This is an optimization exercise on Yosys and OpenROAD, whose aim is small area, not a production implementation. At most, simulation tests tie the RTL to the original design; equivalence was not proved. Some runs may be left out. An edit can pass the tests and still lose a function that they never use. The RTL of runs 5 and 6 was laid out without a check of its function.

Run 1, nets reached from selected ports:
Scale bar: 50 um.
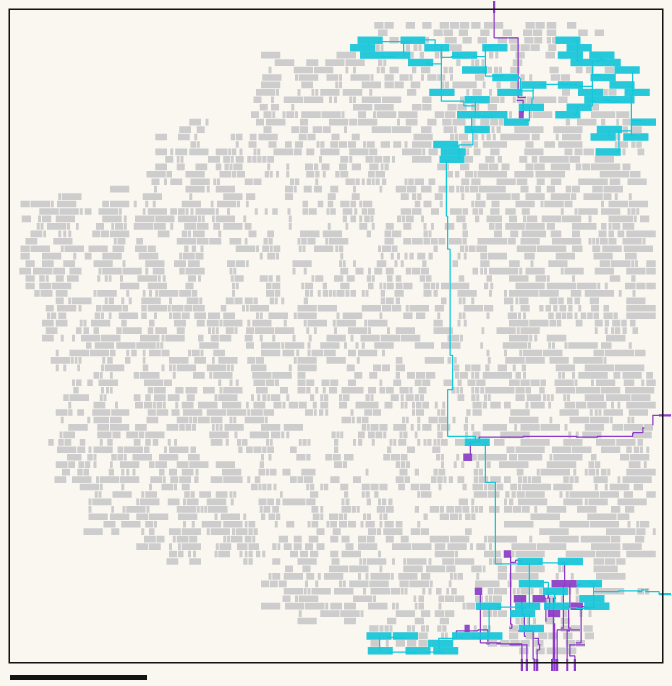
Run 1, wiring heat map:
The die is cut into 24 by 24 equal tiles; dark blue is low, red is high, scaled to the fullest tile. Values are wire area over tile area, all layers added.
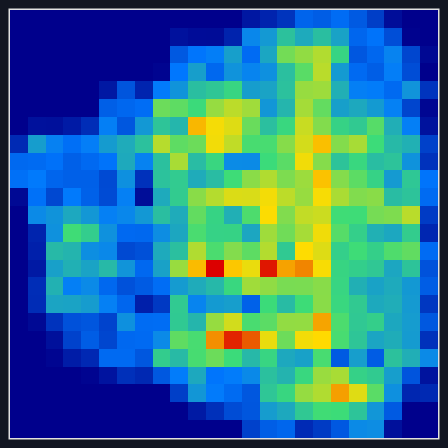
Run 1, sizing map:
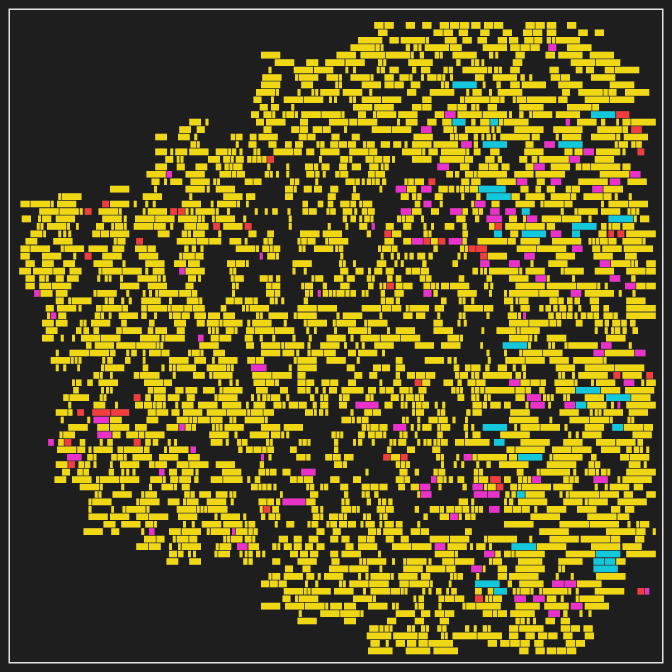
==> flow/design.v <==
module motor1stab(clk, rst,
m1in, m2in, m3in, m4in, ch6ratio, ch3ratio,
m1ratio,m2ratio,m3ratio,m4ratio);
input [10:0] m1in, m2in, m3in, m4in,  ch6ratio, ch3ratio;
input clk,rst;
output [10:0] m1ratio,m2ratio,m3ratio,m4ratio;
localparam P0 = 3'b000,   
           P1 = 3'b001,   
           AA = 3'b010,   
           AB = 3'b011,   
           WF = 3'b100,   
           WS = 3'b101,   
           GB = 3'b110;   
localparam [16:0] LFSR_END = 17'h151ae;
reg [2:0] ph;
reg [16:0] lfsr;
reg sec2;
reg [10:0] a1, a2, a3, a4;    
reg [10:0] b1, b2, b3, b4;    
reg [10:0] r1, r2, r3, r4;    
wire first = (ph == WF);
wire [10:0] x1 = first ? a1 : b1;
wire [10:0] x2 = first ? a2 : b2;
wire neq = (m1in != x1) || (m2in != x2);
always @(posedge clk or negedge rst)
if (!rst) begin
	ph <= P0;
	lfsr <= 17'd0;
	sec2 <= 1'b0;
end else begin
	lfsr <= {lfsr[15:0], ~(lfsr[16] ^ lfsr[13])};
	if (lfsr == LFSR_END) sec2 <= 1'b1;
	case (ph)
	P0: ph <= P1;
	P1: ph <= WF;
	WF: ph <= (neq || sec2) ? GB : WS;
	WS: ph <= neq ? GB : WS;
	GB: ph <= AA;
	AA: ph <= AB;
	AB: ph <= WF;
	default: ph <= P0;
	endcase
end
wire cap_a = ph[2] | ~ph[1];    
wire adj   = ~ph[2] & ph[1];
always @(posedge clk) begin
	if (cap_a) begin
		a1 <= m1in; a2 <= m2in; a3 <= m3in; a4 <= m4in;
	end
	if (first) begin
		b1 <= a1; b2 <= a2; b3 <= a3; b4 <= a4;
	end
end
wire gt1, gt2, gt3, gt4;
wire [10:0] d1, d2, d3, d4;
wire [11:0] cp, cp3;
wire [4:0] w0, w1, w2, w3, w4;
wire t1 = ch6ratio[3] ^ ch6ratio[0];
wire t2 = ch6ratio[3] & ch6ratio[0];
wire t3 = ch6ratio[4] ^ ch6ratio[1] ^ t2;
wire t4 = (ch6ratio[4] & ch6ratio[1]) | (t2 & (ch6ratio[4] ^ ch6ratio[1]));
wire t5 = ch6ratio[5] ^ ch6ratio[2] ^ ch6ratio[0];
wire t6 = (ch6ratio[5] & ch6ratio[2]) | (ch6ratio[0] & (ch6ratio[5] ^ ch6ratio[2]));
wire t7 = t5 ^ t4;
wire t8 = t5 & t4;
wire t9 = ch6ratio[6] ^ ch6ratio[3] ^ ch6ratio[1];
wire t10 = (ch6ratio[6] & ch6ratio[3]) | (ch6ratio[1] & (ch6ratio[6] ^ ch6ratio[3]));
wire t11 = t6 ^ t9 ^ t8;
wire t12 = (t6 & t9) | (t8 & (t6 ^ t9));
wire t13 = ch6ratio[7] ^ ch6ratio[4] ^ ch6ratio[2];
wire t14 = (ch6ratio[7] & ch6ratio[4]) | (ch6ratio[2] & (ch6ratio[7] ^ ch6ratio[4]));
wire t15 = t10 ^ t13 ^ t12;
wire t16 = (t10 & t13) | (t12 & (t10 ^ t13));
wire t17 = ch6ratio[8] ^ ch6ratio[5] ^ ch6ratio[3];
wire t18 = (ch6ratio[8] & ch6ratio[5]) | (ch6ratio[3] & (ch6ratio[8] ^ ch6ratio[5]));
wire t19 = t14 ^ t17 ^ t16;
wire t20 = (t14 & t17) | (t16 & (t14 ^ t17));
wire t21 = ch6ratio[9] ^ ch6ratio[6] ^ ch6ratio[4];
wire t22 = (ch6ratio[9] & ch6ratio[6]) | (ch6ratio[4] & (ch6ratio[9] ^ ch6ratio[6]));
wire t23 = t18 ^ t21 ^ t20;
wire t24 = (t18 & t21) | (t20 & (t18 ^ t21));
wire t25 = ch6ratio[10] ^ ch6ratio[7] ^ ch6ratio[5];
wire t26 = (ch6ratio[10] & ch6ratio[7]) | (ch6ratio[5] & (ch6ratio[10] ^ ch6ratio[7]));
wire t27 = ch6ratio[0] ^ t22 ^ t25;
wire t28 = (ch6ratio[0] & t22) | (t25 & (ch6ratio[0] ^ t22));
wire t29 = t27 ^ t24;
wire t30 = t27 & t24;
wire t31 = ch6ratio[8] ^ ch6ratio[6] ^ ch6ratio[1];
wire t32 = t26 ^ t31 ^ t28;
wire t33 = t32 ^ t30;
wire t34 = ch6ratio[0] ^ ch6ratio[1];
wire t35 = ch6ratio[0] & ch6ratio[1];
wire t36 = ch6ratio[1] ^ ch6ratio[2] ^ t35;
wire t37 = (ch6ratio[1] & ch6ratio[2]) | (t35 & (ch6ratio[1] ^ ch6ratio[2]));
wire t38 = ch6ratio[2] ^ t1 ^ t37;
wire t39 = (ch6ratio[2] & t1) | (t37 & (ch6ratio[2] ^ t1));
wire t40 = t1 ^ t3 ^ t39;
wire t41 = (t1 & t3) | (t39 & (t1 ^ t3));
wire t42 = t3 ^ t7 ^ t41;
wire t43 = (t3 & t7) | (t41 & (t3 ^ t7));
wire t44 = t7 ^ t11 ^ t43;
wire t45 = (t7 & t11) | (t43 & (t7 ^ t11));
wire t46 = t11 ^ t15 ^ t45;
wire t47 = (t11 & t15) | (t45 & (t11 ^ t15));
wire t48 = t15 ^ t19 ^ t47;
wire t49 = (t15 & t19) | (t47 & (t15 ^ t19));
wire t50 = t19 ^ t23 ^ t49;
wire t51 = (t19 & t23) | (t49 & (t19 ^ t23));
wire t52 = t23 ^ t29 ^ t51;
wire t53 = (t23 & t29) | (t51 & (t23 ^ t29));
wire t54 = t29 ^ t33 ^ t53;
wire t55 = ch6ratio[0] ^ ch6ratio[5] ^ ch6ratio[7];
wire t56 = (ch6ratio[0] & ch6ratio[5]) | (ch6ratio[7] & (ch6ratio[0] ^ ch6ratio[5]));
wire t57 = ch6ratio[1] ^ ch6ratio[5] ^ ch6ratio[6];
wire t58 = (ch6ratio[1] & ch6ratio[5]) | (ch6ratio[6] & (ch6ratio[1] ^ ch6ratio[5]));
wire t59 = ch6ratio[7] ^ ch6ratio[8] ^ t56;
wire t60 = (ch6ratio[7] & ch6ratio[8]) | (t56 & (ch6ratio[7] ^ ch6ratio[8]));
wire t61 = t57 ^ t59;
wire t62 = t57 & t59;
wire t63 = ch6ratio[2] ^ ch6ratio[5] ^ ch6ratio[6];
wire t64 = (ch6ratio[2] & ch6ratio[5]) | (ch6ratio[6] & (ch6ratio[2] ^ ch6ratio[5]));
wire t65 = ch6ratio[8] ^ ch6ratio[9] ^ t58;
wire t66 = (ch6ratio[8] & ch6ratio[9]) | (t58 & (ch6ratio[8] ^ ch6ratio[9]));
wire t67 = t63 ^ t60 ^ t65;
wire t68 = (t63 & t60) | (t65 & (t63 ^ t60));
wire t69 = t62 ^ t67;
wire t70 = t62 & t67;
wire t71 = ch6ratio[3] ^ ch6ratio[6] ^ ch6ratio[9];
wire t72 = (ch6ratio[3] & ch6ratio[6]) | (ch6ratio[9] & (ch6ratio[3] ^ ch6ratio[6]));
wire t73 = ch6ratio[10] ^ t64 ^ t71;
wire t74 = (ch6ratio[10] & t64) | (t71 & (ch6ratio[10] ^ t64));
wire t75 = t66 ^ t73 ^ t68;
wire t76 = (t66 & t73) | (t68 & (t66 ^ t73));
wire t77 = t70 ^ t75;
wire t78 = t70 & t75;
wire t79 = ch6ratio[4] ^ ch6ratio[10] ^ t72;
wire t80 = (ch6ratio[4] & ch6ratio[10]) | (t72 & (ch6ratio[4] ^ ch6ratio[10]));
wire t81 = t74 ^ t79 ^ t76;
wire t82 = (t74 & t79) | (t76 & (t74 ^ t79));
wire t83 = t78 ^ t81;
wire t84 = t78 & t81;
wire t85 = t80 ^ t82 ^ t84;
wire t86 = (t80 & t82) | (t84 & (t80 ^ t82));
wire t87 = t86 | (t85 & t83 & (t77 | t69 | t61));
wire t88 = t87 & ~t61;
wire t89 = t87 & t61;
wire t90 = t69 ^ t88;
wire t91 = t69 & t88;
wire t92 = t77 ^ t88 ^ t91;
wire t93 = (t77 & t88) | (t91 & (t77 ^ t88));
wire t94 = t89 | t93;
wire t95 = t83 ^ t94;
wire t96 = t83 & t94;
wire t97 = t85 ^ t96;
wire t98 = t61 ^ t87;
wire t99 = t97 | (t95 & t92 & (t90 | t98 | t55));
wire t100 = t99 & ~t55;
wire t101 = t99 & t55;
wire t102 = t98 ^ t100;
wire t103 = t98 & t100;
wire t104 = t90 ^ t100 ^ t103;
wire t105 = (t90 & t100) | (t103 & (t90 ^ t100));
wire t106 = t101 | t105;
wire t107 = t92 ^ t106;
wire t108 = t92 & t106;
wire t109 = t95 ^ t108;
wire t110 = t55 ^ t99;
wire t111 = t109 | (t107 & t104 & (t102 | t110 | 1'b0));
wire t112 = t111 & ~1'b0;
wire t113 = t111 & 1'b0;
wire t114 = t110 ^ t112;
wire t115 = t110 & t112;
wire t116 = t102 ^ t112 ^ t115;
wire t117 = (t102 & t112) | (t115 & (t102 ^ t112));
wire t118 = t113 | t117;
wire t119 = t104 ^ t118;
wire t120 = t104 & t118;
wire t121 = t107 ^ t120;
wire t122 = 1'b0 ^ t111;
wire t123 = t121 | (t119 & t116 & (t114 | t122 | 1'b0));
wire t124 = t123 & ~1'b0;
wire t125 = t123 & 1'b0;
wire t126 = t122 ^ t124;
wire t127 = t122 & t124;
wire t128 = t114 ^ t124 ^ t127;
wire t129 = (t114 & t124) | (t127 & (t114 ^ t124));
wire t130 = t125 | t129;
wire t131 = t116 ^ t130;
wire t132 = t116 & t130;
wire t133 = t119 ^ t132;
wire t134 = 1'b0 ^ t123;
wire t135 = t133 | (t131 & t128 & (t126 | t134 | 1'b0));
wire t136 = t135 & ~1'b0;
wire t137 = t135 & 1'b0;
wire t138 = t134 ^ t136;
wire t139 = t134 & t136;
wire t140 = t126 ^ t136 ^ t139;
wire t141 = (t126 & t136) | (t139 & (t126 ^ t136));
wire t142 = t137 | t141;
wire t143 = t128 ^ t142;
wire t144 = t128 & t142;
wire t145 = t131 ^ t144;
wire t146 = 1'b0 ^ t135;
wire t147 = t145 | (t143 & t140 & (t138 | t146 | 1'b0));
wire t148 = t147 & ~1'b0;
wire t149 = t147 & 1'b0;
wire t150 = t146 ^ t148;
wire t151 = t146 & t148;
wire t152 = t138 ^ t148 ^ t151;
wire t153 = (t138 & t148) | (t151 & (t138 ^ t148));
wire t154 = t149 | t153;
wire t155 = t140 ^ t154;
wire t156 = t140 & t154;
wire t157 = t143 ^ t156;
wire t158 = 1'b0 ^ t147;
wire t159 = a1[0] ^ a2[0] ^ a3[0];
wire t160 = (a1[0] & a2[0]) | (a3[0] & (a1[0] ^ a2[0]));
wire t161 = a4[0] ^ t159;
wire t162 = a4[0] & t159;
wire t163 = a1[1] ^ a2[1] ^ a3[1];
wire t164 = (a1[1] & a2[1]) | (a3[1] & (a1[1] ^ a2[1]));
wire t165 = a4[1] ^ t160 ^ t163;
wire t166 = (a4[1] & t160) | (t163 & (a4[1] ^ t160));
wire t167 = t162 ^ t165;
wire t168 = t162 & t165;
wire t169 = a1[2] ^ a2[2] ^ a3[2];
wire t170 = (a1[2] & a2[2]) | (a3[2] & (a1[2] ^ a2[2]));
wire t171 = a4[2] ^ t164 ^ t169;
wire t172 = (a4[2] & t164) | (t169 & (a4[2] ^ t164));
wire t173 = t166 ^ t171 ^ t168;
wire t174 = (t166 & t171) | (t168 & (t166 ^ t171));
wire t175 = a1[3] ^ a2[3] ^ a3[3];
wire t176 = (a1[3] & a2[3]) | (a3[3] & (a1[3] ^ a2[3]));
wire t177 = a4[3] ^ t170 ^ t175;
wire t178 = (a4[3] & t170) | (t175 & (a4[3] ^ t170));
wire t179 = t172 ^ t177 ^ t174;
wire t180 = (t172 & t177) | (t174 & (t172 ^ t177));
wire t181 = a1[4] ^ a2[4] ^ a3[4];
wire t182 = (a1[4] & a2[4]) | (a3[4] & (a1[4] ^ a2[4]));
wire t183 = a4[4] ^ t176 ^ t181;
wire t184 = (a4[4] & t176) | (t181 & (a4[4] ^ t176));
wire t185 = t178 ^ t183 ^ t180;
wire t186 = (t178 & t183) | (t180 & (t178 ^ t183));
wire t187 = a1[5] ^ a2[5] ^ a3[5];
wire t188 = (a1[5] & a2[5]) | (a3[5] & (a1[5] ^ a2[5]));
wire t189 = a4[5] ^ t182 ^ t187;
wire t190 = (a4[5] & t182) | (t187 & (a4[5] ^ t182));
wire t191 = t184 ^ t189 ^ t186;
wire t192 = (t184 & t189) | (t186 & (t184 ^ t189));
wire t193 = a1[6] ^ a2[6] ^ a3[6];
wire t194 = (a1[6] & a2[6]) | (a3[6] & (a1[6] ^ a2[6]));
wire t195 = a4[6] ^ t188 ^ t193;
wire t196 = (a4[6] & t188) | (t193 & (a4[6] ^ t188));
wire t197 = t190 ^ t195 ^ t192;
wire t198 = (t190 & t195) | (t192 & (t190 ^ t195));
wire t199 = a1[7] ^ a2[7] ^ a3[7];
wire t200 = (a1[7] & a2[7]) | (a3[7] & (a1[7] ^ a2[7]));
wire t201 = a4[7] ^ t194 ^ t199;
wire t202 = (a4[7] & t194) | (t199 & (a4[7] ^ t194));
wire t203 = t196 ^ t201 ^ t198;
wire t204 = (t196 & t201) | (t198 & (t196 ^ t201));
wire t205 = a1[8] ^ a2[8] ^ a3[8];
wire t206 = (a1[8] & a2[8]) | (a3[8] & (a1[8] ^ a2[8]));
wire t207 = a4[8] ^ t200 ^ t205;
wire t208 = (a4[8] & t200) | (t205 & (a4[8] ^ t200));
wire t209 = t202 ^ t207 ^ t204;
wire t210 = (t202 & t207) | (t204 & (t202 ^ t207));
wire t211 = a1[9] ^ a2[9] ^ a3[9];
wire t212 = (a1[9] & a2[9]) | (a3[9] & (a1[9] ^ a2[9]));
wire t213 = a4[9] ^ t206 ^ t211;
wire t214 = (a4[9] & t206) | (t211 & (a4[9] ^ t206));
wire t215 = t208 ^ t213 ^ t210;
wire t216 = (t208 & t213) | (t210 & (t208 ^ t213));
wire t217 = a1[10] ^ a2[10] ^ a3[10];
wire t218 = (a1[10] & a2[10]) | (a3[10] & (a1[10] ^ a2[10]));
wire t219 = a4[10] ^ t212 ^ t217;
wire t220 = (a4[10] & t212) | (t217 & (a4[10] ^ t212));
wire t221 = t214 ^ t219 ^ t216;
wire t222 = (t214 & t219) | (t216 & (t214 ^ t219));
wire t223 = t218 ^ t220 ^ t222;
wire t224 = (t218 & t220) | (t222 & (t218 ^ t220));
wire t225 = (a1[0] & ~t173) | (a1[0] & 1'b0) | (~t173 & 1'b0);
wire t226 = (a1[1] & ~t179) | (a1[1] & t225) | (~t179 & t225);
wire t227 = (a1[2] & ~t185) | (a1[2] & t226) | (~t185 & t226);
wire t228 = (a1[3] & ~t191) | (a1[3] & t227) | (~t191 & t227);
wire t229 = (a1[4] & ~t197) | (a1[4] & t228) | (~t197 & t228);
wire t230 = (a1[5] & ~t203) | (a1[5] & t229) | (~t203 & t229);
wire t231 = (a1[6] & ~t209) | (a1[6] & t230) | (~t209 & t230);
wire t232 = (a1[7] & ~t215) | (a1[7] & t231) | (~t215 & t231);
wire t233 = (a1[8] & ~t221) | (a1[8] & t232) | (~t221 & t232);
wire t234 = (a1[9] & ~t223) | (a1[9] & t233) | (~t223 & t233);
wire t235 = (a1[10] & ~t224) | (a1[10] & t234) | (~t224 & t234);
assign gt1 = t235;
wire t236 = (a2[0] & ~t173) | (a2[0] & 1'b0) | (~t173 & 1'b0);
wire t237 = (a2[1] & ~t179) | (a2[1] & t236) | (~t179 & t236);
wire t238 = (a2[2] & ~t185) | (a2[2] & t237) | (~t185 & t237);
wire t239 = (a2[3] & ~t191) | (a2[3] & t238) | (~t191 & t238);
wire t240 = (a2[4] & ~t197) | (a2[4] & t239) | (~t197 & t239);
wire t241 = (a2[5] & ~t203) | (a2[5] & t240) | (~t203 & t240);
wire t242 = (a2[6] & ~t209) | (a2[6] & t241) | (~t209 & t241);
wire t243 = (a2[7] & ~t215) | (a2[7] & t242) | (~t215 & t242);
wire t244 = (a2[8] & ~t221) | (a2[8] & t243) | (~t221 & t243);
wire t245 = (a2[9] & ~t223) | (a2[9] & t244) | (~t223 & t244);
wire t246 = (a2[10] & ~t224) | (a2[10] & t245) | (~t224 & t245);
assign gt2 = t246;
wire t247 = (a3[0] & ~t173) | (a3[0] & 1'b0) | (~t173 & 1'b0);
wire t248 = (a3[1] & ~t179) | (a3[1] & t247) | (~t179 & t247);
wire t249 = (a3[2] & ~t185) | (a3[2] & t248) | (~t185 & t248);
wire t250 = (a3[3] & ~t191) | (a3[3] & t249) | (~t191 & t249);
wire t251 = (a3[4] & ~t197) | (a3[4] & t250) | (~t197 & t250);
wire t252 = (a3[5] & ~t203) | (a3[5] & t251) | (~t203 & t251);
wire t253 = (a3[6] & ~t209) | (a3[6] & t252) | (~t209 & t252);
wire t254 = (a3[7] & ~t215) | (a3[7] & t253) | (~t215 & t253);
wire t255 = (a3[8] & ~t221) | (a3[8] & t254) | (~t221 & t254);
wire t256 = (a3[9] & ~t223) | (a3[9] & t255) | (~t223 & t255);
wire t257 = (a3[10] & ~t224) | (a3[10] & t256) | (~t224 & t256);
assign gt3 = t257;
wire t258 = (a4[0] & ~t173) | (a4[0] & 1'b0) | (~t173 & 1'b0);
wire t259 = (a4[1] & ~t179) | (a4[1] & t258) | (~t179 & t258);
wire t260 = (a4[2] & ~t185) | (a4[2] & t259) | (~t185 & t259);
wire t261 = (a4[3] & ~t191) | (a4[3] & t260) | (~t191 & t260);
wire t262 = (a4[4] & ~t197) | (a4[4] & t261) | (~t197 & t261);
wire t263 = (a4[5] & ~t203) | (a4[5] & t262) | (~t203 & t262);
wire t264 = (a4[6] & ~t209) | (a4[6] & t263) | (~t209 & t263);
wire t265 = (a4[7] & ~t215) | (a4[7] & t264) | (~t215 & t264);
wire t266 = (a4[8] & ~t221) | (a4[8] & t265) | (~t221 & t265);
wire t267 = (a4[9] & ~t223) | (a4[9] & t266) | (~t223 & t266);
wire t268 = (a4[10] & ~t224) | (a4[10] & t267) | (~t224 & t267);
assign gt4 = t268;
wire t269 = ~a1[0];
wire t270 = ~a1[1];
wire t271 = ~a1[2];
wire t272 = ~a1[3];
wire t273 = ~a1[4];
wire t274 = ~a1[5];
wire t275 = ~a1[6];
wire t276 = ~a1[7];
wire t277 = ~a1[8];
wire t278 = ~a1[9];
wire t279 = ~a1[10];
wire t280 = ~(b1[0] ^ t269);
wire t281 = b1[0] | t269;
wire t282 = b1[1] ^ t270 ^ t281;
wire t283 = (b1[1] & t270) | (t281 & (b1[1] ^ t270));
wire t284 = b1[2] ^ t271 ^ t283;
wire t285 = (b1[2] & t271) | (t283 & (b1[2] ^ t271));
wire t286 = b1[3] ^ t272 ^ t285;
wire t287 = (b1[3] & t272) | (t285 & (b1[3] ^ t272));
wire t288 = b1[4] ^ t273 ^ t287;
wire t289 = (b1[4] & t273) | (t287 & (b1[4] ^ t273));
wire t290 = b1[5] ^ t274 ^ t289;
wire t291 = (b1[5] & t274) | (t289 & (b1[5] ^ t274));
wire t292 = b1[6] ^ t275 ^ t291;
wire t293 = (b1[6] & t275) | (t291 & (b1[6] ^ t275));
wire t294 = b1[7] ^ t276 ^ t293;
wire t295 = (b1[7] & t276) | (t293 & (b1[7] ^ t276));
wire t296 = b1[8] ^ t277 ^ t295;
wire t297 = (b1[8] & t277) | (t295 & (b1[8] ^ t277));
wire t298 = b1[9] ^ t278 ^ t297;
wire t299 = (b1[9] & t278) | (t297 & (b1[9] ^ t278));
wire t300 = b1[10] ^ t279 ^ t299;
assign d1 = {t300, t298, t296, t294, t292, t290, t288, t286, t284, t282, t280};
wire t301 = ~a2[0];
wire t302 = ~a2[1];
wire t303 = ~a2[2];
wire t304 = ~a2[3];
wire t305 = ~a2[4];
wire t306 = ~a2[5];
wire t307 = ~a2[6];
wire t308 = ~a2[7];
wire t309 = ~a2[8];
wire t310 = ~a2[9];
wire t311 = ~a2[10];
wire t312 = ~(b2[0] ^ t301);
wire t313 = b2[0] | t301;
wire t314 = b2[1] ^ t302 ^ t313;
wire t315 = (b2[1] & t302) | (t313 & (b2[1] ^ t302));
wire t316 = b2[2] ^ t303 ^ t315;
wire t317 = (b2[2] & t303) | (t315 & (b2[2] ^ t303));
wire t318 = b2[3] ^ t304 ^ t317;
wire t319 = (b2[3] & t304) | (t317 & (b2[3] ^ t304));
wire t320 = b2[4] ^ t305 ^ t319;
wire t321 = (b2[4] & t305) | (t319 & (b2[4] ^ t305));
wire t322 = b2[5] ^ t306 ^ t321;
wire t323 = (b2[5] & t306) | (t321 & (b2[5] ^ t306));
wire t324 = b2[6] ^ t307 ^ t323;
wire t325 = (b2[6] & t307) | (t323 & (b2[6] ^ t307));
wire t326 = b2[7] ^ t308 ^ t325;
wire t327 = (b2[7] & t308) | (t325 & (b2[7] ^ t308));
wire t328 = b2[8] ^ t309 ^ t327;
wire t329 = (b2[8] & t309) | (t327 & (b2[8] ^ t309));
wire t330 = b2[9] ^ t310 ^ t329;
wire t331 = (b2[9] & t310) | (t329 & (b2[9] ^ t310));
wire t332 = b2[10] ^ t311 ^ t331;
assign d2 = {t332, t330, t328, t326, t324, t322, t320, t318, t316, t314, t312};
wire t333 = ~a3[0];
wire t334 = ~a3[1];
wire t335 = ~a3[2];
wire t336 = ~a3[3];
wire t337 = ~a3[4];
wire t338 = ~a3[5];
wire t339 = ~a3[6];
wire t340 = ~a3[7];
wire t341 = ~a3[8];
wire t342 = ~a3[9];
wire t343 = ~a3[10];
wire t344 = ~(b3[0] ^ t333);
wire t345 = b3[0] | t333;
wire t346 = b3[1] ^ t334 ^ t345;
wire t347 = (b3[1] & t334) | (t345 & (b3[1] ^ t334));
wire t348 = b3[2] ^ t335 ^ t347;
wire t349 = (b3[2] & t335) | (t347 & (b3[2] ^ t335));
wire t350 = b3[3] ^ t336 ^ t349;
wire t351 = (b3[3] & t336) | (t349 & (b3[3] ^ t336));
wire t352 = b3[4] ^ t337 ^ t351;
wire t353 = (b3[4] & t337) | (t351 & (b3[4] ^ t337));
wire t354 = b3[5] ^ t338 ^ t353;
wire t355 = (b3[5] & t338) | (t353 & (b3[5] ^ t338));
wire t356 = b3[6] ^ t339 ^ t355;
wire t357 = (b3[6] & t339) | (t355 & (b3[6] ^ t339));
wire t358 = b3[7] ^ t340 ^ t357;
wire t359 = (b3[7] & t340) | (t357 & (b3[7] ^ t340));
wire t360 = b3[8] ^ t341 ^ t359;
wire t361 = (b3[8] & t341) | (t359 & (b3[8] ^ t341));
wire t362 = b3[9] ^ t342 ^ t361;
wire t363 = (b3[9] & t342) | (t361 & (b3[9] ^ t342));
wire t364 = b3[10] ^ t343 ^ t363;
assign d3 = {t364, t362, t360, t358, t356, t354, t352, t350, t348, t346, t344};
wire t365 = ~a4[0];
wire t366 = ~a4[1];
wire t367 = ~a4[2];
wire t368 = ~a4[3];
wire t369 = ~a4[4];
wire t370 = ~a4[5];
wire t371 = ~a4[6];
wire t372 = ~a4[7];
wire t373 = ~a4[8];
wire t374 = ~a4[9];
wire t375 = ~a4[10];
wire t376 = ~(b4[0] ^ t365);
wire t377 = b4[0] | t365;
wire t378 = b4[1] ^ t366 ^ t377;
wire t379 = (b4[1] & t366) | (t377 & (b4[1] ^ t366));
wire t380 = b4[2] ^ t367 ^ t379;
wire t381 = (b4[2] & t367) | (t379 & (b4[2] ^ t367));
wire t382 = b4[3] ^ t368 ^ t381;
wire t383 = (b4[3] & t368) | (t381 & (b4[3] ^ t368));
wire t384 = b4[4] ^ t369 ^ t383;
wire t385 = (b4[4] & t369) | (t383 & (b4[4] ^ t369));
wire t386 = b4[5] ^ t370 ^ t385;
wire t387 = (b4[5] & t370) | (t385 & (b4[5] ^ t370));
wire t388 = b4[6] ^ t371 ^ t387;
wire t389 = (b4[6] & t371) | (t387 & (b4[6] ^ t371));
wire t390 = b4[7] ^ t372 ^ t389;
wire t391 = (b4[7] & t372) | (t389 & (b4[7] ^ t372));
wire t392 = b4[8] ^ t373 ^ t391;
wire t393 = (b4[8] & t373) | (t391 & (b4[8] ^ t373));
wire t394 = b4[9] ^ t374 ^ t393;
wire t395 = (b4[9] & t374) | (t393 & (b4[9] ^ t374));
wire t396 = b4[10] ^ t375 ^ t395;
assign d4 = {t396, t394, t392, t390, t388, t386, t384, t382, t380, t378, t376};
assign cp = {t33, t29, t23, t19, t15, t11, t7, t3, t1, ch6ratio[2], ch6ratio[1], ch6ratio[0]};
assign cp3 = {t54, t52, t50, t48, t46, t44, t42, t40, t38, t36, t34, ch6ratio[0]};
assign w0 = {t109, t107, t104, t102, t110};
assign w1 = {t121, t119, t116, t114, t122};
assign w2 = {t133, t131, t128, t126, t134};
assign w3 = {t145, t143, t140, t138, t146};
assign w4 = {t157, t155, t152, t150, t158};
wire act1 = gt1 & (|d1);
wire act2 = gt2 & (|d2);
wire act3 = gt3 & (|d3);
wire act4 = gt4 & (|d4);
wire s12 = act1 & act2;
wire [10:0] u1d = act1 ? d1 : d2;
wire [10:0] u2d = s12 ? d2 : d3;
wire [10:0] u3d = act4 ? d4 : d3;
wire [10:0] u1m = act1 ? m1in : m2in;
wire [10:0] u2m = s12 ? m2in : m3in;
wire [10:0] u3m = act4 ? m4in : m3in;
wire [10:0] u1o, u2o, u3o;
dunit u1 (.d(u1d), .m(u1m), .cp(cp), .cp3(cp3), .w0(w0), .w1(w1), .w2(w2), .w3(w3), .w4(w4), .c0(ch6ratio[0]), .o(u1o));
dunit u2 (.d(u2d), .m(u2m), .cp(cp), .cp3(cp3), .w0(w0), .w1(w1), .w2(w2), .w3(w3), .w4(w4), .c0(ch6ratio[0]), .o(u2o));
dunit u3 (.d(u3d), .m(u3m), .cp(cp), .cp3(cp3), .w0(w0), .w1(w1), .w2(w2), .w3(w3), .w4(w4), .c0(ch6ratio[0]), .o(u3o));
wire [10:0] o1 = u1o;
wire [10:0] o2 = act1 ? u2o : u1o;
wire [10:0] o3 = s12 ? u3o : u2o;
wire [10:0] o4 = u3o;
wire off = ch3ratio < 11'd50;
wire [10:0] n1 = off ? 11'd0 : act1 ? o1 : m1in;
wire [10:0] n2 = off ? 11'd0 : act2 ? o2 : m2in;
wire [10:0] n3 = off ? 11'd0 : act3 ? o3 : m3in;
wire [10:0] n4 = off ? 11'd0 : act4 ? o4 : m4in;
assign m1ratio = adj ? n1 : r1;
assign m2ratio = adj ? n2 : r2;
assign m3ratio = adj ? n3 : r3;
assign m4ratio = adj ? n4 : r4;
always @(posedge clk or negedge rst)
if (!rst) begin
	r1 <= 11'd0; r2 <= 11'd0; r3 <= 11'd0; r4 <= 11'd0;
end else begin
	r1 <= m1ratio; r2 <= m2ratio; r3 <= m3ratio; r4 <= m4ratio;
end
endmodule
module dunit(d, m, cp, cp3, w0, w1, w2, w3, w4, c0, o);
input [10:0] d;
input [10:0] m;
input [11:0] cp;
input [11:0] cp3;
input [4:0] w0;
input [4:0] w1;
input [4:0] w2;
input [4:0] w3;
input [4:0] w4;
input [0:0] c0;
output [10:0] o;
wire n1 = d[0] ^ d[5] ^ d[7];
wire n2 = (d[0] & d[5]) | (d[7] & (d[0] ^ d[5]));
wire n3 = d[1] ^ d[5] ^ d[6];
wire n4 = (d[1] & d[5]) | (d[6] & (d[1] ^ d[5]));
wire n5 = d[7] ^ d[8] ^ n2;
wire n6 = (d[7] & d[8]) | (n2 & (d[7] ^ d[8]));
wire n7 = n3 ^ n5;
wire n8 = n3 & n5;
wire n9 = d[2] ^ d[5] ^ d[6];
wire n10 = (d[2] & d[5]) | (d[6] & (d[2] ^ d[5]));
wire n11 = d[8] ^ d[9] ^ n4;
wire n12 = (d[8] & d[9]) | (n4 & (d[8] ^ d[9]));
wire n13 = n9 ^ n6 ^ n11;
wire n14 = (n9 & n6) | (n11 & (n9 ^ n6));
wire n15 = n8 ^ n13;
wire n16 = n8 & n13;
wire n17 = d[3] ^ d[6] ^ d[9];
wire n18 = (d[3] & d[6]) | (d[9] & (d[3] ^ d[6]));
wire n19 = d[10] ^ n10 ^ n17;
wire n20 = (d[10] & n10) | (n17 & (d[10] ^ n10));
wire n21 = n12 ^ n19 ^ n14;
wire n22 = (n12 & n19) | (n14 & (n12 ^ n19));
wire n23 = n16 ^ n21;
wire n24 = n16 & n21;
wire n25 = d[4] ^ d[10] ^ n18;
wire n26 = (d[4] & d[10]) | (n18 & (d[4] ^ d[10]));
wire n27 = n20 ^ n25 ^ n22;
wire n28 = (n20 & n25) | (n22 & (n20 ^ n25));
wire n29 = n24 ^ n27;
wire n30 = n24 & n27;
wire n31 = n26 ^ n28 ^ n30;
wire n32 = (n26 & n28) | (n30 & (n26 ^ n28));
wire n33 = n32 | (n31 & n29 & (n23 | n15 | n7));
wire n34 = n33 & ~n7;
wire n35 = n33 & n7;
wire n36 = n15 ^ n34;
wire n37 = n15 & n34;
wire n38 = n23 ^ n34 ^ n37;
wire n39 = (n23 & n34) | (n37 & (n23 ^ n34));
wire n40 = n35 | n39;
wire n41 = n29 ^ n40;
wire n42 = n29 & n40;
wire n43 = n31 ^ n42;
wire n44 = n7 ^ n33;
wire n45 = n43 | (n41 & n38 & (n36 | n44 | n1));
wire n46 = n45 & ~n1;
wire n47 = n45 & n1;
wire n48 = n44 ^ n46;
wire n49 = n44 & n46;
wire n50 = n36 ^ n46 ^ n49;
wire n51 = (n36 & n46) | (n49 & (n36 ^ n46));
wire n52 = n47 | n51;
wire n53 = n38 ^ n52;
wire n54 = n38 & n52;
wire n55 = n41 ^ n54;
wire n56 = n1 ^ n45;
wire n57 = n56 & w0[0];
wire n58 = n56 & w0[1];
wire n59 = n56 & w0[2];
wire n60 = n56 & w0[3];
wire n61 = n56 & w0[4];
wire n62 = n48 & w1[0];
wire n63 = n48 & w1[1];
wire n64 = n48 & w1[2];
wire n65 = n48 & w1[3];
wire n66 = n48 & w1[4];
wire n67 = n50 & w2[0];
wire n68 = n50 & w2[1];
wire n69 = n50 & w2[2];
wire n70 = n50 & w2[3];
wire n71 = n50 & w2[4];
wire n72 = n53 & w3[0];
wire n73 = n53 & w3[1];
wire n74 = n53 & w3[2];
wire n75 = n53 & w3[3];
wire n76 = n53 & w3[4];
wire n77 = n55 & w4[0];
wire n78 = n55 & w4[1];
wire n79 = n55 & w4[2];
wire n80 = n55 & w4[3];
wire n81 = n55 & w4[4];
wire n82 = n57 ^ n62 ^ n67;
wire n83 = (n57 & n62) | (n67 & (n57 ^ n62));
wire n84 = n72 ^ n77 ^ n82;
wire n85 = (n72 & n77) | (n82 & (n72 ^ n77));
wire n86 = n58 ^ n63 ^ n68;
wire n87 = (n58 & n63) | (n68 & (n58 ^ n63));
wire n88 = n73 ^ n78 ^ n83;
wire n89 = (n73 & n78) | (n83 & (n73 ^ n78));
wire n90 = n86 ^ n85 ^ n88;
wire n91 = (n86 & n85) | (n88 & (n86 ^ n85));
wire n92 = n59 ^ n64 ^ n69;
wire n93 = (n59 & n64) | (n69 & (n59 ^ n64));
wire n94 = n74 ^ n79 ^ n87;
wire n95 = (n74 & n79) | (n87 & (n74 ^ n79));
wire n96 = n92 ^ n89 ^ n94;
wire n97 = (n92 & n89) | (n94 & (n92 ^ n89));
wire n98 = n91 ^ n96;
wire n99 = n91 & n96;
wire n100 = n60 ^ n65 ^ n70;
wire n101 = (n60 & n65) | (n70 & (n60 ^ n65));
wire n102 = n75 ^ n80 ^ n93;
wire n103 = (n75 & n80) | (n93 & (n75 ^ n80));
wire n104 = n100 ^ n95 ^ n102;
wire n105 = (n100 & n95) | (n102 & (n100 ^ n95));
wire n106 = n97 ^ n104 ^ n99;
wire n107 = (n97 & n104) | (n99 & (n97 ^ n104));
wire n108 = n61 ^ n66 ^ n71;
wire n109 = (n61 & n66) | (n71 & (n61 ^ n66));
wire n110 = n76 ^ n81 ^ n101;
wire n111 = (n76 & n81) | (n101 & (n76 ^ n81));
wire n112 = n108 ^ n103 ^ n110;
wire n113 = (n108 & n103) | (n110 & (n108 ^ n103));
wire n114 = n105 ^ n112 ^ n107;
wire n115 = (n105 & n112) | (n107 & (n105 ^ n112));
wire n116 = n109 ^ n111 ^ n113;
wire n117 = (n109 & n111) | (n113 & (n109 ^ n111));
wire n118 = n116 ^ n115;
wire n119 = n116 & n115;
wire n120 = n117 ^ n119;
wire n121 = n120 | (n118 & n114 & (n106 | n98 | n90));
wire n122 = n121 & ~n90;
wire n123 = n121 & n90;
wire n124 = n98 ^ n122;
wire n125 = n98 & n122;
wire n126 = n106 ^ n122 ^ n125;
wire n127 = (n106 & n122) | (n125 & (n106 ^ n122));
wire n128 = n123 | n127;
wire n129 = n114 ^ n128;
wire n130 = n114 & n128;
wire n131 = n118 ^ n130;
wire n132 = n90 ^ n121;
wire n133 = n131 | (n129 & n126 & (n124 | n132 | n84));
wire n134 = n133 & ~n84;
wire n135 = n133 & n84;
wire n136 = n132 ^ n134;
wire n137 = n132 & n134;
wire n138 = n124 ^ n134 ^ n137;
wire n139 = (n124 & n134) | (n137 & (n124 ^ n134));
wire n140 = n135 | n139;
wire n141 = n126 ^ n140;
wire n142 = n126 & n140;
wire n143 = n129 ^ n142;
wire n144 = n84 ^ n133;
wire n145 = (d[0] & c0) ^ n144;
wire n146 = (1'b0 & ~d[0] & ~d[1] & ~d[2]) | (~1'b0 & d[0] & ~d[1] & ~d[2]) | (1'b0 & ~d[0] & d[1] & d[2]) | (~1'b0 & d[0] & d[1] & d[2]);
wire n147 = (1'b0 & d[0] & ~d[1] & ~d[2]) | (~1'b0 & ~d[0] & d[1] & ~d[2]) | (1'b0 & d[0] & ~d[1] & d[2]) | (~1'b0 & ~d[0] & d[1] & d[2]);
wire n148 = (1'b0 & ~d[0] & d[1] & ~d[2]) | (~1'b0 & d[0] & d[1] & ~d[2]) | (1'b0 & ~d[0] & ~d[1] & d[2]) | (~1'b0 & d[0] & ~d[1] & d[2]);
wire n149 = (1'b0 & d[0] & d[1] & ~d[2]) | (~1'b0 & ~d[0] & ~d[1] & d[2]);
wire n150 = (1'b0 & ~d[0] & ~d[1] & ~d[2]) | (~1'b0 & d[0] & ~d[1] & ~d[2]) | (1'b0 & d[0] & ~d[1] & ~d[2]) | (~1'b0 & ~d[0] & d[1] & ~d[2]) | (1'b0 & ~d[0] & d[1] & ~d[2]) | (~1'b0 & d[0] & d[1] & ~d[2]) | (1'b0 & d[0] & d[1] & ~d[2]);
wire n151 = (d[2] & ~d[3] & ~d[4] & ~d[5]) | (~d[2] & d[3] & ~d[4] & ~d[5]) | (d[2] & ~d[3] & d[4] & d[5]) | (~d[2] & d[3] & d[4] & d[5]);
wire n152 = (d[2] & d[3] & ~d[4] & ~d[5]) | (~d[2] & ~d[3] & d[4] & ~d[5]) | (d[2] & d[3] & ~d[4] & d[5]) | (~d[2] & ~d[3] & d[4] & d[5]);
wire n153 = (d[2] & ~d[3] & d[4] & ~d[5]) | (~d[2] & d[3] & d[4] & ~d[5]) | (d[2] & ~d[3] & ~d[4] & d[5]) | (~d[2] & d[3] & ~d[4] & d[5]);
wire n154 = (d[2] & d[3] & d[4] & ~d[5]) | (~d[2] & ~d[3] & ~d[4] & d[5]);
wire n155 = (d[2] & ~d[3] & ~d[4] & ~d[5]) | (~d[2] & d[3] & ~d[4] & ~d[5]) | (d[2] & d[3] & ~d[4] & ~d[5]) | (~d[2] & ~d[3] & d[4] & ~d[5]) | (d[2] & ~d[3] & d[4] & ~d[5]) | (~d[2] & d[3] & d[4] & ~d[5]) | (d[2] & d[3] & d[4] & ~d[5]);
wire n156 = (d[5] & ~d[6] & ~d[7] & ~d[8]) | (~d[5] & d[6] & ~d[7] & ~d[8]) | (d[5] & ~d[6] & d[7] & d[8]) | (~d[5] & d[6] & d[7] & d[8]);
wire n157 = (d[5] & d[6] & ~d[7] & ~d[8]) | (~d[5] & ~d[6] & d[7] & ~d[8]) | (d[5] & d[6] & ~d[7] & d[8]) | (~d[5] & ~d[6] & d[7] & d[8]);
wire n158 = (d[5] & ~d[6] & d[7] & ~d[8]) | (~d[5] & d[6] & d[7] & ~d[8]) | (d[5] & ~d[6] & ~d[7] & d[8]) | (~d[5] & d[6] & ~d[7] & d[8]);
wire n159 = (d[5] & d[6] & d[7] & ~d[8]) | (~d[5] & ~d[6] & ~d[7] & d[8]);
wire n160 = (d[5] & ~d[6] & ~d[7] & ~d[8]) | (~d[5] & d[6] & ~d[7] & ~d[8]) | (d[5] & d[6] & ~d[7] & ~d[8]) | (~d[5] & ~d[6] & d[7] & ~d[8]) | (d[5] & ~d[6] & d[7] & ~d[8]) | (~d[5] & d[6] & d[7] & ~d[8]) | (d[5] & d[6] & d[7] & ~d[8]);
wire n161 = (d[8] & ~d[9] & ~d[10] & ~1'b0) | (~d[8] & d[9] & ~d[10] & ~1'b0) | (d[8] & ~d[9] & d[10] & 1'b0) | (~d[8] & d[9] & d[10] & 1'b0);
wire n162 = (d[8] & d[9] & ~d[10] & ~1'b0) | (~d[8] & ~d[9] & d[10] & ~1'b0) | (d[8] & d[9] & ~d[10] & 1'b0) | (~d[8] & ~d[9] & d[10] & 1'b0);
wire n163 = (d[8] & ~d[9] & d[10] & ~1'b0) | (~d[8] & d[9] & d[10] & ~1'b0) | (d[8] & ~d[9] & ~d[10] & 1'b0) | (~d[8] & d[9] & ~d[10] & 1'b0);
wire n164 = (d[8] & d[9] & d[10] & ~1'b0) | (~d[8] & ~d[9] & ~d[10] & 1'b0);
wire n165 = (d[8] & ~d[9] & ~d[10] & ~1'b0) | (~d[8] & d[9] & ~d[10] & ~1'b0) | (d[8] & d[9] & ~d[10] & ~1'b0) | (~d[8] & ~d[9] & d[10] & ~1'b0) | (d[8] & ~d[9] & d[10] & ~1'b0) | (~d[8] & d[9] & d[10] & ~1'b0) | (d[8] & d[9] & d[10] & ~1'b0);
wire n166 = ((n146 & cp[0]) | (n148 & cp3[0])) ^ n150;
wire n167 = ((n146 & cp[1]) | (n147 & cp[0]) | (n148 & cp3[1])) ^ n150;
wire n168 = ((n146 & cp[2]) | (n147 & cp[1]) | (n148 & cp3[2]) | (n149 & cp[0])) ^ n150;
wire n169 = ((n146 & cp[3]) | (n147 & cp[2]) | (n148 & cp3[3]) | (n149 & cp[1])) ^ n150;
wire n170 = ((n146 & cp[4]) | (n147 & cp[3]) | (n148 & cp3[4]) | (n149 & cp[2])) ^ n150;
wire n171 = ((n146 & cp[5]) | (n147 & cp[4]) | (n148 & cp3[5]) | (n149 & cp[3])) ^ n150;
wire n172 = ((n146 & cp[6]) | (n147 & cp[5]) | (n148 & cp3[6]) | (n149 & cp[4])) ^ n150;
wire n173 = ((n146 & cp[7]) | (n147 & cp[6]) | (n148 & cp3[7]) | (n149 & cp[5])) ^ n150;
wire n174 = ((n146 & cp[8]) | (n147 & cp[7]) | (n148 & cp3[8]) | (n149 & cp[6])) ^ n150;
wire n175 = ((n146 & cp[9]) | (n147 & cp[8]) | (n148 & cp3[9]) | (n149 & cp[7])) ^ n150;
wire n176 = ((n146 & cp[10]) | (n147 & cp[9]) | (n148 & cp3[10]) | (n149 & cp[8])) ^ n150;
wire n177 = ((n146 & cp[11]) | (n147 & cp[10]) | (n148 & cp3[11]) | (n149 & cp[9])) ^ n150;
wire n178 = ((n151 & cp[0]) | (n153 & cp3[0])) ^ n155;
wire n179 = ((n151 & cp[1]) | (n152 & cp[0]) | (n153 & cp3[1])) ^ n155;
wire n180 = ((n151 & cp[2]) | (n152 & cp[1]) | (n153 & cp3[2]) | (n154 & cp[0])) ^ n155;
wire n181 = ((n151 & cp[3]) | (n152 & cp[2]) | (n153 & cp3[3]) | (n154 & cp[1])) ^ n155;
wire n182 = ((n151 & cp[4]) | (n152 & cp[3]) | (n153 & cp3[4]) | (n154 & cp[2])) ^ n155;
wire n183 = ((n151 & cp[5]) | (n152 & cp[4]) | (n153 & cp3[5]) | (n154 & cp[3])) ^ n155;
wire n184 = ((n151 & cp[6]) | (n152 & cp[5]) | (n153 & cp3[6]) | (n154 & cp[4])) ^ n155;
wire n185 = ((n151 & cp[7]) | (n152 & cp[6]) | (n153 & cp3[7]) | (n154 & cp[5])) ^ n155;
wire n186 = ((n151 & cp[8]) | (n152 & cp[7]) | (n153 & cp3[8]) | (n154 & cp[6])) ^ n155;
wire n187 = ((n156 & cp[0]) | (n158 & cp3[0])) ^ n160;
wire n188 = ((n156 & cp[1]) | (n157 & cp[0]) | (n158 & cp3[1])) ^ n160;
wire n189 = ((n156 & cp[2]) | (n157 & cp[1]) | (n158 & cp3[2]) | (n159 & cp[0])) ^ n160;
wire n190 = ((n156 & cp[3]) | (n157 & cp[2]) | (n158 & cp3[3]) | (n159 & cp[1])) ^ n160;
wire n191 = ((n156 & cp[4]) | (n157 & cp[3]) | (n158 & cp3[4]) | (n159 & cp[2])) ^ n160;
wire n192 = ((n156 & cp[5]) | (n157 & cp[4]) | (n158 & cp3[5]) | (n159 & cp[3])) ^ n160;
wire n193 = ((n161 & cp[0]) | (n163 & cp3[0])) ^ n165;
wire n194 = ((n161 & cp[1]) | (n162 & cp[0]) | (n163 & cp3[1])) ^ n165;
wire n195 = ((n161 & cp[2]) | (n162 & cp[1]) | (n163 & cp3[2]) | (n164 & cp[0])) ^ n165;
wire n196 = n144 ^ n145 ^ n166;
wire n197 = (n144 & n145) | (n166 & (n144 ^ n145));
wire n198 = n150 ^ n196;
wire n199 = n150 & n196;
wire n200 = m[0] ^ n136 ^ n167;
wire n201 = (m[0] & n136) | (n167 & (m[0] ^ n136));
wire n202 = n197 ^ n200 ^ n199;
wire n203 = (n197 & n200) | (n199 & (n197 ^ n200));
wire n204 = m[1] ^ n138 ^ n168;
wire n205 = (m[1] & n138) | (n168 & (m[1] ^ n138));
wire n206 = n201 ^ n204 ^ n203;
wire n207 = (n201 & n204) | (n203 & (n201 ^ n204));
wire n208 = m[2] ^ n141 ^ n144;
wire n209 = (m[2] & n141) | (n144 & (m[2] ^ n141));
wire n210 = n169 ^ n178 ^ n155;
wire n211 = (n169 & n178) | (n155 & (n169 ^ n178));
wire n212 = n205 ^ n208 ^ n210;
wire n213 = (n205 & n208) | (n210 & (n205 ^ n208));
wire n214 = n212 ^ n207;
wire n215 = n212 & n207;
wire n216 = m[3] ^ n143 ^ n136;
wire n217 = (m[3] & n143) | (n136 & (m[3] ^ n143));
wire n218 = n170 ^ n179 ^ n209;
wire n219 = (n170 & n179) | (n209 & (n170 ^ n179));
wire n220 = n211 ^ n216 ^ n213;
wire n221 = (n211 & n216) | (n213 & (n211 ^ n216));
wire n222 = n218 ^ n220 ^ n215;
wire n223 = (n218 & n220) | (n215 & (n218 ^ n220));
wire n224 = m[4] ^ n138 ^ n144;
wire n225 = (m[4] & n138) | (n144 & (m[4] ^ n138));
wire n226 = n171 ^ n180 ^ n217;
wire n227 = (n171 & n180) | (n217 & (n171 ^ n180));
wire n228 = n224 ^ n219 ^ n226;
wire n229 = (n224 & n219) | (n226 & (n224 ^ n219));
wire n230 = n221 ^ n228 ^ n223;
wire n231 = (n221 & n228) | (n223 & (n221 ^ n228));
wire n232 = m[5] ^ n141 ^ n136;
wire n233 = (m[5] & n141) | (n136 & (m[5] ^ n141));
wire n234 = n172 ^ n181 ^ n187;
wire n235 = (n172 & n181) | (n187 & (n172 ^ n181));
wire n236 = n160 ^ n225 ^ n232;
wire n237 = (n160 & n225) | (n232 & (n160 ^ n225));
wire n238 = n234 ^ n227 ^ n236;
wire n239 = (n234 & n227) | (n236 & (n234 ^ n227));
wire n240 = n229 ^ n238 ^ n231;
wire n241 = (n229 & n238) | (n231 & (n229 ^ n238));
wire n242 = m[6] ^ n143 ^ n138;
wire n243 = (m[6] & n143) | (n138 & (m[6] ^ n143));
wire n244 = n173 ^ n182 ^ n188;
wire n245 = (n173 & n182) | (n188 & (n173 ^ n182));
wire n246 = n233 ^ n235 ^ n242;
wire n247 = (n233 & n235) | (n242 & (n233 ^ n235));
wire n248 = n244 ^ n237 ^ n246;
wire n249 = (n244 & n237) | (n246 & (n244 ^ n237));
wire n250 = n239 ^ n248 ^ n241;
wire n251 = (n239 & n248) | (n241 & (n239 ^ n248));
wire n252 = m[7] ^ n141 ^ n174;
wire n253 = (m[7] & n141) | (n174 & (m[7] ^ n141));
wire n254 = n183 ^ n189 ^ n243;
wire n255 = (n183 & n189) | (n243 & (n183 ^ n189));
wire n256 = n245 ^ n252 ^ n247;
wire n257 = (n245 & n252) | (n247 & (n245 ^ n252));
wire n258 = n254 ^ n249 ^ n256;
wire n259 = (n254 & n249) | (n256 & (n254 ^ n249));
wire n260 = n258 ^ n251;
wire n261 = n258 & n251;
wire n262 = m[8] ^ n143 ^ n175;
wire n263 = (m[8] & n143) | (n175 & (m[8] ^ n143));
wire n264 = n184 ^ n190 ^ n193;
wire n265 = (n184 & n190) | (n193 & (n184 ^ n190));
wire n266 = n165 ^ n253 ^ n262;
wire n267 = (n165 & n253) | (n262 & (n165 ^ n253));
wire n268 = n264 ^ n255 ^ n266;
wire n269 = (n264 & n255) | (n266 & (n264 ^ n255));
wire n270 = n257 ^ n268 ^ n259;
wire n271 = (n257 & n268) | (n259 & (n257 ^ n268));
wire n272 = n270 ^ n261;
wire n273 = n270 & n261;
wire n274 = m[9] ^ n144 ^ n176;
wire n275 = (m[9] & n144) | (n176 & (m[9] ^ n144));
wire n276 = n185 ^ n191 ^ n194;
wire n277 = (n185 & n191) | (n194 & (n185 ^ n191));
wire n278 = n263 ^ n265 ^ n274;
wire n279 = (n263 & n265) | (n274 & (n263 ^ n265));
wire n280 = n276 ^ n267 ^ n278;
wire n281 = (n276 & n267) | (n278 & (n276 ^ n267));
wire n282 = n269 ^ n280 ^ n271;
wire n283 = (n269 & n280) | (n271 & (n269 ^ n280));
wire n284 = n282 ^ n273;
wire n285 = n282 & n273;
wire n286 = m[10] ^ n136 ^ n145;
wire n287 = n177 ^ n186 ^ n192;
wire n288 = n195 ^ n275 ^ n277;
wire n289 = n286 ^ n287 ^ n279;
wire n290 = n288 ^ n281 ^ n289;
wire n291 = n290 ^ n283 ^ n285;
assign o = {n291, n284, n272, n260, n250, n240, n230, n222, n214, n206, n202};
endmodule
==> flow/run.sh <==
#!/bin/bash
# synth_recipe.tcl (not shown) runs the flow's synth.tcl, then flattens the netlist and writes it again
# the make line also repeats each setting of config.mk as NAME=value (left out here)
make -C /OpenROAD-flow-scripts/flow DESIGN_CONFIG=/design/flow/config.mk WORK_HOME=/design/flow/orfs CLKGATE_MAP_FILE= SYNTH_SCRIPT=/design/flow/synth_recipe.tcl finish
==> flow/config.mk <==
export PLATFORM = sky130hd
export DESIGN_NAME = motor1stab
export DESIGN_NICKNAME = motor1stab
export VERILOG_FILES = /design/flow/design.v
export SDC_FILE = /design/flow/constraint.sdc
export NUM_CORES = 4
export LEC_CHECK = 0
export CAP_MARGIN = 20
export CORE_MARGIN = 2
export CORE_UTILIZATION = 40
export SLEW_MARGIN = 20
==> flow/constraint.sdc <==
create_clock -name core_clock -period 40.0 [get_ports {clk}]
set_input_delay 8.0000 -clock core_clock [delete_from_list [all_inputs] [get_ports {clk}]]
set_output_delay 8.0000 -clock core_clock [all_outputs]
set_load 0.01 [all_outputs]
==> flow_metrics.tcl, run 1 <==
set metrics [dict create \
    outcome "timing/DRC/antenna clean" \
    final_nets 2858 \
    grt_first_pass_wirelength_mm 107 \
    holdWs_ns 0.368 \
    cp_top_family "adder cells" \
    dominant_cells "multi-input combinational cells" \
    fin_cells 3059 \
    design.seq.count 153 \
    rows 85 \
    dp_hpwl_mm 57.5 \
    required_ns 32.00 \
    routed-via-count 17100 \
    gr-usage-met1 0.331 \
    regArea_um2 4050 \
    netlist_instances 2283 \
    clock_path_buffers 2 \
    buffer_area_frac 0.0563 \
    wirelength_mm 69.9 \
    cp-start-kind "input port" \
    seq_share 0.166 \
    layout_common_cells "345 x inv_1, 317 x fa_1, 236 x nand2_1" \
    dp.cells 3024 \
    clock_buffers 19 \
    synthArstFlopShare 0.425 \
    fin_ws_ns 1.19 \
    inv_count 357 \
    cts-root-buf "clkbuf_16" \
    slowest_stage "clkdlybuf4s50_1" \
    cpMostUsedCell "fa_1" \
    synth_warnings 1 \
    routabilityCongestion 0.926 \
    syn_nets 2791 \
    seq_area_frac_synth 0.185 \
    slew_violations 0 \
    viasPerCell 5.59 \
    core_area_um2 54000 \
    syn-mean-instance-area_um2 9.61 \
    syn2layout_area_growth_pct 11.5 \
    busiest_layer "met2" \
    final_common_cell "inv_1" \
    hold_buffers 0 \
    synth.ff_latch_count 153 \
    num-multi-input-gates 1678 \
    netlist.area_leader.share 0.289 \
    tritoncts "built" \
    final_cell_area_um2 24500 \
    critPathKind "input port to primary output" \
    finalCriticalPeriod_ns 38.81 \
    hold_class "register to register" \
    multiInputGateArea_um2 16300 \
    crit_buf_inv 14 \
    yosysTopAreaCell "fa_1" \
    grt_pass1_vias 17700 \
    synth_area_leaders "fa_1 29%, edfxtp_1 9.0%, dfrtp_1 7.4%" \
    n_antenna_cell 0 \
    tightest_slew_ns 1.09 \
    synth_area_um2 21900 \
    slowest_delay_ns 0.58 \
    drt_iter0_markers 1314 \
    multi_input_area_share 0.664 \
    utilization 0.453 \
    drc_errors 0 \
    initial_core_util 0.406 \
    layout-drive-gt1-share 0.0690 \
    grt_use_met2 0.422 \
    grt.met3_usage 0.0297 \
    die_area_um2 56700 \
    finalClockSkew_ns 0.0163 \
    ant_nets 0 \
    arrival_ns 30.81 \
    ys_top_cells_by_count "345 x inv_1, 317 x fa_1, 236 x nand2_1" \
    cts.reportedPaths.clkPinSlew_ns 0.07 \
    clkLatencyLatePin_ns 0.45 \
]
Back to the opening pictures, 'nets reached from selected ports':
Key: `rst` = cyan [direction input, edge right, end cells 65, buffers 2, wire 639 um]; `m3ratio` = purple [direction output, edge 9 bottom, 1 right, 1 top, end cells 11, buffers 11, wire 452 um]
IO buf count: 110
io pins: 112

Back to the opening pictures, 'wiring heat map':
The fullest tile reaches 0.65. 20% of the tiles are nearly empty. The mean over all tiles is 0.20. The densest ninth of the die: middle. The emptiest ninth of the die: top left. 23% of the tiles are over half the peak.

Back to the opening pictures, 'sizing map':
Key: _2 cells = magenta [cells 93, share 3.9%]; _3 and _4 cells = red [cells 40, share 1.7%]; _0 and _1 cells = yellow [cells 2200, share 93%]; _6 and larger = cyan [cells 30, share 1.3%]

-- run 1: worst paths after layout --
kind                                to         from  cells after the start  slack [ns]
setup reg to reg                r3[10]        a1[1]                     96       14.33
hold / removal                 lfsr[9]      lfsr[8]                      0        0.37
setup / recovery           m3ratio[10]  ch6ratio[9]                     93        1.19
max in group asynchronous     lfsr[14]          rst                      2       31.60
min in group asynchronous        r3[7]          rst                      2        7.73
hold reg to reg                lfsr[9]      lfsr[8]                      0        0.37
-- run 1: routing by layer --
metal | wire (um) | vias up
li1 | - | 7677
met1 | 28700 | 8659
met2 | 33900 | 643
met3 | 4300 | 106
met4 | 2930 | 0
met5 | 0 | -
-- run 1: logic make-up after synthesis --
family / Yosys count / synth area share
xor+xnor: 190 / 0.0778
simple gates: 522 / 0.110
fa+ha+maj: 452 / 0.365
buf+inv: 452 / 0.0783
compound gates: 373 / 0.117
flops: 153 / 0.185
mux: 141 / 0.0666
-- run 1: timing repair --
action	CTS	global route
setup endpoints to repair	1	4
setup buffers	0	2
resized for setup	1	16
endpoints found under the hold margin	0	0
pin swaps	0	7
Run 1, cell area per tile:
Scale bar: 50 um. The die is cut into 24 by 24 equal tiles; dark blue is low, red is high, 0 to 100% covered.
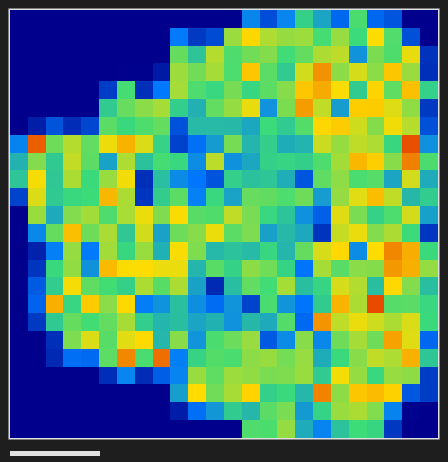

==> run 1 -> run 2 <==
==> flow/flow/run.sh (new file) <==
#!/bin/bash
# Own layout flow: the standard layout (standard.sh) with one change: synthesis
# maps the logic with an area-oriented ABC script (flow/abc_area.script, used as
# ORFS's abc_area.script with ABC_AREA=1) instead of ORFS's speed script.
# Yosys's own steps, and so the registers, are those of the standard synthesis.
set -euo pipefail
here=$(pwd)
rm -rf "$here/scripts_local"
cp -r "$FLOW_HOME/scripts" "$here/scripts_local"
cp "$here/flow/abc_area.script" "$here/scripts_local/abc_area.script"
bash standard.sh SCRIPTS_DIR="$here/scripts_local" ABC_AREA=1 synth > "$here/flow_synth.log" 2>&1
bash standard.sh finish > "$here/flow_finish.log" 2>&1
==> flow/flow/abc_area.script (new file) <==
strash
dch -f
map -a
topo
==> flow/standard.sh (new file) <==
#!/bin/bash
# synth_recipe.tcl (not shown) runs the flow's synth.tcl, then flattens the netlist and writes it again
# the make line also repeats each setting of config.mk as NAME=value (left out here)
make -C /OpenROAD-flow-scripts/flow DESIGN_CONFIG=/design/flow/config.mk WORK_HOME=/design/flow/orfs CLKGATE_MAP_FILE= SYNTH_SCRIPT=/design/flow/synth_recipe.tcl "${@:-finish}"
removed: flow/run.sh
Run 2, cell area per tile:
Scale bar: 50 um. The die is cut into 23 by 23 equal tiles; dark blue is low, red is high, 0 to 100% covered.
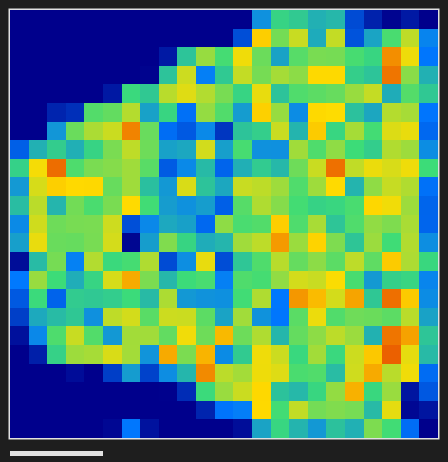
The emptiest ninth of the die: top left. The fullest tile reaches 89%. The mean over all tiles is 42%. 17% of the tiles are nearly empty. 7.4% of the tiles are over 75% full.
core area: 50200 um^2
final core utilization: 0.462
Starting Density: 0.406

Run 2, nets reached from selected ports:
Scale bar: 50 um.
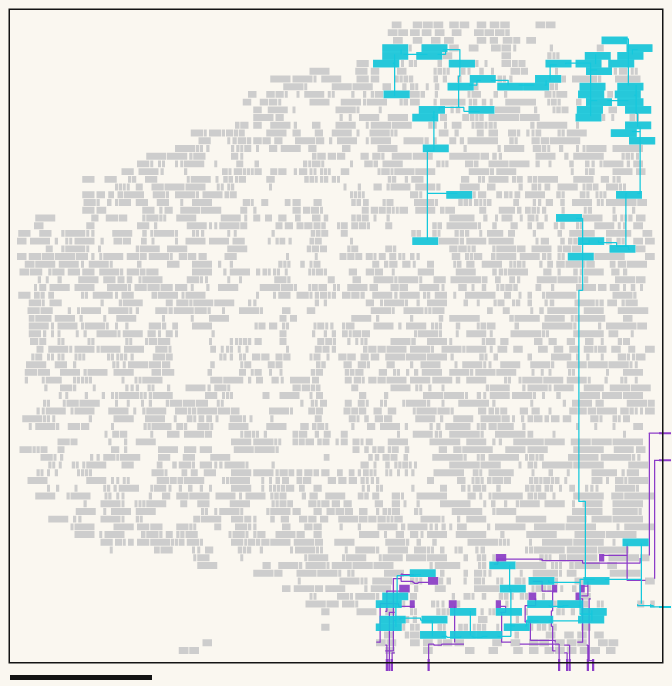
Key: `m3ratio` = purple [direction output, edge 9 bottom, 2 right, end cells 11, buffers 11, wire 498 um]; `rst` = cyan [direction input, edge right, end cells 65, buffers 2, wire 650 um]

==> run 2 against run 1 <==
  * Sequential share of layout area grew 0.93 points
  * Non-clock buffer count down 5
  * Register-to-register slack got worse by 0.22 ns
  * Synthesized cell count shrank 2.2%
  * Count of clock-buffer cells in the layout down 2
  * Critical path type unchanged
  * Critical endpoint is now m3ratio[8]
  * Largest cell class unchanged
  * Highest routed layer unchanged
==> flow_metrics.tcl, run 2 <==
set metrics [dict create \
    largest-register "lfsr" \
    wl_met2_mm 31.3 \
    required_ns 32.00 \
    n_fill_cell 4870 \
    gr-usage-met1 0.327 \
    min_to "lfsr[12]" \
    max_freq_ghz 0.0258 \
    busiest_layer "met2" \
    die_x_um 230 \
    final_nets 2898 \
    grt_use_met2 0.417 \
    cp_top_family "adder cells" \
    clkLatencyLatePin_ns 0.46 \
    hold_buffers 0 \
    grt.met3_usage 0.0262 \
    drc_errors 0 \
    grt_pass1_vias 16900 \
    netlist.area_leader.share 0.312 \
    dp.cells 3043 \
    netlist_instances 2233 \
    ys_top_cells_by_count "470 x clkinv_1, 317 x fa_1, 253 x nand2_1" \
    fin_cells 3075 \
    layout-drive-gt1-share 0.0487 \
    die_h_um 230 \
    slew_violations 0 \
    cts-htree-levels 4 \
    cts_resized 0 \
    yosys.cell_types.count 41 \
    ant_nets 0 \
    grt_overflow 0 \
    tightest_slew_ns 1.22 \
    multiInputGateArea_um2 14600 \
    viasPerCell 5.38 \
    finalClockSkew_ns 0.0133 \
    ys.flop_type "edfxtp_1" \
    dp_hpwl_mm 52.4 \
    layout_common_cells "468 x clkinv_1, 317 x fa_1, 253 x nand2_1" \
    finalSetupViolCount 0 \
    hold_class "register to register" \
    n_antenna_cell 0 \
    arrival_ns 30.75 \
    routabilityCongestion 0.946 \
    hold_viol 0 \
    critPathMaxFanout 6 \
    worst_r2r_startpoint "a1[1]" \
    cts.reportedPaths.clkPinSlew_ns 0.07 \
    critPathKind "input port to primary output" \
    crit_buf_inv 20 \
    wl_met1_mm 26.9 \
    syn2layout_area_growth_pct 13.7 \
    synth_area_um2 20400 \
    pin_count 112 \
    largest_register_ffs 17 \
    setup_tns_ns 0 \
    regArea_um2 4050 \
    grt_max_degree 70 \
    antenna_found_initial 0 \
    synth.ff_latch_count 153 \
    rsz0062_at_grt "no" \
    relSlewSlack 0.180 \
    clock_path_buffers 2 \
    portBuffers 110 \
    max-cap-violations 0 \
    r2r_setup_slack_ns 14.11 \
    end_kind "primary output" \
    slowest_stage "clkdlybuf4s50_1" \
    syn-mean-instance-area_um2 9.12 \
    post_cts_buffers 0 \
    synth-edff-count 66 \
    dr_wl_met3_mm 3.38 \
    drt_iter0_markers 1425 \
    fin_crit_sh 0.969 \
    yosysTopAreaCell "fa_1" \
    worstRegToRegCells 91 \
    cts-root-buf "clkbuf_16" \
    cts_buffers 17 \
    cp-startpoint "ch6ratio[9]" \
    grt_first_pass_wirelength_mm 98.1 \
    finalCriticalPeriod_ns 38.75 \
    synth_area_leaders "fa_1 31%, edfxtp_1 9.7%, clkinv_1 8.7%" \
    seq_area_frac_synth 0.199 \
    final_common_cell "clkinv_1" \
    tritoncts "built" \
    min_from "lfsr[11]" \
    rows 82 \
    outcome "timing/DRC/antenna clean" \
    highest_layer "met4" \
    synth_warnings 1 \
    min_path_cells 0 \
    holdWs_ns 0.369 \
    cp-start-kind "input port" \
    path_depth 93 \
    syn_nets 2741 \
    die_area_um2 52700 \
    slowest_delay_ns 0.61 \
    r2r-end "r3[9]" \
    dr.pass1.iters 6 \
    synthArstFlopShare 0.425 \
    endpoint "m3ratio[8]" \
    synth.most_common_cell "clkinv_1" \
    cts.sinks 153 \
]
Run 2, wiring heat map:
The die is cut into 23 by 23 equal tiles; dark blue is low, red is high, scaled to the fullest tile. Values are wire area over tile area, all layers added.
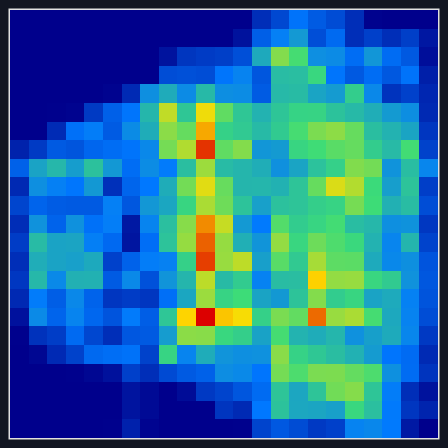
The fullest tile reaches 0.68. The mean over all tiles is 0.19. 15% of the tiles are over half the peak. The densest ninth of the die: middle.
gr usage total: 0.245
DR WL/cell: 20.6 um
total number of vias: 16500
Total Wirelength: 63.5 mm

run 2: cell types whose count changed after synthesis, sizes merged, moves of 40 or more:
cell	before	now
clkinv	5	470
inv	352	0
mux2i	104	6
nor2	100	183
clkbuf	74	0
o21ai	100	174
xnor2	106	46
a22oi	15	65
xor2	81	121
run 2: cell families after synthesis:
kind of cell	share of synthesized area
adders and majority gates	0.391
muxes	0.00295
DFF	0.199
and+or+nand+nor	0.108
xor gates and xnor gates	0.0718
AOI/OAI and AO/OA	0.141
buffers and inverters	0.0866
run 2: through the flow:
step                setup slack, ns   util  instance area (um^2)
finish                         1.25  0.462                 23200
global route                 0.0314  0.462                 23200
CTS                           0.485  0.461                 23100
detailed placement            0.517  0.449                 22600
global placement              0.827  0.449                 22600
floorplan                      3.65      -                 20400
run 2: final cells by class:
type	count	share of cell area
clock buffers	17	0.0184
clock inverters	15	0.00638
inverters	470	0.0764
multi-input cells	1610	0.631
flip-flops and latches	153	0.175
well taps	672	0.0363
repair buffers	138	0.0567
Run 2, final layout:
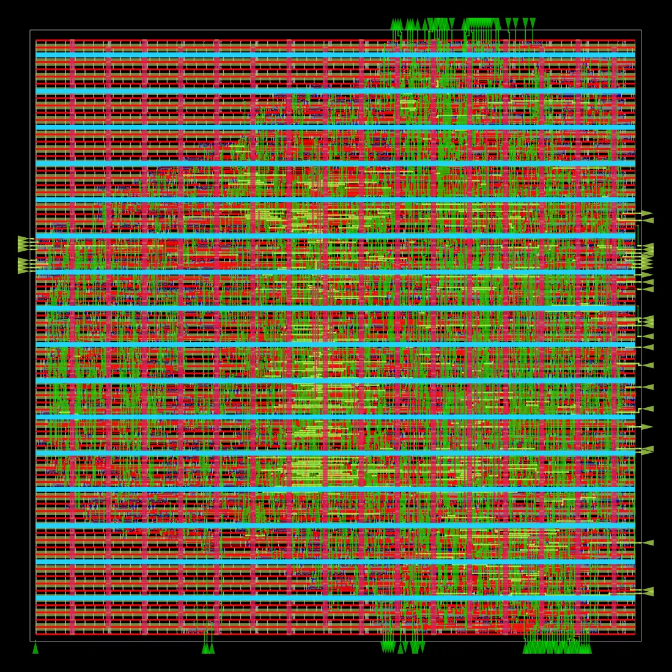

==> run 2 -> run 3 <==
==> flow/flow/run.sh (replaced) <==
#!/bin/bash
# Own layout flow: the standard layout (standard.sh) with two changes: synthesis
# maps the logic with an area-oriented ABC script (flow/abc_area.script, used as
# ORFS's abc_area.script with ABC_AREA=1) instead of ORFS's speed script.
# Yosys's own steps, and so the registers, are those of the standard synthesis.
# The port buffers are sky130_fd_sc_hd__buf_1 cells.
set -euo pipefail
here=$(pwd)
rm -rf "$here/scripts_local"
cp -r "$FLOW_HOME/scripts" "$here/scripts_local"
cp "$here/flow/abc_area.script" "$here/scripts_local/abc_area.script"
bash standard.sh SCRIPTS_DIR="$here/scripts_local" ABC_AREA=1 synth > "$here/flow_synth.log" 2>&1
export BUFFER_PORTS_ARGS="-buffer_cell sky130_fd_sc_hd__buf_1"
bash standard.sh finish > "$here/flow_finish.log" 2>&1
Run 3, final layout:
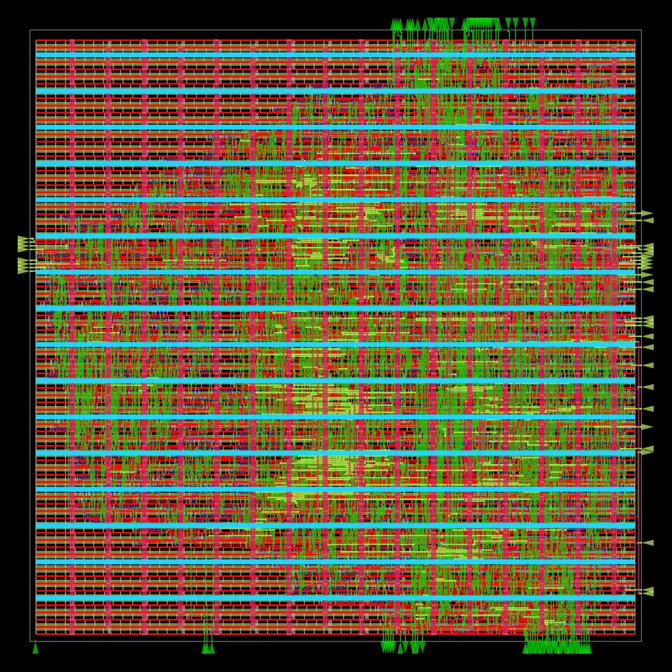
Die Footprint: 52700 um^2
row count: 82
final core utilization: 0.448

Run 3, nets reached from selected ports:
Scale bar: 50 um.
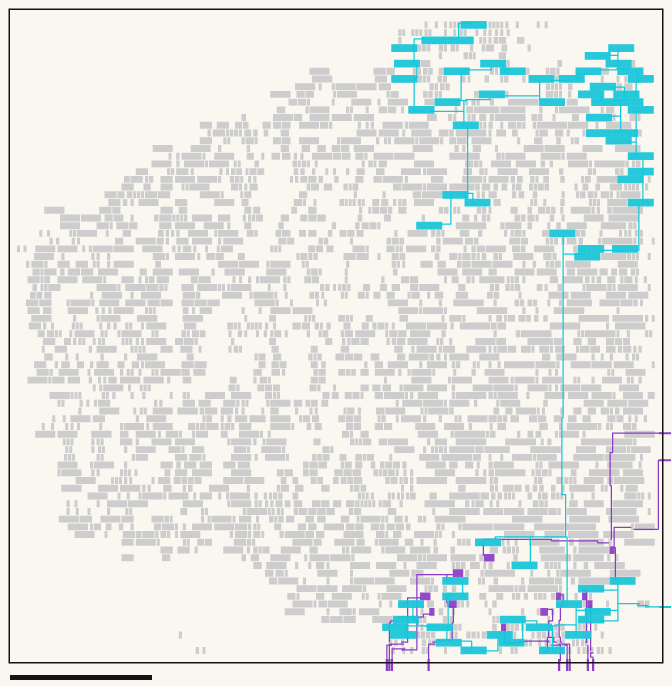
Key: `m3ratio` = purple [direction output, edge 9 bottom, 2 right, end cells 11, buffers 11, wire 465 um]; `rst` = cyan [direction input, edge right, end cells 65, buffers 2, wire 697 um]

Run 3, wiring heat map:
The die is cut into 23 by 23 equal tiles; dark blue is low, red is high, scaled to the fullest tile. Values are wire area over tile area, all layers added.
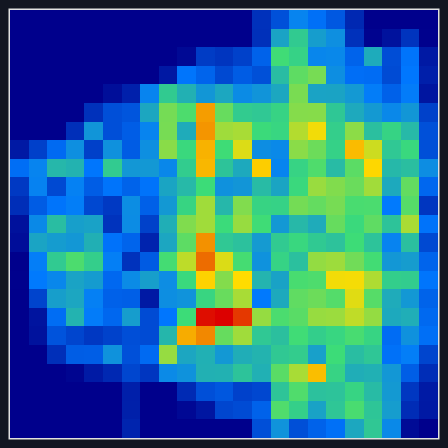
The fullest tile reaches 0.65. 20% of the tiles are over half the peak. 20% of the tiles are nearly empty. The emptiest ninth of the die: top left. The mean over all tiles is 0.19.

==> run 3 against run 2 <==
  * Still clean
  * Sequential cell count is the same
  * Global-route usage increased by 0.23 points
  * Critical path depth is 4 lower
  * Via count rose by 0.50%
  * Count of clock-buffer cells in the layout rose by 5
  * Fmax barely moved
  * Die area did not move
==> flow_metrics.tcl, run 3 <==
set metrics [dict create \
    grt_pass1_vias 17200 \
    grt_overflow 0 \
    ys_top_cells_by_count "470 x clkinv_1, 317 x fa_1, 253 x nand2_1" \
    dp.cells 3042 \
    largest-register "lfsr" \
    grt_first_pass_wirelength_mm 99.6 \
    setup_tns_ns 0 \
    rsz0062_at_grt "no" \
    max-cap-violations 0 \
    synth_top_family_by_area "adder cells" \
    synth-xor-area-share 0.0718 \
    hold_class "register to register" \
    finalSetupViolCount 0 \
    crit_buf_inv 17 \
    final_cell_area_um2 22500 \
    cts-htree-levels 4 \
    holdWs_ns 0.373 \
    layout-drive-gt1-share 0.0462 \
    ant_nets 0 \
    cp-start-kind "input port" \
    grt_max_degree 67 \
    hold_viol 0 \
    netlist_instances 2233 \
    core_area_um2 50200 \
    fin_ws_ns 1.25 \
    n_antenna_cell 0 \
    synth_area_um2 20400 \
    syn-mean-instance-area_um2 9.12 \
    relSlewSlack 0.201 \
    max_freq_ghz 0.0258 \
    synth_warnings 1 \
    path_depth 89 \
    portBuffers 110 \
    cts.reportedPaths.clkPinSlew_ns 0.07 \
    cts-root-buf "clkbuf_16" \
    clock_path_buffers 2 \
    synth-edff-count 66 \
    syn_nets 2741 \
    fin_cells 3074 \
    finalClockSkew_ns 0.0123 \
    end_kind "primary output" \
    hold_buffers 0 \
    endpoint "m2ratio[10]" \
    cp-startpoint "ch6ratio[6]" \
    netlist.area_leader.share 0.312 \
    synth.ff_latch_count 153 \
    min_path_cells 0 \
    cts_buffers 17 \
    die_h_um 230 \
    antenna_found_initial 0 \
    synthAdderAreaFrac 0.391 \
    slowest_delay_ns 0.55 \
    die_x_um 230 \
    slew_violations 0 \
    outcome "timing/DRC/antenna clean" \
    dr.pass1.iters 6 \
    synth_area_leaders "fa_1 31%, edfxtp_1 9.7%, clkinv_1 8.7%" \
    synth_simple_gate_area_frac 0.108 \
    cts.sinks 153 \
]
[run 3: final cells by class]
class | count | area (um^2)
timing repair buffer | 137 | 617
clock buffer | 22 | 508
fill | 4924 | 27700
sequential | 153 | 4050
inverter | 470 | 1770
clock inverter | 10 | 73.8
multi-input combinational | 1610 | 14600
tap | 672 | 841
[run 3: logic make-up after synthesis]
group,count (synthesis)
AOI/OAI and AO/OA,461
xor gates and xnor gates,167
adders and majority gates,448
buffers and inverters,470
DFF,153
muxes,6
and+or+nand+nor,528
[run 3: routing by layer]
| layer | vias to the layer above | track usage | routed length [um] |
|---|---|---|---|
| met3 | 106 | 0.0284 | 3600 |
| met1 | 8294 | 0.322 | 26400 |
| li1 | 7599 | - | - |
| met5 | - | 0 | 0 |
| met4 | 0 | 0.0899 | 2090 |
| met2 | 616 | 0.425 | 31400 |
[run 3: repair_timing]
item                       CTS  global route
setup endpoints to repair    0             4
resized for setup            0             1
setup buffers                0             0
Run 3, sizing map:
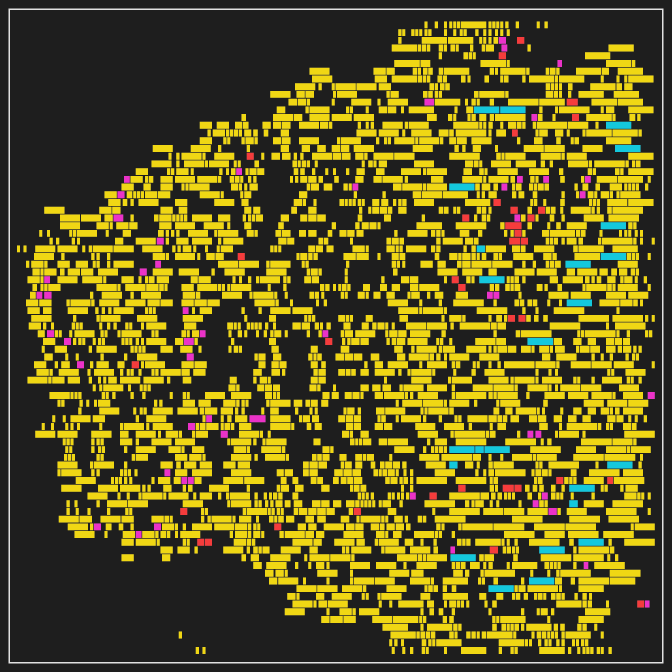

==> run 3 -> run 4 <==
--- a/flow/config.mk
+++ b/flow/config.mk
@@ -7,5 +7,7 @@
 export LEC_CHECK = 0
 export CAP_MARGIN = 20
 export CORE_MARGIN = 2
-export CORE_UTILIZATION = 40
+export CORE_UTILIZATION = 55
+export CTS_BUF_LIST = sky130_fd_sc_hd__clkbuf_8
+export CTS_CLUSTER_SIZE = 30
 export SLEW_MARGIN = 20
Run 4, sizing map:
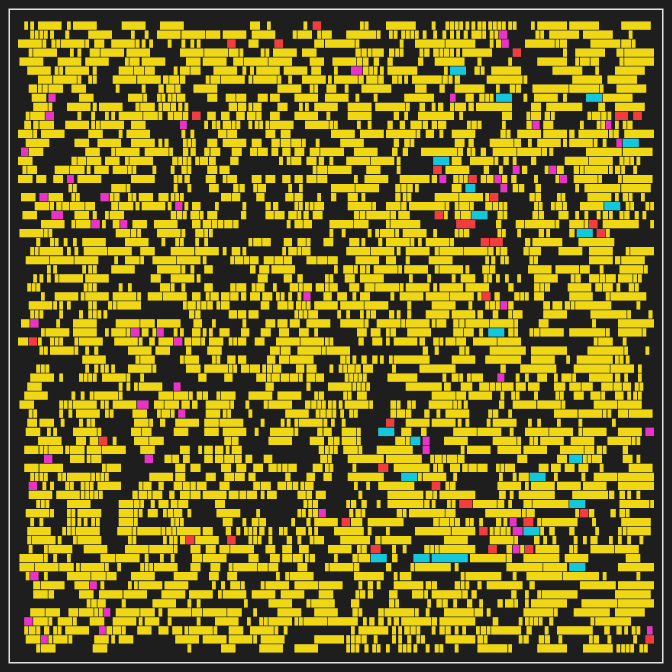
Key: _0 and _1 cells = yellow [cells 2293, share 96%]; _6 and larger = cyan [cells 21, share 0.88%]; _2 cells = magenta [cells 51, share 2.1%]; _3 and _4 cells = red [cells 33, share 1.4%]

Run 4, wiring heat map:
The die is cut into 39 by 39 equal tiles; dark blue is low, red is high, scaled to the fullest tile. Values are wire area over tile area, all layers added.
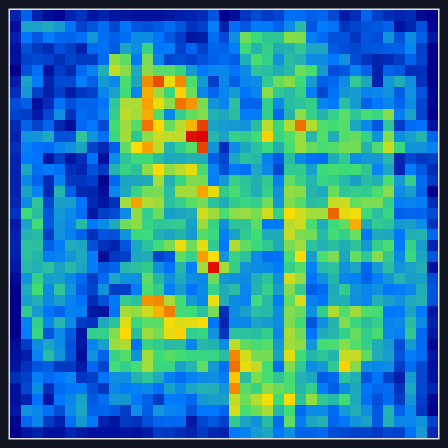
19% of the tiles are over half the peak. The fullest tile reaches 0.76. 1.6% of the tiles are nearly empty. The mean over all tiles is 0.26.
total number of vias: 16600
DR WL/cell: 21.4 um
gr usage total: 0.330
Total Wirelength: 61.3 mm

==> run 4 against run 3 <==
  * Hold slack better by 0.0088 ns
  * Register-to-register slack better by 0.33 ns
  * Setup slack better by 0.018 ns
  * Count of clock-buffer cells in the layout down 5
  * Clock skew up 0.0065 ns
  * Fmax about the same
  * Area after synthesis unchanged
  * Critical endpoint unchanged
  * Highest routed layer unchanged
==> flow_metrics.tcl, run 4 <==
set metrics [dict create \
    critPathMaxFanout 6 \
    die_x_um 196 \
    cts-htree-levels 4 \
    dr.pass1.iters 6 \
    die_h_um 196 \
    gr-usage-met1 0.435 \
    min_path_cells 0 \
    n_antenna_cell 0 \
    path_depth 91 \
    finalClockSkew_ns 0.0189 \
    outcome "timing/DRC/antenna clean" \
    relSlewSlack 0.193 \
    required_ns 32.00 \
    cp-start-kind "input port" \
    grt_max_degree 67 \
    cp_top_family "adder cells" \
    yosys.cell_types.count 41 \
    post_cts_buffers 0 \
    syn2layout_area_growth_pct 7.72 \
    grt_pass1_vias 16800 \
    drt_iter0_markers 1379 \
    cts.reportedPaths.clkPinSlew_ns 0.08 \
    fin_crit_sh 0.968 \
    r2r_setup_slack_ns 14.43 \
    synth_area_um2 20400 \
    netlist_instances 2233 \
    r2r-end "r2[10]" \
    syn_nets 2741 \
    clkLatencyLatePin_ns 0.49 \
    hold_class "register to register" \
    hold_viol 0 \
    synthAdderAreaFrac 0.391 \
    ys.flop_type "edfxtp_1" \
    min_from "lfsr[0]" \
    wl_met1_mm 25.0 \
    slew_violations 0 \
    rsz0062_at_grt "no" \
    pin_count 112 \
    dr_wl_met3_mm 3.50 \
    slowest_delay_ns 0.55 \
    worstRegToRegCells 91 \
    cts-root-buf "clkbuf_8" \
    synth-edff-count 66 \
    endpoint "m2ratio[10]" \
    rows 70 \
    grt_overflow 0 \
    ant_nets 0 \
    wl_met2_mm 30.4 \
    seq_area_frac_synth 0.199 \
    arrival_ns 30.73 \
    core_area_um2 36500 \
    fin_ws_ns 1.27 \
    cts_buffers 17 \
    min_to "lfsr[1]" \
    grt_use_met2 0.566 \
    clock_path_buffers 2 \
    dp_hpwl_mm 50.6 \
    grt.met3_usage 0.0282 \
    cpMostUsedCell "ha_1" \
    synthMuxAreaShare 0.00295 \
    synthArstFlopShare 0.425 \
    tightest_slew_ns 1.20 \
    max_freq_ghz 0.0258 \
    cts_resized 0 \
    busiest_layer "met2" \
    final_common_cell "clkinv_1" \
    worst_r2r_startpoint "a1[1]" \
    portBuffers 110 \
    hold_buffers 0 \
    synth_simple_gate_area_frac 0.108 \
    finalCriticalPeriod_ns 38.73 \
    initial_core_util 0.558 \
    setup_tns_ns 0 \
    end_kind "primary output" \
    synth.most_common_cell "clkinv_1" \
    yosysTopAreaCell "fa_1" \
    grt_first_pass_wirelength_mm 95.4 \
    viasPerCell 5.80 \
    slowest_stage "fa_1" \
    layout-drive-gt1-share 0.0438 \
    synth_area_leaders "fa_1 31%, edfxtp_1 9.7%, clkinv_1 8.7%" \
    layout_common_cells "471 x clkinv_1, 317 x fa_1, 253 x nand2_1" \
    cp-startpoint "ch6ratio[6]" \
    final_cell_area_um2 21900 \
    ys_top_cells_by_count "470 x clkinv_1, 317 x fa_1, 253 x nand2_1" \
    highest_layer "met4" \
    antenna_found_initial 0 \
    drc_errors 0 \
]
Run 4, cell area per tile:
Scale bar: 50 um. The die is cut into 20 by 20 equal tiles; dark blue is low, red is high, 0 to 100% covered.
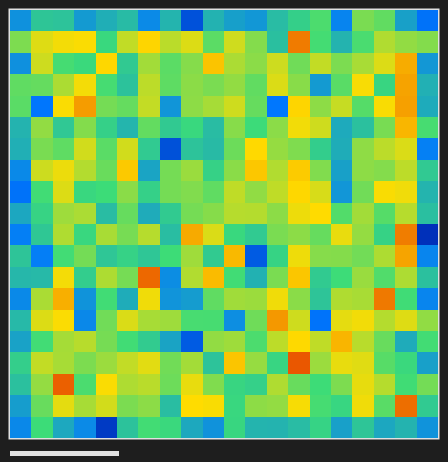
The mean over all tiles is 55%. 8.0% of the tiles are over 75% full. The fullest tile reaches 90%.

## run 4: cell counts after synthesis
Identical to the previous run, type by type.
## run 4: through the flow
step,utilization,cells
after floorplan,-,2233
after global placement,0.591,2834
after detailed placement,0.591,2834
after CTS,0.601,2866
after global routing,0.601,2866
final,0.601,2866
## run 4: cell families (layout without fill, tap and decap cells)
family,Yosys count,after routing
and+or+nand+nor,528,528
DFF,153,153
muxes,6,6
adders and majority gates,448,448
xor gates and xnor gates,167,167
AOI/OAI and AO/OA,461,461
buffers and inverters,470,635
## run 4: cell type report
cell class | instances | area (um^2)
Multi-Input combinational cell | 1610 | 14600
Fill cell | 3343 | 14600
Sequential cell | 153 | 4050
Inverter | 470 | 1770
Timing Repair Buffer | 133 | 587
Tap cell | 468 | 586
Clock buffer | 17 | 234
Clock inverter | 15 | 129
Run 4, nets reached from selected ports:
Scale bar: 50 um.
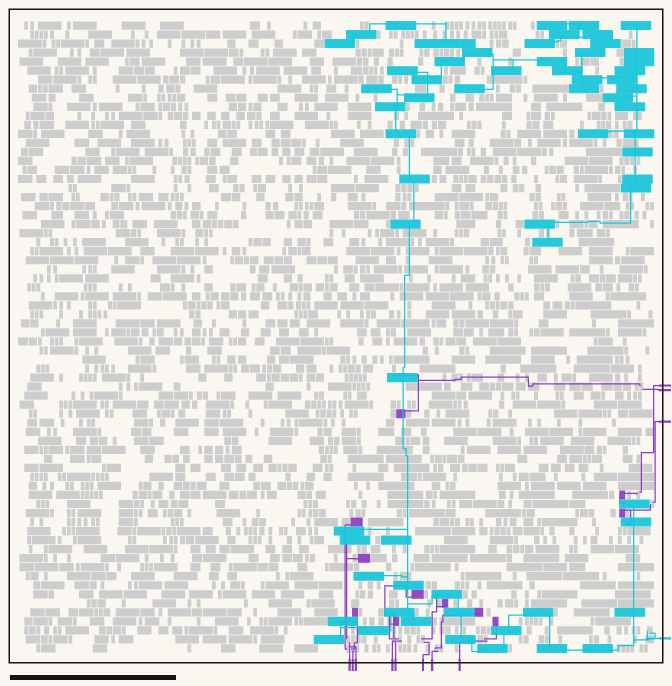

## Run 5: files that changed since run 4, shown whole
removed: flow/flow/run.sh
removed: flow/flow/abc_area.script
removed: flow/standard.sh
==> flow/design.v <==
module motor1stab(clk, rst,
m1in, m2in, m3in, m4in, ch6ratio, ch3ratio,
m1ratio,m2ratio,m3ratio,m4ratio);
input [10:0] m1in, m2in, m3in, m4in,  ch6ratio, ch3ratio;
input clk,rst;
output [10:0] m1ratio,m2ratio,m3ratio,m4ratio;
localparam P0 = 3'b000,   
           P1 = 3'b001,   
           AA = 3'b010,   
           AB = 3'b011,   
           WF = 3'b100,   
           WS = 3'b101,   
           GB = 3'b110;   
localparam [16:0] LFSR_END = 17'h151ae;
reg [2:0] ph;
reg [16:0] lfsr;
reg sec2;
reg [10:0] a1, a2, a3, a4;    
reg [10:0] b1, b2, b3, b4;    
reg [10:0] r1, r2, r3, r4;    
wire first = (ph == WF);
wire [10:0] x1 = first ? a1 : b1;
wire [10:0] x2 = first ? a2 : b2;
wire neq = (m1in != x1) || (m2in != x2);
always @(posedge clk or negedge rst)
if (!rst) begin
	ph <= P0;
	lfsr <= 17'd0;
	sec2 <= 1'b0;
end else begin
	lfsr <= {lfsr[15:0], ~(lfsr[16] ^ lfsr[13])};
	if (lfsr == LFSR_END) sec2 <= 1'b1;
	case (ph)
	P0: ph <= P1;
	P1: ph <= WF;
	WF: ph <= (neq || sec2) ? GB : WS;
	WS: ph <= neq ? GB : WS;
	GB: ph <= AA;
	AA: ph <= AB;
	AB: ph <= WF;
	default: ph <= P0;
	endcase
end
wire cap_a = ph[2] | ~ph[1];    
wire adj   = ~ph[2] & ph[1];
always @(posedge clk) begin
	if (cap_a) begin
		a1 <= m1in; a2 <= m2in; a3 <= m3in; a4 <= m4in;
	end
	if (first) begin
		b1 <= a1; b2 <= a2; b3 <= a3; b4 <= a4;
	end
end
wire gt1, gt2, gt3, gt4;
wire [10:0] d1, d2, d3, d4;
wire [11:0] cp, cp3;
wire [4:0] w0, w1, w2, w3, w4;
wire t1 = ch6ratio[3] ^ ch6ratio[0];
wire t2 = ch6ratio[3] & ch6ratio[0];
wire t3 = ch6ratio[4] ^ ch6ratio[1] ^ t2;
wire t4 = (ch6ratio[4] & ch6ratio[1]) | (t2 & (ch6ratio[4] ^ ch6ratio[1]));
wire t5 = ch6ratio[5] ^ ch6ratio[2] ^ ch6ratio[0];
wire t6 = (ch6ratio[5] & ch6ratio[2]) | (ch6ratio[0] & (ch6ratio[5] ^ ch6ratio[2]));
wire t7 = t5 ^ t4;
wire t8 = t5 & t4;
wire t9 = ch6ratio[6] ^ ch6ratio[3] ^ ch6ratio[1];
wire t10 = (ch6ratio[6] & ch6ratio[3]) | (ch6ratio[1] & (ch6ratio[6] ^ ch6ratio[3]));
wire t11 = t6 ^ t9 ^ t8;
wire t12 = (t6 & t9) | (t8 & (t6 ^ t9));
wire t13 = ch6ratio[7] ^ ch6ratio[4] ^ ch6ratio[2];
wire t14 = (ch6ratio[7] & ch6ratio[4]) | (ch6ratio[2] & (ch6ratio[7] ^ ch6ratio[4]));
wire t15 = t10 ^ t13 ^ t12;
wire t16 = (t10 & t13) | (t12 & (t10 ^ t13));
wire t17 = ch6ratio[8] ^ ch6ratio[5] ^ ch6ratio[3];
wire t18 = (ch6ratio[8] & ch6ratio[5]) | (ch6ratio[3] & (ch6ratio[8] ^ ch6ratio[5]));
wire t19 = t14 ^ t17 ^ t16;
wire t20 = (t14 & t17) | (t16 & (t14 ^ t17));
wire t21 = ch6ratio[9] ^ ch6ratio[6] ^ ch6ratio[4];
wire t22 = (ch6ratio[9] & ch6ratio[6]) | (ch6ratio[4] & (ch6ratio[9] ^ ch6ratio[6]));
wire t23 = t18 ^ t21 ^ t20;
wire t24 = (t18 & t21) | (t20 & (t18 ^ t21));
wire t25 = ch6ratio[10] ^ ch6ratio[7] ^ ch6ratio[5];
wire t26 = (ch6ratio[10] & ch6ratio[7]) | (ch6ratio[5] & (ch6ratio[10] ^ ch6ratio[7]));
wire t27 = ch6ratio[0] ^ t22 ^ t25;
wire t28 = (ch6ratio[0] & t22) | (t25 & (ch6ratio[0] ^ t22));
wire t29 = t27 ^ t24;
wire t30 = t27 & t24;
wire t31 = ch6ratio[8] ^ ch6ratio[6] ^ ch6ratio[1];
wire t32 = t31 ^ t26 ^ t28;
wire t33 = t32 ^ t30;
wire t34 = ~ch6ratio[0];
wire t35 = ~ch6ratio[1];
wire t36 = ~ch6ratio[2];
wire t37 = ~ch6ratio[3];
wire t38 = ~ch6ratio[4];
wire t39 = ~ch6ratio[5];
wire t40 = ~ch6ratio[6];
wire t41 = ~ch6ratio[7];
wire t42 = ~ch6ratio[8];
wire t43 = ~ch6ratio[9];
wire t44 = ~ch6ratio[10];
wire t45 = ~ch6ratio[0];
wire t46 = ~ch6ratio[1];
wire t47 = ~ch6ratio[2];
wire t48 = ~ch6ratio[3];
wire t49 = ~ch6ratio[4];
wire t50 = ~ch6ratio[5];
wire t51 = ~ch6ratio[6];
wire t52 = ~ch6ratio[7];
wire t53 = ~ch6ratio[8];
wire t54 = ~ch6ratio[9];
wire t55 = ~ch6ratio[0];
wire t56 = ~ch6ratio[1];
wire t57 = ~t34;
wire t58 = t35 ^ t34;
wire t59 = t35 & t34;
wire t60 = ~(t36 ^ t45);
wire t61 = t36 | t45;
wire t62 = t59 ^ t60;
wire t63 = t59 & t60;
wire t64 = t37 ^ t46 ^ t61;
wire t65 = (t37 & t46) | (t61 & (t37 ^ t46));
wire t66 = t63 ^ t64;
wire t67 = t63 & t64;
wire t68 = t38 ^ t47 ^ t65;
wire t69 = (t38 & t47) | (t65 & (t38 ^ t47));
wire t70 = t67 ^ t68;
wire t71 = t67 & t68;
wire t72 = t39 ^ t48 ^ t69;
wire t73 = (t39 & t48) | (t69 & (t39 ^ t48));
wire t74 = t71 ^ t72;
wire t75 = t71 & t72;
wire t76 = t40 ^ t49 ^ t73;
wire t77 = (t40 & t49) | (t73 & (t40 ^ t49));
wire t78 = t75 ^ t76;
wire t79 = t75 & t76;
wire t80 = ch6ratio[0] ^ t41 ^ t50;
wire t81 = (ch6ratio[0] & t41) | (t50 & (ch6ratio[0] ^ t41));
wire t82 = t80 ^ t77 ^ t79;
wire t83 = (t80 & t77) | (t79 & (t80 ^ t77));
wire t84 = ch6ratio[1] ^ t42 ^ t51;
wire t85 = (ch6ratio[1] & t42) | (t51 & (ch6ratio[1] ^ t42));
wire t86 = t81 ^ t84 ^ t83;
wire t87 = (t81 & t84) | (t83 & (t81 ^ t84));
wire t88 = ch6ratio[2] ^ t43 ^ t52;
wire t89 = (ch6ratio[2] & t43) | (t52 & (ch6ratio[2] ^ t43));
wire t90 = t85 ^ t88 ^ t87;
wire t91 = (t85 & t88) | (t87 & (t85 ^ t88));
wire t92 = ~(ch6ratio[3] ^ t44);
wire t93 = ch6ratio[3] | t44;
wire t94 = t53 ^ t55 ^ t89;
wire t95 = (t53 & t55) | (t89 & (t53 ^ t55));
wire t96 = t92 ^ t94 ^ t91;
wire t97 = (t92 & t94) | (t91 & (t92 ^ t94));
wire t98 = ch6ratio[4] ^ 1'b1 ^ t54;
wire t99 = t56 ^ t98 ^ t93;
wire t100 = t99 ^ t95 ^ t97;
wire t101 = ch6ratio[0] ^ ch6ratio[5] ^ ch6ratio[7];
wire t102 = (ch6ratio[0] & ch6ratio[5]) | (ch6ratio[7] & (ch6ratio[0] ^ ch6ratio[5]));
wire t103 = ch6ratio[1] ^ ch6ratio[5] ^ ch6ratio[6];
wire t104 = (ch6ratio[1] & ch6ratio[5]) | (ch6ratio[6] & (ch6ratio[1] ^ ch6ratio[5]));
wire t105 = ch6ratio[7] ^ ch6ratio[8] ^ t102;
wire t106 = (ch6ratio[7] & ch6ratio[8]) | (t102 & (ch6ratio[7] ^ ch6ratio[8]));
wire t107 = t103 ^ t105;
wire t108 = t103 & t105;
wire t109 = ch6ratio[2] ^ ch6ratio[5] ^ ch6ratio[6];
wire t110 = (ch6ratio[2] & ch6ratio[5]) | (ch6ratio[6] & (ch6ratio[2] ^ ch6ratio[5]));
wire t111 = ch6ratio[8] ^ ch6ratio[9] ^ t104;
wire t112 = (ch6ratio[8] & ch6ratio[9]) | (t104 & (ch6ratio[8] ^ ch6ratio[9]));
wire t113 = t109 ^ t106 ^ t111;
wire t114 = (t109 & t106) | (t111 & (t109 ^ t106));
wire t115 = t108 ^ t113;
wire t116 = t108 & t113;
wire t117 = ch6ratio[3] ^ ch6ratio[6] ^ ch6ratio[9];
wire t118 = (ch6ratio[3] & ch6ratio[6]) | (ch6ratio[9] & (ch6ratio[3] ^ ch6ratio[6]));
wire t119 = ch6ratio[10] ^ t110 ^ t117;
wire t120 = (ch6ratio[10] & t110) | (t117 & (ch6ratio[10] ^ t110));
wire t121 = t112 ^ t119 ^ t114;
wire t122 = (t112 & t119) | (t114 & (t112 ^ t119));
wire t123 = t116 ^ t121;
wire t124 = t116 & t121;
wire t125 = ch6ratio[4] ^ ch6ratio[10] ^ t118;
wire t126 = (ch6ratio[4] & ch6ratio[10]) | (t118 & (ch6ratio[4] ^ ch6ratio[10]));
wire t127 = t120 ^ t125 ^ t122;
wire t128 = (t120 & t125) | (t122 & (t120 ^ t125));
wire t129 = t124 ^ t127;
wire t130 = t124 & t127;
wire t131 = t126 ^ t128 ^ t130;
wire t132 = (t126 & t128) | (t130 & (t126 ^ t128));
wire t133 = t132 | (t131 & t129 & (t123 | t115 | t107));
wire t134 = t133 & ~t107;
wire t135 = t133 & t107;
wire t136 = t115 ^ t134;
wire t137 = t115 & t134;
wire t138 = t123 ^ t134 ^ t137;
wire t139 = (t123 & t134) | (t137 & (t123 ^ t134));
wire t140 = t135 | t139;
wire t141 = t129 ^ t140;
wire t142 = t129 & t140;
wire t143 = t131 ^ t142;
wire t144 = t107 ^ t133;
wire t145 = t143 | (t141 & t138 & (t136 | t144 | t101));
wire t146 = t145 & ~t101;
wire t147 = t145 & t101;
wire t148 = t144 ^ t146;
wire t149 = t144 & t146;
wire t150 = t136 ^ t146 ^ t149;
wire t151 = (t136 & t146) | (t149 & (t136 ^ t146));
wire t152 = t147 | t151;
wire t153 = t138 ^ t152;
wire t154 = t138 & t152;
wire t155 = t141 ^ t154;
wire t156 = t101 ^ t145;
wire t157 = (t155) | (t156 & t150 & t153) | (t148 & t150 & t153);
wire t158 = (~t156 & t155) | (t156 & ~t150 & ~t155) | (t156 & ~t153 & ~t155) | (~t156 & t148 & t150 & t153);
wire t159 = (t156 & t148) | (~t156 & ~t148 & t155) | (t148 & ~t150 & ~t155) | (t148 & ~t153 & ~t155);
wire t160 = (t150 & ~t153 & ~t155) | (t156 & ~t150 & t155) | (~t156 & ~t148 & t150) | (t148 & ~t150 & t155);
wire t161 = (~t150 & t153) | (t156 & t150 & t155) | (~t156 & ~t148 & t153) | (t148 & t150 & t155);
wire t162 = (~t150 & t153) | (t150 & t155) | (t156 & t148 & t155) | (~t156 & ~t148 & t153) | (t156 & t148 & t150 & ~t153);
wire t163 = (t153 & ~t155) | (~t148 & ~t150 & ~t153 & t155) | (~t156 & t148 & ~t150 & t155) | (t156 & t148 & t150 & ~t155);
wire t164 = (~t156 & t153) | (~t156 & t155) | (t156 & ~t150 & ~t153 & ~t155) | (t156 & ~t148 & ~t153 & ~t155);
wire t165 = (~t156 & t148 & ~t150 & ~t155) | (~t156 & t148 & t150 & ~t153) | (t156 & t148 & t150 & t153) | (t148 & ~t150 & ~t153 & ~t155) | (t156 & ~t148 & t150 & t155) | (t156 & ~t148 & ~t150 & t153) | (~t156 & ~t148 & ~t150 & ~t153 & t155);
wire t166 = (~t156 & t150 & ~t153 & ~t155) | (t153 & t155) | (~t156 & t148 & ~t150 & t155) | (t156 & t148 & t150 & t155) | (~t156 & ~t148 & t150 & t153) | (t156 & ~t148 & ~t150 & t155) | (t156 & t148 & ~t150 & t153) | (~t148 & t150 & ~t153 & ~t155);
wire t167 = (~t148 & ~t150 & t155) | (t148 & ~t150 & t153) | (t148 & t150 & t155) | (~t156 & t150 & ~t153 & ~t155) | (~t156 & ~t150 & t155) | (~t156 & ~t148 & t150 & t153) | (~t148 & t150 & ~t153 & ~t155);
wire t168 = (t150 & ~t153 & ~t155) | (~t150 & ~t153 & t155) | (~t148 & t150 & ~t153) | (~t148 & ~t150 & t153 & ~t155);
wire t169 = (t150 & ~t155) | (t153 & ~t155);
wire t170 = (t156 & ~t150 & ~t153 & ~t155) | (t156 & t148 & t150 & t155) | (t156 & ~t148 & ~t150 & t155) | (t156 & t148 & ~t150 & t153) | (~t156 & ~t148 & t150 & t155) | (t156 & ~t148 & ~t153 & ~t155) | (~t156 & t148 & t150 & t153) | (~t156 & ~t148 & ~t150 & t153 & ~t155);
wire t171 = (~t156 & t148 & ~t150 & ~t153) | (t153 & t155) | (t156 & t148 & t150 & t153) | (~t156 & ~t148 & t150 & t153) | (t148 & ~t150 & ~t153 & ~t155) | (~t156 & t148 & ~t153 & ~t155) | (t156 & ~t148 & t150 & t155) | (t156 & ~t148 & ~t150 & t153);
wire t172 = (~t148 & ~t150 & t153) | (t156 & t148 & t153) | (~t156 & t148 & ~t150 & ~t153) | (t156 & ~t148 & t150 & ~t153) | (~t156 & ~t148 & t153) | (t148 & ~t150 & ~t153 & ~t155) | (~t156 & t148 & ~t153 & ~t155);
wire t173 = (t156 & ~t148 & t155) | (t148 & t150 & t155) | (~t156 & t148 & ~t150 & ~t155) | (~t148 & ~t150 & t153 & ~t155) | (t156 & t148 & t150 & t153) | (~t148 & ~t150 & ~t153 & t155) | (t148 & ~t150 & ~t153 & ~t155) | (~t156 & ~t148 & t150 & ~t153 & ~t155);
wire t174 = (t150 & ~t153 & ~t155) | (t148 & ~t150 & ~t153) | (~t150 & ~t153 & t155) | (~t156 & ~t148 & ~t153 & t155) | (t156 & t148 & t150 & t153);
wire t175 = (t156 & t150 & t153) | (~t156 & t148 & t153) | (t153 & t155) | (~t156 & t148 & ~t150 & t155) | (t156 & ~t148 & t150 & t155) | (t156 & t148 & t150 & ~t155) | (~t156 & ~t148 & t150 & ~t153 & ~t155);
wire t176 = (t156 & ~t148 & ~t150) | (~t156 & t150 & t153) | (t156 & ~t150 & ~t153 & ~t155) | (t156 & t148 & t150 & t155) | (~t156 & t148 & t150 & ~t155) | (~t156 & ~t148 & t150 & t155);
wire t177 = a1[0] ^ a2[0] ^ a3[0];
wire t178 = (a1[0] & a2[0]) | (a3[0] & (a1[0] ^ a2[0]));
wire t179 = a4[0] ^ t177;
wire t180 = a4[0] & t177;
wire t181 = a1[1] ^ a2[1] ^ a3[1];
wire t182 = (a1[1] & a2[1]) | (a3[1] & (a1[1] ^ a2[1]));
wire t183 = a4[1] ^ t178 ^ t181;
wire t184 = (a4[1] & t178) | (t181 & (a4[1] ^ t178));
wire t185 = t180 ^ t183;
wire t186 = t180 & t183;
wire t187 = a1[2] ^ a2[2] ^ a3[2];
wire t188 = (a1[2] & a2[2]) | (a3[2] & (a1[2] ^ a2[2]));
wire t189 = a4[2] ^ t182 ^ t187;
wire t190 = (a4[2] & t182) | (t187 & (a4[2] ^ t182));
wire t191 = t184 ^ t189 ^ t186;
wire t192 = (t184 & t189) | (t186 & (t184 ^ t189));
wire t193 = a1[3] ^ a2[3] ^ a3[3];
wire t194 = (a1[3] & a2[3]) | (a3[3] & (a1[3] ^ a2[3]));
wire t195 = a4[3] ^ t188 ^ t193;
wire t196 = (a4[3] & t188) | (t193 & (a4[3] ^ t188));
wire t197 = t190 ^ t195 ^ t192;
wire t198 = (t190 & t195) | (t192 & (t190 ^ t195));
wire t199 = a1[4] ^ a2[4] ^ a3[4];
wire t200 = (a1[4] & a2[4]) | (a3[4] & (a1[4] ^ a2[4]));
wire t201 = a4[4] ^ t194 ^ t199;
wire t202 = (a4[4] & t194) | (t199 & (a4[4] ^ t194));
wire t203 = t196 ^ t201 ^ t198;
wire t204 = (t196 & t201) | (t198 & (t196 ^ t201));
wire t205 = a1[5] ^ a2[5] ^ a3[5];
wire t206 = (a1[5] & a2[5]) | (a3[5] & (a1[5] ^ a2[5]));
wire t207 = a4[5] ^ t200 ^ t205;
wire t208 = (a4[5] & t200) | (t205 & (a4[5] ^ t200));
wire t209 = t202 ^ t207 ^ t204;
wire t210 = (t202 & t207) | (t204 & (t202 ^ t207));
wire t211 = a1[6] ^ a2[6] ^ a3[6];
wire t212 = (a1[6] & a2[6]) | (a3[6] & (a1[6] ^ a2[6]));
wire t213 = a4[6] ^ t206 ^ t211;
wire t214 = (a4[6] & t206) | (t211 & (a4[6] ^ t206));
wire t215 = t208 ^ t213 ^ t210;
wire t216 = (t208 & t213) | (t210 & (t208 ^ t213));
wire t217 = a1[7] ^ a2[7] ^ a3[7];
wire t218 = (a1[7] & a2[7]) | (a3[7] & (a1[7] ^ a2[7]));
wire t219 = a4[7] ^ t212 ^ t217;
wire t220 = (a4[7] & t212) | (t217 & (a4[7] ^ t212));
wire t221 = t214 ^ t219 ^ t216;
wire t222 = (t214 & t219) | (t216 & (t214 ^ t219));
wire t223 = a1[8] ^ a2[8] ^ a3[8];
wire t224 = (a1[8] & a2[8]) | (a3[8] & (a1[8] ^ a2[8]));
wire t225 = a4[8] ^ t218 ^ t223;
wire t226 = (a4[8] & t218) | (t223 & (a4[8] ^ t218));
wire t227 = t220 ^ t225 ^ t222;
wire t228 = (t220 & t225) | (t222 & (t220 ^ t225));
wire t229 = a1[9] ^ a2[9] ^ a3[9];
wire t230 = (a1[9] & a2[9]) | (a3[9] & (a1[9] ^ a2[9]));
wire t231 = a4[9] ^ t224 ^ t229;
wire t232 = (a4[9] & t224) | (t229 & (a4[9] ^ t224));
wire t233 = t226 ^ t231 ^ t228;
wire t234 = (t226 & t231) | (t228 & (t226 ^ t231));
wire t235 = a1[10] ^ a2[10] ^ a3[10];
wire t236 = (a1[10] & a2[10]) | (a3[10] & (a1[10] ^ a2[10]));
wire t237 = a4[10] ^ t230 ^ t235;
wire t238 = (a4[10] & t230) | (t235 & (a4[10] ^ t230));
wire t239 = t232 ^ t237 ^ t234;
wire t240 = (t232 & t237) | (t234 & (t232 ^ t237));
wire t241 = t236 ^ t238 ^ t240;
wire t242 = (t236 & t238) | (t240 & (t236 ^ t238));
wire t243 = (a1[0] & ~t191) | (a1[0] & 1'b0) | (~t191 & 1'b0);
wire t244 = (a1[1] & ~t197) | (a1[1] & t243) | (~t197 & t243);
wire t245 = (a1[2] & ~t203) | (a1[2] & t244) | (~t203 & t244);
wire t246 = (a1[3] & ~t209) | (a1[3] & t245) | (~t209 & t245);
wire t247 = (a1[4] & ~t215) | (a1[4] & t246) | (~t215 & t246);
wire t248 = (a1[5] & ~t221) | (a1[5] & t247) | (~t221 & t247);
wire t249 = (a1[6] & ~t227) | (a1[6] & t248) | (~t227 & t248);
wire t250 = (a1[7] & ~t233) | (a1[7] & t249) | (~t233 & t249);
wire t251 = (a1[8] & ~t239) | (a1[8] & t250) | (~t239 & t250);
wire t252 = (a1[9] & ~t241) | (a1[9] & t251) | (~t241 & t251);
wire t253 = (a1[10] & ~t242) | (a1[10] & t252) | (~t242 & t252);
assign gt1 = t253;
wire t254 = (a2[0] & ~t191) | (a2[0] & 1'b0) | (~t191 & 1'b0);
wire t255 = (a2[1] & ~t197) | (a2[1] & t254) | (~t197 & t254);
wire t256 = (a2[2] & ~t203) | (a2[2] & t255) | (~t203 & t255);
wire t257 = (a2[3] & ~t209) | (a2[3] & t256) | (~t209 & t256);
wire t258 = (a2[4] & ~t215) | (a2[4] & t257) | (~t215 & t257);
wire t259 = (a2[5] & ~t221) | (a2[5] & t258) | (~t221 & t258);
wire t260 = (a2[6] & ~t227) | (a2[6] & t259) | (~t227 & t259);
wire t261 = (a2[7] & ~t233) | (a2[7] & t260) | (~t233 & t260);
wire t262 = (a2[8] & ~t239) | (a2[8] & t261) | (~t239 & t261);
wire t263 = (a2[9] & ~t241) | (a2[9] & t262) | (~t241 & t262);
wire t264 = (a2[10] & ~t242) | (a2[10] & t263) | (~t242 & t263);
assign gt2 = t264;
wire t265 = (a3[0] & ~t191) | (a3[0] & 1'b0) | (~t191 & 1'b0);
wire t266 = (a3[1] & ~t197) | (a3[1] & t265) | (~t197 & t265);
wire t267 = (a3[2] & ~t203) | (a3[2] & t266) | (~t203 & t266);
wire t268 = (a3[3] & ~t209) | (a3[3] & t267) | (~t209 & t267);
wire t269 = (a3[4] & ~t215) | (a3[4] & t268) | (~t215 & t268);
wire t270 = (a3[5] & ~t221) | (a3[5] & t269) | (~t221 & t269);
wire t271 = (a3[6] & ~t227) | (a3[6] & t270) | (~t227 & t270);
wire t272 = (a3[7] & ~t233) | (a3[7] & t271) | (~t233 & t271);
wire t273 = (a3[8] & ~t239) | (a3[8] & t272) | (~t239 & t272);
wire t274 = (a3[9] & ~t241) | (a3[9] & t273) | (~t241 & t273);
wire t275 = (a3[10] & ~t242) | (a3[10] & t274) | (~t242 & t274);
assign gt3 = t275;
wire t276 = (a4[0] & ~t191) | (a4[0] & 1'b0) | (~t191 & 1'b0);
wire t277 = (a4[1] & ~t197) | (a4[1] & t276) | (~t197 & t276);
wire t278 = (a4[2] & ~t203) | (a4[2] & t277) | (~t203 & t277);
wire t279 = (a4[3] & ~t209) | (a4[3] & t278) | (~t209 & t278);
wire t280 = (a4[4] & ~t215) | (a4[4] & t279) | (~t215 & t279);
wire t281 = (a4[5] & ~t221) | (a4[5] & t280) | (~t221 & t280);
wire t282 = (a4[6] & ~t227) | (a4[6] & t281) | (~t227 & t281);
wire t283 = (a4[7] & ~t233) | (a4[7] & t282) | (~t233 & t282);
wire t284 = (a4[8] & ~t239) | (a4[8] & t283) | (~t239 & t283);
wire t285 = (a4[9] & ~t241) | (a4[9] & t284) | (~t241 & t284);
wire t286 = (a4[10] & ~t242) | (a4[10] & t285) | (~t242 & t285);
assign gt4 = t286;
wire t287 = ~a1[0];
wire t288 = ~a1[1];
wire t289 = ~a1[2];
wire t290 = ~a1[3];
wire t291 = ~a1[4];
wire t292 = ~a1[5];
wire t293 = ~a1[6];
wire t294 = ~a1[7];
wire t295 = ~a1[8];
wire t296 = ~a1[9];
wire t297 = ~a1[10];
wire t298 = ~(b1[0] ^ t287);
wire t299 = b1[0] | t287;
wire t300 = b1[1] ^ t288 ^ t299;
wire t301 = (b1[1] & t288) | (t299 & (b1[1] ^ t288));
wire t302 = b1[2] ^ t289 ^ t301;
wire t303 = (b1[2] & t289) | (t301 & (b1[2] ^ t289));
wire t304 = b1[3] ^ t290 ^ t303;
wire t305 = (b1[3] & t290) | (t303 & (b1[3] ^ t290));
wire t306 = b1[4] ^ t291 ^ t305;
wire t307 = (b1[4] & t291) | (t305 & (b1[4] ^ t291));
wire t308 = b1[5] ^ t292 ^ t307;
wire t309 = (b1[5] & t292) | (t307 & (b1[5] ^ t292));
wire t310 = b1[6] ^ t293 ^ t309;
wire t311 = (b1[6] & t293) | (t309 & (b1[6] ^ t293));
wire t312 = b1[7] ^ t294 ^ t311;
wire t313 = (b1[7] & t294) | (t311 & (b1[7] ^ t294));
wire t314 = b1[8] ^ t295 ^ t313;
wire t315 = (b1[8] & t295) | (t313 & (b1[8] ^ t295));
wire t316 = b1[9] ^ t296 ^ t315;
wire t317 = (b1[9] & t296) | (t315 & (b1[9] ^ t296));
wire t318 = b1[10] ^ t297 ^ t317;
assign d1 = {t318, t316, t314, t312, t310, t308, t306, t304, t302, t300, t298};
wire t319 = ~a2[0];
wire t320 = ~a2[1];
wire t321 = ~a2[2];
wire t322 = ~a2[3];
wire t323 = ~a2[4];
wire t324 = ~a2[5];
wire t325 = ~a2[6];
wire t326 = ~a2[7];
wire t327 = ~a2[8];
wire t328 = ~a2[9];
wire t329 = ~a2[10];
wire t330 = ~(b2[0] ^ t319);
wire t331 = b2[0] | t319;
wire t332 = b2[1] ^ t320 ^ t331;
wire t333 = (b2[1] & t320) | (t331 & (b2[1] ^ t320));
wire t334 = b2[2] ^ t321 ^ t333;
wire t335 = (b2[2] & t321) | (t333 & (b2[2] ^ t321));
wire t336 = b2[3] ^ t322 ^ t335;
wire t337 = (b2[3] & t322) | (t335 & (b2[3] ^ t322));
wire t338 = b2[4] ^ t323 ^ t337;
wire t339 = (b2[4] & t323) | (t337 & (b2[4] ^ t323));
wire t340 = b2[5] ^ t324 ^ t339;
wire t341 = (b2[5] & t324) | (t339 & (b2[5] ^ t324));
wire t342 = b2[6] ^ t325 ^ t341;
wire t343 = (b2[6] & t325) | (t341 & (b2[6] ^ t325));
wire t344 = b2[7] ^ t326 ^ t343;
wire t345 = (b2[7] & t326) | (t343 & (b2[7] ^ t326));
wire t346 = b2[8] ^ t327 ^ t345;
wire t347 = (b2[8] & t327) | (t345 & (b2[8] ^ t327));
wire t348 = b2[9] ^ t328 ^ t347;
wire t349 = (b2[9] & t328) | (t347 & (b2[9] ^ t328));
wire t350 = b2[10] ^ t329 ^ t349;
assign d2 = {t350, t348, t346, t344, t342, t340, t338, t336, t334, t332, t330};
wire t351 = ~a3[0];
wire t352 = ~a3[1];
wire t353 = ~a3[2];
wire t354 = ~a3[3];
wire t355 = ~a3[4];
wire t356 = ~a3[5];
wire t357 = ~a3[6];
wire t358 = ~a3[7];
wire t359 = ~a3[8];
wire t360 = ~a3[9];
wire t361 = ~a3[10];
wire t362 = ~(b3[0] ^ t351);
wire t363 = b3[0] | t351;
wire t364 = b3[1] ^ t352 ^ t363;
wire t365 = (b3[1] & t352) | (t363 & (b3[1] ^ t352));
wire t366 = b3[2] ^ t353 ^ t365;
wire t367 = (b3[2] & t353) | (t365 & (b3[2] ^ t353));
wire t368 = b3[3] ^ t354 ^ t367;
wire t369 = (b3[3] & t354) | (t367 & (b3[3] ^ t354));
wire t370 = b3[4] ^ t355 ^ t369;
wire t371 = (b3[4] & t355) | (t369 & (b3[4] ^ t355));
wire t372 = b3[5] ^ t356 ^ t371;
wire t373 = (b3[5] & t356) | (t371 & (b3[5] ^ t356));
wire t374 = b3[6] ^ t357 ^ t373;
wire t375 = (b3[6] & t357) | (t373 & (b3[6] ^ t357));
wire t376 = b3[7] ^ t358 ^ t375;
wire t377 = (b3[7] & t358) | (t375 & (b3[7] ^ t358));
wire t378 = b3[8] ^ t359 ^ t377;
wire t379 = (b3[8] & t359) | (t377 & (b3[8] ^ t359));
wire t380 = b3[9] ^ t360 ^ t379;
wire t381 = (b3[9] & t360) | (t379 & (b3[9] ^ t360));
wire t382 = b3[10] ^ t361 ^ t381;
assign d3 = {t382, t380, t378, t376, t374, t372, t370, t368, t366, t364, t362};
wire t383 = ~a4[0];
wire t384 = ~a4[1];
wire t385 = ~a4[2];
wire t386 = ~a4[3];
wire t387 = ~a4[4];
wire t388 = ~a4[5];
wire t389 = ~a4[6];
wire t390 = ~a4[7];
wire t391 = ~a4[8];
wire t392 = ~a4[9];
wire t393 = ~a4[10];
wire t394 = ~(b4[0] ^ t383);
wire t395 = b4[0] | t383;
wire t396 = b4[1] ^ t384 ^ t395;
wire t397 = (b4[1] & t384) | (t395 & (b4[1] ^ t384));
wire t398 = b4[2] ^ t385 ^ t397;
wire t399 = (b4[2] & t385) | (t397 & (b4[2] ^ t385));
wire t400 = b4[3] ^ t386 ^ t399;
wire t401 = (b4[3] & t386) | (t399 & (b4[3] ^ t386));
wire t402 = b4[4] ^ t387 ^ t401;
wire t403 = (b4[4] & t387) | (t401 & (b4[4] ^ t387));
wire t404 = b4[5] ^ t388 ^ t403;
wire t405 = (b4[5] & t388) | (t403 & (b4[5] ^ t388));
wire t406 = b4[6] ^ t389 ^ t405;
wire t407 = (b4[6] & t389) | (t405 & (b4[6] ^ t389));
wire t408 = b4[7] ^ t390 ^ t407;
wire t409 = (b4[7] & t390) | (t407 & (b4[7] ^ t390));
wire t410 = b4[8] ^ t391 ^ t409;
wire t411 = (b4[8] & t391) | (t409 & (b4[8] ^ t391));
wire t412 = b4[9] ^ t392 ^ t411;
wire t413 = (b4[9] & t392) | (t411 & (b4[9] ^ t392));
wire t414 = b4[10] ^ t393 ^ t413;
assign d4 = {t414, t412, t410, t408, t406, t404, t402, t400, t398, t396, t394};
assign cp = {t33, t29, t23, t19, t15, t11, t7, t3, t1, ch6ratio[2], ch6ratio[1], ch6ratio[0]};
assign cp3 = {t100, t96, t90, t86, t82, t78, t74, t70, t66, t62, t58, t57};
assign w0 = {t155, t153, t150, t148, t156};
assign w1 = {t161, t160, t159, t158, t157};
assign w2 = {t166, t165, t164, t163, t162};
assign w3 = {t171, t170, t169, t168, t167};
assign w4 = {t176, t175, t174, t173, t172};
wire act1 = gt1 & (|d1);
wire act2 = gt2 & (|d2);
wire act3 = gt3 & (|d3);
wire act4 = gt4 & (|d4);
wire s12 = act1 & act2;
wire [10:0] u1d = act1 ? d1 : d2;
wire [10:0] u2d = s12 ? d2 : d3;
wire [10:0] u3d = act4 ? d4 : d3;
wire [10:0] u1m = act1 ? m1in : m2in;
wire [10:0] u2m = s12 ? m2in : m3in;
wire [10:0] u3m = act4 ? m4in : m3in;
wire [10:0] u1o, u2o, u3o;
dunit u1 (.d(u1d), .m(u1m), .cp(cp), .cp3(cp3), .w0(w0), .w1(w1), .w2(w2), .w3(w3), .w4(w4), .c0(ch6ratio[0]), .o(u1o));
dunit u2 (.d(u2d), .m(u2m), .cp(cp), .cp3(cp3), .w0(w0), .w1(w1), .w2(w2), .w3(w3), .w4(w4), .c0(ch6ratio[0]), .o(u2o));
dunit u3 (.d(u3d), .m(u3m), .cp(cp), .cp3(cp3), .w0(w0), .w1(w1), .w2(w2), .w3(w3), .w4(w4), .c0(ch6ratio[0]), .o(u3o));
wire [10:0] o1 = u1o;
wire [10:0] o2 = act1 ? u2o : u1o;
wire [10:0] o3 = s12 ? u3o : u2o;
wire [10:0] o4 = u3o;
wire off = ch3ratio < 11'd50;
wire [10:0] n1 = off ? 11'd0 : act1 ? o1 : m1in;
wire [10:0] n2 = off ? 11'd0 : act2 ? o2 : m2in;
wire [10:0] n3 = off ? 11'd0 : act3 ? o3 : m3in;
wire [10:0] n4 = off ? 11'd0 : act4 ? o4 : m4in;
assign m1ratio = adj ? n1 : r1;
assign m2ratio = adj ? n2 : r2;
assign m3ratio = adj ? n3 : r3;
assign m4ratio = adj ? n4 : r4;
always @(posedge clk or negedge rst)
if (!rst) begin
	r1 <= 11'd0; r2 <= 11'd0; r3 <= 11'd0; r4 <= 11'd0;
end else begin
	r1 <= m1ratio; r2 <= m2ratio; r3 <= m3ratio; r4 <= m4ratio;
end
endmodule
module dunit(d, m, cp, cp3, w0, w1, w2, w3, w4, c0, o);
input [10:0] d;
input [10:0] m;
input [11:0] cp;
input [11:0] cp3;
input [4:0] w0;
input [4:0] w1;
input [4:0] w2;
input [4:0] w3;
input [4:0] w4;
input [0:0] c0;
output [10:0] o;
wire n1 = d[0] ^ d[5] ^ d[7];
wire n2 = (d[0] & d[5]) | (d[7] & (d[0] ^ d[5]));
wire n3 = d[1] ^ d[5] ^ d[6];
wire n4 = (d[1] & d[5]) | (d[6] & (d[1] ^ d[5]));
wire n5 = d[7] ^ d[8] ^ n2;
wire n6 = (d[7] & d[8]) | (n2 & (d[7] ^ d[8]));
wire n7 = n3 ^ n5;
wire n8 = n3 & n5;
wire n9 = d[2] ^ d[5] ^ d[6];
wire n10 = (d[2] & d[5]) | (d[6] & (d[2] ^ d[5]));
wire n11 = d[8] ^ d[9] ^ n4;
wire n12 = (d[8] & d[9]) | (n4 & (d[8] ^ d[9]));
wire n13 = n9 ^ n6 ^ n11;
wire n14 = (n9 & n6) | (n11 & (n9 ^ n6));
wire n15 = n8 ^ n13;
wire n16 = n8 & n13;
wire n17 = d[3] ^ d[6] ^ d[9];
wire n18 = (d[3] & d[6]) | (d[9] & (d[3] ^ d[6]));
wire n19 = d[10] ^ n10 ^ n17;
wire n20 = (d[10] & n10) | (n17 & (d[10] ^ n10));
wire n21 = n12 ^ n19 ^ n14;
wire n22 = (n12 & n19) | (n14 & (n12 ^ n19));
wire n23 = n16 ^ n21;
wire n24 = n16 & n21;
wire n25 = d[4] ^ d[10] ^ n18;
wire n26 = (d[4] & d[10]) | (n18 & (d[4] ^ d[10]));
wire n27 = n20 ^ n25 ^ n22;
wire n28 = (n20 & n25) | (n22 & (n20 ^ n25));
wire n29 = n24 ^ n27;
wire n30 = n24 & n27;
wire n31 = n26 ^ n28 ^ n30;
wire n32 = (n26 & n28) | (n30 & (n26 ^ n28));
wire n33 = n32 | (n31 & n29 & (n23 | n15 | n7));
wire n34 = n33 & ~n7;
wire n35 = n33 & n7;
wire n36 = n15 ^ n34;
wire n37 = n15 & n34;
wire n38 = n23 ^ n34 ^ n37;
wire n39 = (n23 & n34) | (n37 & (n23 ^ n34));
wire n40 = n35 | n39;
wire n41 = n29 ^ n40;
wire n42 = n29 & n40;
wire n43 = n31 ^ n42;
wire n44 = n7 ^ n33;
wire n45 = n43 | (n41 & n38 & (n36 | n44 | n1));
wire n46 = n45 & ~n1;
wire n47 = n45 & n1;
wire n48 = n44 ^ n46;
wire n49 = n44 & n46;
wire n50 = n36 ^ n46 ^ n49;
wire n51 = (n36 & n46) | (n49 & (n36 ^ n46));
wire n52 = n47 | n51;
wire n53 = n38 ^ n52;
wire n54 = n38 & n52;
wire n55 = n41 ^ n54;
wire n56 = n1 ^ n45;
wire n57 = n56 & w0[0];
wire n58 = n56 & w0[1];
wire n59 = n56 & w0[2];
wire n60 = n56 & w0[3];
wire n61 = n56 & w0[4];
wire n62 = n48 & w1[0];
wire n63 = n48 & w1[1];
wire n64 = n48 & w1[2];
wire n65 = n48 & w1[3];
wire n66 = n48 & w1[4];
wire n67 = n50 & w2[0];
wire n68 = n50 & w2[1];
wire n69 = n50 & w2[2];
wire n70 = n50 & w2[3];
wire n71 = n50 & w2[4];
wire n72 = n53 & w3[0];
wire n73 = n53 & w3[1];
wire n74 = n53 & w3[2];
wire n75 = n53 & w3[3];
wire n76 = n53 & w3[4];
wire n77 = n55 & w4[0];
wire n78 = n55 & w4[1];
wire n79 = n55 & w4[2];
wire n80 = n55 & w4[3];
wire n81 = n55 & w4[4];
wire n82 = n57 ^ n62 ^ n67;
wire n83 = (n57 & n62) | (n67 & (n57 ^ n62));
wire n84 = n72 ^ n82 ^ n77;
wire n85 = (n72 & n82) | (n77 & (n72 ^ n82));
wire n86 = n58 ^ n63 ^ n68;
wire n87 = (n58 & n63) | (n68 & (n58 ^ n63));
wire n88 = n73 ^ n83 ^ n86;
wire n89 = (n73 & n83) | (n86 & (n73 ^ n83));
wire n90 = n78 ^ n88 ^ n85;
wire n91 = (n78 & n88) | (n85 & (n78 ^ n88));
wire n92 = n59 ^ n64 ^ n69;
wire n93 = (n59 & n64) | (n69 & (n59 ^ n64));
wire n94 = n74 ^ n87 ^ n92;
wire n95 = (n74 & n87) | (n92 & (n74 ^ n87));
wire n96 = n79 ^ n89 ^ n94;
wire n97 = (n79 & n89) | (n94 & (n79 ^ n89));
wire n98 = n96 ^ n91;
wire n99 = n96 & n91;
wire n100 = n60 ^ n65 ^ n70;
wire n101 = (n60 & n65) | (n70 & (n60 ^ n65));
wire n102 = n75 ^ n93 ^ n100;
wire n103 = (n75 & n93) | (n100 & (n75 ^ n93));
wire n104 = n80 ^ n95 ^ n102;
wire n105 = (n80 & n95) | (n102 & (n80 ^ n95));
wire n106 = n97 ^ n104 ^ n99;
wire n107 = (n97 & n104) | (n99 & (n97 ^ n104));
wire n108 = n61 ^ n66 ^ n71;
wire n109 = (n61 & n66) | (n71 & (n61 ^ n66));
wire n110 = n76 ^ n101 ^ n108;
wire n111 = (n76 & n101) | (n108 & (n76 ^ n101));
wire n112 = n81 ^ n103 ^ n110;
wire n113 = (n81 & n103) | (n110 & (n81 ^ n103));
wire n114 = n105 ^ n112 ^ n107;
wire n115 = (n105 & n112) | (n107 & (n105 ^ n112));
wire n116 = n109 ^ n111 ^ n113;
wire n117 = (n109 & n111) | (n113 & (n109 ^ n111));
wire n118 = n116 ^ n115;
wire n119 = n116 & n115;
wire n120 = n117 ^ n119;
wire n121 = n120 | (n118 & n114 & (n106 | n98 | n90));
wire n122 = n121 & ~n90;
wire n123 = n121 & n90;
wire n124 = n98 ^ n122;
wire n125 = n98 & n122;
wire n126 = n106 ^ n122 ^ n125;
wire n127 = (n106 & n122) | (n125 & (n106 ^ n122));
wire n128 = n123 | n127;
wire n129 = n114 ^ n128;
wire n130 = n114 & n128;
wire n131 = n118 ^ n130;
wire n132 = n90 ^ n121;
wire n133 = n131 | (n129 & n126 & (n124 | n132 | n84));
wire n134 = n133 & ~n84;
wire n135 = n133 & n84;
wire n136 = n132 ^ n134;
wire n137 = n132 & n134;
wire n138 = n124 ^ n134 ^ n137;
wire n139 = (n124 & n134) | (n137 & (n124 ^ n134));
wire n140 = n135 | n139;
wire n141 = n126 ^ n140;
wire n142 = n126 & n140;
wire n143 = n129 ^ n142;
wire n144 = n84 ^ n133;
wire n145 = (d[0] & c0) ^ n144;
wire n146 = (1'b0 & ~d[0] & ~d[1] & ~d[2]) | (~1'b0 & d[0] & ~d[1] & ~d[2]) | (1'b0 & ~d[0] & d[1] & d[2]) | (~1'b0 & d[0] & d[1] & d[2]);
wire n147 = (1'b0 & d[0] & ~d[1] & ~d[2]) | (~1'b0 & ~d[0] & d[1] & ~d[2]) | (1'b0 & d[0] & ~d[1] & d[2]) | (~1'b0 & ~d[0] & d[1] & d[2]);
wire n148 = (1'b0 & ~d[0] & d[1] & ~d[2]) | (~1'b0 & d[0] & d[1] & ~d[2]) | (1'b0 & ~d[0] & ~d[1] & d[2]) | (~1'b0 & d[0] & ~d[1] & d[2]);
wire n149 = (1'b0 & d[0] & d[1] & ~d[2]) | (~1'b0 & ~d[0] & ~d[1] & d[2]);
wire n150 = (1'b0 & ~d[0] & ~d[1] & ~d[2]) | (~1'b0 & d[0] & ~d[1] & ~d[2]) | (1'b0 & d[0] & ~d[1] & ~d[2]) | (~1'b0 & ~d[0] & d[1] & ~d[2]) | (1'b0 & ~d[0] & d[1] & ~d[2]) | (~1'b0 & d[0] & d[1] & ~d[2]) | (1'b0 & d[0] & d[1] & ~d[2]);
wire n151 = (d[2] & ~d[3] & ~d[4] & ~d[5]) | (~d[2] & d[3] & ~d[4] & ~d[5]) | (d[2] & ~d[3] & d[4] & d[5]) | (~d[2] & d[3] & d[4] & d[5]);
wire n152 = (d[2] & d[3] & ~d[4] & ~d[5]) | (~d[2] & ~d[3] & d[4] & ~d[5]) | (d[2] & d[3] & ~d[4] & d[5]) | (~d[2] & ~d[3] & d[4] & d[5]);
wire n153 = (d[2] & ~d[3] & d[4] & ~d[5]) | (~d[2] & d[3] & d[4] & ~d[5]) | (d[2] & ~d[3] & ~d[4] & d[5]) | (~d[2] & d[3] & ~d[4] & d[5]);
wire n154 = (d[2] & d[3] & d[4] & ~d[5]) | (~d[2] & ~d[3] & ~d[4] & d[5]);
wire n155 = (d[2] & ~d[3] & ~d[4] & ~d[5]) | (~d[2] & d[3] & ~d[4] & ~d[5]) | (d[2] & d[3] & ~d[4] & ~d[5]) | (~d[2] & ~d[3] & d[4] & ~d[5]) | (d[2] & ~d[3] & d[4] & ~d[5]) | (~d[2] & d[3] & d[4] & ~d[5]) | (d[2] & d[3] & d[4] & ~d[5]);
wire n156 = (d[5] & ~d[6] & ~d[7] & ~d[8]) | (~d[5] & d[6] & ~d[7] & ~d[8]) | (d[5] & ~d[6] & d[7] & d[8]) | (~d[5] & d[6] & d[7] & d[8]);
wire n157 = (d[5] & d[6] & ~d[7] & ~d[8]) | (~d[5] & ~d[6] & d[7] & ~d[8]) | (d[5] & d[6] & ~d[7] & d[8]) | (~d[5] & ~d[6] & d[7] & d[8]);
wire n158 = (d[5] & ~d[6] & d[7] & ~d[8]) | (~d[5] & d[6] & d[7] & ~d[8]) | (d[5] & ~d[6] & ~d[7] & d[8]) | (~d[5] & d[6] & ~d[7] & d[8]);
wire n159 = (d[5] & d[6] & d[7] & ~d[8]) | (~d[5] & ~d[6] & ~d[7] & d[8]);
wire n160 = (d[5] & ~d[6] & ~d[7] & ~d[8]) | (~d[5] & d[6] & ~d[7] & ~d[8]) | (d[5] & d[6] & ~d[7] & ~d[8]) | (~d[5] & ~d[6] & d[7] & ~d[8]) | (d[5] & ~d[6] & d[7] & ~d[8]) | (~d[5] & d[6] & d[7] & ~d[8]) | (d[5] & d[6] & d[7] & ~d[8]);
wire n161 = (d[8] & ~d[9] & ~d[10] & ~1'b0) | (~d[8] & d[9] & ~d[10] & ~1'b0) | (d[8] & ~d[9] & d[10] & 1'b0) | (~d[8] & d[9] & d[10] & 1'b0);
wire n162 = (d[8] & d[9] & ~d[10] & ~1'b0) | (~d[8] & ~d[9] & d[10] & ~1'b0) | (d[8] & d[9] & ~d[10] & 1'b0) | (~d[8] & ~d[9] & d[10] & 1'b0);
wire n163 = (d[8] & ~d[9] & d[10] & ~1'b0) | (~d[8] & d[9] & d[10] & ~1'b0) | (d[8] & ~d[9] & ~d[10] & 1'b0) | (~d[8] & d[9] & ~d[10] & 1'b0);
wire n164 = (d[8] & d[9] & d[10] & ~1'b0) | (~d[8] & ~d[9] & ~d[10] & 1'b0);
wire n165 = (d[8] & ~d[9] & ~d[10] & ~1'b0) | (~d[8] & d[9] & ~d[10] & ~1'b0) | (d[8] & d[9] & ~d[10] & ~1'b0) | (~d[8] & ~d[9] & d[10] & ~1'b0) | (d[8] & ~d[9] & d[10] & ~1'b0) | (~d[8] & d[9] & d[10] & ~1'b0) | (d[8] & d[9] & d[10] & ~1'b0);
wire n166 = ((n146 & cp[0]) | (n148 & cp3[0])) ^ n150;
wire n167 = ((n146 & cp[1]) | (n147 & cp[0]) | (n148 & cp3[1])) ^ n150;
wire n168 = ((n146 & cp[2]) | (n147 & cp[1]) | (n148 & cp3[2]) | (n149 & cp[0])) ^ n150;
wire n169 = ((n146 & cp[3]) | (n147 & cp[2]) | (n148 & cp3[3]) | (n149 & cp[1])) ^ n150;
wire n170 = ((n146 & cp[4]) | (n147 & cp[3]) | (n148 & cp3[4]) | (n149 & cp[2])) ^ n150;
wire n171 = ((n146 & cp[5]) | (n147 & cp[4]) | (n148 & cp3[5]) | (n149 & cp[3])) ^ n150;
wire n172 = ((n146 & cp[6]) | (n147 & cp[5]) | (n148 & cp3[6]) | (n149 & cp[4])) ^ n150;
wire n173 = ((n146 & cp[7]) | (n147 & cp[6]) | (n148 & cp3[7]) | (n149 & cp[5])) ^ n150;
wire n174 = ((n146 & cp[8]) | (n147 & cp[7]) | (n148 & cp3[8]) | (n149 & cp[6])) ^ n150;
wire n175 = ((n146 & cp[9]) | (n147 & cp[8]) | (n148 & cp3[9]) | (n149 & cp[7])) ^ n150;
wire n176 = ((n146 & cp[10]) | (n147 & cp[9]) | (n148 & cp3[10]) | (n149 & cp[8])) ^ n150;
wire n177 = ((n146 & cp[11]) | (n147 & cp[10]) | (n148 & cp3[11]) | (n149 & cp[9])) ^ n150;
wire n178 = ((n151 & cp[0]) | (n153 & cp3[0])) ^ n155;
wire n179 = ((n151 & cp[1]) | (n152 & cp[0]) | (n153 & cp3[1])) ^ n155;
wire n180 = ((n151 & cp[2]) | (n152 & cp[1]) | (n153 & cp3[2]) | (n154 & cp[0])) ^ n155;
wire n181 = ((n151 & cp[3]) | (n152 & cp[2]) | (n153 & cp3[3]) | (n154 & cp[1])) ^ n155;
wire n182 = ((n151 & cp[4]) | (n152 & cp[3]) | (n153 & cp3[4]) | (n154 & cp[2])) ^ n155;
wire n183 = ((n151 & cp[5]) | (n152 & cp[4]) | (n153 & cp3[5]) | (n154 & cp[3])) ^ n155;
wire n184 = ((n151 & cp[6]) | (n152 & cp[5]) | (n153 & cp3[6]) | (n154 & cp[4])) ^ n155;
wire n185 = ((n151 & cp[7]) | (n152 & cp[6]) | (n153 & cp3[7]) | (n154 & cp[5])) ^ n155;
wire n186 = ((n151 & cp[8]) | (n152 & cp[7]) | (n153 & cp3[8]) | (n154 & cp[6])) ^ n155;
wire n187 = ((n156 & cp[0]) | (n158 & cp3[0])) ^ n160;
wire n188 = ((n156 & cp[1]) | (n157 & cp[0]) | (n158 & cp3[1])) ^ n160;
wire n189 = ((n156 & cp[2]) | (n157 & cp[1]) | (n158 & cp3[2]) | (n159 & cp[0])) ^ n160;
wire n190 = ((n156 & cp[3]) | (n157 & cp[2]) | (n158 & cp3[3]) | (n159 & cp[1])) ^ n160;
wire n191 = ((n156 & cp[4]) | (n157 & cp[3]) | (n158 & cp3[4]) | (n159 & cp[2])) ^ n160;
wire n192 = ((n156 & cp[5]) | (n157 & cp[4]) | (n158 & cp3[5]) | (n159 & cp[3])) ^ n160;
wire n193 = ((n161 & cp[0]) | (n163 & cp3[0])) ^ n165;
wire n194 = ((n161 & cp[1]) | (n162 & cp[0]) | (n163 & cp3[1])) ^ n165;
wire n195 = ((n161 & cp[2]) | (n162 & cp[1]) | (n163 & cp3[2]) | (n164 & cp[0])) ^ n165;
wire n196 = n150 ^ n166 ^ n144;
wire n197 = (n150 & n166) | (n144 & (n150 ^ n166));
wire n198 = n145 ^ n196;
wire n199 = n145 & n196;
wire n200 = m[0] ^ n167 ^ n136;
wire n201 = (m[0] & n167) | (n136 & (m[0] ^ n167));
wire n202 = n197 ^ n199 ^ n200;
wire n203 = (n197 & n199) | (n200 & (n197 ^ n199));
wire n204 = m[1] ^ n168 ^ n138;
wire n205 = (m[1] & n168) | (n138 & (m[1] ^ n168));
wire n206 = n201 ^ n204 ^ n203;
wire n207 = (n201 & n204) | (n203 & (n201 ^ n204));
wire n208 = m[2] ^ n155 ^ n169;
wire n209 = (m[2] & n155) | (n169 & (m[2] ^ n155));
wire n210 = n178 ^ n208 ^ n144;
wire n211 = (n178 & n208) | (n144 & (n178 ^ n208));
wire n212 = n210 ^ n141 ^ n205;
wire n213 = (n210 & n141) | (n205 & (n210 ^ n141));
wire n214 = n212 ^ n207;
wire n215 = n212 & n207;
wire n216 = m[3] ^ n170 ^ n179;
wire n217 = (m[3] & n170) | (n179 & (m[3] ^ n170));
wire n218 = n209 ^ n216 ^ n136;
wire n219 = (n209 & n216) | (n136 & (n209 ^ n216));
wire n220 = n211 ^ n218 ^ n143;
wire n221 = (n211 & n218) | (n143 & (n211 ^ n218));
wire n222 = n213 ^ n220 ^ n215;
wire n223 = (n213 & n220) | (n215 & (n213 ^ n220));
wire n224 = m[4] ^ n171 ^ n180;
wire n225 = (m[4] & n171) | (n180 & (m[4] ^ n171));
wire n226 = n217 ^ n224 ^ n144;
wire n227 = (n217 & n224) | (n144 & (n217 ^ n224));
wire n228 = n138 ^ n226 ^ n219;
wire n229 = (n138 & n226) | (n219 & (n138 ^ n226));
wire n230 = n228 ^ n221 ^ n223;
wire n231 = (n228 & n221) | (n223 & (n228 ^ n221));
wire n232 = m[5] ^ n160 ^ n172;
wire n233 = (m[5] & n160) | (n172 & (m[5] ^ n160));
wire n234 = n181 ^ n187 ^ n225;
wire n235 = (n181 & n187) | (n225 & (n181 ^ n187));
wire n236 = n232 ^ n234 ^ n136;
wire n237 = (n232 & n234) | (n136 & (n232 ^ n234));
wire n238 = n227 ^ n236 ^ n141;
wire n239 = (n227 & n236) | (n141 & (n227 ^ n236));
wire n240 = n229 ^ n238 ^ n231;
wire n241 = (n229 & n238) | (n231 & (n229 ^ n238));
wire n242 = m[6] ^ n173 ^ n182;
wire n243 = (m[6] & n173) | (n182 & (m[6] ^ n173));
wire n244 = n188 ^ n233 ^ n242;
wire n245 = (n188 & n233) | (n242 & (n188 ^ n233));
wire n246 = n235 ^ n244 ^ n138;
wire n247 = (n235 & n244) | (n138 & (n235 ^ n244));
wire n248 = n237 ^ n246 ^ n143;
wire n249 = (n237 & n246) | (n143 & (n237 ^ n246));
wire n250 = n239 ^ n248 ^ n241;
wire n251 = (n239 & n248) | (n241 & (n239 ^ n248));
wire n252 = m[7] ^ n174 ^ n183;
wire n253 = (m[7] & n174) | (n183 & (m[7] ^ n174));
wire n254 = n189 ^ n243 ^ n252;
wire n255 = (n189 & n243) | (n252 & (n189 ^ n243));
wire n256 = n245 ^ n254 ^ n141;
wire n257 = (n245 & n254) | (n141 & (n245 ^ n254));
wire n258 = n247 ^ n256 ^ n249;
wire n259 = (n247 & n256) | (n249 & (n247 ^ n256));
wire n260 = n258 ^ n251;
wire n261 = n258 & n251;
wire n262 = m[8] ^ n165 ^ n175;
wire n263 = (m[8] & n165) | (n175 & (m[8] ^ n165));
wire n264 = n184 ^ n190 ^ n193;
wire n265 = (n184 & n190) | (n193 & (n184 ^ n190));
wire n266 = n253 ^ n262 ^ n264;
wire n267 = (n253 & n262) | (n264 & (n253 ^ n262));
wire n268 = n255 ^ n266 ^ n143;
wire n269 = (n255 & n266) | (n143 & (n255 ^ n266));
wire n270 = n257 ^ n268 ^ n259;
wire n271 = (n257 & n268) | (n259 & (n257 ^ n268));
wire n272 = n270 ^ n261;
wire n273 = n270 & n261;
wire n274 = m[9] ^ n176 ^ n185;
wire n275 = (m[9] & n176) | (n185 & (m[9] ^ n176));
wire n276 = n191 ^ n194 ^ n263;
wire n277 = (n191 & n194) | (n263 & (n191 ^ n194));
wire n278 = n265 ^ n274 ^ n267;
wire n279 = (n265 & n274) | (n267 & (n265 ^ n274));
wire n280 = n276 ^ n278 ^ n144;
wire n281 = (n276 & n278) | (n144 & (n276 ^ n278));
wire n282 = n280 ^ n269 ^ n271;
wire n283 = (n280 & n269) | (n271 & (n280 ^ n269));
wire n284 = n282 ^ n273;
wire n285 = n282 & n273;
wire n286 = m[10] ^ n177 ^ n186;
wire n287 = n192 ^ n195 ^ n286;
wire n288 = n275 ^ n287 ^ n277;
wire n289 = n288 ^ n279 ^ n136;
wire n290 = n145 ^ n281 ^ n289;
wire n291 = n290 ^ n283 ^ n285;
assign o = {n291, n284, n272, n260, n250, n240, n230, n222, n214, n206, n202};
endmodule
==> flow/run.sh <==
#!/bin/bash
# synth_recipe.tcl (not shown) runs the flow's synth.tcl, then flattens the netlist and writes it again
# the make line also repeats each setting of config.mk as NAME=value (left out here)
make -C /OpenROAD-flow-scripts/flow DESIGN_CONFIG=/design/flow/config.mk WORK_HOME=/design/flow/orfs CLKGATE_MAP_FILE= SYNTH_SCRIPT=/design/flow/synth_recipe.tcl finish
==> flow/config.mk <==
export PLATFORM = sky130hd
export DESIGN_NAME = motor1stab
export DESIGN_NICKNAME = motor1stab
export VERILOG_FILES = /design/flow/design.v
export SDC_FILE = /design/flow/constraint.sdc
export NUM_CORES = 4
export LEC_CHECK = 0
export CAP_MARGIN = 20
export CORE_MARGIN = 2
export CORE_UTILIZATION = 40
export SLEW_MARGIN = 20
Run 5, nets reached from selected ports:
Scale bar: 50 um.
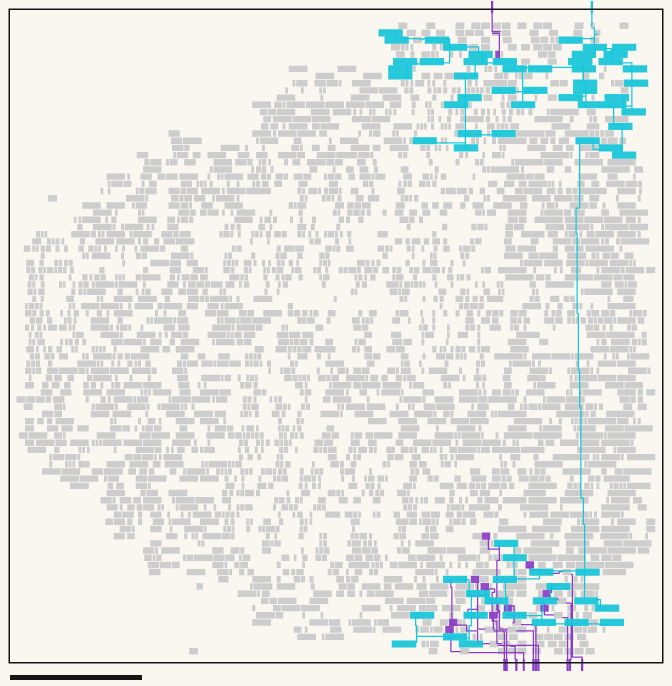
Key: `rst` = cyan [direction input, edge top, end cells 65, buffers 2, wire 655 um]; `m3ratio` = purple [direction output, edge 10 bottom, 1 top, end cells 11, buffers 11, wire 449 um]

Run 5, wiring heat map:
The die is cut into 25 by 25 equal tiles; dark blue is low, red is high, scaled to the fullest tile. Values are wire area over tile area, all layers added.
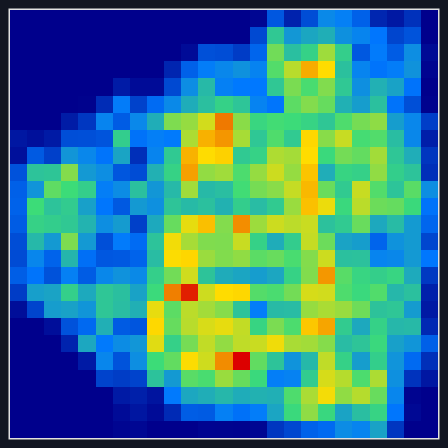
18% of the tiles are nearly empty. The densest ninth of the die: middle. The emptiest ninth of the die: top left. The fullest tile reaches 0.61. The mean over all tiles is 0.21.
total number of vias: 19600
DR WL/cell: 22.6 um
Total Wirelength: 78.0 mm
gr usage total: 0.260

Run 5, final layout:
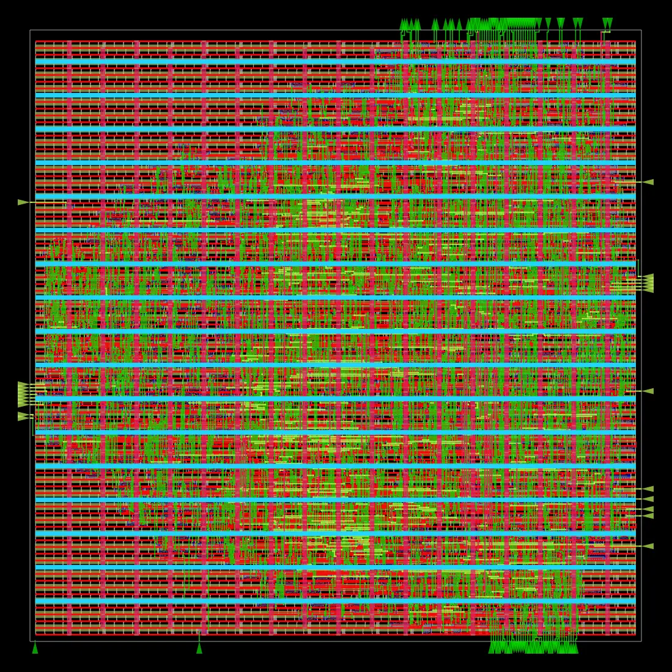
Die Y: 247 um
row count: 88
Die Footprint: 60800 um^2
Die X: 247 um
Finished Layout Cells: 3454

==> run 5 against run 4 <==
  * Hold slack worse by 0.0037 ns
  * Area after synthesis is 16% higher
  * Synthesized cell count is 19% higher
  * Count of clock-buffer cells in the layout stayed put
  * Via count is 18% higher
  * First-iteration DRC count is 25% higher
  * Largest cell class unchanged
  * Still clean
  * Routed wire length is 27% higher
==> flow_metrics.tcl, run 5 <==
set metrics [dict create \
    outcome "timing/DRC/antenna clean" \
    finalSetupViolCount 0 \
    critPathMaxFanout 19 \
    fin_crit_sh 0.899 \
    synth-xor-area-share 0.0618 \
    routabilityCongestion 0.883 \
    hold_buffers 0 \
    min_to "lfsr[6]" \
    worstRegToRegCells 91 \
    yosys.cell_types.count 96 \
    grt_first_pass_wirelength_mm 119 \
    rsz0062_at_grt "no" \
    wl_met2_mm 37.7 \
    netlist.area_leader.share 0.269 \
    cp-start-kind "input port" \
    cts_buffers 17 \
    ys_top_cells_by_count "351 x nand2_1, 343 x inv_1, 316 x fa_1" \
    core_area_um2 57900 \
    post_cts_buffers 0 \
    initial_core_util 0.407 \
    synth_compound_area_frac 0.157 \
    synth_area_um2 23600 \
    dr.pass1.iters 7 \
    grt_overflow 0 \
    synth_simple_gate_area_frac 0.137 \
    dr_wl_met3_mm 4.08 \
    finalClockSkew_ns 0.0166 \
    critPathKind "input port to primary output" \
    grt_use_met2 0.432 \
    end_kind "primary output" \
    syn2layout_area_growth_pct 9.90 \
    highest_layer "met4" \
    slowest_delay_ns 0.78 \
    synth-edff-count 66 \
    layout-drive-gt1-share 0.0614 \
    busiest_layer "met2" \
    cpMostUsedCell "fa_1" \
    max-cap-violations 0 \
    cts.reportedPaths.clkPinSlew_ns 0.07 \
    synth_area_leaders "fa_1 27%, edfxtp_1 8.4%, dfrtp_1 6.9%" \
    syn-mean-instance-area_um2 8.86 \
    crit_buf_inv 8 \
    required_ns 32.00 \
    r2r_setup_slack_ns 14.18 \
    ant_nets 0 \
    hold_viol 0 \
    max_freq_ghz 0.0278 \
    cts-htree-levels 4 \
    grt.met3_usage 0.0244 \
    clkLatencyLatePin_ns 0.46 \
    path_depth 72 \
    grt_max_degree 66 \
    cp-startpoint "ch6ratio[5]" \
    synth_warnings 1 \
    grt_pass1_vias 19700 \
    pin_count 112 \
    utilization 0.447 \
    cp_top_family "adder cells" \
    dp_hpwl_mm 62.5 \
    final_cell_area_um2 25900 \
    cts.sinks 153 \
    synth.ff_latch_count 153 \
    slowest_stage "clkdlybuf4s50_1" \
    r2r-end "r3[10]" \
    tightest_slew_ns 1.03 \
    worst_r2r_startpoint "a1[1]" \
    cts-root-buf "clkbuf_16" \
    n_antenna_cell 0 \
    synthMuxAreaShare 0.0525 \
    syn_nets 3167 \
    layout_common_cells "351 x nand2_1, 343 x inv_1, 316 x fa_1" \
    endpoint "m3ratio[10]" \
    synthArstFlopShare 0.425 \
    finalCriticalPeriod_ns 35.95 \
    netlist_instances 2657 \
    place_ws_ns 3.96 \
    tritoncts "built" \
    viasPerCell 5.68 \
    final_common_cell "nand2_1" \
    relSlewSlack 0.305 \
    largest-register "lfsr" \
    seq_area_frac_synth 0.172 \
    antenna_found_initial 1 \
    hold_class "register to register" \
    yosysTopAreaCell "fa_1" \
    synth_top_family_by_area "adder cells" \
    wl_met1_mm 33.5 \
    portBuffers 110 \
    ys.flop_type "edfxtp_1" \
    drt_iter0_markers 1726 \
    min_path_cells 0 \
    gr-usage-met1 0.352 \
    min_from "lfsr[5]" \
    slew_violations 0 \
    fin_ws_ns 4.05 \
    synthAdderAreaFrac 0.340 \
    setup_tns_ns 0 \
    cts_resized 0 \
    arrival_ns 27.95 \
    holdWs_ns 0.378 \
    synth.most_common_cell "nand2_1" \
    clock_path_buffers 2 \
    drc_errors 0 \
]
[run 5: cell count changes in the layout (fill, tap and decap cells not counted), sizes merged, moves of 50 or more]
cell / previous run / this run
a22oi: 65 / 10
clkdlybuf4s50: 0 / 109
xor2: 121 / 62
buf: 133 / 35
nand2: 253 / 351
mux2i: 6 / 78
a21oi: 77 / 152
nor2: 183 / 133
clkinv: 477 / 9
inv: 4 / 359
[run 5: layout make-up]
| cell class | count | area, um^2 |
|---|---|---|
| Multi-Input combinational cell | 2007 | 17600 |
| Tap cell | 765 | 957 |
| Inverter | 353 | 1330 |
| Clock inverter | 15 | 130 |
| Sequential cell | 153 | 4050 |
| Timing Repair Buffer | 144 | 1350 |
| Clock buffer | 17 | 425 |
| Fill cell | 5692 | 32000 |
Run 5, sizing map:
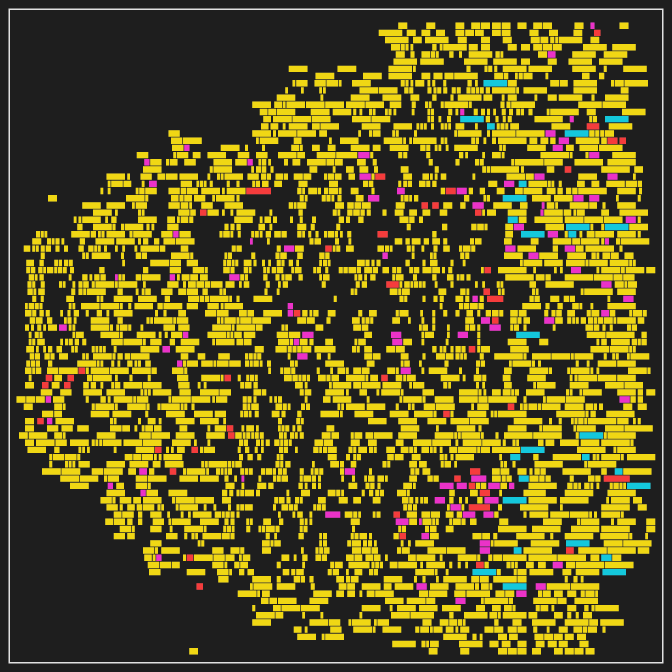

==> run 5 -> run 6 <==
--- a/flow/config.mk
+++ b/flow/config.mk
@@ -5,7 +5,9 @@
 export SDC_FILE = /design/flow/constraint.sdc
 export NUM_CORES = 4
 export LEC_CHECK = 0
+export ABC_AREA = 1
 export CAP_MARGIN = 20
 export CORE_MARGIN = 2
-export CORE_UTILIZATION = 40
+export CORE_UTILIZATION = 55
+export CTS_BUF_LIST = sky130_fd_sc_hd__clkbuf_8
 export SLEW_MARGIN = 20
Run 6, sizing map:
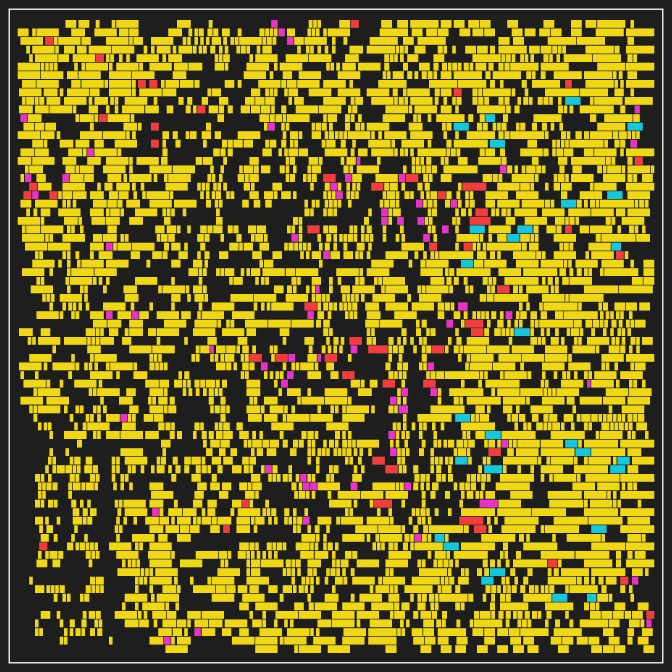
Key: _0 and _1 cells = yellow [cells 2739, share 95%]; _3 and _4 cells = red [cells 52, share 1.8%]; _2 cells = magenta [cells 66, share 2.3%]; _6 and larger = cyan [cells 28, share 0.97%]
Area Growth Syn to Fin: 8.50%
Non-CTS buffers: 130
final worst slack: 4.41 ns
design area: 24600 um^2

Run 6, final layout:
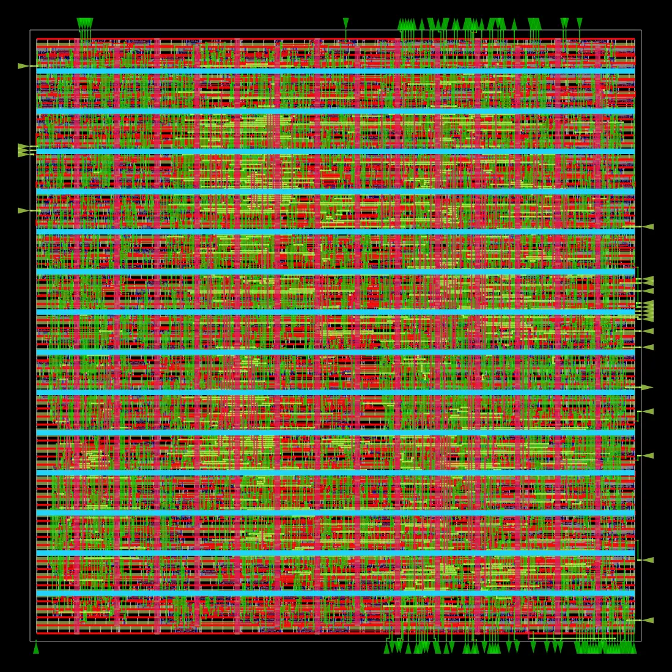
Die X: 207 um
Finished Layout Cells: 3418
row count: 74
Die Y: 207 um

==> run 6 against run 5 <==
  * Still clean
  * Final area down 5.0%
  * Fmax is 1.0% higher
  * Register-to-register slack better by 1.3 ns
  * Non-clock buffer count decreased by 14
  * Clock skew hardly changed
  * Setup slack better by 0.36 ns
  * Routed wire length fell by 5.3%
  * Largest cell class unchanged
==> flow_metrics.tcl, run 6 <==
set metrics [dict create \
    outcome "timing/DRC/antenna clean" \
    min_to "lfsr[1]" \
    syn_nets 3309 \
    final_nets 3382 \
    wl_per_cell_um 21.6 \
    worst_r2r_startpoint "a1[1]" \
    min_from "lfsr[0]" \
    wirelength_mm 73.9 \
    slowest_delay_ns 0.62 \
    rsz0062_at_grt "no" \
    drt_iter0_markers 1897 \
    holdWs_ns 0.384 \
    netlist_instances 2799 \
    initial_core_util 0.556 \
    cts.reportedPaths.clkPinSlew_ns 0.10 \
    portBuffers 110 \
    grt_first_pass_wirelength_mm 113 \
    min_path_cells 0 \
    yosysTopAreaCell "fa_1" \
    die_area_um2 42900 \
    synth-edff-count 66 \
    max-cap-violations 0 \
    dp_hpwl_mm 61.4 \
    hold_buffers 0 \
    final_common_cell "nand2_1" \
    yosys.cell_types.count 61 \
    n_fill_cell 3784 \
    routed-via-count 19800 \
    layout_common_cells "628 x nand2_1, 543 x inv_1, 316 x fa_1" \
    arrival_ns 27.59 \
    antenna_found_initial 0 \
    required_ns 32.00 \
    critPathMaxFanout 25 \
    clkLatencyLatePin_ns 0.50 \
    cts_buffers 17 \
    hold_class "register to register" \
    finalClockSkew_ns 0.0171 \
    syn-mean-instance-area_um2 8.10 \
    slowest_stage "xor2_1" \
    clock_path_buffers 2 \
    grt_pass1_vias 19600 \
    finalCriticalPeriod_ns 35.59 \
    tightest_slew_ns 1.01 \
    fin_crit_sh 0.890 \
    setup_tns_ns 0 \
    multiInputGateArea_um2 16200 \
    worstRegToRegCells 104 \
    finalSetupViolCount 0 \
    synth_area_leaders "fa_1 28%, nand2_1 10%, inv_1 9.0%" \
    cts-root-buf "clkbuf_8" \
    ys.flop_type "edfxtp_1" \
    synthArstFlopShare 0.425 \
]
Run 6, nets reached from selected ports:
Scale bar: 50 um.
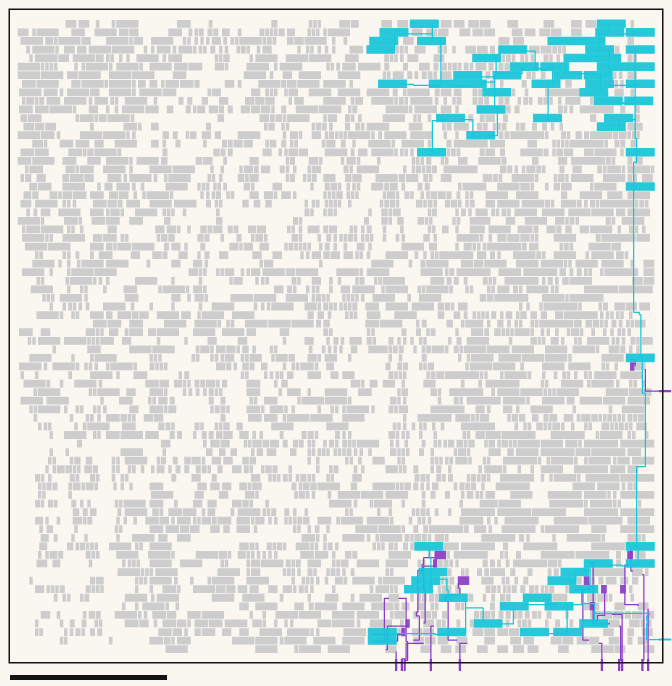
Key: `rst` = cyan [direction input, edge right, end cells 65, buffers 2, wire 602 um]; `m3ratio` = purple [direction output, edge 10 bottom, 1 right, end cells 11, buffers 11, wire 384 um]

==> run 6: how the worst max path moves through the flow <==
stage / end / from
after floorplan: m2ratio[10] / ch6ratio[2]
after global placement: m2ratio[10] / ch6ratio[5]
after detailed placement: m2ratio[10] / ch6ratio[5]
after CTS: m2ratio[10] / ch6ratio[5]
after global routing: m2ratio[10] / ch6ratio[5]
final: m2ratio[10] / ch6ratio[1]
==> run 6: cell type report <==
type,count,area share
antenna,1,0.000102
clock buffer,17,0.00951
clock inverter,15,0.00600
inverter,558,0.0854
multi-input combinational,2012,0.657
sequential,153,0.165
tap,532,0.0271
timing repair buffer,130,0.0507
==> run 6: cell families (layout without fill, tap and decap cells) <==
group / Yosys count / after routing / share of synthesized area
AO/OA/AOI/OAI: 414 / 414 / 0.115
XOR/XNOR: 133 / 133 / 0.0517
adder cells (fa/ha/maj): 442 / 442 / 0.349
buffers and inverters: 634 / 720 / 0.109
flip-flops: 153 / 153 / 0.179
other: 0 / 1 / 0
AND/OR/NAND/NOR: 1023 / 1023 / 0.197
==> run 6: routing by layer <==
layer	routed length [um]	GRT usage	up-vias
li1	-	-	8985
met1	29000	0.448	9622
met2	35200	0.573	952
met3	5820	0.0482	201
met4	3830	0.155	0
met5	0	0	-
Run 6, wiring heat map:
The die is cut into 21 by 21 equal tiles; dark blue is low, red is high, scaled to the fullest tile. Values are wire area over tile area, all layers added.
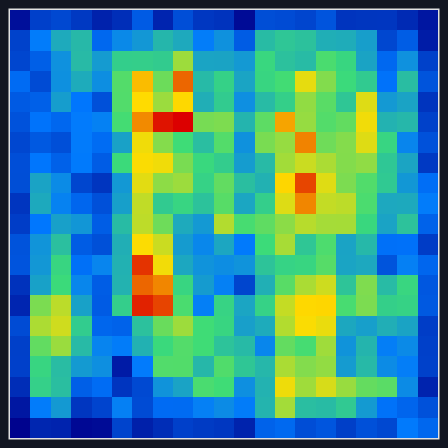

--- run 7 (changed files replaced; the others as in run 6) ---
removed: flow/run.sh
==> flow/design.v <==
module motor1stab(clk, rst,
m1in, m2in, m3in, m4in, ch6ratio, ch3ratio,
m1ratio,m2ratio,m3ratio,m4ratio);
input [10:0] m1in, m2in, m3in, m4in,  ch6ratio, ch3ratio;
input clk,rst;
output [10:0] m1ratio,m2ratio,m3ratio,m4ratio;
localparam P0 = 3'b000,   
           P1 = 3'b001,   
           AA = 3'b010,   
           AB = 3'b011,   
           WF = 3'b100,   
           WS = 3'b101,   
           GB = 3'b110;   
localparam [16:0] LFSR_END = 17'h151ae;
reg [2:0] ph;
reg [16:0] lfsr;
reg sec2;
reg [10:0] a1, a2, a3, a4;    
reg [10:0] b1, b2, b3, b4;    
reg [10:0] r1, r2, r3, r4;    
wire first = (ph == WF);
wire [10:0] x1 = first ? a1 : b1;
wire [10:0] x2 = first ? a2 : b2;
wire neq = (m1in != x1) || (m2in != x2);
always @(posedge clk or negedge rst)
if (!rst) begin
	ph <= P0;
	lfsr <= 17'd0;
	sec2 <= 1'b0;
end else begin
	lfsr <= {lfsr[15:0], ~(lfsr[16] ^ lfsr[13])};
	if (lfsr == LFSR_END) sec2 <= 1'b1;
	case (ph)
	P0: ph <= P1;
	P1: ph <= WF;
	WF: ph <= (neq || sec2) ? GB : WS;
	WS: ph <= neq ? GB : WS;
	GB: ph <= AA;
	AA: ph <= AB;
	AB: ph <= WF;
	default: ph <= P0;
	endcase
end
wire cap_a = ph[2] | ~ph[1];    
wire adj   = ~ph[2] & ph[1];
always @(posedge clk) begin
	if (cap_a) begin
		a1 <= m1in; a2 <= m2in; a3 <= m3in; a4 <= m4in;
	end
	if (first) begin
		b1 <= a1; b2 <= a2; b3 <= a3; b4 <= a4;
	end
end
wire gt1, gt2, gt3, gt4;
wire [10:0] d1, d2, d3, d4;
wire [11:0] cp, cp3;
wire [4:0] w0, w1, w2, w3, w4;
wire t1 = ch6ratio[3] ^ ch6ratio[0];
wire t2 = ch6ratio[3] & ch6ratio[0];
wire t3 = ch6ratio[4] ^ ch6ratio[1] ^ t2;
wire t4 = (ch6ratio[4] & ch6ratio[1]) | (t2 & (ch6ratio[4] ^ ch6ratio[1]));
wire t5 = ch6ratio[5] ^ ch6ratio[2] ^ ch6ratio[0];
wire t6 = (ch6ratio[5] & ch6ratio[2]) | (ch6ratio[0] & (ch6ratio[5] ^ ch6ratio[2]));
wire t7 = t5 ^ t4;
wire t8 = t5 & t4;
wire t9 = ch6ratio[6] ^ ch6ratio[3] ^ ch6ratio[1];
wire t10 = (ch6ratio[6] & ch6ratio[3]) | (ch6ratio[1] & (ch6ratio[6] ^ ch6ratio[3]));
wire t11 = t6 ^ t9 ^ t8;
wire t12 = (t6 & t9) | (t8 & (t6 ^ t9));
wire t13 = ch6ratio[7] ^ ch6ratio[4] ^ ch6ratio[2];
wire t14 = (ch6ratio[7] & ch6ratio[4]) | (ch6ratio[2] & (ch6ratio[7] ^ ch6ratio[4]));
wire t15 = t10 ^ t13 ^ t12;
wire t16 = (t10 & t13) | (t12 & (t10 ^ t13));
wire t17 = ch6ratio[8] ^ ch6ratio[5] ^ ch6ratio[3];
wire t18 = (ch6ratio[8] & ch6ratio[5]) | (ch6ratio[3] & (ch6ratio[8] ^ ch6ratio[5]));
wire t19 = t14 ^ t17 ^ t16;
wire t20 = (t14 & t17) | (t16 & (t14 ^ t17));
wire t21 = ch6ratio[9] ^ ch6ratio[6] ^ ch6ratio[4];
wire t22 = (ch6ratio[9] & ch6ratio[6]) | (ch6ratio[4] & (ch6ratio[9] ^ ch6ratio[6]));
wire t23 = t18 ^ t21 ^ t20;
wire t24 = (t18 & t21) | (t20 & (t18 ^ t21));
wire t25 = ch6ratio[10] ^ ch6ratio[7] ^ ch6ratio[5];
wire t26 = (ch6ratio[10] & ch6ratio[7]) | (ch6ratio[5] & (ch6ratio[10] ^ ch6ratio[7]));
wire t27 = ch6ratio[0] ^ t22 ^ t25;
wire t28 = (ch6ratio[0] & t22) | (t25 & (ch6ratio[0] ^ t22));
wire t29 = t27 ^ t24;
wire t30 = t27 & t24;
wire t31 = ch6ratio[8] ^ ch6ratio[6] ^ ch6ratio[1];
wire t32 = t26 ^ t31 ^ t28;
wire t33 = t32 ^ t30;
wire t34 = ch6ratio[0] ^ ch6ratio[1];
wire t35 = ch6ratio[0] & ch6ratio[1];
wire t36 = ch6ratio[1] ^ ch6ratio[2] ^ t35;
wire t37 = (ch6ratio[1] & ch6ratio[2]) | (t35 & (ch6ratio[1] ^ ch6ratio[2]));
wire t38 = ch6ratio[2] ^ t1 ^ t37;
wire t39 = (ch6ratio[2] & t1) | (t37 & (ch6ratio[2] ^ t1));
wire t40 = t1 ^ t3 ^ t39;
wire t41 = (t1 & t3) | (t39 & (t1 ^ t3));
wire t42 = t3 ^ t7 ^ t41;
wire t43 = (t3 & t7) | (t41 & (t3 ^ t7));
wire t44 = t7 ^ t11 ^ t43;
wire t45 = (t7 & t11) | (t43 & (t7 ^ t11));
wire t46 = t11 ^ t15 ^ t45;
wire t47 = (t11 & t15) | (t45 & (t11 ^ t15));
wire t48 = t15 ^ t19 ^ t47;
wire t49 = (t15 & t19) | (t47 & (t15 ^ t19));
wire t50 = t19 ^ t23 ^ t49;
wire t51 = (t19 & t23) | (t49 & (t19 ^ t23));
wire t52 = t23 ^ t29 ^ t51;
wire t53 = (t23 & t29) | (t51 & (t23 ^ t29));
wire t54 = t29 ^ t33 ^ t53;
wire t55 = ~ch6ratio[5];
wire t56 = ~ch6ratio[10];
wire t57 = ch6ratio[0] ^ ch6ratio[7] ^ t56;
wire t58 = (ch6ratio[0] & ch6ratio[7]) | (t56 & (ch6ratio[0] ^ ch6ratio[7]));
wire t59 = ch6ratio[1] ^ t55 ^ ch6ratio[6];
wire t60 = (ch6ratio[1] & t55) | (ch6ratio[6] & (ch6ratio[1] ^ t55));
wire t61 = ~(ch6ratio[7] ^ ch6ratio[8]);
wire t62 = ch6ratio[7] | ch6ratio[8];
wire t63 = t58 ^ t59 ^ t61;
wire t64 = (t58 & t59) | (t61 & (t58 ^ t59));
wire t65 = ch6ratio[2] ^ ch6ratio[6] ^ ch6ratio[8];
wire t66 = (ch6ratio[2] & ch6ratio[6]) | (ch6ratio[8] & (ch6ratio[2] ^ ch6ratio[6]));
wire t67 = ~(ch6ratio[9] ^ t60);
wire t68 = ch6ratio[9] | t60;
wire t69 = t62 ^ t65 ^ t64;
wire t70 = (t62 & t65) | (t64 & (t62 ^ t65));
wire t71 = t67 ^ t69;
wire t72 = t67 & t69;
wire t73 = ch6ratio[3] ^ ch6ratio[6] ^ ch6ratio[9];
wire t74 = (ch6ratio[3] & ch6ratio[6]) | (ch6ratio[9] & (ch6ratio[3] ^ ch6ratio[6]));
wire t75 = t66 ^ t73 ^ t68;
wire t76 = (t66 & t73) | (t68 & (t66 ^ t73));
wire t77 = t70 ^ t75 ^ t72;
wire t78 = (t70 & t75) | (t72 & (t70 ^ t75));
wire t79 = ch6ratio[4] ^ t55 ^ t74;
wire t80 = (ch6ratio[4] & t55) | (t74 & (ch6ratio[4] ^ t55));
wire t81 = t79 ^ t76 ^ t78;
wire t82 = (t79 & t76) | (t78 & (t79 ^ t76));
wire t83 = t80 ^ t82;
wire t84 = t80 & t82;
wire t85 = t84 | (t83 & t81 & (t77 | t71 | t63));
wire t86 = t85 & ~t63;
wire t87 = t85 & t63;
wire t88 = t71 ^ t86;
wire t89 = t71 & t86;
wire t90 = t77 ^ t86 ^ t89;
wire t91 = (t77 & t86) | (t89 & (t77 ^ t86));
wire t92 = t87 | t91;
wire t93 = t81 ^ t92;
wire t94 = t81 & t92;
wire t95 = t83 ^ t94;
wire t96 = t63 ^ t85;
wire t97 = t95 | (t93 & t90 & (t88 | t96 | t57));
wire t98 = t97 & ~t57;
wire t99 = t97 & t57;
wire t100 = t96 ^ t98;
wire t101 = t96 & t98;
wire t102 = t88 ^ t98 ^ t101;
wire t103 = (t88 & t98) | (t101 & (t88 ^ t98));
wire t104 = t99 | t103;
wire t105 = t90 ^ t104;
wire t106 = t90 & t104;
wire t107 = t93 ^ t106;
wire t108 = t57 ^ t97;
wire t109 = t107 | (t105 & t102 & (t100 | t108 | 1'b0));
wire t110 = t109 & ~1'b0;
wire t111 = t109 & 1'b0;
wire t112 = t108 ^ t110;
wire t113 = t108 & t110;
wire t114 = t100 ^ t110 ^ t113;
wire t115 = (t100 & t110) | (t113 & (t100 ^ t110));
wire t116 = t111 | t115;
wire t117 = t102 ^ t116;
wire t118 = t102 & t116;
wire t119 = t105 ^ t118;
wire t120 = 1'b0 ^ t109;
wire t121 = t119 | (t117 & t114 & (t112 | t120 | 1'b0));
wire t122 = t121 & ~1'b0;
wire t123 = t121 & 1'b0;
wire t124 = t120 ^ t122;
wire t125 = t120 & t122;
wire t126 = t112 ^ t122 ^ t125;
wire t127 = (t112 & t122) | (t125 & (t112 ^ t122));
wire t128 = t123 | t127;
wire t129 = t114 ^ t128;
wire t130 = t114 & t128;
wire t131 = t117 ^ t130;
wire t132 = 1'b0 ^ t121;
wire t133 = t131 | (t129 & t126 & (t124 | t132 | 1'b0));
wire t134 = t133 & ~1'b0;
wire t135 = t133 & 1'b0;
wire t136 = t132 ^ t134;
wire t137 = t132 & t134;
wire t138 = t124 ^ t134 ^ t137;
wire t139 = (t124 & t134) | (t137 & (t124 ^ t134));
wire t140 = t135 | t139;
wire t141 = t126 ^ t140;
wire t142 = t126 & t140;
wire t143 = t129 ^ t142;
wire t144 = 1'b0 ^ t133;
wire t145 = t143 | (t141 & t138 & (t136 | t144 | 1'b0));
wire t146 = t145 & ~1'b0;
wire t147 = t145 & 1'b0;
wire t148 = t144 ^ t146;
wire t149 = t144 & t146;
wire t150 = t136 ^ t146 ^ t149;
wire t151 = (t136 & t146) | (t149 & (t136 ^ t146));
wire t152 = t147 | t151;
wire t153 = t138 ^ t152;
wire t154 = t138 & t152;
wire t155 = t141 ^ t154;
wire t156 = 1'b0 ^ t145;
wire t157 = a1[0] ^ a2[0] ^ a3[0];
wire t158 = (a1[0] & a2[0]) | (a3[0] & (a1[0] ^ a2[0]));
wire t159 = a4[0] ^ t157;
wire t160 = a4[0] & t157;
wire t161 = a1[1] ^ a2[1] ^ a3[1];
wire t162 = (a1[1] & a2[1]) | (a3[1] & (a1[1] ^ a2[1]));
wire t163 = a4[1] ^ t158 ^ t161;
wire t164 = (a4[1] & t158) | (t161 & (a4[1] ^ t158));
wire t165 = t160 ^ t163;
wire t166 = t160 & t163;
wire t167 = a1[2] ^ a2[2] ^ a3[2];
wire t168 = (a1[2] & a2[2]) | (a3[2] & (a1[2] ^ a2[2]));
wire t169 = a4[2] ^ t162 ^ t167;
wire t170 = (a4[2] & t162) | (t167 & (a4[2] ^ t162));
wire t171 = t164 ^ t169 ^ t166;
wire t172 = (t164 & t169) | (t166 & (t164 ^ t169));
wire t173 = a1[3] ^ a2[3] ^ a3[3];
wire t174 = (a1[3] & a2[3]) | (a3[3] & (a1[3] ^ a2[3]));
wire t175 = a4[3] ^ t168 ^ t173;
wire t176 = (a4[3] & t168) | (t173 & (a4[3] ^ t168));
wire t177 = t170 ^ t175 ^ t172;
wire t178 = (t170 & t175) | (t172 & (t170 ^ t175));
wire t179 = a1[4] ^ a2[4] ^ a3[4];
wire t180 = (a1[4] & a2[4]) | (a3[4] & (a1[4] ^ a2[4]));
wire t181 = a4[4] ^ t174 ^ t179;
wire t182 = (a4[4] & t174) | (t179 & (a4[4] ^ t174));
wire t183 = t176 ^ t181 ^ t178;
wire t184 = (t176 & t181) | (t178 & (t176 ^ t181));
wire t185 = a1[5] ^ a2[5] ^ a3[5];
wire t186 = (a1[5] & a2[5]) | (a3[5] & (a1[5] ^ a2[5]));
wire t187 = a4[5] ^ t180 ^ t185;
wire t188 = (a4[5] & t180) | (t185 & (a4[5] ^ t180));
wire t189 = t182 ^ t187 ^ t184;
wire t190 = (t182 & t187) | (t184 & (t182 ^ t187));
wire t191 = a1[6] ^ a2[6] ^ a3[6];
wire t192 = (a1[6] & a2[6]) | (a3[6] & (a1[6] ^ a2[6]));
wire t193 = a4[6] ^ t186 ^ t191;
wire t194 = (a4[6] & t186) | (t191 & (a4[6] ^ t186));
wire t195 = t188 ^ t193 ^ t190;
wire t196 = (t188 & t193) | (t190 & (t188 ^ t193));
wire t197 = a1[7] ^ a2[7] ^ a3[7];
wire t198 = (a1[7] & a2[7]) | (a3[7] & (a1[7] ^ a2[7]));
wire t199 = a4[7] ^ t192 ^ t197;
wire t200 = (a4[7] & t192) | (t197 & (a4[7] ^ t192));
wire t201 = t194 ^ t199 ^ t196;
wire t202 = (t194 & t199) | (t196 & (t194 ^ t199));
wire t203 = a1[8] ^ a2[8] ^ a3[8];
wire t204 = (a1[8] & a2[8]) | (a3[8] & (a1[8] ^ a2[8]));
wire t205 = a4[8] ^ t198 ^ t203;
wire t206 = (a4[8] & t198) | (t203 & (a4[8] ^ t198));
wire t207 = t200 ^ t205 ^ t202;
wire t208 = (t200 & t205) | (t202 & (t200 ^ t205));
wire t209 = a1[9] ^ a2[9] ^ a3[9];
wire t210 = (a1[9] & a2[9]) | (a3[9] & (a1[9] ^ a2[9]));
wire t211 = a4[9] ^ t204 ^ t209;
wire t212 = (a4[9] & t204) | (t209 & (a4[9] ^ t204));
wire t213 = t206 ^ t211 ^ t208;
wire t214 = (t206 & t211) | (t208 & (t206 ^ t211));
wire t215 = a1[10] ^ a2[10] ^ a3[10];
wire t216 = (a1[10] & a2[10]) | (a3[10] & (a1[10] ^ a2[10]));
wire t217 = a4[10] ^ t210 ^ t215;
wire t218 = (a4[10] & t210) | (t215 & (a4[10] ^ t210));
wire t219 = t212 ^ t217 ^ t214;
wire t220 = (t212 & t217) | (t214 & (t212 ^ t217));
wire t221 = t216 ^ t218 ^ t220;
wire t222 = (t216 & t218) | (t220 & (t216 ^ t218));
wire t223 = (a1[0] & ~t171) | (a1[0] & 1'b0) | (~t171 & 1'b0);
wire t224 = (a1[1] & ~t177) | (a1[1] & t223) | (~t177 & t223);
wire t225 = (a1[2] & ~t183) | (a1[2] & t224) | (~t183 & t224);
wire t226 = (a1[3] & ~t189) | (a1[3] & t225) | (~t189 & t225);
wire t227 = (a1[4] & ~t195) | (a1[4] & t226) | (~t195 & t226);
wire t228 = (a1[5] & ~t201) | (a1[5] & t227) | (~t201 & t227);
wire t229 = (a1[6] & ~t207) | (a1[6] & t228) | (~t207 & t228);
wire t230 = (a1[7] & ~t213) | (a1[7] & t229) | (~t213 & t229);
wire t231 = (a1[8] & ~t219) | (a1[8] & t230) | (~t219 & t230);
wire t232 = (a1[9] & ~t221) | (a1[9] & t231) | (~t221 & t231);
wire t233 = (a1[10] & ~t222) | (a1[10] & t232) | (~t222 & t232);
assign gt1 = t233;
wire t234 = (a2[0] & ~t171) | (a2[0] & 1'b0) | (~t171 & 1'b0);
wire t235 = (a2[1] & ~t177) | (a2[1] & t234) | (~t177 & t234);
wire t236 = (a2[2] & ~t183) | (a2[2] & t235) | (~t183 & t235);
wire t237 = (a2[3] & ~t189) | (a2[3] & t236) | (~t189 & t236);
wire t238 = (a2[4] & ~t195) | (a2[4] & t237) | (~t195 & t237);
wire t239 = (a2[5] & ~t201) | (a2[5] & t238) | (~t201 & t238);
wire t240 = (a2[6] & ~t207) | (a2[6] & t239) | (~t207 & t239);
wire t241 = (a2[7] & ~t213) | (a2[7] & t240) | (~t213 & t240);
wire t242 = (a2[8] & ~t219) | (a2[8] & t241) | (~t219 & t241);
wire t243 = (a2[9] & ~t221) | (a2[9] & t242) | (~t221 & t242);
wire t244 = (a2[10] & ~t222) | (a2[10] & t243) | (~t222 & t243);
assign gt2 = t244;
wire t245 = (a3[0] & ~t171) | (a3[0] & 1'b0) | (~t171 & 1'b0);
wire t246 = (a3[1] & ~t177) | (a3[1] & t245) | (~t177 & t245);
wire t247 = (a3[2] & ~t183) | (a3[2] & t246) | (~t183 & t246);
wire t248 = (a3[3] & ~t189) | (a3[3] & t247) | (~t189 & t247);
wire t249 = (a3[4] & ~t195) | (a3[4] & t248) | (~t195 & t248);
wire t250 = (a3[5] & ~t201) | (a3[5] & t249) | (~t201 & t249);
wire t251 = (a3[6] & ~t207) | (a3[6] & t250) | (~t207 & t250);
wire t252 = (a3[7] & ~t213) | (a3[7] & t251) | (~t213 & t251);
wire t253 = (a3[8] & ~t219) | (a3[8] & t252) | (~t219 & t252);
wire t254 = (a3[9] & ~t221) | (a3[9] & t253) | (~t221 & t253);
wire t255 = (a3[10] & ~t222) | (a3[10] & t254) | (~t222 & t254);
assign gt3 = t255;
wire t256 = (a4[0] & ~t171) | (a4[0] & 1'b0) | (~t171 & 1'b0);
wire t257 = (a4[1] & ~t177) | (a4[1] & t256) | (~t177 & t256);
wire t258 = (a4[2] & ~t183) | (a4[2] & t257) | (~t183 & t257);
wire t259 = (a4[3] & ~t189) | (a4[3] & t258) | (~t189 & t258);
wire t260 = (a4[4] & ~t195) | (a4[4] & t259) | (~t195 & t259);
wire t261 = (a4[5] & ~t201) | (a4[5] & t260) | (~t201 & t260);
wire t262 = (a4[6] & ~t207) | (a4[6] & t261) | (~t207 & t261);
wire t263 = (a4[7] & ~t213) | (a4[7] & t262) | (~t213 & t262);
wire t264 = (a4[8] & ~t219) | (a4[8] & t263) | (~t219 & t263);
wire t265 = (a4[9] & ~t221) | (a4[9] & t264) | (~t221 & t264);
wire t266 = (a4[10] & ~t222) | (a4[10] & t265) | (~t222 & t265);
assign gt4 = t266;
wire t267 = ~a1[0];
wire t268 = ~a1[1];
wire t269 = ~a1[2];
wire t270 = ~a1[3];
wire t271 = ~a1[4];
wire t272 = ~a1[5];
wire t273 = ~a1[6];
wire t274 = ~a1[7];
wire t275 = ~a1[8];
wire t276 = ~a1[9];
wire t277 = ~a1[10];
wire t278 = ~(b1[0] ^ t267);
wire t279 = b1[0] | t267;
wire t280 = b1[1] ^ t268 ^ t279;
wire t281 = (b1[1] & t268) | (t279 & (b1[1] ^ t268));
wire t282 = b1[2] ^ t269 ^ t281;
wire t283 = (b1[2] & t269) | (t281 & (b1[2] ^ t269));
wire t284 = b1[3] ^ t270 ^ t283;
wire t285 = (b1[3] & t270) | (t283 & (b1[3] ^ t270));
wire t286 = b1[4] ^ t271 ^ t285;
wire t287 = (b1[4] & t271) | (t285 & (b1[4] ^ t271));
wire t288 = b1[5] ^ t272 ^ t287;
wire t289 = (b1[5] & t272) | (t287 & (b1[5] ^ t272));
wire t290 = b1[6] ^ t273 ^ t289;
wire t291 = (b1[6] & t273) | (t289 & (b1[6] ^ t273));
wire t292 = b1[7] ^ t274 ^ t291;
wire t293 = (b1[7] & t274) | (t291 & (b1[7] ^ t274));
wire t294 = b1[8] ^ t275 ^ t293;
wire t295 = (b1[8] & t275) | (t293 & (b1[8] ^ t275));
wire t296 = b1[9] ^ t276 ^ t295;
wire t297 = (b1[9] & t276) | (t295 & (b1[9] ^ t276));
wire t298 = b1[10] ^ t277 ^ t297;
assign d1 = {t298, t296, t294, t292, t290, t288, t286, t284, t282, t280, t278};
wire t299 = ~a2[0];
wire t300 = ~a2[1];
wire t301 = ~a2[2];
wire t302 = ~a2[3];
wire t303 = ~a2[4];
wire t304 = ~a2[5];
wire t305 = ~a2[6];
wire t306 = ~a2[7];
wire t307 = ~a2[8];
wire t308 = ~a2[9];
wire t309 = ~a2[10];
wire t310 = ~(b2[0] ^ t299);
wire t311 = b2[0] | t299;
wire t312 = b2[1] ^ t300 ^ t311;
wire t313 = (b2[1] & t300) | (t311 & (b2[1] ^ t300));
wire t314 = b2[2] ^ t301 ^ t313;
wire t315 = (b2[2] & t301) | (t313 & (b2[2] ^ t301));
wire t316 = b2[3] ^ t302 ^ t315;
wire t317 = (b2[3] & t302) | (t315 & (b2[3] ^ t302));
wire t318 = b2[4] ^ t303 ^ t317;
wire t319 = (b2[4] & t303) | (t317 & (b2[4] ^ t303));
wire t320 = b2[5] ^ t304 ^ t319;
wire t321 = (b2[5] & t304) | (t319 & (b2[5] ^ t304));
wire t322 = b2[6] ^ t305 ^ t321;
wire t323 = (b2[6] & t305) | (t321 & (b2[6] ^ t305));
wire t324 = b2[7] ^ t306 ^ t323;
wire t325 = (b2[7] & t306) | (t323 & (b2[7] ^ t306));
wire t326 = b2[8] ^ t307 ^ t325;
wire t327 = (b2[8] & t307) | (t325 & (b2[8] ^ t307));
wire t328 = b2[9] ^ t308 ^ t327;
wire t329 = (b2[9] & t308) | (t327 & (b2[9] ^ t308));
wire t330 = b2[10] ^ t309 ^ t329;
assign d2 = {t330, t328, t326, t324, t322, t320, t318, t316, t314, t312, t310};
wire t331 = ~a3[0];
wire t332 = ~a3[1];
wire t333 = ~a3[2];
wire t334 = ~a3[3];
wire t335 = ~a3[4];
wire t336 = ~a3[5];
wire t337 = ~a3[6];
wire t338 = ~a3[7];
wire t339 = ~a3[8];
wire t340 = ~a3[9];
wire t341 = ~a3[10];
wire t342 = ~(b3[0] ^ t331);
wire t343 = b3[0] | t331;
wire t344 = b3[1] ^ t332 ^ t343;
wire t345 = (b3[1] & t332) | (t343 & (b3[1] ^ t332));
wire t346 = b3[2] ^ t333 ^ t345;
wire t347 = (b3[2] & t333) | (t345 & (b3[2] ^ t333));
wire t348 = b3[3] ^ t334 ^ t347;
wire t349 = (b3[3] & t334) | (t347 & (b3[3] ^ t334));
wire t350 = b3[4] ^ t335 ^ t349;
wire t351 = (b3[4] & t335) | (t349 & (b3[4] ^ t335));
wire t352 = b3[5] ^ t336 ^ t351;
wire t353 = (b3[5] & t336) | (t351 & (b3[5] ^ t336));
wire t354 = b3[6] ^ t337 ^ t353;
wire t355 = (b3[6] & t337) | (t353 & (b3[6] ^ t337));
wire t356 = b3[7] ^ t338 ^ t355;
wire t357 = (b3[7] & t338) | (t355 & (b3[7] ^ t338));
wire t358 = b3[8] ^ t339 ^ t357;
wire t359 = (b3[8] & t339) | (t357 & (b3[8] ^ t339));
wire t360 = b3[9] ^ t340 ^ t359;
wire t361 = (b3[9] & t340) | (t359 & (b3[9] ^ t340));
wire t362 = b3[10] ^ t341 ^ t361;
assign d3 = {t362, t360, t358, t356, t354, t352, t350, t348, t346, t344, t342};
wire t363 = ~a4[0];
wire t364 = ~a4[1];
wire t365 = ~a4[2];
wire t366 = ~a4[3];
wire t367 = ~a4[4];
wire t368 = ~a4[5];
wire t369 = ~a4[6];
wire t370 = ~a4[7];
wire t371 = ~a4[8];
wire t372 = ~a4[9];
wire t373 = ~a4[10];
wire t374 = ~(b4[0] ^ t363);
wire t375 = b4[0] | t363;
wire t376 = b4[1] ^ t364 ^ t375;
wire t377 = (b4[1] & t364) | (t375 & (b4[1] ^ t364));
wire t378 = b4[2] ^ t365 ^ t377;
wire t379 = (b4[2] & t365) | (t377 & (b4[2] ^ t365));
wire t380 = b4[3] ^ t366 ^ t379;
wire t381 = (b4[3] & t366) | (t379 & (b4[3] ^ t366));
wire t382 = b4[4] ^ t367 ^ t381;
wire t383 = (b4[4] & t367) | (t381 & (b4[4] ^ t367));
wire t384 = b4[5] ^ t368 ^ t383;
wire t385 = (b4[5] & t368) | (t383 & (b4[5] ^ t368));
wire t386 = b4[6] ^ t369 ^ t385;
wire t387 = (b4[6] & t369) | (t385 & (b4[6] ^ t369));
wire t388 = b4[7] ^ t370 ^ t387;
wire t389 = (b4[7] & t370) | (t387 & (b4[7] ^ t370));
wire t390 = b4[8] ^ t371 ^ t389;
wire t391 = (b4[8] & t371) | (t389 & (b4[8] ^ t371));
wire t392 = b4[9] ^ t372 ^ t391;
wire t393 = (b4[9] & t372) | (t391 & (b4[9] ^ t372));
wire t394 = b4[10] ^ t373 ^ t393;
assign d4 = {t394, t392, t390, t388, t386, t384, t382, t380, t378, t376, t374};
assign cp = {t33, t29, t23, t19, t15, t11, t7, t3, t1, ch6ratio[2], ch6ratio[1], ch6ratio[0]};
assign cp3 = {t54, t52, t50, t48, t46, t44, t42, t40, t38, t36, t34, ch6ratio[0]};
assign w0 = {t107, t105, t102, t100, t108};
assign w1 = {t119, t117, t114, t112, t120};
assign w2 = {t131, t129, t126, t124, t132};
assign w3 = {t143, t141, t138, t136, t144};
assign w4 = {t155, t153, t150, t148, t156};
wire act1 = gt1 & (|d1);
wire act2 = gt2 & (|d2);
wire act3 = gt3 & (|d3);
wire act4 = gt4 & (|d4);
wire s12 = act1 & act2;
wire [10:0] u1d = act1 ? d1 : d2;
wire [10:0] u2d = s12 ? d2 : d3;
wire [10:0] u3d = act4 ? d4 : d3;
wire [10:0] u1m = act1 ? m1in : m2in;
wire [10:0] u2m = s12 ? m2in : m3in;
wire [10:0] u3m = act4 ? m4in : m3in;
wire [10:0] u1o, u2o, u3o;
dunit u1 (.d(u1d), .m(u1m), .cp(cp), .cp3(cp3), .w0(w0), .w1(w1), .w2(w2), .w3(w3), .w4(w4), .c0(ch6ratio[0]), .o(u1o));
dunit u2 (.d(u2d), .m(u2m), .cp(cp), .cp3(cp3), .w0(w0), .w1(w1), .w2(w2), .w3(w3), .w4(w4), .c0(ch6ratio[0]), .o(u2o));
dunit u3 (.d(u3d), .m(u3m), .cp(cp), .cp3(cp3), .w0(w0), .w1(w1), .w2(w2), .w3(w3), .w4(w4), .c0(ch6ratio[0]), .o(u3o));
wire [10:0] o1 = u1o;
wire [10:0] o2 = act1 ? u2o : u1o;
wire [10:0] o3 = s12 ? u3o : u2o;
wire [10:0] o4 = u3o;
wire off = ch3ratio < 11'd50;
wire [10:0] n1 = off ? 11'd0 : act1 ? o1 : m1in;
wire [10:0] n2 = off ? 11'd0 : act2 ? o2 : m2in;
wire [10:0] n3 = off ? 11'd0 : act3 ? o3 : m3in;
wire [10:0] n4 = off ? 11'd0 : act4 ? o4 : m4in;
assign m1ratio = adj ? n1 : r1;
assign m2ratio = adj ? n2 : r2;
assign m3ratio = adj ? n3 : r3;
assign m4ratio = adj ? n4 : r4;
always @(posedge clk or negedge rst)
if (!rst) begin
	r1 <= 11'd0; r2 <= 11'd0; r3 <= 11'd0; r4 <= 11'd0;
end else begin
	r1 <= m1ratio; r2 <= m2ratio; r3 <= m3ratio; r4 <= m4ratio;
end
endmodule
module dunit(d, m, cp, cp3, w0, w1, w2, w3, w4, c0, o);
input [10:0] d;
input [10:0] m;
input [11:0] cp;
input [11:0] cp3;
input [4:0] w0;
input [4:0] w1;
input [4:0] w2;
input [4:0] w3;
input [4:0] w4;
input [0:0] c0;
output [10:0] o;
wire n1 = ~d[5];
wire n2 = ~d[10];
wire n3 = d[0] ^ d[7] ^ n2;
wire n4 = (d[0] & d[7]) | (n2 & (d[0] ^ d[7]));
wire n5 = d[1] ^ n1 ^ d[6];
wire n6 = (d[1] & n1) | (d[6] & (d[1] ^ n1));
wire n7 = ~(d[7] ^ d[8]);
wire n8 = d[7] | d[8];
wire n9 = n4 ^ n5 ^ n7;
wire n10 = (n4 & n5) | (n7 & (n4 ^ n5));
wire n11 = d[2] ^ d[6] ^ d[8];
wire n12 = (d[2] & d[6]) | (d[8] & (d[2] ^ d[6]));
wire n13 = ~(d[9] ^ n6);
wire n14 = d[9] | n6;
wire n15 = n8 ^ n11 ^ n10;
wire n16 = (n8 & n11) | (n10 & (n8 ^ n11));
wire n17 = n13 ^ n15;
wire n18 = n13 & n15;
wire n19 = d[3] ^ d[6] ^ d[9];
wire n20 = (d[3] & d[6]) | (d[9] & (d[3] ^ d[6]));
wire n21 = n12 ^ n19 ^ n14;
wire n22 = (n12 & n19) | (n14 & (n12 ^ n19));
wire n23 = n16 ^ n21 ^ n18;
wire n24 = (n16 & n21) | (n18 & (n16 ^ n21));
wire n25 = d[4] ^ n1 ^ n20;
wire n26 = (d[4] & n1) | (n20 & (d[4] ^ n1));
wire n27 = n25 ^ n22 ^ n24;
wire n28 = (n25 & n22) | (n24 & (n25 ^ n22));
wire n29 = n26 ^ n28;
wire n30 = n26 & n28;
wire n31 = n30 | (n29 & n27 & (n23 | n17 | n9));
wire n32 = n31 & ~n9;
wire n33 = n31 & n9;
wire n34 = n17 ^ n32;
wire n35 = n17 & n32;
wire n36 = n23 ^ n32 ^ n35;
wire n37 = (n23 & n32) | (n35 & (n23 ^ n32));
wire n38 = n33 | n37;
wire n39 = n27 ^ n38;
wire n40 = n27 & n38;
wire n41 = n29 ^ n40;
wire n42 = n9 ^ n31;
wire n43 = n41 | (n39 & n36 & (n34 | n42 | n3));
wire n44 = n43 & ~n3;
wire n45 = n43 & n3;
wire n46 = n42 ^ n44;
wire n47 = n42 & n44;
wire n48 = n34 ^ n44 ^ n47;
wire n49 = (n34 & n44) | (n47 & (n34 ^ n44));
wire n50 = n45 | n49;
wire n51 = n36 ^ n50;
wire n52 = n36 & n50;
wire n53 = n39 ^ n52;
wire n54 = n3 ^ n43;
wire n55 = n54 & w0[0];
wire n56 = n54 & w0[1];
wire n57 = n54 & w0[2];
wire n58 = n54 & w0[3];
wire n59 = n54 & w0[4];
wire n60 = n46 & w1[0];
wire n61 = n46 & w1[1];
wire n62 = n46 & w1[2];
wire n63 = n46 & w1[3];
wire n64 = n46 & w1[4];
wire n65 = n48 & w2[0];
wire n66 = n48 & w2[1];
wire n67 = n48 & w2[2];
wire n68 = n48 & w2[3];
wire n69 = n48 & w2[4];
wire n70 = n51 & w3[0];
wire n71 = n51 & w3[1];
wire n72 = n51 & w3[2];
wire n73 = n51 & w3[3];
wire n74 = n51 & w3[4];
wire n75 = n53 & w4[0];
wire n76 = n53 & w4[1];
wire n77 = n53 & w4[2];
wire n78 = n53 & w4[3];
wire n79 = n53 & w4[4];
wire n80 = n55 ^ n60 ^ n65;
wire n81 = (n55 & n60) | (n65 & (n55 ^ n60));
wire n82 = n70 ^ n75 ^ n80;
wire n83 = (n70 & n75) | (n80 & (n70 ^ n75));
wire n84 = n56 ^ n61 ^ n66;
wire n85 = (n56 & n61) | (n66 & (n56 ^ n61));
wire n86 = n71 ^ n76 ^ n81;
wire n87 = (n71 & n76) | (n81 & (n71 ^ n76));
wire n88 = n84 ^ n83 ^ n86;
wire n89 = (n84 & n83) | (n86 & (n84 ^ n83));
wire n90 = n57 ^ n62 ^ n67;
wire n91 = (n57 & n62) | (n67 & (n57 ^ n62));
wire n92 = n72 ^ n77 ^ n85;
wire n93 = (n72 & n77) | (n85 & (n72 ^ n77));
wire n94 = n90 ^ n87 ^ n92;
wire n95 = (n90 & n87) | (n92 & (n90 ^ n87));
wire n96 = n89 ^ n94;
wire n97 = n89 & n94;
wire n98 = n58 ^ n63 ^ n68;
wire n99 = (n58 & n63) | (n68 & (n58 ^ n63));
wire n100 = n73 ^ n78 ^ n91;
wire n101 = (n73 & n78) | (n91 & (n73 ^ n78));
wire n102 = n98 ^ n93 ^ n100;
wire n103 = (n98 & n93) | (n100 & (n98 ^ n93));
wire n104 = n95 ^ n102 ^ n97;
wire n105 = (n95 & n102) | (n97 & (n95 ^ n102));
wire n106 = n59 ^ n64 ^ n69;
wire n107 = (n59 & n64) | (n69 & (n59 ^ n64));
wire n108 = n74 ^ n79 ^ n99;
wire n109 = (n74 & n79) | (n99 & (n74 ^ n79));
wire n110 = n106 ^ n101 ^ n108;
wire n111 = (n106 & n101) | (n108 & (n106 ^ n101));
wire n112 = n103 ^ n110 ^ n105;
wire n113 = (n103 & n110) | (n105 & (n103 ^ n110));
wire n114 = n107 ^ n109 ^ n111;
wire n115 = (n107 & n109) | (n111 & (n107 ^ n109));
wire n116 = n114 ^ n113;
wire n117 = n114 & n113;
wire n118 = n115 ^ n117;
wire n119 = n118 | (n116 & n112 & (n104 | n96 | n88));
wire n120 = n119 & ~n88;
wire n121 = n119 & n88;
wire n122 = n96 ^ n120;
wire n123 = n96 & n120;
wire n124 = n104 ^ n120 ^ n123;
wire n125 = (n104 & n120) | (n123 & (n104 ^ n120));
wire n126 = n121 | n125;
wire n127 = n112 ^ n126;
wire n128 = n112 & n126;
wire n129 = n116 ^ n128;
wire n130 = n88 ^ n119;
wire n131 = n129 | (n127 & n124 & (n122 | n130 | n82));
wire n132 = n131 & ~n82;
wire n133 = n131 & n82;
wire n134 = n130 ^ n132;
wire n135 = n130 & n132;
wire n136 = n122 ^ n132 ^ n135;
wire n137 = (n122 & n132) | (n135 & (n122 ^ n132));
wire n138 = n133 | n137;
wire n139 = n124 ^ n138;
wire n140 = n124 & n138;
wire n141 = n127 ^ n140;
wire n142 = n82 ^ n131;
wire n143 = (d[0] & c0) ^ n142;
wire n144 = (1'b0 & ~d[0] & ~d[1] & ~d[2]) | (~1'b0 & d[0] & ~d[1] & ~d[2]) | (1'b0 & ~d[0] & d[1] & d[2]) | (~1'b0 & d[0] & d[1] & d[2]);
wire n145 = (1'b0 & d[0] & ~d[1] & ~d[2]) | (~1'b0 & ~d[0] & d[1] & ~d[2]) | (1'b0 & d[0] & ~d[1] & d[2]) | (~1'b0 & ~d[0] & d[1] & d[2]);
wire n146 = (1'b0 & ~d[0] & d[1] & ~d[2]) | (~1'b0 & d[0] & d[1] & ~d[2]) | (1'b0 & ~d[0] & ~d[1] & d[2]) | (~1'b0 & d[0] & ~d[1] & d[2]);
wire n147 = (1'b0 & d[0] & d[1] & ~d[2]) | (~1'b0 & ~d[0] & ~d[1] & d[2]);
wire n148 = (1'b0 & ~d[0] & ~d[1] & ~d[2]) | (~1'b0 & d[0] & ~d[1] & ~d[2]) | (1'b0 & d[0] & ~d[1] & ~d[2]) | (~1'b0 & ~d[0] & d[1] & ~d[2]) | (1'b0 & ~d[0] & d[1] & ~d[2]) | (~1'b0 & d[0] & d[1] & ~d[2]) | (1'b0 & d[0] & d[1] & ~d[2]);
wire n149 = (d[2] & ~d[3] & ~d[4] & ~d[5]) | (~d[2] & d[3] & ~d[4] & ~d[5]) | (d[2] & ~d[3] & d[4] & d[5]) | (~d[2] & d[3] & d[4] & d[5]);
wire n150 = (d[2] & d[3] & ~d[4] & ~d[5]) | (~d[2] & ~d[3] & d[4] & ~d[5]) | (d[2] & d[3] & ~d[4] & d[5]) | (~d[2] & ~d[3] & d[4] & d[5]);
wire n151 = (d[2] & ~d[3] & d[4] & ~d[5]) | (~d[2] & d[3] & d[4] & ~d[5]) | (d[2] & ~d[3] & ~d[4] & d[5]) | (~d[2] & d[3] & ~d[4] & d[5]);
wire n152 = (d[2] & d[3] & d[4] & ~d[5]) | (~d[2] & ~d[3] & ~d[4] & d[5]);
wire n153 = (d[2] & ~d[3] & ~d[4] & ~d[5]) | (~d[2] & d[3] & ~d[4] & ~d[5]) | (d[2] & d[3] & ~d[4] & ~d[5]) | (~d[2] & ~d[3] & d[4] & ~d[5]) | (d[2] & ~d[3] & d[4] & ~d[5]) | (~d[2] & d[3] & d[4] & ~d[5]) | (d[2] & d[3] & d[4] & ~d[5]);
wire n154 = (d[5] & ~d[6] & ~d[7] & ~d[8]) | (~d[5] & d[6] & ~d[7] & ~d[8]) | (d[5] & ~d[6] & d[7] & d[8]) | (~d[5] & d[6] & d[7] & d[8]);
wire n155 = (d[5] & d[6] & ~d[7] & ~d[8]) | (~d[5] & ~d[6] & d[7] & ~d[8]) | (d[5] & d[6] & ~d[7] & d[8]) | (~d[5] & ~d[6] & d[7] & d[8]);
wire n156 = (d[5] & ~d[6] & d[7] & ~d[8]) | (~d[5] & d[6] & d[7] & ~d[8]) | (d[5] & ~d[6] & ~d[7] & d[8]) | (~d[5] & d[6] & ~d[7] & d[8]);
wire n157 = (d[5] & d[6] & d[7] & ~d[8]) | (~d[5] & ~d[6] & ~d[7] & d[8]);
wire n158 = (d[5] & ~d[6] & ~d[7] & ~d[8]) | (~d[5] & d[6] & ~d[7] & ~d[8]) | (d[5] & d[6] & ~d[7] & ~d[8]) | (~d[5] & ~d[6] & d[7] & ~d[8]) | (d[5] & ~d[6] & d[7] & ~d[8]) | (~d[5] & d[6] & d[7] & ~d[8]) | (d[5] & d[6] & d[7] & ~d[8]);
wire n159 = (d[8] & ~d[9] & ~d[10] & ~1'b0) | (~d[8] & d[9] & ~d[10] & ~1'b0) | (d[8] & ~d[9] & d[10] & 1'b0) | (~d[8] & d[9] & d[10] & 1'b0);
wire n160 = (d[8] & d[9] & ~d[10] & ~1'b0) | (~d[8] & ~d[9] & d[10] & ~1'b0) | (d[8] & d[9] & ~d[10] & 1'b0) | (~d[8] & ~d[9] & d[10] & 1'b0);
wire n161 = (d[8] & ~d[9] & d[10] & ~1'b0) | (~d[8] & d[9] & d[10] & ~1'b0) | (d[8] & ~d[9] & ~d[10] & 1'b0) | (~d[8] & d[9] & ~d[10] & 1'b0);
wire n162 = (d[8] & d[9] & d[10] & ~1'b0) | (~d[8] & ~d[9] & ~d[10] & 1'b0);
wire n163 = (d[8] & ~d[9] & ~d[10] & ~1'b0) | (~d[8] & d[9] & ~d[10] & ~1'b0) | (d[8] & d[9] & ~d[10] & ~1'b0) | (~d[8] & ~d[9] & d[10] & ~1'b0) | (d[8] & ~d[9] & d[10] & ~1'b0) | (~d[8] & d[9] & d[10] & ~1'b0) | (d[8] & d[9] & d[10] & ~1'b0);
wire n164 = ((n144 & cp[0]) | (n146 & cp3[0])) ^ n148;
wire n165 = ((n144 & cp[1]) | (n145 & cp[0]) | (n146 & cp3[1])) ^ n148;
wire n166 = ((n144 & cp[2]) | (n145 & cp[1]) | (n146 & cp3[2]) | (n147 & cp[0])) ^ n148;
wire n167 = ((n144 & cp[3]) | (n145 & cp[2]) | (n146 & cp3[3]) | (n147 & cp[1])) ^ n148;
wire n168 = ((n144 & cp[4]) | (n145 & cp[3]) | (n146 & cp3[4]) | (n147 & cp[2])) ^ n148;
wire n169 = ((n144 & cp[5]) | (n145 & cp[4]) | (n146 & cp3[5]) | (n147 & cp[3])) ^ n148;
wire n170 = ((n144 & cp[6]) | (n145 & cp[5]) | (n146 & cp3[6]) | (n147 & cp[4])) ^ n148;
wire n171 = ((n144 & cp[7]) | (n145 & cp[6]) | (n146 & cp3[7]) | (n147 & cp[5])) ^ n148;
wire n172 = ((n144 & cp[8]) | (n145 & cp[7]) | (n146 & cp3[8]) | (n147 & cp[6])) ^ n148;
wire n173 = ((n144 & cp[9]) | (n145 & cp[8]) | (n146 & cp3[9]) | (n147 & cp[7])) ^ n148;
wire n174 = ((n144 & cp[10]) | (n145 & cp[9]) | (n146 & cp3[10]) | (n147 & cp[8])) ^ n148;
wire n175 = ((n144 & cp[11]) | (n145 & cp[10]) | (n146 & cp3[11]) | (n147 & cp[9])) ^ n148;
wire n176 = ((n149 & cp[0]) | (n151 & cp3[0])) ^ n153;
wire n177 = ((n149 & cp[1]) | (n150 & cp[0]) | (n151 & cp3[1])) ^ n153;
wire n178 = ((n149 & cp[2]) | (n150 & cp[1]) | (n151 & cp3[2]) | (n152 & cp[0])) ^ n153;
wire n179 = ((n149 & cp[3]) | (n150 & cp[2]) | (n151 & cp3[3]) | (n152 & cp[1])) ^ n153;
wire n180 = ((n149 & cp[4]) | (n150 & cp[3]) | (n151 & cp3[4]) | (n152 & cp[2])) ^ n153;
wire n181 = ((n149 & cp[5]) | (n150 & cp[4]) | (n151 & cp3[5]) | (n152 & cp[3])) ^ n153;
wire n182 = ((n149 & cp[6]) | (n150 & cp[5]) | (n151 & cp3[6]) | (n152 & cp[4])) ^ n153;
wire n183 = ((n149 & cp[7]) | (n150 & cp[6]) | (n151 & cp3[7]) | (n152 & cp[5])) ^ n153;
wire n184 = ((n149 & cp[8]) | (n150 & cp[7]) | (n151 & cp3[8]) | (n152 & cp[6])) ^ n153;
wire n185 = ((n154 & cp[0]) | (n156 & cp3[0])) ^ n158;
wire n186 = ((n154 & cp[1]) | (n155 & cp[0]) | (n156 & cp3[1])) ^ n158;
wire n187 = ((n154 & cp[2]) | (n155 & cp[1]) | (n156 & cp3[2]) | (n157 & cp[0])) ^ n158;
wire n188 = ((n154 & cp[3]) | (n155 & cp[2]) | (n156 & cp3[3]) | (n157 & cp[1])) ^ n158;
wire n189 = ((n154 & cp[4]) | (n155 & cp[3]) | (n156 & cp3[4]) | (n157 & cp[2])) ^ n158;
wire n190 = ((n154 & cp[5]) | (n155 & cp[4]) | (n156 & cp3[5]) | (n157 & cp[3])) ^ n158;
wire n191 = ((n159 & cp[0]) | (n161 & cp3[0])) ^ n163;
wire n192 = ((n159 & cp[1]) | (n160 & cp[0]) | (n161 & cp3[1])) ^ n163;
wire n193 = ((n159 & cp[2]) | (n160 & cp[1]) | (n161 & cp3[2]) | (n162 & cp[0])) ^ n163;
wire n194 = n142 ^ n143 ^ n164;
wire n195 = (n142 & n143) | (n164 & (n142 ^ n143));
wire n196 = n148 ^ n194;
wire n197 = n148 & n194;
wire n198 = m[0] ^ n134 ^ n165;
wire n199 = (m[0] & n134) | (n165 & (m[0] ^ n134));
wire n200 = n195 ^ n198 ^ n197;
wire n201 = (n195 & n198) | (n197 & (n195 ^ n198));
wire n202 = m[1] ^ n136 ^ n166;
wire n203 = (m[1] & n136) | (n166 & (m[1] ^ n136));
wire n204 = n199 ^ n202 ^ n201;
wire n205 = (n199 & n202) | (n201 & (n199 ^ n202));
wire n206 = m[2] ^ n139 ^ n142;
wire n207 = (m[2] & n139) | (n142 & (m[2] ^ n139));
wire n208 = n167 ^ n176 ^ n153;
wire n209 = (n167 & n176) | (n153 & (n167 ^ n176));
wire n210 = n203 ^ n206 ^ n208;
wire n211 = (n203 & n206) | (n208 & (n203 ^ n206));
wire n212 = n210 ^ n205;
wire n213 = n210 & n205;
wire n214 = m[3] ^ n141 ^ n134;
wire n215 = (m[3] & n141) | (n134 & (m[3] ^ n141));
wire n216 = n168 ^ n177 ^ n207;
wire n217 = (n168 & n177) | (n207 & (n168 ^ n177));
wire n218 = n209 ^ n214 ^ n211;
wire n219 = (n209 & n214) | (n211 & (n209 ^ n214));
wire n220 = n216 ^ n218 ^ n213;
wire n221 = (n216 & n218) | (n213 & (n216 ^ n218));
wire n222 = m[4] ^ n136 ^ n142;
wire n223 = (m[4] & n136) | (n142 & (m[4] ^ n136));
wire n224 = n169 ^ n178 ^ n215;
wire n225 = (n169 & n178) | (n215 & (n169 ^ n178));
wire n226 = n222 ^ n217 ^ n224;
wire n227 = (n222 & n217) | (n224 & (n222 ^ n217));
wire n228 = n219 ^ n226 ^ n221;
wire n229 = (n219 & n226) | (n221 & (n219 ^ n226));
wire n230 = m[5] ^ n139 ^ n134;
wire n231 = (m[5] & n139) | (n134 & (m[5] ^ n139));
wire n232 = n170 ^ n179 ^ n185;
wire n233 = (n170 & n179) | (n185 & (n170 ^ n179));
wire n234 = n158 ^ n223 ^ n230;
wire n235 = (n158 & n223) | (n230 & (n158 ^ n223));
wire n236 = n232 ^ n225 ^ n234;
wire n237 = (n232 & n225) | (n234 & (n232 ^ n225));
wire n238 = n227 ^ n236 ^ n229;
wire n239 = (n227 & n236) | (n229 & (n227 ^ n236));
wire n240 = m[6] ^ n141 ^ n136;
wire n241 = (m[6] & n141) | (n136 & (m[6] ^ n141));
wire n242 = n171 ^ n180 ^ n186;
wire n243 = (n171 & n180) | (n186 & (n171 ^ n180));
wire n244 = n231 ^ n233 ^ n240;
wire n245 = (n231 & n233) | (n240 & (n231 ^ n233));
wire n246 = n242 ^ n235 ^ n244;
wire n247 = (n242 & n235) | (n244 & (n242 ^ n235));
wire n248 = n237 ^ n246 ^ n239;
wire n249 = (n237 & n246) | (n239 & (n237 ^ n246));
wire n250 = m[7] ^ n139 ^ n172;
wire n251 = (m[7] & n139) | (n172 & (m[7] ^ n139));
wire n252 = n181 ^ n187 ^ n241;
wire n253 = (n181 & n187) | (n241 & (n181 ^ n187));
wire n254 = n243 ^ n250 ^ n245;
wire n255 = (n243 & n250) | (n245 & (n243 ^ n250));
wire n256 = n252 ^ n247 ^ n254;
wire n257 = (n252 & n247) | (n254 & (n252 ^ n247));
wire n258 = n256 ^ n249;
wire n259 = n256 & n249;
wire n260 = m[8] ^ n141 ^ n173;
wire n261 = (m[8] & n141) | (n173 & (m[8] ^ n141));
wire n262 = n182 ^ n188 ^ n191;
wire n263 = (n182 & n188) | (n191 & (n182 ^ n188));
wire n264 = n163 ^ n251 ^ n260;
wire n265 = (n163 & n251) | (n260 & (n163 ^ n251));
wire n266 = n262 ^ n253 ^ n264;
wire n267 = (n262 & n253) | (n264 & (n262 ^ n253));
wire n268 = n255 ^ n266 ^ n257;
wire n269 = (n255 & n266) | (n257 & (n255 ^ n266));
wire n270 = n268 ^ n259;
wire n271 = n268 & n259;
wire n272 = m[9] ^ n142 ^ n174;
wire n273 = (m[9] & n142) | (n174 & (m[9] ^ n142));
wire n274 = n183 ^ n189 ^ n192;
wire n275 = (n183 & n189) | (n192 & (n183 ^ n189));
wire n276 = n261 ^ n263 ^ n272;
wire n277 = (n261 & n263) | (n272 & (n261 ^ n263));
wire n278 = n274 ^ n265 ^ n276;
wire n279 = (n274 & n265) | (n276 & (n274 ^ n265));
wire n280 = n267 ^ n278 ^ n269;
wire n281 = (n267 & n278) | (n269 & (n267 ^ n278));
wire n282 = n280 ^ n271;
wire n283 = n280 & n271;
wire n284 = m[10] ^ n134 ^ n143;
wire n285 = n175 ^ n184 ^ n190;
wire n286 = n193 ^ n273 ^ n275;
wire n287 = n284 ^ n285 ^ n277;
wire n288 = n286 ^ n279 ^ n287;
wire n289 = n288 ^ n281 ^ n283;
assign o = {n289, n282, n270, n258, n248, n238, n228, n220, n212, n204, n200};
endmodule
==> flow/flow/run.sh <==
#!/bin/bash
# Own layout flow: the standard layout (standard.sh) with three changes:
#  - synthesis runs synth_recipe.tcl with its synth wrapper replaced by
#    flow/synth_proc.tcl: the full/half adders are extracted before synth's
#    abc -fast instead of after it (same passes otherwise, same registers);
#  - the logic is mapped with an area-oriented ABC script (flow/abc_area.script,
#    used as ORFS's abc_area.script with ABC_AREA=1);
#  - the port buffers are sky130_fd_sc_hd__buf_1 cells.
# Each step's output goes to its own log file in this folder.
set -euo pipefail
here=$(pwd)
rm -rf "$here/scripts_local"
cp -r "$FLOW_HOME/scripts" "$here/scripts_local"
cp "$here/flow/abc_area.script" "$here/scripts_local/abc_area.script"
first='proc synth {args} { yosys synth -nofsm -noshare {*}$args }'
if [[ "$(head -1 synth_recipe.tcl)" != "$first" ]]; then
  echo "synth_recipe.tcl does not start with the expected synth wrapper" >&2
  exit 1
fi
{ cat "$here/flow/synth_proc.tcl"; tail -n +2 synth_recipe.tcl; } > "$here/own_synth.tcl"
bash standard.sh SCRIPTS_DIR="$here/scripts_local" ABC_AREA=1 SYNTH_SCRIPT="$here/own_synth.tcl" synth > "$here/flow_synth.log" 2>&1
export BUFFER_PORTS_ARGS="-buffer_cell sky130_fd_sc_hd__buf_1"
bash standard.sh finish > "$here/flow_finish.log" 2>&1
==> flow/flow/abc_area.script <==
strash
dch -f
map -a
topo
==> flow/flow/synth_proc.tcl <==
# Replaces the first line of synth_recipe.tcl (its synth wrapper). Same synth -nofsm
# -noshare, except that the fine stage extracts the full and half adders (as ORFS's
# synth.tcl does later) before synth's own abc -fast, so that the adder structure of
# the RTL reaches the adder cells. Registers are not touched by this step.
proc synth {args} {
  set i [lsearch -exact $args "fine:"]
  if { $i > 0 && [lindex $args [expr {$i - 1}]] == "-run" } {
    # the fine stage of synth, with the full adders extracted before abc -fast
    set rest [lreplace $args [expr {$i - 1}] $i]
    set top [lindex $rest [expr {[lsearch -exact $rest "-top"] + 1}]]
    set extra {}
    set j [lsearch -exact $rest "-extra-map"]
    if { $j >= 0 } { set extra [list -map [lindex $rest [expr {$j + 1}]]] }
    yosys opt -fast -full
    yosys memory_map
    yosys opt -full
    yosys techmap -map +/techmap.v {*}$extra
    yosys opt -fast
    yosys extract_fa
    yosys techmap -map $::env(ADDER_MAP_FILE)
    yosys techmap
    yosys opt -fast
    yosys abc -fast
    yosys opt -fast
    yosys synth -nofsm -noshare -run check: {*}$rest
  } else {
    yosys synth -nofsm -noshare {*}$args
  }
}
==> flow/standard.sh <==
#!/bin/bash
# synth_recipe.tcl (not shown) runs the flow's synth.tcl, then flattens the netlist and writes it again
# the make line also repeats each setting of config.mk as NAME=value (left out here)
make -C /OpenROAD-flow-scripts/flow DESIGN_CONFIG=/design/flow/config.mk WORK_HOME=/design/flow/orfs CLKGATE_MAP_FILE= SYNTH_SCRIPT=/design/flow/synth_recipe.tcl "${@:-finish}"
==> flow/config.mk <==
export PLATFORM = sky130hd
export DESIGN_NAME = motor1stab
export DESIGN_NICKNAME = motor1stab
export VERILOG_FILES = /design/flow/design.v
export SDC_FILE = /design/flow/constraint.sdc
export NUM_CORES = 4
export LEC_CHECK = 0
export CAP_MARGIN = 10
export CORE_MARGIN = 2
export CORE_UTILIZATION = 70
export CTS_BUF_LIST = sky130_fd_sc_hd__clkbuf_8
export CTS_CLUSTER_SIZE = 30
export GPL_TIMING_DRIVEN = 0
export SLEW_MARGIN = 10
Run 7, wiring heat map:
The die is cut into 34 by 34 equal tiles; dark blue is low, red is high, scaled to the fullest tile. Values are wire area over tile area, all layers added.
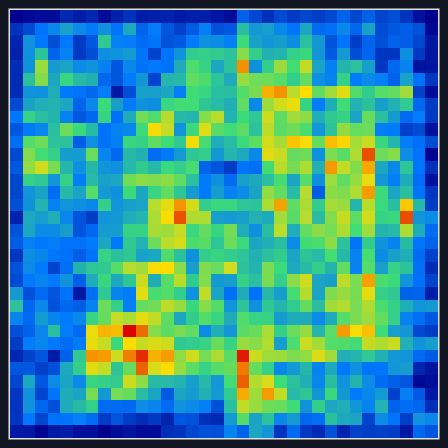
The emptiest ninth of the die: top left. 0.70% of the tiles are nearly empty. The mean over all tiles is 0.33. The fullest tile reaches 0.85. 27% of the tiles are over half the peak.

Run 7, sizing map:
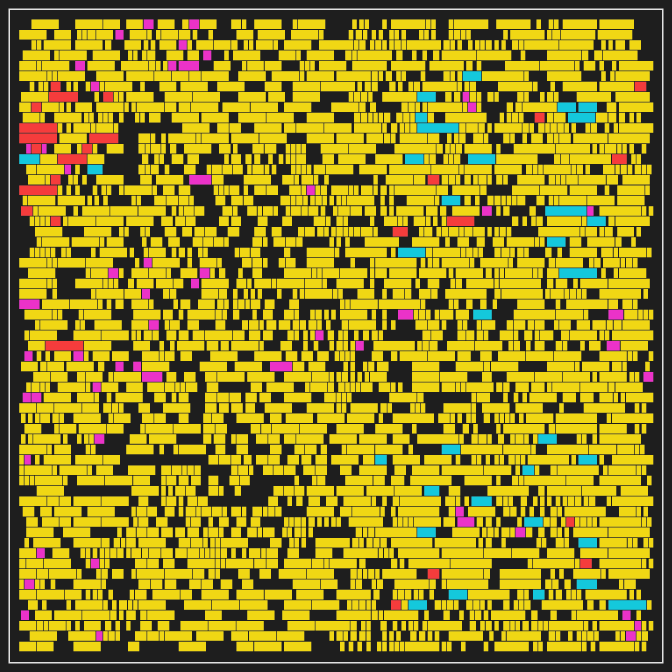
Key: _3 and _4 cells = red [cells 25, share 1.1%]; _2 cells = magenta [cells 53, share 2.4%]; _6 and larger = cyan [cells 33, share 1.5%]; _0 and _1 cells = yellow [cells 2106, share 95%]

Run 7, final layout:
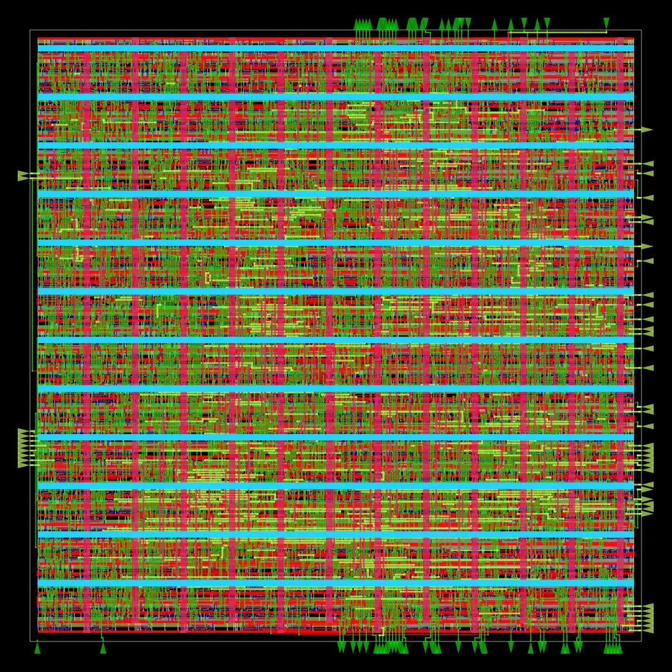
Die Y: 171 um
final core utilization: 0.768
design area: 21200 um^2
Total Wirelength: 56.3 mm
Die X: 171 um

==> run 7 against run 6 <==
  * Still clean
  * Final area decreased by 14%
  * Synthesized cell count decreased by 26%
  * Area after synthesis decreased by 14%
  * Via count decreased by 18%
  * Count of clock-buffer cells in the layout unchanged
  * Global-route usage increased by 5.7 points
  * Core utilization increased by 16 points
  * Fmax decreased by 8.8%
  * Sequential share of layout area increased by 2.6 points
  * Non-clock buffer count decreased by 7
  * Highest routed layer unchanged
==> flow_metrics.tcl, run 7 <==
set metrics [dict create \
    ys.flop_type "edfxtp_1" \
    r2r-end "r3[10]" \
    cp-start-kind "input port" \
    fin_cells 2595 \
    cts.sinks 153 \
    routabilityCongestion 0.978 \
    slew_violations 0 \
    cp_top_family "adder cells" \
    min_path_cells 0 \
    grt_overflow 0 \
    finalSetupViolCount 0 \
    n_fill_cell 1995 \
    synthAdderAreaFrac 0.405 \
    end_kind "primary output" \
    cp-startpoint "ch6ratio[1]" \
    slowest_delay_ns 0.55 \
    synth_area_um2 19500 \
    drc_errors 0 \
    min_to "lfsr[5]" \
    pin_count 112 \
    fin_crit_sh 0.976 \
    synth.ff_latch_count 153 \
    synth_simple_gate_area_frac 0.117 \
    holdWs_ns 0.379 \
    synth_area_leaders "fa_1 32%, edfxtp_1 10%, dfrtp_1 8.3%" \
    grt_max_degree 90 \
    slowest_stage "fa_1" \
    tritoncts "built" \
    path_depth 85 \
    hold_buffers 0 \
    ant_nets 0 \
    cts-root-buf "clkbuf_8" \
    max_freq_ghz 0.0256 \
    core_area_um2 27600 \
    syn2layout_area_growth_pct 8.64 \
    r2r_setup_slack_ns 12.65 \
    layout_common_cells "317 x fa_1, 289 x clkinv_1, 267 x nand2_1" \
    layout-drive-gt1-share 0.0501 \
    hold_class "register to register" \
    fin_ws_ns 0.962 \
    rows 61 \
    synth-edff-count 66 \
    drt_iter0_markers 1691 \
    arrival_ns 31.04 \
    synthMuxAreaShare 0.000577 \
    final_common_cell "fa_1" \
    largest_register_ffs 17 \
    finalClockSkew_ns 0.0145 \
    finalCriticalPeriod_ns 39.04 \
    synth-xor-area-share 0.0749 \
    clkLatencyLatePin_ns 0.48 \
    dp_hpwl_mm 45.9 \
    max-cap-violations 0 \
    required_ns 32.00 \
    synthArstFlopShare 0.425 \
    routed-via-count 16100 \
    worstRegToRegCells 80 \
    critPathMaxFanout 25 \
    netlist_instances 2062 \
    ys_top_cells_by_count "317 x fa_1, 294 x clkinv_1, 267 x nand2_1" \
    yosysTopAreaCell "fa_1" \
    syn_nets 2559 \
    synth_compound_area_frac 0.138 \
    largest-register "lfsr" \
    grt_pass1_vias 16700 \
    outcome "timing/DRC/antenna clean" \
    synth.most_common_cell "fa_1" \
    syn-mean-instance-area_um2 9.47 \
    track_usage 0.401 \
    initial_core_util 0.707 \
    endpoint "m2ratio[10]" \
    netlist.area_leader.share 0.325 \
    setup_tns_ns 0 \
    critPathKind "input port to primary output" \
    antenna_found_initial 0 \
    synth_warnings 1 \
    clock_path_buffers 2 \
    crit_buf_inv 8 \
    yosys.cell_types.count 39 \
    place_area_um2 20600 \
    synth_top_family_by_area "adder cells" \
]
[run 7: cell count changes after synthesis, moves of 22 or more]
cell and delta:
a21oi_1 +22, a22oi_1 +83, clkbuf_1 -56, clkinv_1 +287
inv_1 -543, nand2_1 -361, nand2_2 -38, nand3_1 -118
nor2_1 +84, o22ai_1 -33, xnor2_1 +28
[run 7: cell type report]
| cell class | count | area, um^2 | share of cell area |
|---|---|---|---|
| flip-flops and latches | 153 | 4050 | 0.191 |
| multi-input cells | 1615 | 14600 | 0.686 |
| well taps | 378 | 473 | 0.0223 |
| clock inverters | 15 | 164 | 0.00773 |
| clock buffers | 17 | 234 | 0.0110 |
| inverters | 294 | 1120 | 0.0528 |
| repair buffers | 123 | 619 | 0.0292 |
[run 7: layer usage]
layer | up-vias | part of all wire | GRT usage
li1 | 7145 | - | -
met4 | 0 | 0.053 | 0.202
met5 | - | 0 | 0
met1 | 7858 | 0.37 | 0.514
met2 | 908 | 0.48 | 0.658
met3 | 215 | 0.089 | 0.0740
Run 7, nets reached from selected ports:
Scale bar: 50 um.
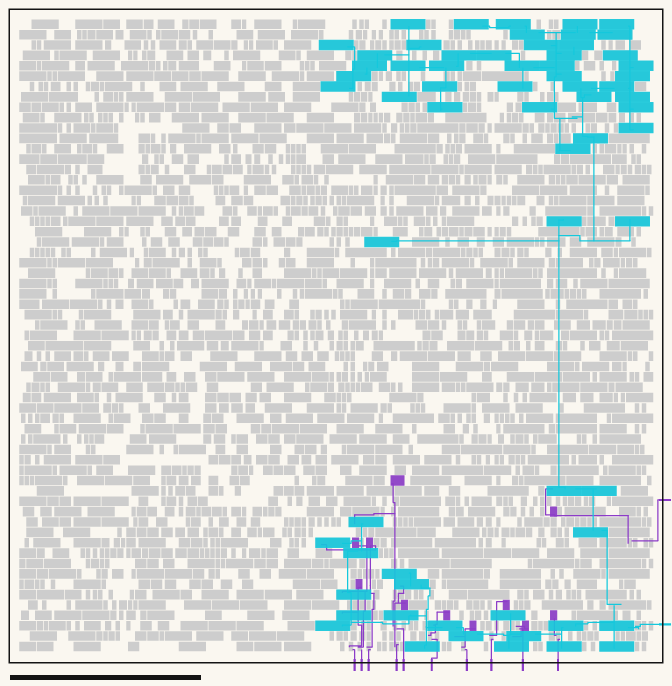

==> run 7 -> run 8 <==
==> flow/config.mk (replaced) <==
export PLATFORM = sky130hd
export DESIGN_NAME = motor1stab
export DESIGN_NICKNAME = motor1stab
export VERILOG_FILES = /design/flow/design.v
export SDC_FILE = /design/flow/constraint.sdc
export NUM_CORES = 4
export LEC_CHECK = 0
export CAP_MARGIN = 20
export CORE_MARGIN = 2
export CORE_UTILIZATION = 70
export CTS_BUF_LIST = sky130_fd_sc_hd__clkbuf_8
export CTS_CLUSTER_SIZE = 30
export SLEW_MARGIN = 20
Run 8, nets reached from selected ports:
Scale bar: 50 um.
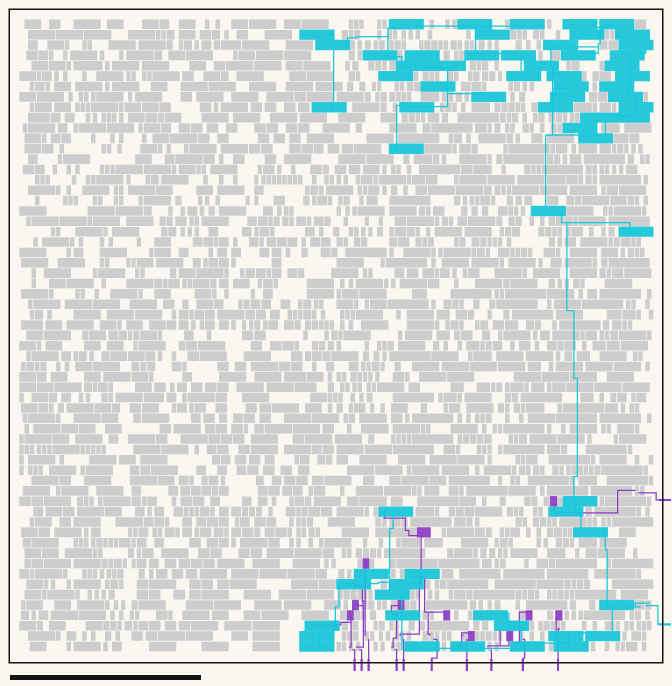
Key: `m3ratio` = purple [direction output, edge 10 bottom, 1 right, end cells 11, buffers 11, wire 286 um]; `rst` = cyan [direction input, edge right, end cells 65, buffers 2, wire 588 um]

Run 8, final layout:
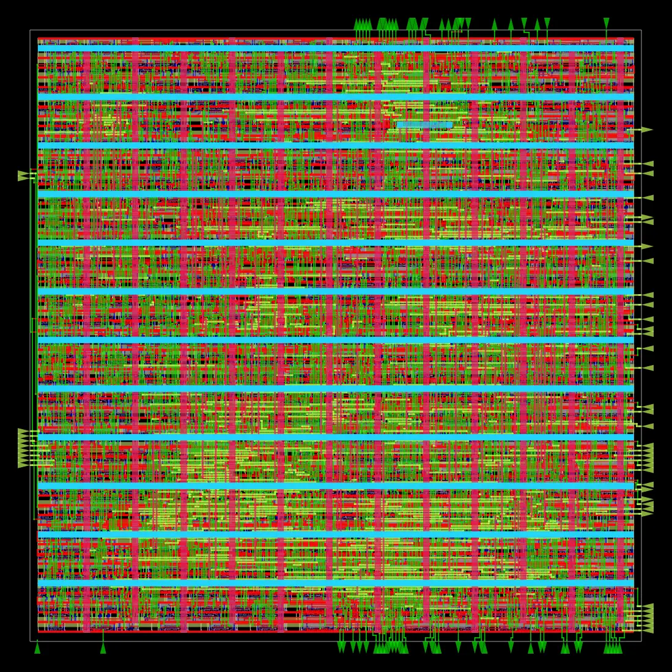
design area: 21100 um^2
Die Footprint: 29300 um^2
Total Wirelength: 56.6 mm
final core utilization: 0.763
row count: 61

==> run 8 against run 7 <==
  * Still clean on timing, DRC and antenna
  * Hold slack improved by 0.0044 ns
  * Sequential cell count did not move
  * Core utilization fell by 0.48 points
  * Synthesized cell count did not move
  * Via count barely moved
  * First-iteration DRC count rose by 9.2%
  * Clock skew rose by 0.0057 ns
==> flow_metrics.tcl, run 8 <==
set metrics [dict create \
    yosys.cell_types.count 39 \
    worst_r2r_startpoint "a1[1]" \
    grt_overflow 0 \
    slowest_stage "fa_1" \
    antenna_found_initial 1 \
    crit_buf_inv 12 \
    synthArstFlopShare 0.425 \
    fin_cells 2613 \
    hold_class "register to register" \
    max-cap-violations 0 \
    arrival_ns 31.02 \
    clock_path_buffers 2 \
    min_to "lfsr[7]" \
    cp_top_family "adder cells" \
    cts-htree-levels 4 \
    slew_violations 0 \
    synthAdderAreaFrac 0.405 \
    dp.cells 2577 \
    grt_max_degree 66 \
    track_usage 0.405 \
    cts-root-buf "clkbuf_8" \
    syn2layout_area_growth_pct 7.96 \
    synthMuxAreaShare 0.000577 \
    final_common_cell "fa_1" \
    max_freq_ghz 0.0256 \
    outcome "timing/DRC/antenna clean" \
    die_h_um 171 \
    netlist_instances 2062 \
    worstRegToRegCells 84 \
    portBuffers 110 \
    routabilityCongestion 0.987 \
    layout_common_cells "317 x fa_1, 291 x clkinv_1, 267 x nand2_1" \
    r2r-end "r3[10]" \
    pin_count 112 \
    hold_buffers 0 \
    largest-register "lfsr" \
    ys_top_cells_by_count "317 x fa_1, 294 x clkinv_1, 267 x nand2_1" \
    yosysTopAreaCell "fa_1" \
    required_ns 32.00 \
    path_depth 88 \
    min_from "lfsr[6]" \
    fin_ws_ns 0.977 \
    dr.pass1.iters 7 \
    synth_area_leaders "fa_1 32%, edfxtp_1 10%, dfrtp_1 8.3%" \
    syn-mean-instance-area_um2 9.47 \
    netlist.area_leader.share 0.325 \
    n_antenna_cell 0 \
    seq_area_frac_synth 0.207 \
    synth_simple_gate_area_frac 0.117 \
    synth-edff-count 66 \
    endpoint "m3ratio[10]" \
    synth_area_um2 19500 \
    clkLatencyLatePin_ns 0.46 \
    synth_top_family_by_area "adder cells" \
    cts.reportedPaths.clkPinSlew_ns 0.08 \
    synth-xor-area-share 0.0749 \
    grt_pass1_vias 16400 \
    finalSetupViolCount 0 \
    die_x_um 171 \
    place_ws_ns 0.169 \
    cts.sinks 153 \
    routed-via-count 16100 \
    largest_register_ffs 17 \
    relSlewSlack 0.248 \
    cp-startpoint "ch6ratio[6]" \
    cts_buffers 17 \
    viasPerCell 6.17 \
    drt_iter0_markers 1847 \
    tightest_slew_ns 1.12 \
    synth_compound_area_frac 0.138 \
    slowest_delay_ns 0.55 \
    r2r_setup_slack_ns 12.08 \
    finalCriticalPeriod_ns 39.02 \
    critPathKind "input port to primary output" \
    synth.most_common_cell "fa_1" \
    critPathMaxFanout 6 \
]
Run 8, cell area per tile:
Scale bar: 50 um. The die is cut into 17 by 17 equal tiles; dark blue is low, red is high, 0 to 100% covered.
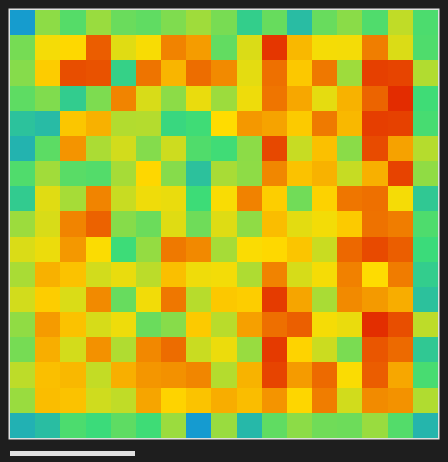
The mean over all tiles is 71%. 42% of the tiles are over 75% full. The fullest tile reaches 95%.
core area: 27600 um^2
Starting Density: 0.707

-- run 8: cell counts after synthesis --
No cell type changed its count.
-- run 8: layer usage --
layer / routed length [um] / track usage / vias to the layer above
li1: - / - / 7177
met4: 3460 / 0.220 / 2
met2: 26900 / 0.655 / 896
met5: 13 / 0 / -
met1: 20400 / 0.515 / 7841
met3: 5770 / 0.0826 / 209
-- run 8: cell families after synthesis --
logic type | Yosys count
fa+ha+maj | 446
flops | 153
compound gates | 439
buf+inv | 294
xor+xnor | 167
mux | 1
simple gates | 562
-- run 8: per-stage QoR --
step	utilization	hold slack (ns)	TNS, ns	cell area, um^2
after floorplan	-	0.354	0	19500
after global placement	0.747	0.356	0	20700
after detailed placement	0.747	0.363	0	20700
after CTS	0.760	0.384	0	21000
after global routing	0.763	0.390	-0.0186	21100
final	0.763	0.383	0	21100
-- run 8: cell type report --
| class | count | area (um^2) |
|---|---|---|
| clock buffers | 17 | 234 |
| clock inverters | 15 | 116 |
| fillers | 2078 | 6550 |
| inverters | 294 | 1100 |
| multi-input cells | 1615 | 14500 |
| flip-flops and latches | 153 | 4050 |
| well taps | 378 | 473 |
| repair buffers | 141 | 647 |
Run 8, wiring heat map:
The die is cut into 34 by 34 equal tiles; dark blue is low, red is high, scaled to the fullest tile. Values are wire area over tile area, all layers added.
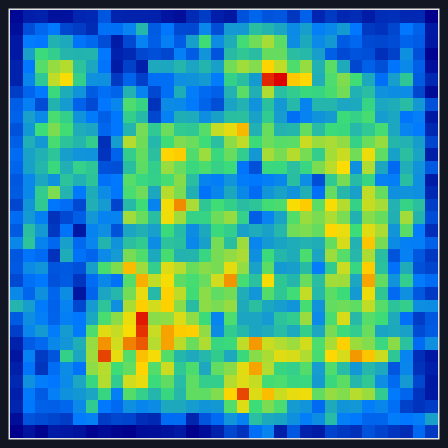

==> run 8 -> run 9 <==
--- a/flow/config.mk
+++ b/flow/config.mk
@@ -8,6 +8,8 @@
 export CAP_MARGIN = 20
 export CORE_MARGIN = 2
 export CORE_UTILIZATION = 70
-export CTS_BUF_LIST = sky130_fd_sc_hd__clkbuf_8
-export CTS_CLUSTER_SIZE = 30
+export CTS_BUF_LIST = sky130_fd_sc_hd__clkbuf_16
+export CTS_CLUSTER_DIAMETER = 300
+export CTS_CLUSTER_SIZE = 50
+export GPL_TIMING_DRIVEN = 0
 export SLEW_MARGIN = 20
Run 9, wiring heat map:
The die is cut into 34 by 34 equal tiles; dark blue is low, red is high, scaled to the fullest tile. Values are wire area over tile area, all layers added.
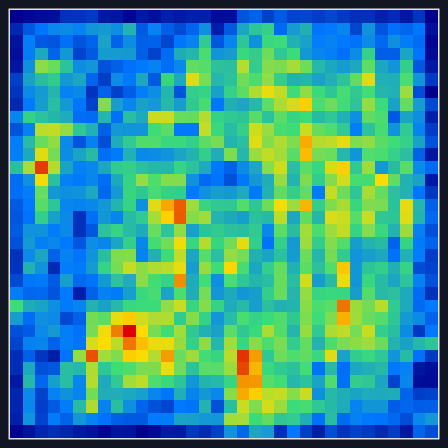
0.90% of the tiles are nearly empty. The mean over all tiles is 0.33. The fullest tile reaches 0.84. The emptiest ninth of the die: top left. 28% of the tiles are over half the peak.

Run 9, final layout:
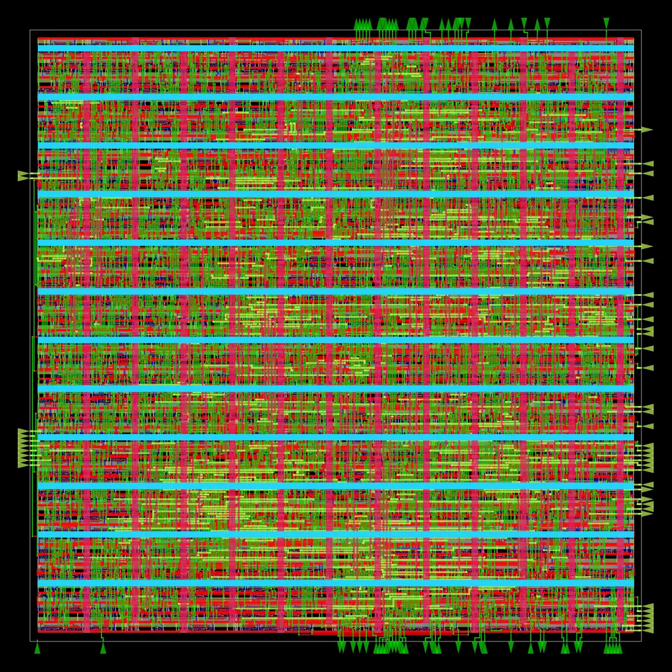
Finished Layout Cells: 2599
Total Wirelength: 57.5 mm
design area: 21500 um^2

Run 9, cell area per tile:
Scale bar: 50 um. The die is cut into 17 by 17 equal tiles; dark blue is low, red is high, 0 to 100% covered.
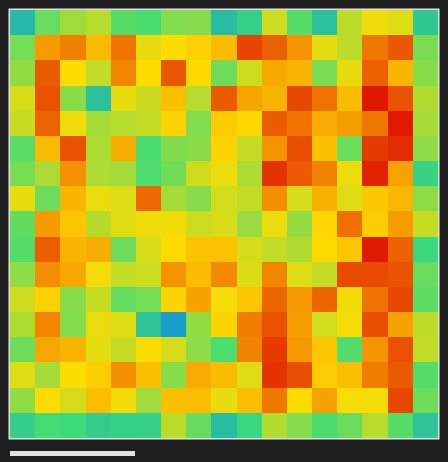
The mean over all tiles is 72%. The fullest tile reaches 98%. 44% of the tiles are over 75% full.

==> run 9 against run 8 <==
  * Still clean on timing, DRC and antenna
  * Core utilization is 1.5 points higher
  * Final cell count is 0.54% lower
  * Die area stayed put
  * Setup slack worse by 0.058 ns
  * Routed wire length is 1.7% higher
  * Via count is 0.71% higher
  * Synthesized cell count stayed put
==> flow_metrics.tcl, run 9 <==
set metrics [dict create \
    r2r_setup_slack_ns 12.69 \
    die_x_um 171 \
    max_freq_ghz 0.0256 \
    hold_class "register to register" \
    synth.most_common_cell "fa_1" \
    track_usage 0.407 \
    routabilityCongestion 0.978 \
    r2r-end "r2[10]" \
    max-cap-violations 0 \
    cp-start-kind "input port" \
    finalClockSkew_ns 0.00871 \
    layout-drive-gt1-share 0.0527 \
    min_to "lfsr[5]" \
    seq_area_frac_synth 0.207 \
    fin_crit_sh 0.977 \
    viasPerCell 6.25 \
    tritoncts "built" \
    cts.sinks 153 \
    grt_pass1_vias 16700 \
    drc_errors 0 \
    tightest_slew_ns 1.15 \
    largest-register "lfsr" \
    synth.ff_latch_count 153 \
    n_fill_cell 1956 \
    antenna_found_initial 0 \
    clkLatencyLatePin_ns 0.44 \
    core_area_um2 27600 \
    yosys.cell_types.count 39 \
    slowest_delay_ns 0.55 \
    layout_common_cells "317 x fa_1, 290 x clkinv_1, 267 x nand2_1" \
    finalCriticalPeriod_ns 39.08 \
    final_nets 2705 \
    largest_register_ffs 17 \
    netlist.area_leader.share 0.325 \
    arrival_ns 31.08 \
    syn_nets 2559 \
    synth_area_leaders "fa_1 32%, edfxtp_1 10%, dfrtp_1 8.3%" \
    gr-usage-met1 0.517 \
    wl_per_cell_um 22.1 \
    hold_buffers 0 \
    fin_ws_ns 0.919 \
    wl_met1_mm 21.4 \
    utilization 0.778 \
    min_from "lfsr[4]" \
    routed-via-count 16200 \
    highest_layer "met4" \
    endpoint "m3ratio[10]" \
    cts.reportedPaths.clkPinSlew_ns 0.06 \
    cts_buffers 17 \
    slowest_stage "fa_1" \
    die_area_um2 29300 \
    n_antenna_cell 0 \
    regArea_um2 4050 \
    hold_viol 0 \
    cp_top_family "adder cells" \
    die_h_um 171 \
    outcome "timing/DRC/antenna clean" \
    path_depth 83 \
    post_cts_buffers 0 \
    yosysTopAreaCell "fa_1" \
    grt_first_pass_wirelength_mm 89.1 \
    grt_use_met2 0.682 \
    multiInputGateArea_um2 14600 \
    grt_overflow 0 \
    critPathKind "input port to primary output" \
    rows 61 \
    netlist_instances 2062 \
    finalSetupViolCount 0 \
    min_path_cells 0 \
    pin_count 112 \
    cts_resized 10 \
    synth_warnings 1 \
    ys_top_cells_by_count "317 x fa_1, 294 x clkinv_1, 267 x nand2_1" \
    cp-startpoint "ch6ratio[0]" \
    place_area_um2 20700 \
    dr_wl_met3_mm 4.84 \
    dr.pass1.iters 6 \
    place_ws_ns -1.50 \
    synthArstFlopShare 0.425 \
    busiest_layer "met2" \
    end_kind "primary output" \
    holdWs_ns 0.377 \
    slew_violations 0 \
    setup_tns_ns 0 \
    worst_r2r_startpoint "a1[1]" \
    critPathMaxFanout 23 \
    cts-root-buf "clkbuf_16" \
    synth-edff-count 66 \
    grt.met3_usage 0.0657 \
    relSlewSlack 0.224 \
    wl_met2_mm 28.2 \
    ant_nets 0 \
    dp_hpwl_mm 46.4 \
    required_ns 32.00 \
    final_common_cell "fa_1" \
    grt_max_degree 90 \
    crit_buf_inv 7 \
    drt_iter0_markers 1756 \
    portBuffers 110 \
    syn-mean-instance-area_um2 9.47 \
    clock_path_buffers 2 \
    synth_area_um2 19500 \
    ys.flop_type "edfxtp_1" \
    syn2layout_area_growth_pct 10.1 \
    cts-htree-levels 4 \
    dp.cells 2559 \
    initial_core_util 0.707 \
    worstRegToRegCells 83 \
]
[run 9: cell count changes in the layout (fill, tap and decap cells not counted), moves of 3 or more]
cell       change
buf_16         +4
buf_8          +3
buf_1          -4
o21ai_1        +4
buf_4         -22
xnor2_2        -3
xnor2_4        +4
o21ai_0        -4
clkbuf_16     +20
buf_12         +3
clkbuf_8      -17
[run 9: layout make-up]
class,count,area share
sequential,153,0.188
inverter,294,0.0521
multi-input combinational,1615,0.678
timing repair buffer,127,0.0321
clock buffer,20,0.0233
tap,378,0.0220
clock inverter,12,0.00442
[run 9: logic make-up after synthesis]
group / count (synthesis) / share of synthesized area
and+or+nand+nor: 562 / 0.117
buffers and inverters: 294 / 0.0565
adders and majority gates: 446 / 0.405
DFF: 153 / 0.207
xor gates and xnor gates: 167 / 0.0749
muxes: 1 / 0.000577
AOI/OAI and AO/OA: 439 / 0.138
Run 9, nets reached from selected ports:
Scale bar: 50 um.
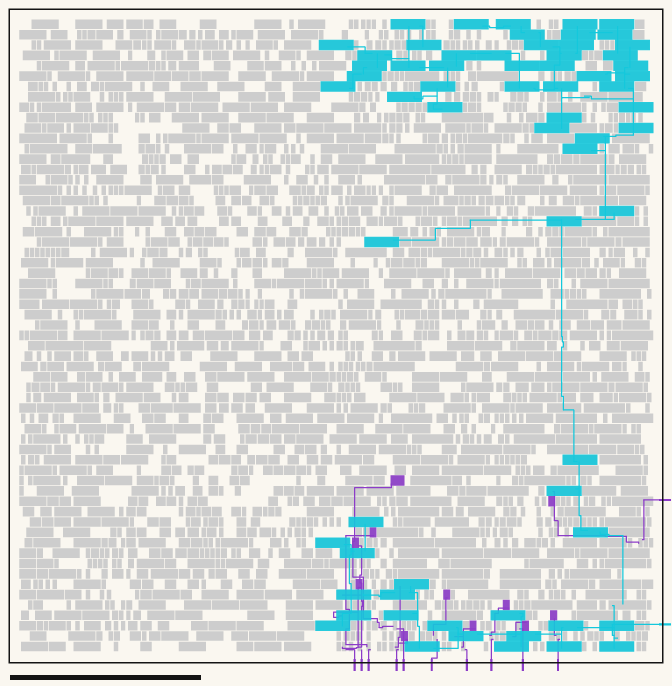

==> run 9 -> run 10 <==
--- a/flow/flow/run.sh
+++ b/flow/flow/run.sh
@@ -1,11 +1,13 @@
 #!/bin/bash
-# Own layout flow: the standard layout (standard.sh) with three changes:
+# Own layout flow: the standard layout (standard.sh) with four changes:
 #  - synthesis runs synth_recipe.tcl with its synth wrapper replaced by
 #    flow/synth_proc.tcl: the full/half adders are extracted before synth's
 #    abc -fast instead of after it (same passes otherwise, same registers);
 #  - the logic is mapped with an area-oriented ABC script (flow/abc_area.script,
 #    used as ORFS's abc_area.script with ABC_AREA=1);
-#  - the port buffers are sky130_fd_sc_hd__buf_1 cells.
+#  - the port buffers are sky130_fd_sc_hd__buf_1 cells;
+#  - after global routing, gates off the critical paths are downsized
+#    (ORFS's RECOVER_POWER step, repair_timing -recover_power).
 # Each step's output goes to its own log file in this folder.
 set -euo pipefail
 here=$(pwd)
@@ -20,4 +22,4 @@
 { cat "$here/flow/synth_proc.tcl"; tail -n +2 synth_recipe.tcl; } > "$here/own_synth.tcl"
 bash standard.sh SCRIPTS_DIR="$here/scripts_local" ABC_AREA=1 SYNTH_SCRIPT="$here/own_synth.tcl" synth > "$here/flow_synth.log" 2>&1
 export BUFFER_PORTS_ARGS="-buffer_cell sky130_fd_sc_hd__buf_1"
-bash standard.sh finish > "$here/flow_finish.log" 2>&1
+bash standard.sh RECOVER_POWER=100 finish > "$here/flow_finish.log" 2>&1
--- a/flow/config.mk
+++ b/flow/config.mk
@@ -8,8 +8,6 @@
 export CAP_MARGIN = 20
 export CORE_MARGIN = 2
 export CORE_UTILIZATION = 70
-export CTS_BUF_LIST = sky130_fd_sc_hd__clkbuf_16
-export CTS_CLUSTER_DIAMETER = 300
-export CTS_CLUSTER_SIZE = 50
-export GPL_TIMING_DRIVEN = 0
+export CTS_BUF_LIST = sky130_fd_sc_hd__clkbuf_8
+export CTS_CLUSTER_SIZE = 30
 export SLEW_MARGIN = 20
Run 10, nets reached from selected ports:
Scale bar: 50 um.
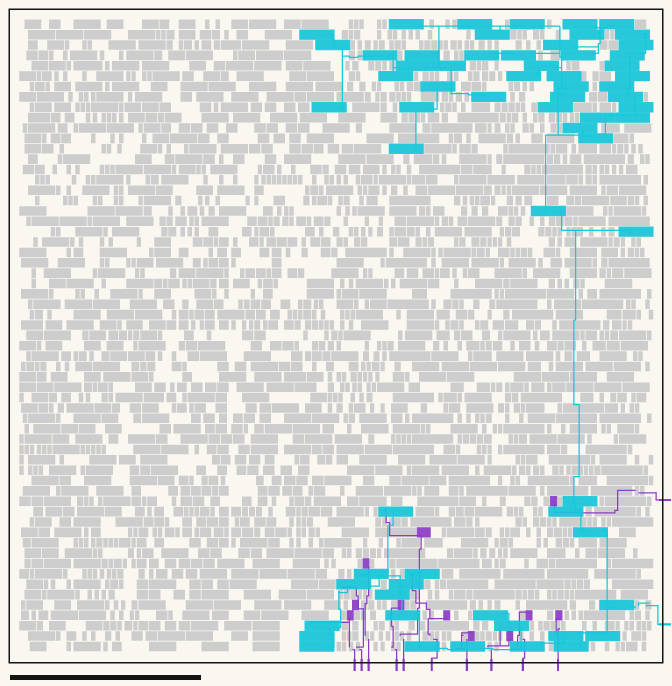
Key: `rst` = cyan [direction input, edge right, end cells 65, buffers 2, wire 574 um]; `m3ratio` = purple [direction output, edge 10 bottom, 1 right, end cells 11, buffers 11, wire 283 um]

Run 10, final layout:
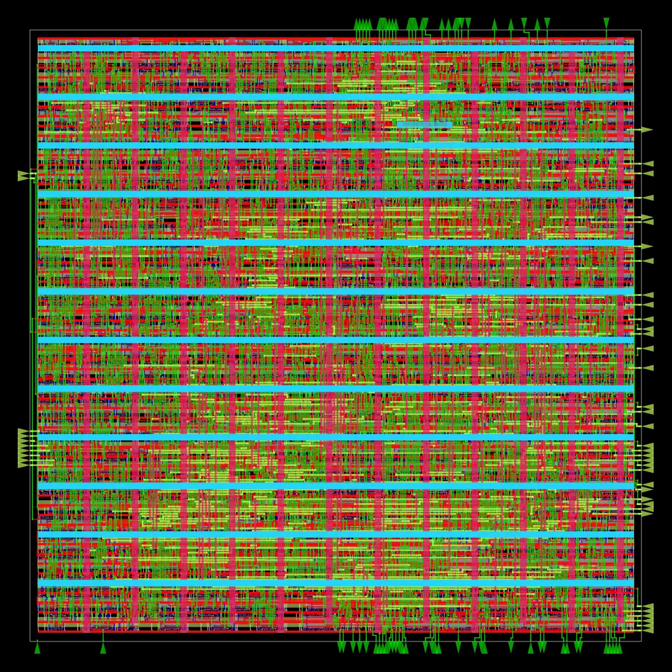
design area: 21100 um^2
final core utilization: 0.763
Finished Layout Cells: 2613

==> run 10 against run 9 <==
  * Global-route usage shrank 0.22 points
  * Critical path type unchanged
  * Highest routed layer is now met5
  * Register-to-register slack lost 0.57 ns
  * Core utilization shrank 1.6 points
  * Hold slack gained 0.0067 ns
  * Now fails the layout checks on capacitance limit, slew limit
  * Clock skew grew 0.013 ns
  * Area after synthesis is the same
==> flow_metrics.tcl, run 10 <==
set metrics [dict create \
    netlist_instances 2062 \
    slew_violations 188 \
    drc_errors 0 \
    yosys.cell_types.count 39 \
    hold_class "register to register" \
    routed-via-count 16200 \
    synth-edff-count 66 \
    portBuffers 110 \
    initial_core_util 0.707 \
    layout_common_cells "317 x fa_1, 291 x clkinv_1, 267 x nand2_1" \
    final_nets 2719 \
    grt.met3_usage 0.0826 \
    max-cap-violations 4 \
    place_ws_ns 0.169 \
    place_area_um2 20700 \
    dr.pass1.iters 7 \
    highest_layer "met5" \
    die_area_um2 29300 \
    finalSetupViolCount 0 \
    n_fill_cell 2082 \
    grt_pass1_vias 16400 \
    gr-usage-met1 0.515 \
    final_common_cell "fa_1" \
    die_h_um 171 \
    slowest_delay_ns 0.54 \
    synth.ff_latch_count 153 \
    pin_count 112 \
    clock_path_buffers 2 \
    antenna_found_initial 1 \
    syn-mean-instance-area_um2 9.47 \
    die_x_um 171 \
    min_path_cells 0 \
    wl_met2_mm 26.8 \
    grt_max_degree 66 \
    worstRegToRegCells 84 \
    max_freq_ghz 0.0256 \
    grt_first_pass_wirelength_mm 88.2 \
    dp.cells 2577 \
    synth_warnings 1 \
    seq_area_frac_synth 0.207 \
    cts-root-buf "clkbuf_8" \
    tightest_slew_ns 3.73 \
    grt_use_met2 0.655 \
    min_to "lfsr[7]" \
    largest_register_ffs 17 \
    cts.reportedPaths.clkPinSlew_ns 0.08 \
    layout-drive-gt1-share 0.0501 \
    netlist.area_leader.share 0.325 \
    grt_overflow 0 \
    wirelength_mm 56.4 \
    slowest_stage "fa_1" \
    synth_simple_gate_area_frac 0.117 \
    cp_top_family "adder cells" \
    holdWs_ns 0.383 \
    drt_iter0_markers 1733 \
    critPathKind "input port to primary output" \
    clkLatencyLatePin_ns 0.46 \
    dp_hpwl_mm 46.0 \
    min_from "lfsr[6]" \
    viasPerCell 6.21 \
    ant_nets 0 \
    failed_checks "capacitance limit, slew limit" \
    finalCriticalPeriod_ns 39.02 \
    largest-register "lfsr" \
    synth_compound_area_frac 0.138 \
    hold_buffers 0 \
    synth_area_um2 19500 \
    cts-htree-levels 4 \
    multiInputGateArea_um2 14500 \
    critPathMaxFanout 6 \
    dr_wl_met3_mm 5.75 \
    end_kind "primary output" \
    track_usage 0.405 \
    core_area_um2 27600 \
    cts_resized 0 \
    r2r-end "r3[10]" \
    synth_top_family_by_area "adder cells" \
    cts_buffers 17 \
    hold_viol 0 \
    tritoncts "built" \
    synth.most_common_cell "fa_1" \
    fin_ws_ns 0.982 \
    synthArstFlopShare 0.425 \
    outcome "failed layout checks" \
    relSlewSlack -1.49 \
    busiest_layer "met2" \
    routabilityCongestion 0.987 \
    synth_area_leaders "fa_1 32%, edfxtp_1 10%, dfrtp_1 8.3%" \
    cts.sinks 153 \
    ys.flop_type "edfxtp_1" \
    syn_nets 2559 \
    syn2layout_area_growth_pct 7.90 \
    synth-xor-area-share 0.0749 \
    cp-start-kind "input port" \
    n_antenna_cell 0 \
]
Run 10, cell area per tile:
Scale bar: 50 um. The die is cut into 17 by 17 equal tiles; dark blue is low, red is high, 0 to 100% covered.
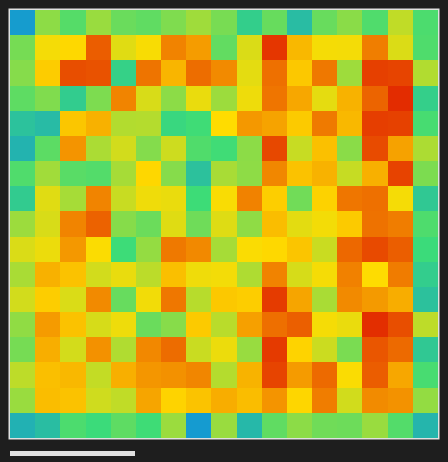
42% of the tiles are over 75% full. The fullest tile reaches 95%. The mean over all tiles is 70%.

[run 10: cell counts after synthesis]
Identical to the previous run, type by type.
[run 10: cell type report]
class	instances	share of cell area
Inverter	294	0.0524
Clock inverter	15	0.00552
Tap cell	378	0.0224
Sequential cell	153	0.192
Timing Repair Buffer	141	0.0302
Multi-Input combinational cell	1615	0.686
Clock buffer	17	0.0111
[run 10: worst max-delay path by stage]
stage / to / cells past startpoint / slack (ns) / start
floorplan: m1ratio[10] / 82 / 2.27 / ch6ratio[1]
global placement: m3ratio[10] / 88 / 0.69 / ch6ratio[6]
detailed placement: m3ratio[10] / 88 / 0.17 / ch6ratio[6]
CTS: m3ratio[10] / 88 / 0.12 / ch6ratio[6]
global route: m3ratio[10] / 88 / -0.02 / ch6ratio[6]
finish: m3ratio[10] / 88 / 0.98 / ch6ratio[6]
Run 10, wiring heat map:
The die is cut into 34 by 34 equal tiles; dark blue is low, red is high, scaled to the fullest tile. Values are wire area over tile area, all layers added.
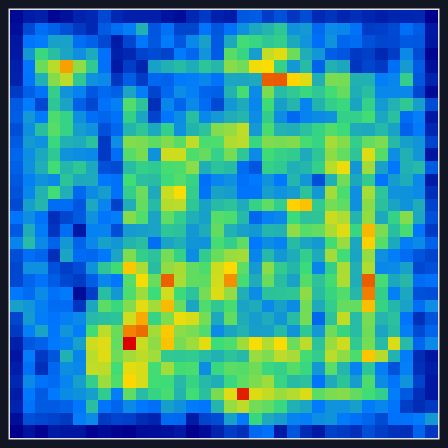

==> run 10 -> run 11 <==
--- a/flow/flow/run.sh
+++ b/flow/flow/run.sh
@@ -6,8 +6,7 @@
 #  - the logic is mapped with an area-oriented ABC script (flow/abc_area.script,
 #    used as ORFS's abc_area.script with ABC_AREA=1);
 #  - the port buffers are sky130_fd_sc_hd__buf_1 cells;
-#  - after global routing, gates off the critical paths are downsized
-#    (ORFS's RECOVER_POWER step, repair_timing -recover_power).
+#  - clock tree: clkbuf_16 at the root, clkbuf_4/clkbuf_8 below it, no dummy loads.
 # Each step's output goes to its own log file in this folder.
 set -euo pipefail
 here=$(pwd)
@@ -22,4 +21,5 @@
 { cat "$here/flow/synth_proc.tcl"; tail -n +2 synth_recipe.tcl; } > "$here/own_synth.tcl"
 bash standard.sh SCRIPTS_DIR="$here/scripts_local" ABC_AREA=1 SYNTH_SCRIPT="$here/own_synth.tcl" synth > "$here/flow_synth.log" 2>&1
 export BUFFER_PORTS_ARGS="-buffer_cell sky130_fd_sc_hd__buf_1"
-bash standard.sh RECOVER_POWER=100 finish > "$here/flow_finish.log" 2>&1
+export CTS_ARGS="-sink_clustering_enable -repair_clock_nets -sink_clustering_size 30 -root_buf sky130_fd_sc_hd__clkbuf_16 -buf_list {sky130_fd_sc_hd__clkbuf_4 sky130_fd_sc_hd__clkbuf_8} -dont_use_dummy_load"
+bash standard.sh finish > "$here/flow_finish.log" 2>&1
--- a/flow/config.mk
+++ b/flow/config.mk
@@ -7,7 +7,7 @@
 export LEC_CHECK = 0
 export CAP_MARGIN = 20
 export CORE_MARGIN = 2
-export CORE_UTILIZATION = 70
+export CORE_UTILIZATION = 80
 export CTS_BUF_LIST = sky130_fd_sc_hd__clkbuf_8
 export CTS_CLUSTER_SIZE = 30
 export SLEW_MARGIN = 20
Run 11, wiring heat map:
The die is cut into 32 by 32 equal tiles; dark blue is low, red is high, scaled to the fullest tile. Values are wire area over tile area, all layers added.
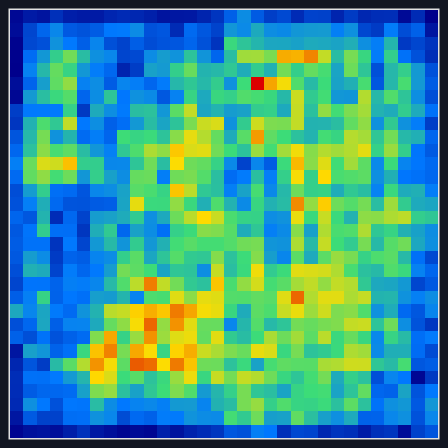
32% of the tiles are over half the peak. The fullest tile reaches 1.1. 1.0% of the tiles are nearly empty. The emptiest ninth of the die: top left.

Run 11, final layout:
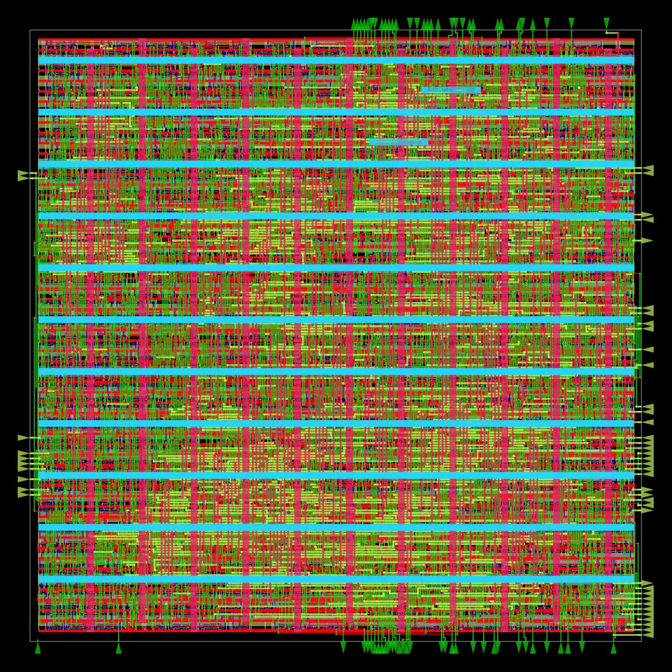
design area: 20900 um^2
Die X: 160 um

Run 11, cell area per tile:
Scale bar: 50 um. The die is cut into 16 by 16 equal tiles; dark blue is low, red is high, 0 to 100% covered.
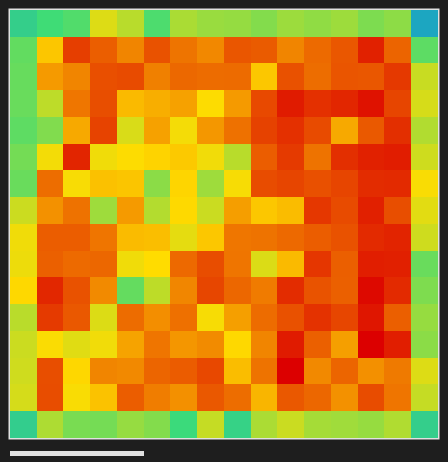
66% of the tiles are over 75% full. The fullest tile reaches 100%. The densest ninth of the die: right middle. The mean over all tiles is 80%.

==> run 11 against run 10 <==
  * Setup slack worse by 0.13 ns
  * Area after synthesis unchanged
  * Routed wire length up 6.9%
  * Final area shrank 0.93%
  * The run now finishes clean
  * Critical path depth stayed put
  * Clock skew is 0.017 ns higher
  * Non-clock buffer count fell by 3
  * Sequential cell count did not move
  * Synthesized cell count unchanged
  * Core utilization rose by 10 points
==> flow_metrics.tcl, run 11 <==
set metrics [dict create \
    outcome "timing/DRC/antenna clean" \
    cts.reportedPaths.clkPinSlew_ns 0.10 \
    holdWs_ns 0.378 \
    clkLatencyLatePin_ns 0.40 \
    final_common_cell "fa_1" \
    die_area_um2 25700 \
    hold_class "register to register" \
    worst_r2r_startpoint "a1[1]" \
    n_antenna_cell 1 \
    dominant_cells "multi-input combinational cells" \
    grt_max_degree 66 \
    layout_common_cells "317 x fa_1, 291 x clkinv_1, 267 x nand2_1" \
    finalClockSkew_ns 0.0380 \
    end_kind "primary output" \
    rows 57 \
    cpMostUsedCell "ha_1" \
    pin_count 112 \
    max-cap-violations 0 \
    dp.cells 2523 \
    syn_nets 2559 \
    critPathKind "input port to primary output" \
    cp-startpoint "ch6ratio[6]" \
    final_nets 2716 \
    hold_viol 0 \
    finalSetupViolCount 0 \
    ys_top_cells_by_count "317 x fa_1, 294 x clkinv_1, 267 x nand2_1" \
    cp-start-kind "input port" \
    tightest_slew_ns 1.16 \
    place_ws_ns 0.414 \
    syn-mean-instance-area_um2 9.47 \
    ant_nets 0 \
    drc_errors 0 \
    multiInputGateArea_um2 14400 \
    antenna_found_initial 3 \
    nWellTaps 324 \
    place_area_um2 20600 \
    synth_area_leaders "fa_1 32%, edfxtp_1 10%, dfrtp_1 8.3%" \
    fin_ws_ns 0.850 \
    critPathMaxFanout 6 \
    clock_path_buffers 2 \
    seq_area_frac_synth 0.207 \
    yosysTopAreaCell "fa_1" \
    slowest_delay_ns 0.51 \
    wl_per_cell_um 23.7 \
    endpoint "m3ratio[10]" \
    synth_area_um2 19500 \
    cts-root-buf "clkbuf_16" \
    slew_violations 0 \
    setup_tns_ns 0 \
    netlist_instances 2062 \
    synth_warnings 1 \
    multi_input_area_share 0.692 \
    finalCriticalPeriod_ns 39.15 \
    routed-via-count 17300 \
    min_from "lfsr[6]" \
    grt_first_pass_wirelength_mm 95.2 \
    seq_share 0.194 \
    clk_share 0.0117 \
    synth-edff-count 66 \
    grt_overflow 0 \
    regArea_um2 4050 \
    dr.pass1.iters 9 \
    signal_buffers 138 \
    arrival_ns 31.15 \
    buffer_area_frac 0.0299 \
    synthArstFlopShare 0.425 \
    wirelength_mm 60.3 \
    fin_cells 2542 \
    routabilityCongestion 1.02 \
    relSlewSlack 0.227 \
    max_freq_ghz 0.0255 \
    cts.sinks 153 \
    rsz0062_at_grt "no" \
    design.seq.count 153 \
    syn2layout_area_growth_pct 6.89 \
    synth.ff_latch_count 153 \
    drt_iter0_markers 2525 \
    inv_count 294 \
    cts-htree-levels 4 \
    largest-register "lfsr" \
    netlist.area_leader.share 0.325 \
    r2r_setup_slack_ns 12.46 \
    clock_buffers 17 \
    n_fill_cell 1246 \
    synth.most_common_cell "fa_1" \
    initial_core_util 0.808 \
    num-multi-input-gates 1615 \
    min_to "lfsr[7]" \
    ys.flop_type "edfxtp_1" \
    utilization 0.863 \
    min_path_cells 0 \
    cts_buffers 17 \
    grt_pass1_vias 18000 \
    tritoncts "built" \
    yosys.cell_types.count 39 \
    hold_buffers 0 \
    layout-drive-gt1-share 0.0433 \
    track_usage 0.491 \
    viasPerCell 6.81 \
    slowest_stage "fa_1" \
    dp_hpwl_mm 47.6 \
    portBuffers 110 \
]
-- run 11: cell counts after synthesis --
No cell type changed its count.
-- run 11: logic make-up (layout without fill, tap and decap cells) --
logic type                 after synthesis  in the layout  share of synthesized area
buffers and inverters                  294            449                     0.0565
and+or+nand+nor                        562            562                      0.117
muxes                                    1              1                   0.000577
adders and majority gates              446            446                      0.405
DFF                                    153            153                      0.207
AOI/OAI and AO/OA                      439            439                      0.138
other                                    0              1                          0
xor gates and xnor gates               167            167                     0.0749
-- run 11: what timing repair did --
action                     CTS  global route
buffers inserted             0             1
resized for setup            0            10
setup endpoints to repair    0             4
-- run 11: critical path, delay by kind of cell --
family	cells	cell delay, ns
AO/OA/AOI/OAI	9	1.23
XOR/XNOR	5	1.15
adder cells (fa/ha/maj)	50	16.99
buffers and inverters	12	1.60
AND/OR/NAND/NOR	12	2.12
-- run 11: per-layer routing --
metal	vias up	share of wire	track usage
met4	4	0.095	0.341
met3	469	0.13	0.140
met2	1477	0.46	0.776
li1	7150	-	-
met1	8204	0.32	0.587
met5	-	0.00045	0
Run 11, sizing map:
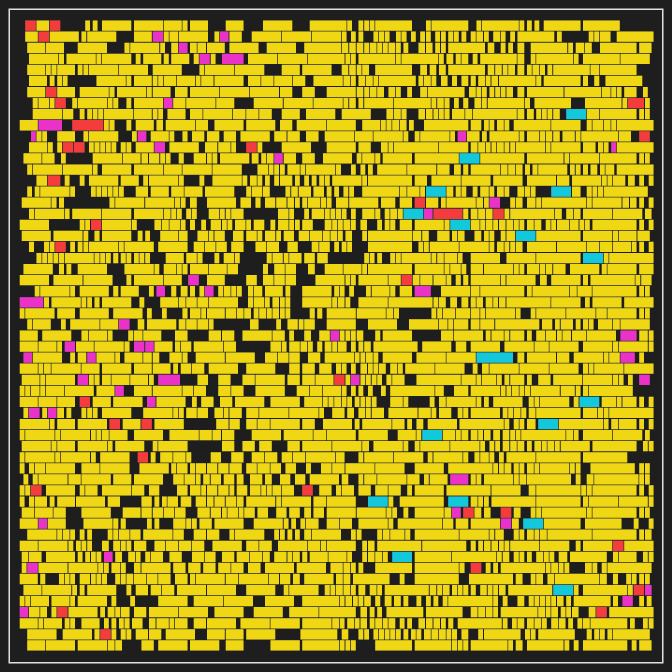

==> run 11 -> run 12 <==
--- a/flow/config.mk
+++ b/flow/config.mk
@@ -7,7 +7,7 @@
 export LEC_CHECK = 0
 export CAP_MARGIN = 20
 export CORE_MARGIN = 2
-export CORE_UTILIZATION = 80
+export CORE_UTILIZATION = 75
 export CTS_BUF_LIST = sky130_fd_sc_hd__clkbuf_8
 export CTS_CLUSTER_SIZE = 30
 export SLEW_MARGIN = 20
Run 12, sizing map:
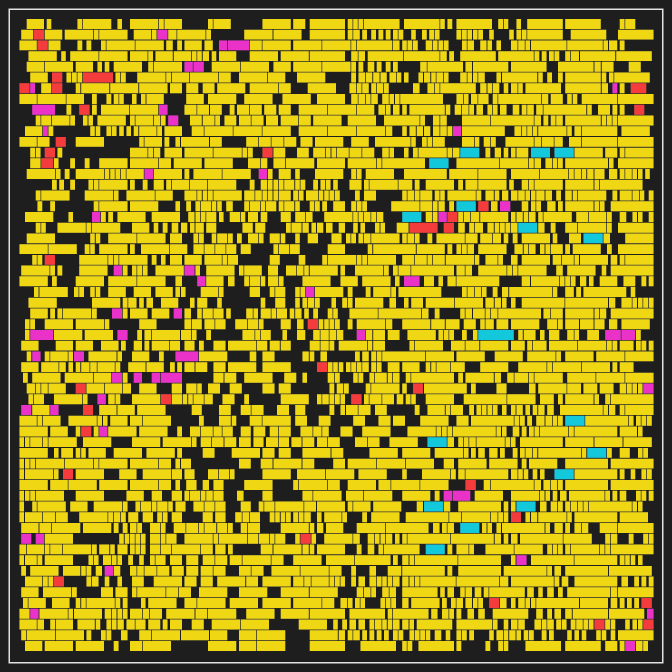
Key: _6 and larger = cyan [cells 17, share 0.77%]; _3 and _4 cells = red [cells 35, share 1.6%]; _2 cells = magenta [cells 50, share 2.3%]; _0 and _1 cells = yellow [cells 2116, share 95%]
design area: 20900 um^2
final worst slack: 1.05 ns
Area Growth Syn to Fin: 7.07%
Non-CTS buffers: 139

Run 12, final layout:
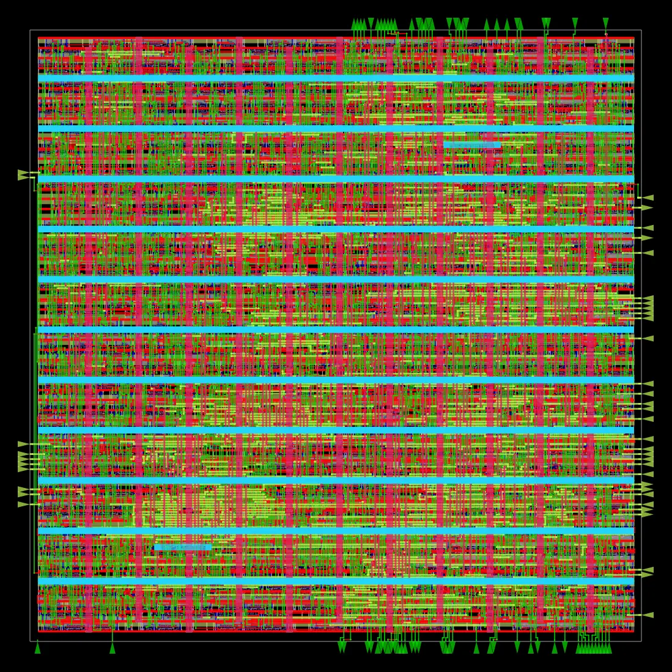
row count: 59
Die X: 165 um
Finished Layout Cells: 2553

==> run 12 against run 11 <==
  * Still clean
  * Clock skew about the same
  * Sequential cell count unchanged
  * Sequential share of layout area about the same
  * Via count decreased by 3.8%
  * Setup slack improved by 0.20 ns
  * Fmax up 0.51%
  * Register-to-register slack better by 0.18 ns
  * Final cell count increased by 0.43%
  * Highest routed layer unchanged
==> flow_metrics.tcl, run 12 <==
set metrics [dict create \
    outcome "timing/DRC/antenna clean" \
    cp-startpoint "ch6ratio[6]" \
    routabilityCongestion 0.999 \
    initial_core_util 0.756 \
    synth-edff-count 66 \
    grt_max_degree 66 \
    portBuffers 110 \
    synth_area_um2 19500 \
    wl_met2_mm 27.4 \
    grt_use_met2 0.716 \
    min_path_cells 0 \
    dp_hpwl_mm 46.9 \
    drt_iter0_markers 2041 \
    ys.flop_type "edfxtp_1" \
    pin_count 112 \
    cts_buffers 17 \
    track_usage 0.443 \
    finalCriticalPeriod_ns 38.95 \
    relSlewSlack 0.258 \
    synth.most_common_cell "fa_1" \
    wl_met1_mm 19.6 \
    utilization 0.809 \
    netlist_instances 2062 \
    grt_overflow 0 \
    routed-via-count 16600 \
    yosys.cell_types.count 39 \
    layout-drive-gt1-share 0.0460 \
    place_area_um2 20600 \
    cpMostUsedCell "ha_1" \
    seq_area_frac_synth 0.207 \
    gr-usage-met1 0.537 \
    critPathMaxFanout 6 \
    setup_tns_ns 0 \
    grt_first_pass_wirelength_mm 89.6 \
    synth_warnings 1 \
    tritoncts "built" \
    final_common_cell "fa_1" \
    finalClockSkew_ns 0.0377 \
    required_ns 32.00 \
    holdWs_ns 0.370 \
    largest_register_ffs 17 \
    cp-start-kind "input port" \
    hold_viol 0 \
    wl_per_cell_um 22.9 \
    finalSetupViolCount 0 \
    largest-register "lfsr" \
]
Run 12, nets reached from selected ports:
Scale bar: 50 um.
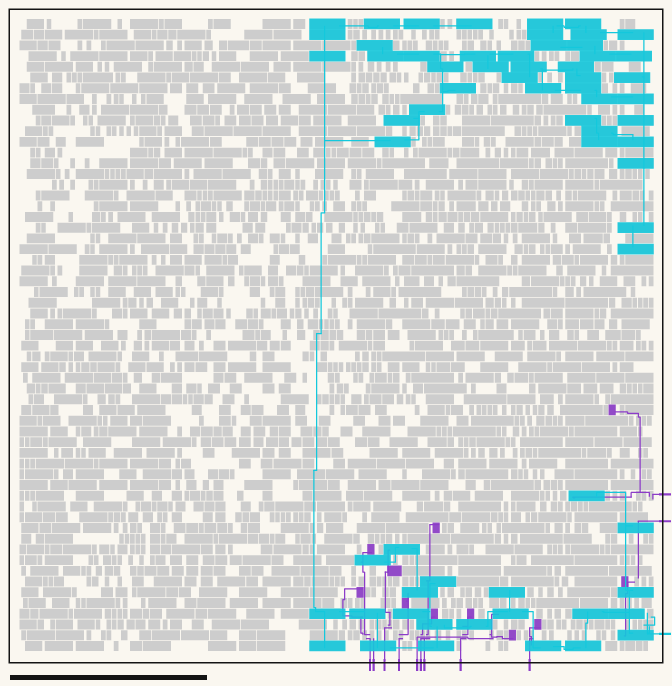
Key: `m3ratio` = purple [direction output, edge 9 bottom, 2 right, end cells 11, buffers 11, wire 323 um]; `rst` = cyan [direction input, edge right, end cells 65, buffers 2, wire 597 um]

## run 12: changes by cell type in the layout (fill, tap and decap cells not counted), sizes merged
| cell | previous run | this run |
|---|---|---|
| clkinv | 291 | 289 |
| buf | 138 | 139 |
| clkinvlp | 1 | 2 |
| diode | 1 | 0 |
| inv | 2 | 3 |
## run 12: worst max-delay path, delay by kind of cell
family	cells	cell delay, ns
compound gates	10	1.26
xor+xnor	5	1.08
simple gates	11	1.96
fa+ha+maj	50	17.03
buf+inv	12	1.61
## run 12: cell families (layout without fill, tap and decap cells)
family,Yosys count,count (layout),share of synthesized area
and+or+nand+nor,562,562,0.117
adders and majority gates,446,446,0.405
AOI/OAI and AO/OA,439,439,0.138
buffers and inverters,294,450,0.0565
xor gates and xnor gates,167,167,0.0749
DFF,153,153,0.207
muxes,1,1,0.000577
## run 12: what timing repair did
action | CTS | global route
resized for setup | 0 | 14
setup endpoints to repair | 0 | 6
setup buffers | 0 | 3
## run 12: layout make-up
cell class,count,area share
Inverter,294,0.0531
Sequential cell,153,0.194
Tap cell,335,0.0200
Timing Repair Buffer,139,0.0302
Multi-Input combinational cell,1615,0.691
Clock buffer,17,0.0117

==> port drivers added, routing unchanged <==
How much do the figures lean on ideal ports? The routed layouts below were timed once more, with nothing changed but the port constraints. Step 1 assumes that a clkbuf_16 drives the clock port and a buf_2 every other input. Step 2 times the ports against the registers' clock, not the clock port: input delays grow and output delays shrink by t, the midpoint of the rising clock arrivals with the driver on. Slacks: ideal ports / drivers / drivers and shift; pairs: ideal ports / drivers.
| run | shift t [ns] | setup slack, ns | slew at the worst register clock pin (ns) | worst slew at a driven data input, ns | cell pins on the clock port's net |
|---|---|---|---|---|---|
| run 1 | 0.492 | 1.186 / 1.162 / 1.162 | 0.08 / 0.08 | 0.06 | 1 |
| run 2 | 0.500 | 1.251 / 1.228 / 1.228 | 0.07 / 0.07 | 0.05 | 1 |
| run 3 | 0.487 | 1.250 / 1.217 / 1.217 | 0.07 / 0.07 | 0.05 | 1 |
| run 4 | 0.522 | 1.269 / 1.246 / 1.246 | 0.10 / 0.10 | 0.04 | 1 |
| run 5 | 0.502 | 4.049 / 4.028 / 4.028 | 0.07 / 0.07 | 0.07 | 1 |
| run 6 | 0.538 | 4.408 / 4.385 / 4.385 | 0.11 / 0.11 | 0.05 | 1 |
| run 7 | 0.508 | 0.962 / 0.913 / 0.913 | 0.09 / 0.09 | 0.05 | 1 |
| run 8 | 0.498 | 0.977 / 0.949 / 0.949 | 0.10 / 0.10 | 0.06 | 1 |
| run 9 | 0.479 | 0.919 / 0.859 / 0.859 | 0.07 / 0.07 | 0.06 | 1 |
| run 10 | 0.496 | 0.982 / 0.956 / 0.956 | 0.10 / 0.10 | 0.06 | 1 |
| run 11 | 0.429 | 0.850 / 0.805 / 0.805 | 0.10 / 0.10 | 0.06 | 1 |
| run 12 | 0.425 | 1.049 / 1.007 / 1.007 | 0.10 / 0.10 | 0.06 | 1 |
For run 9, which loses most, drivers alone change the setup slack by -0.060 ns; drivers and shift together by -0.060 ns.
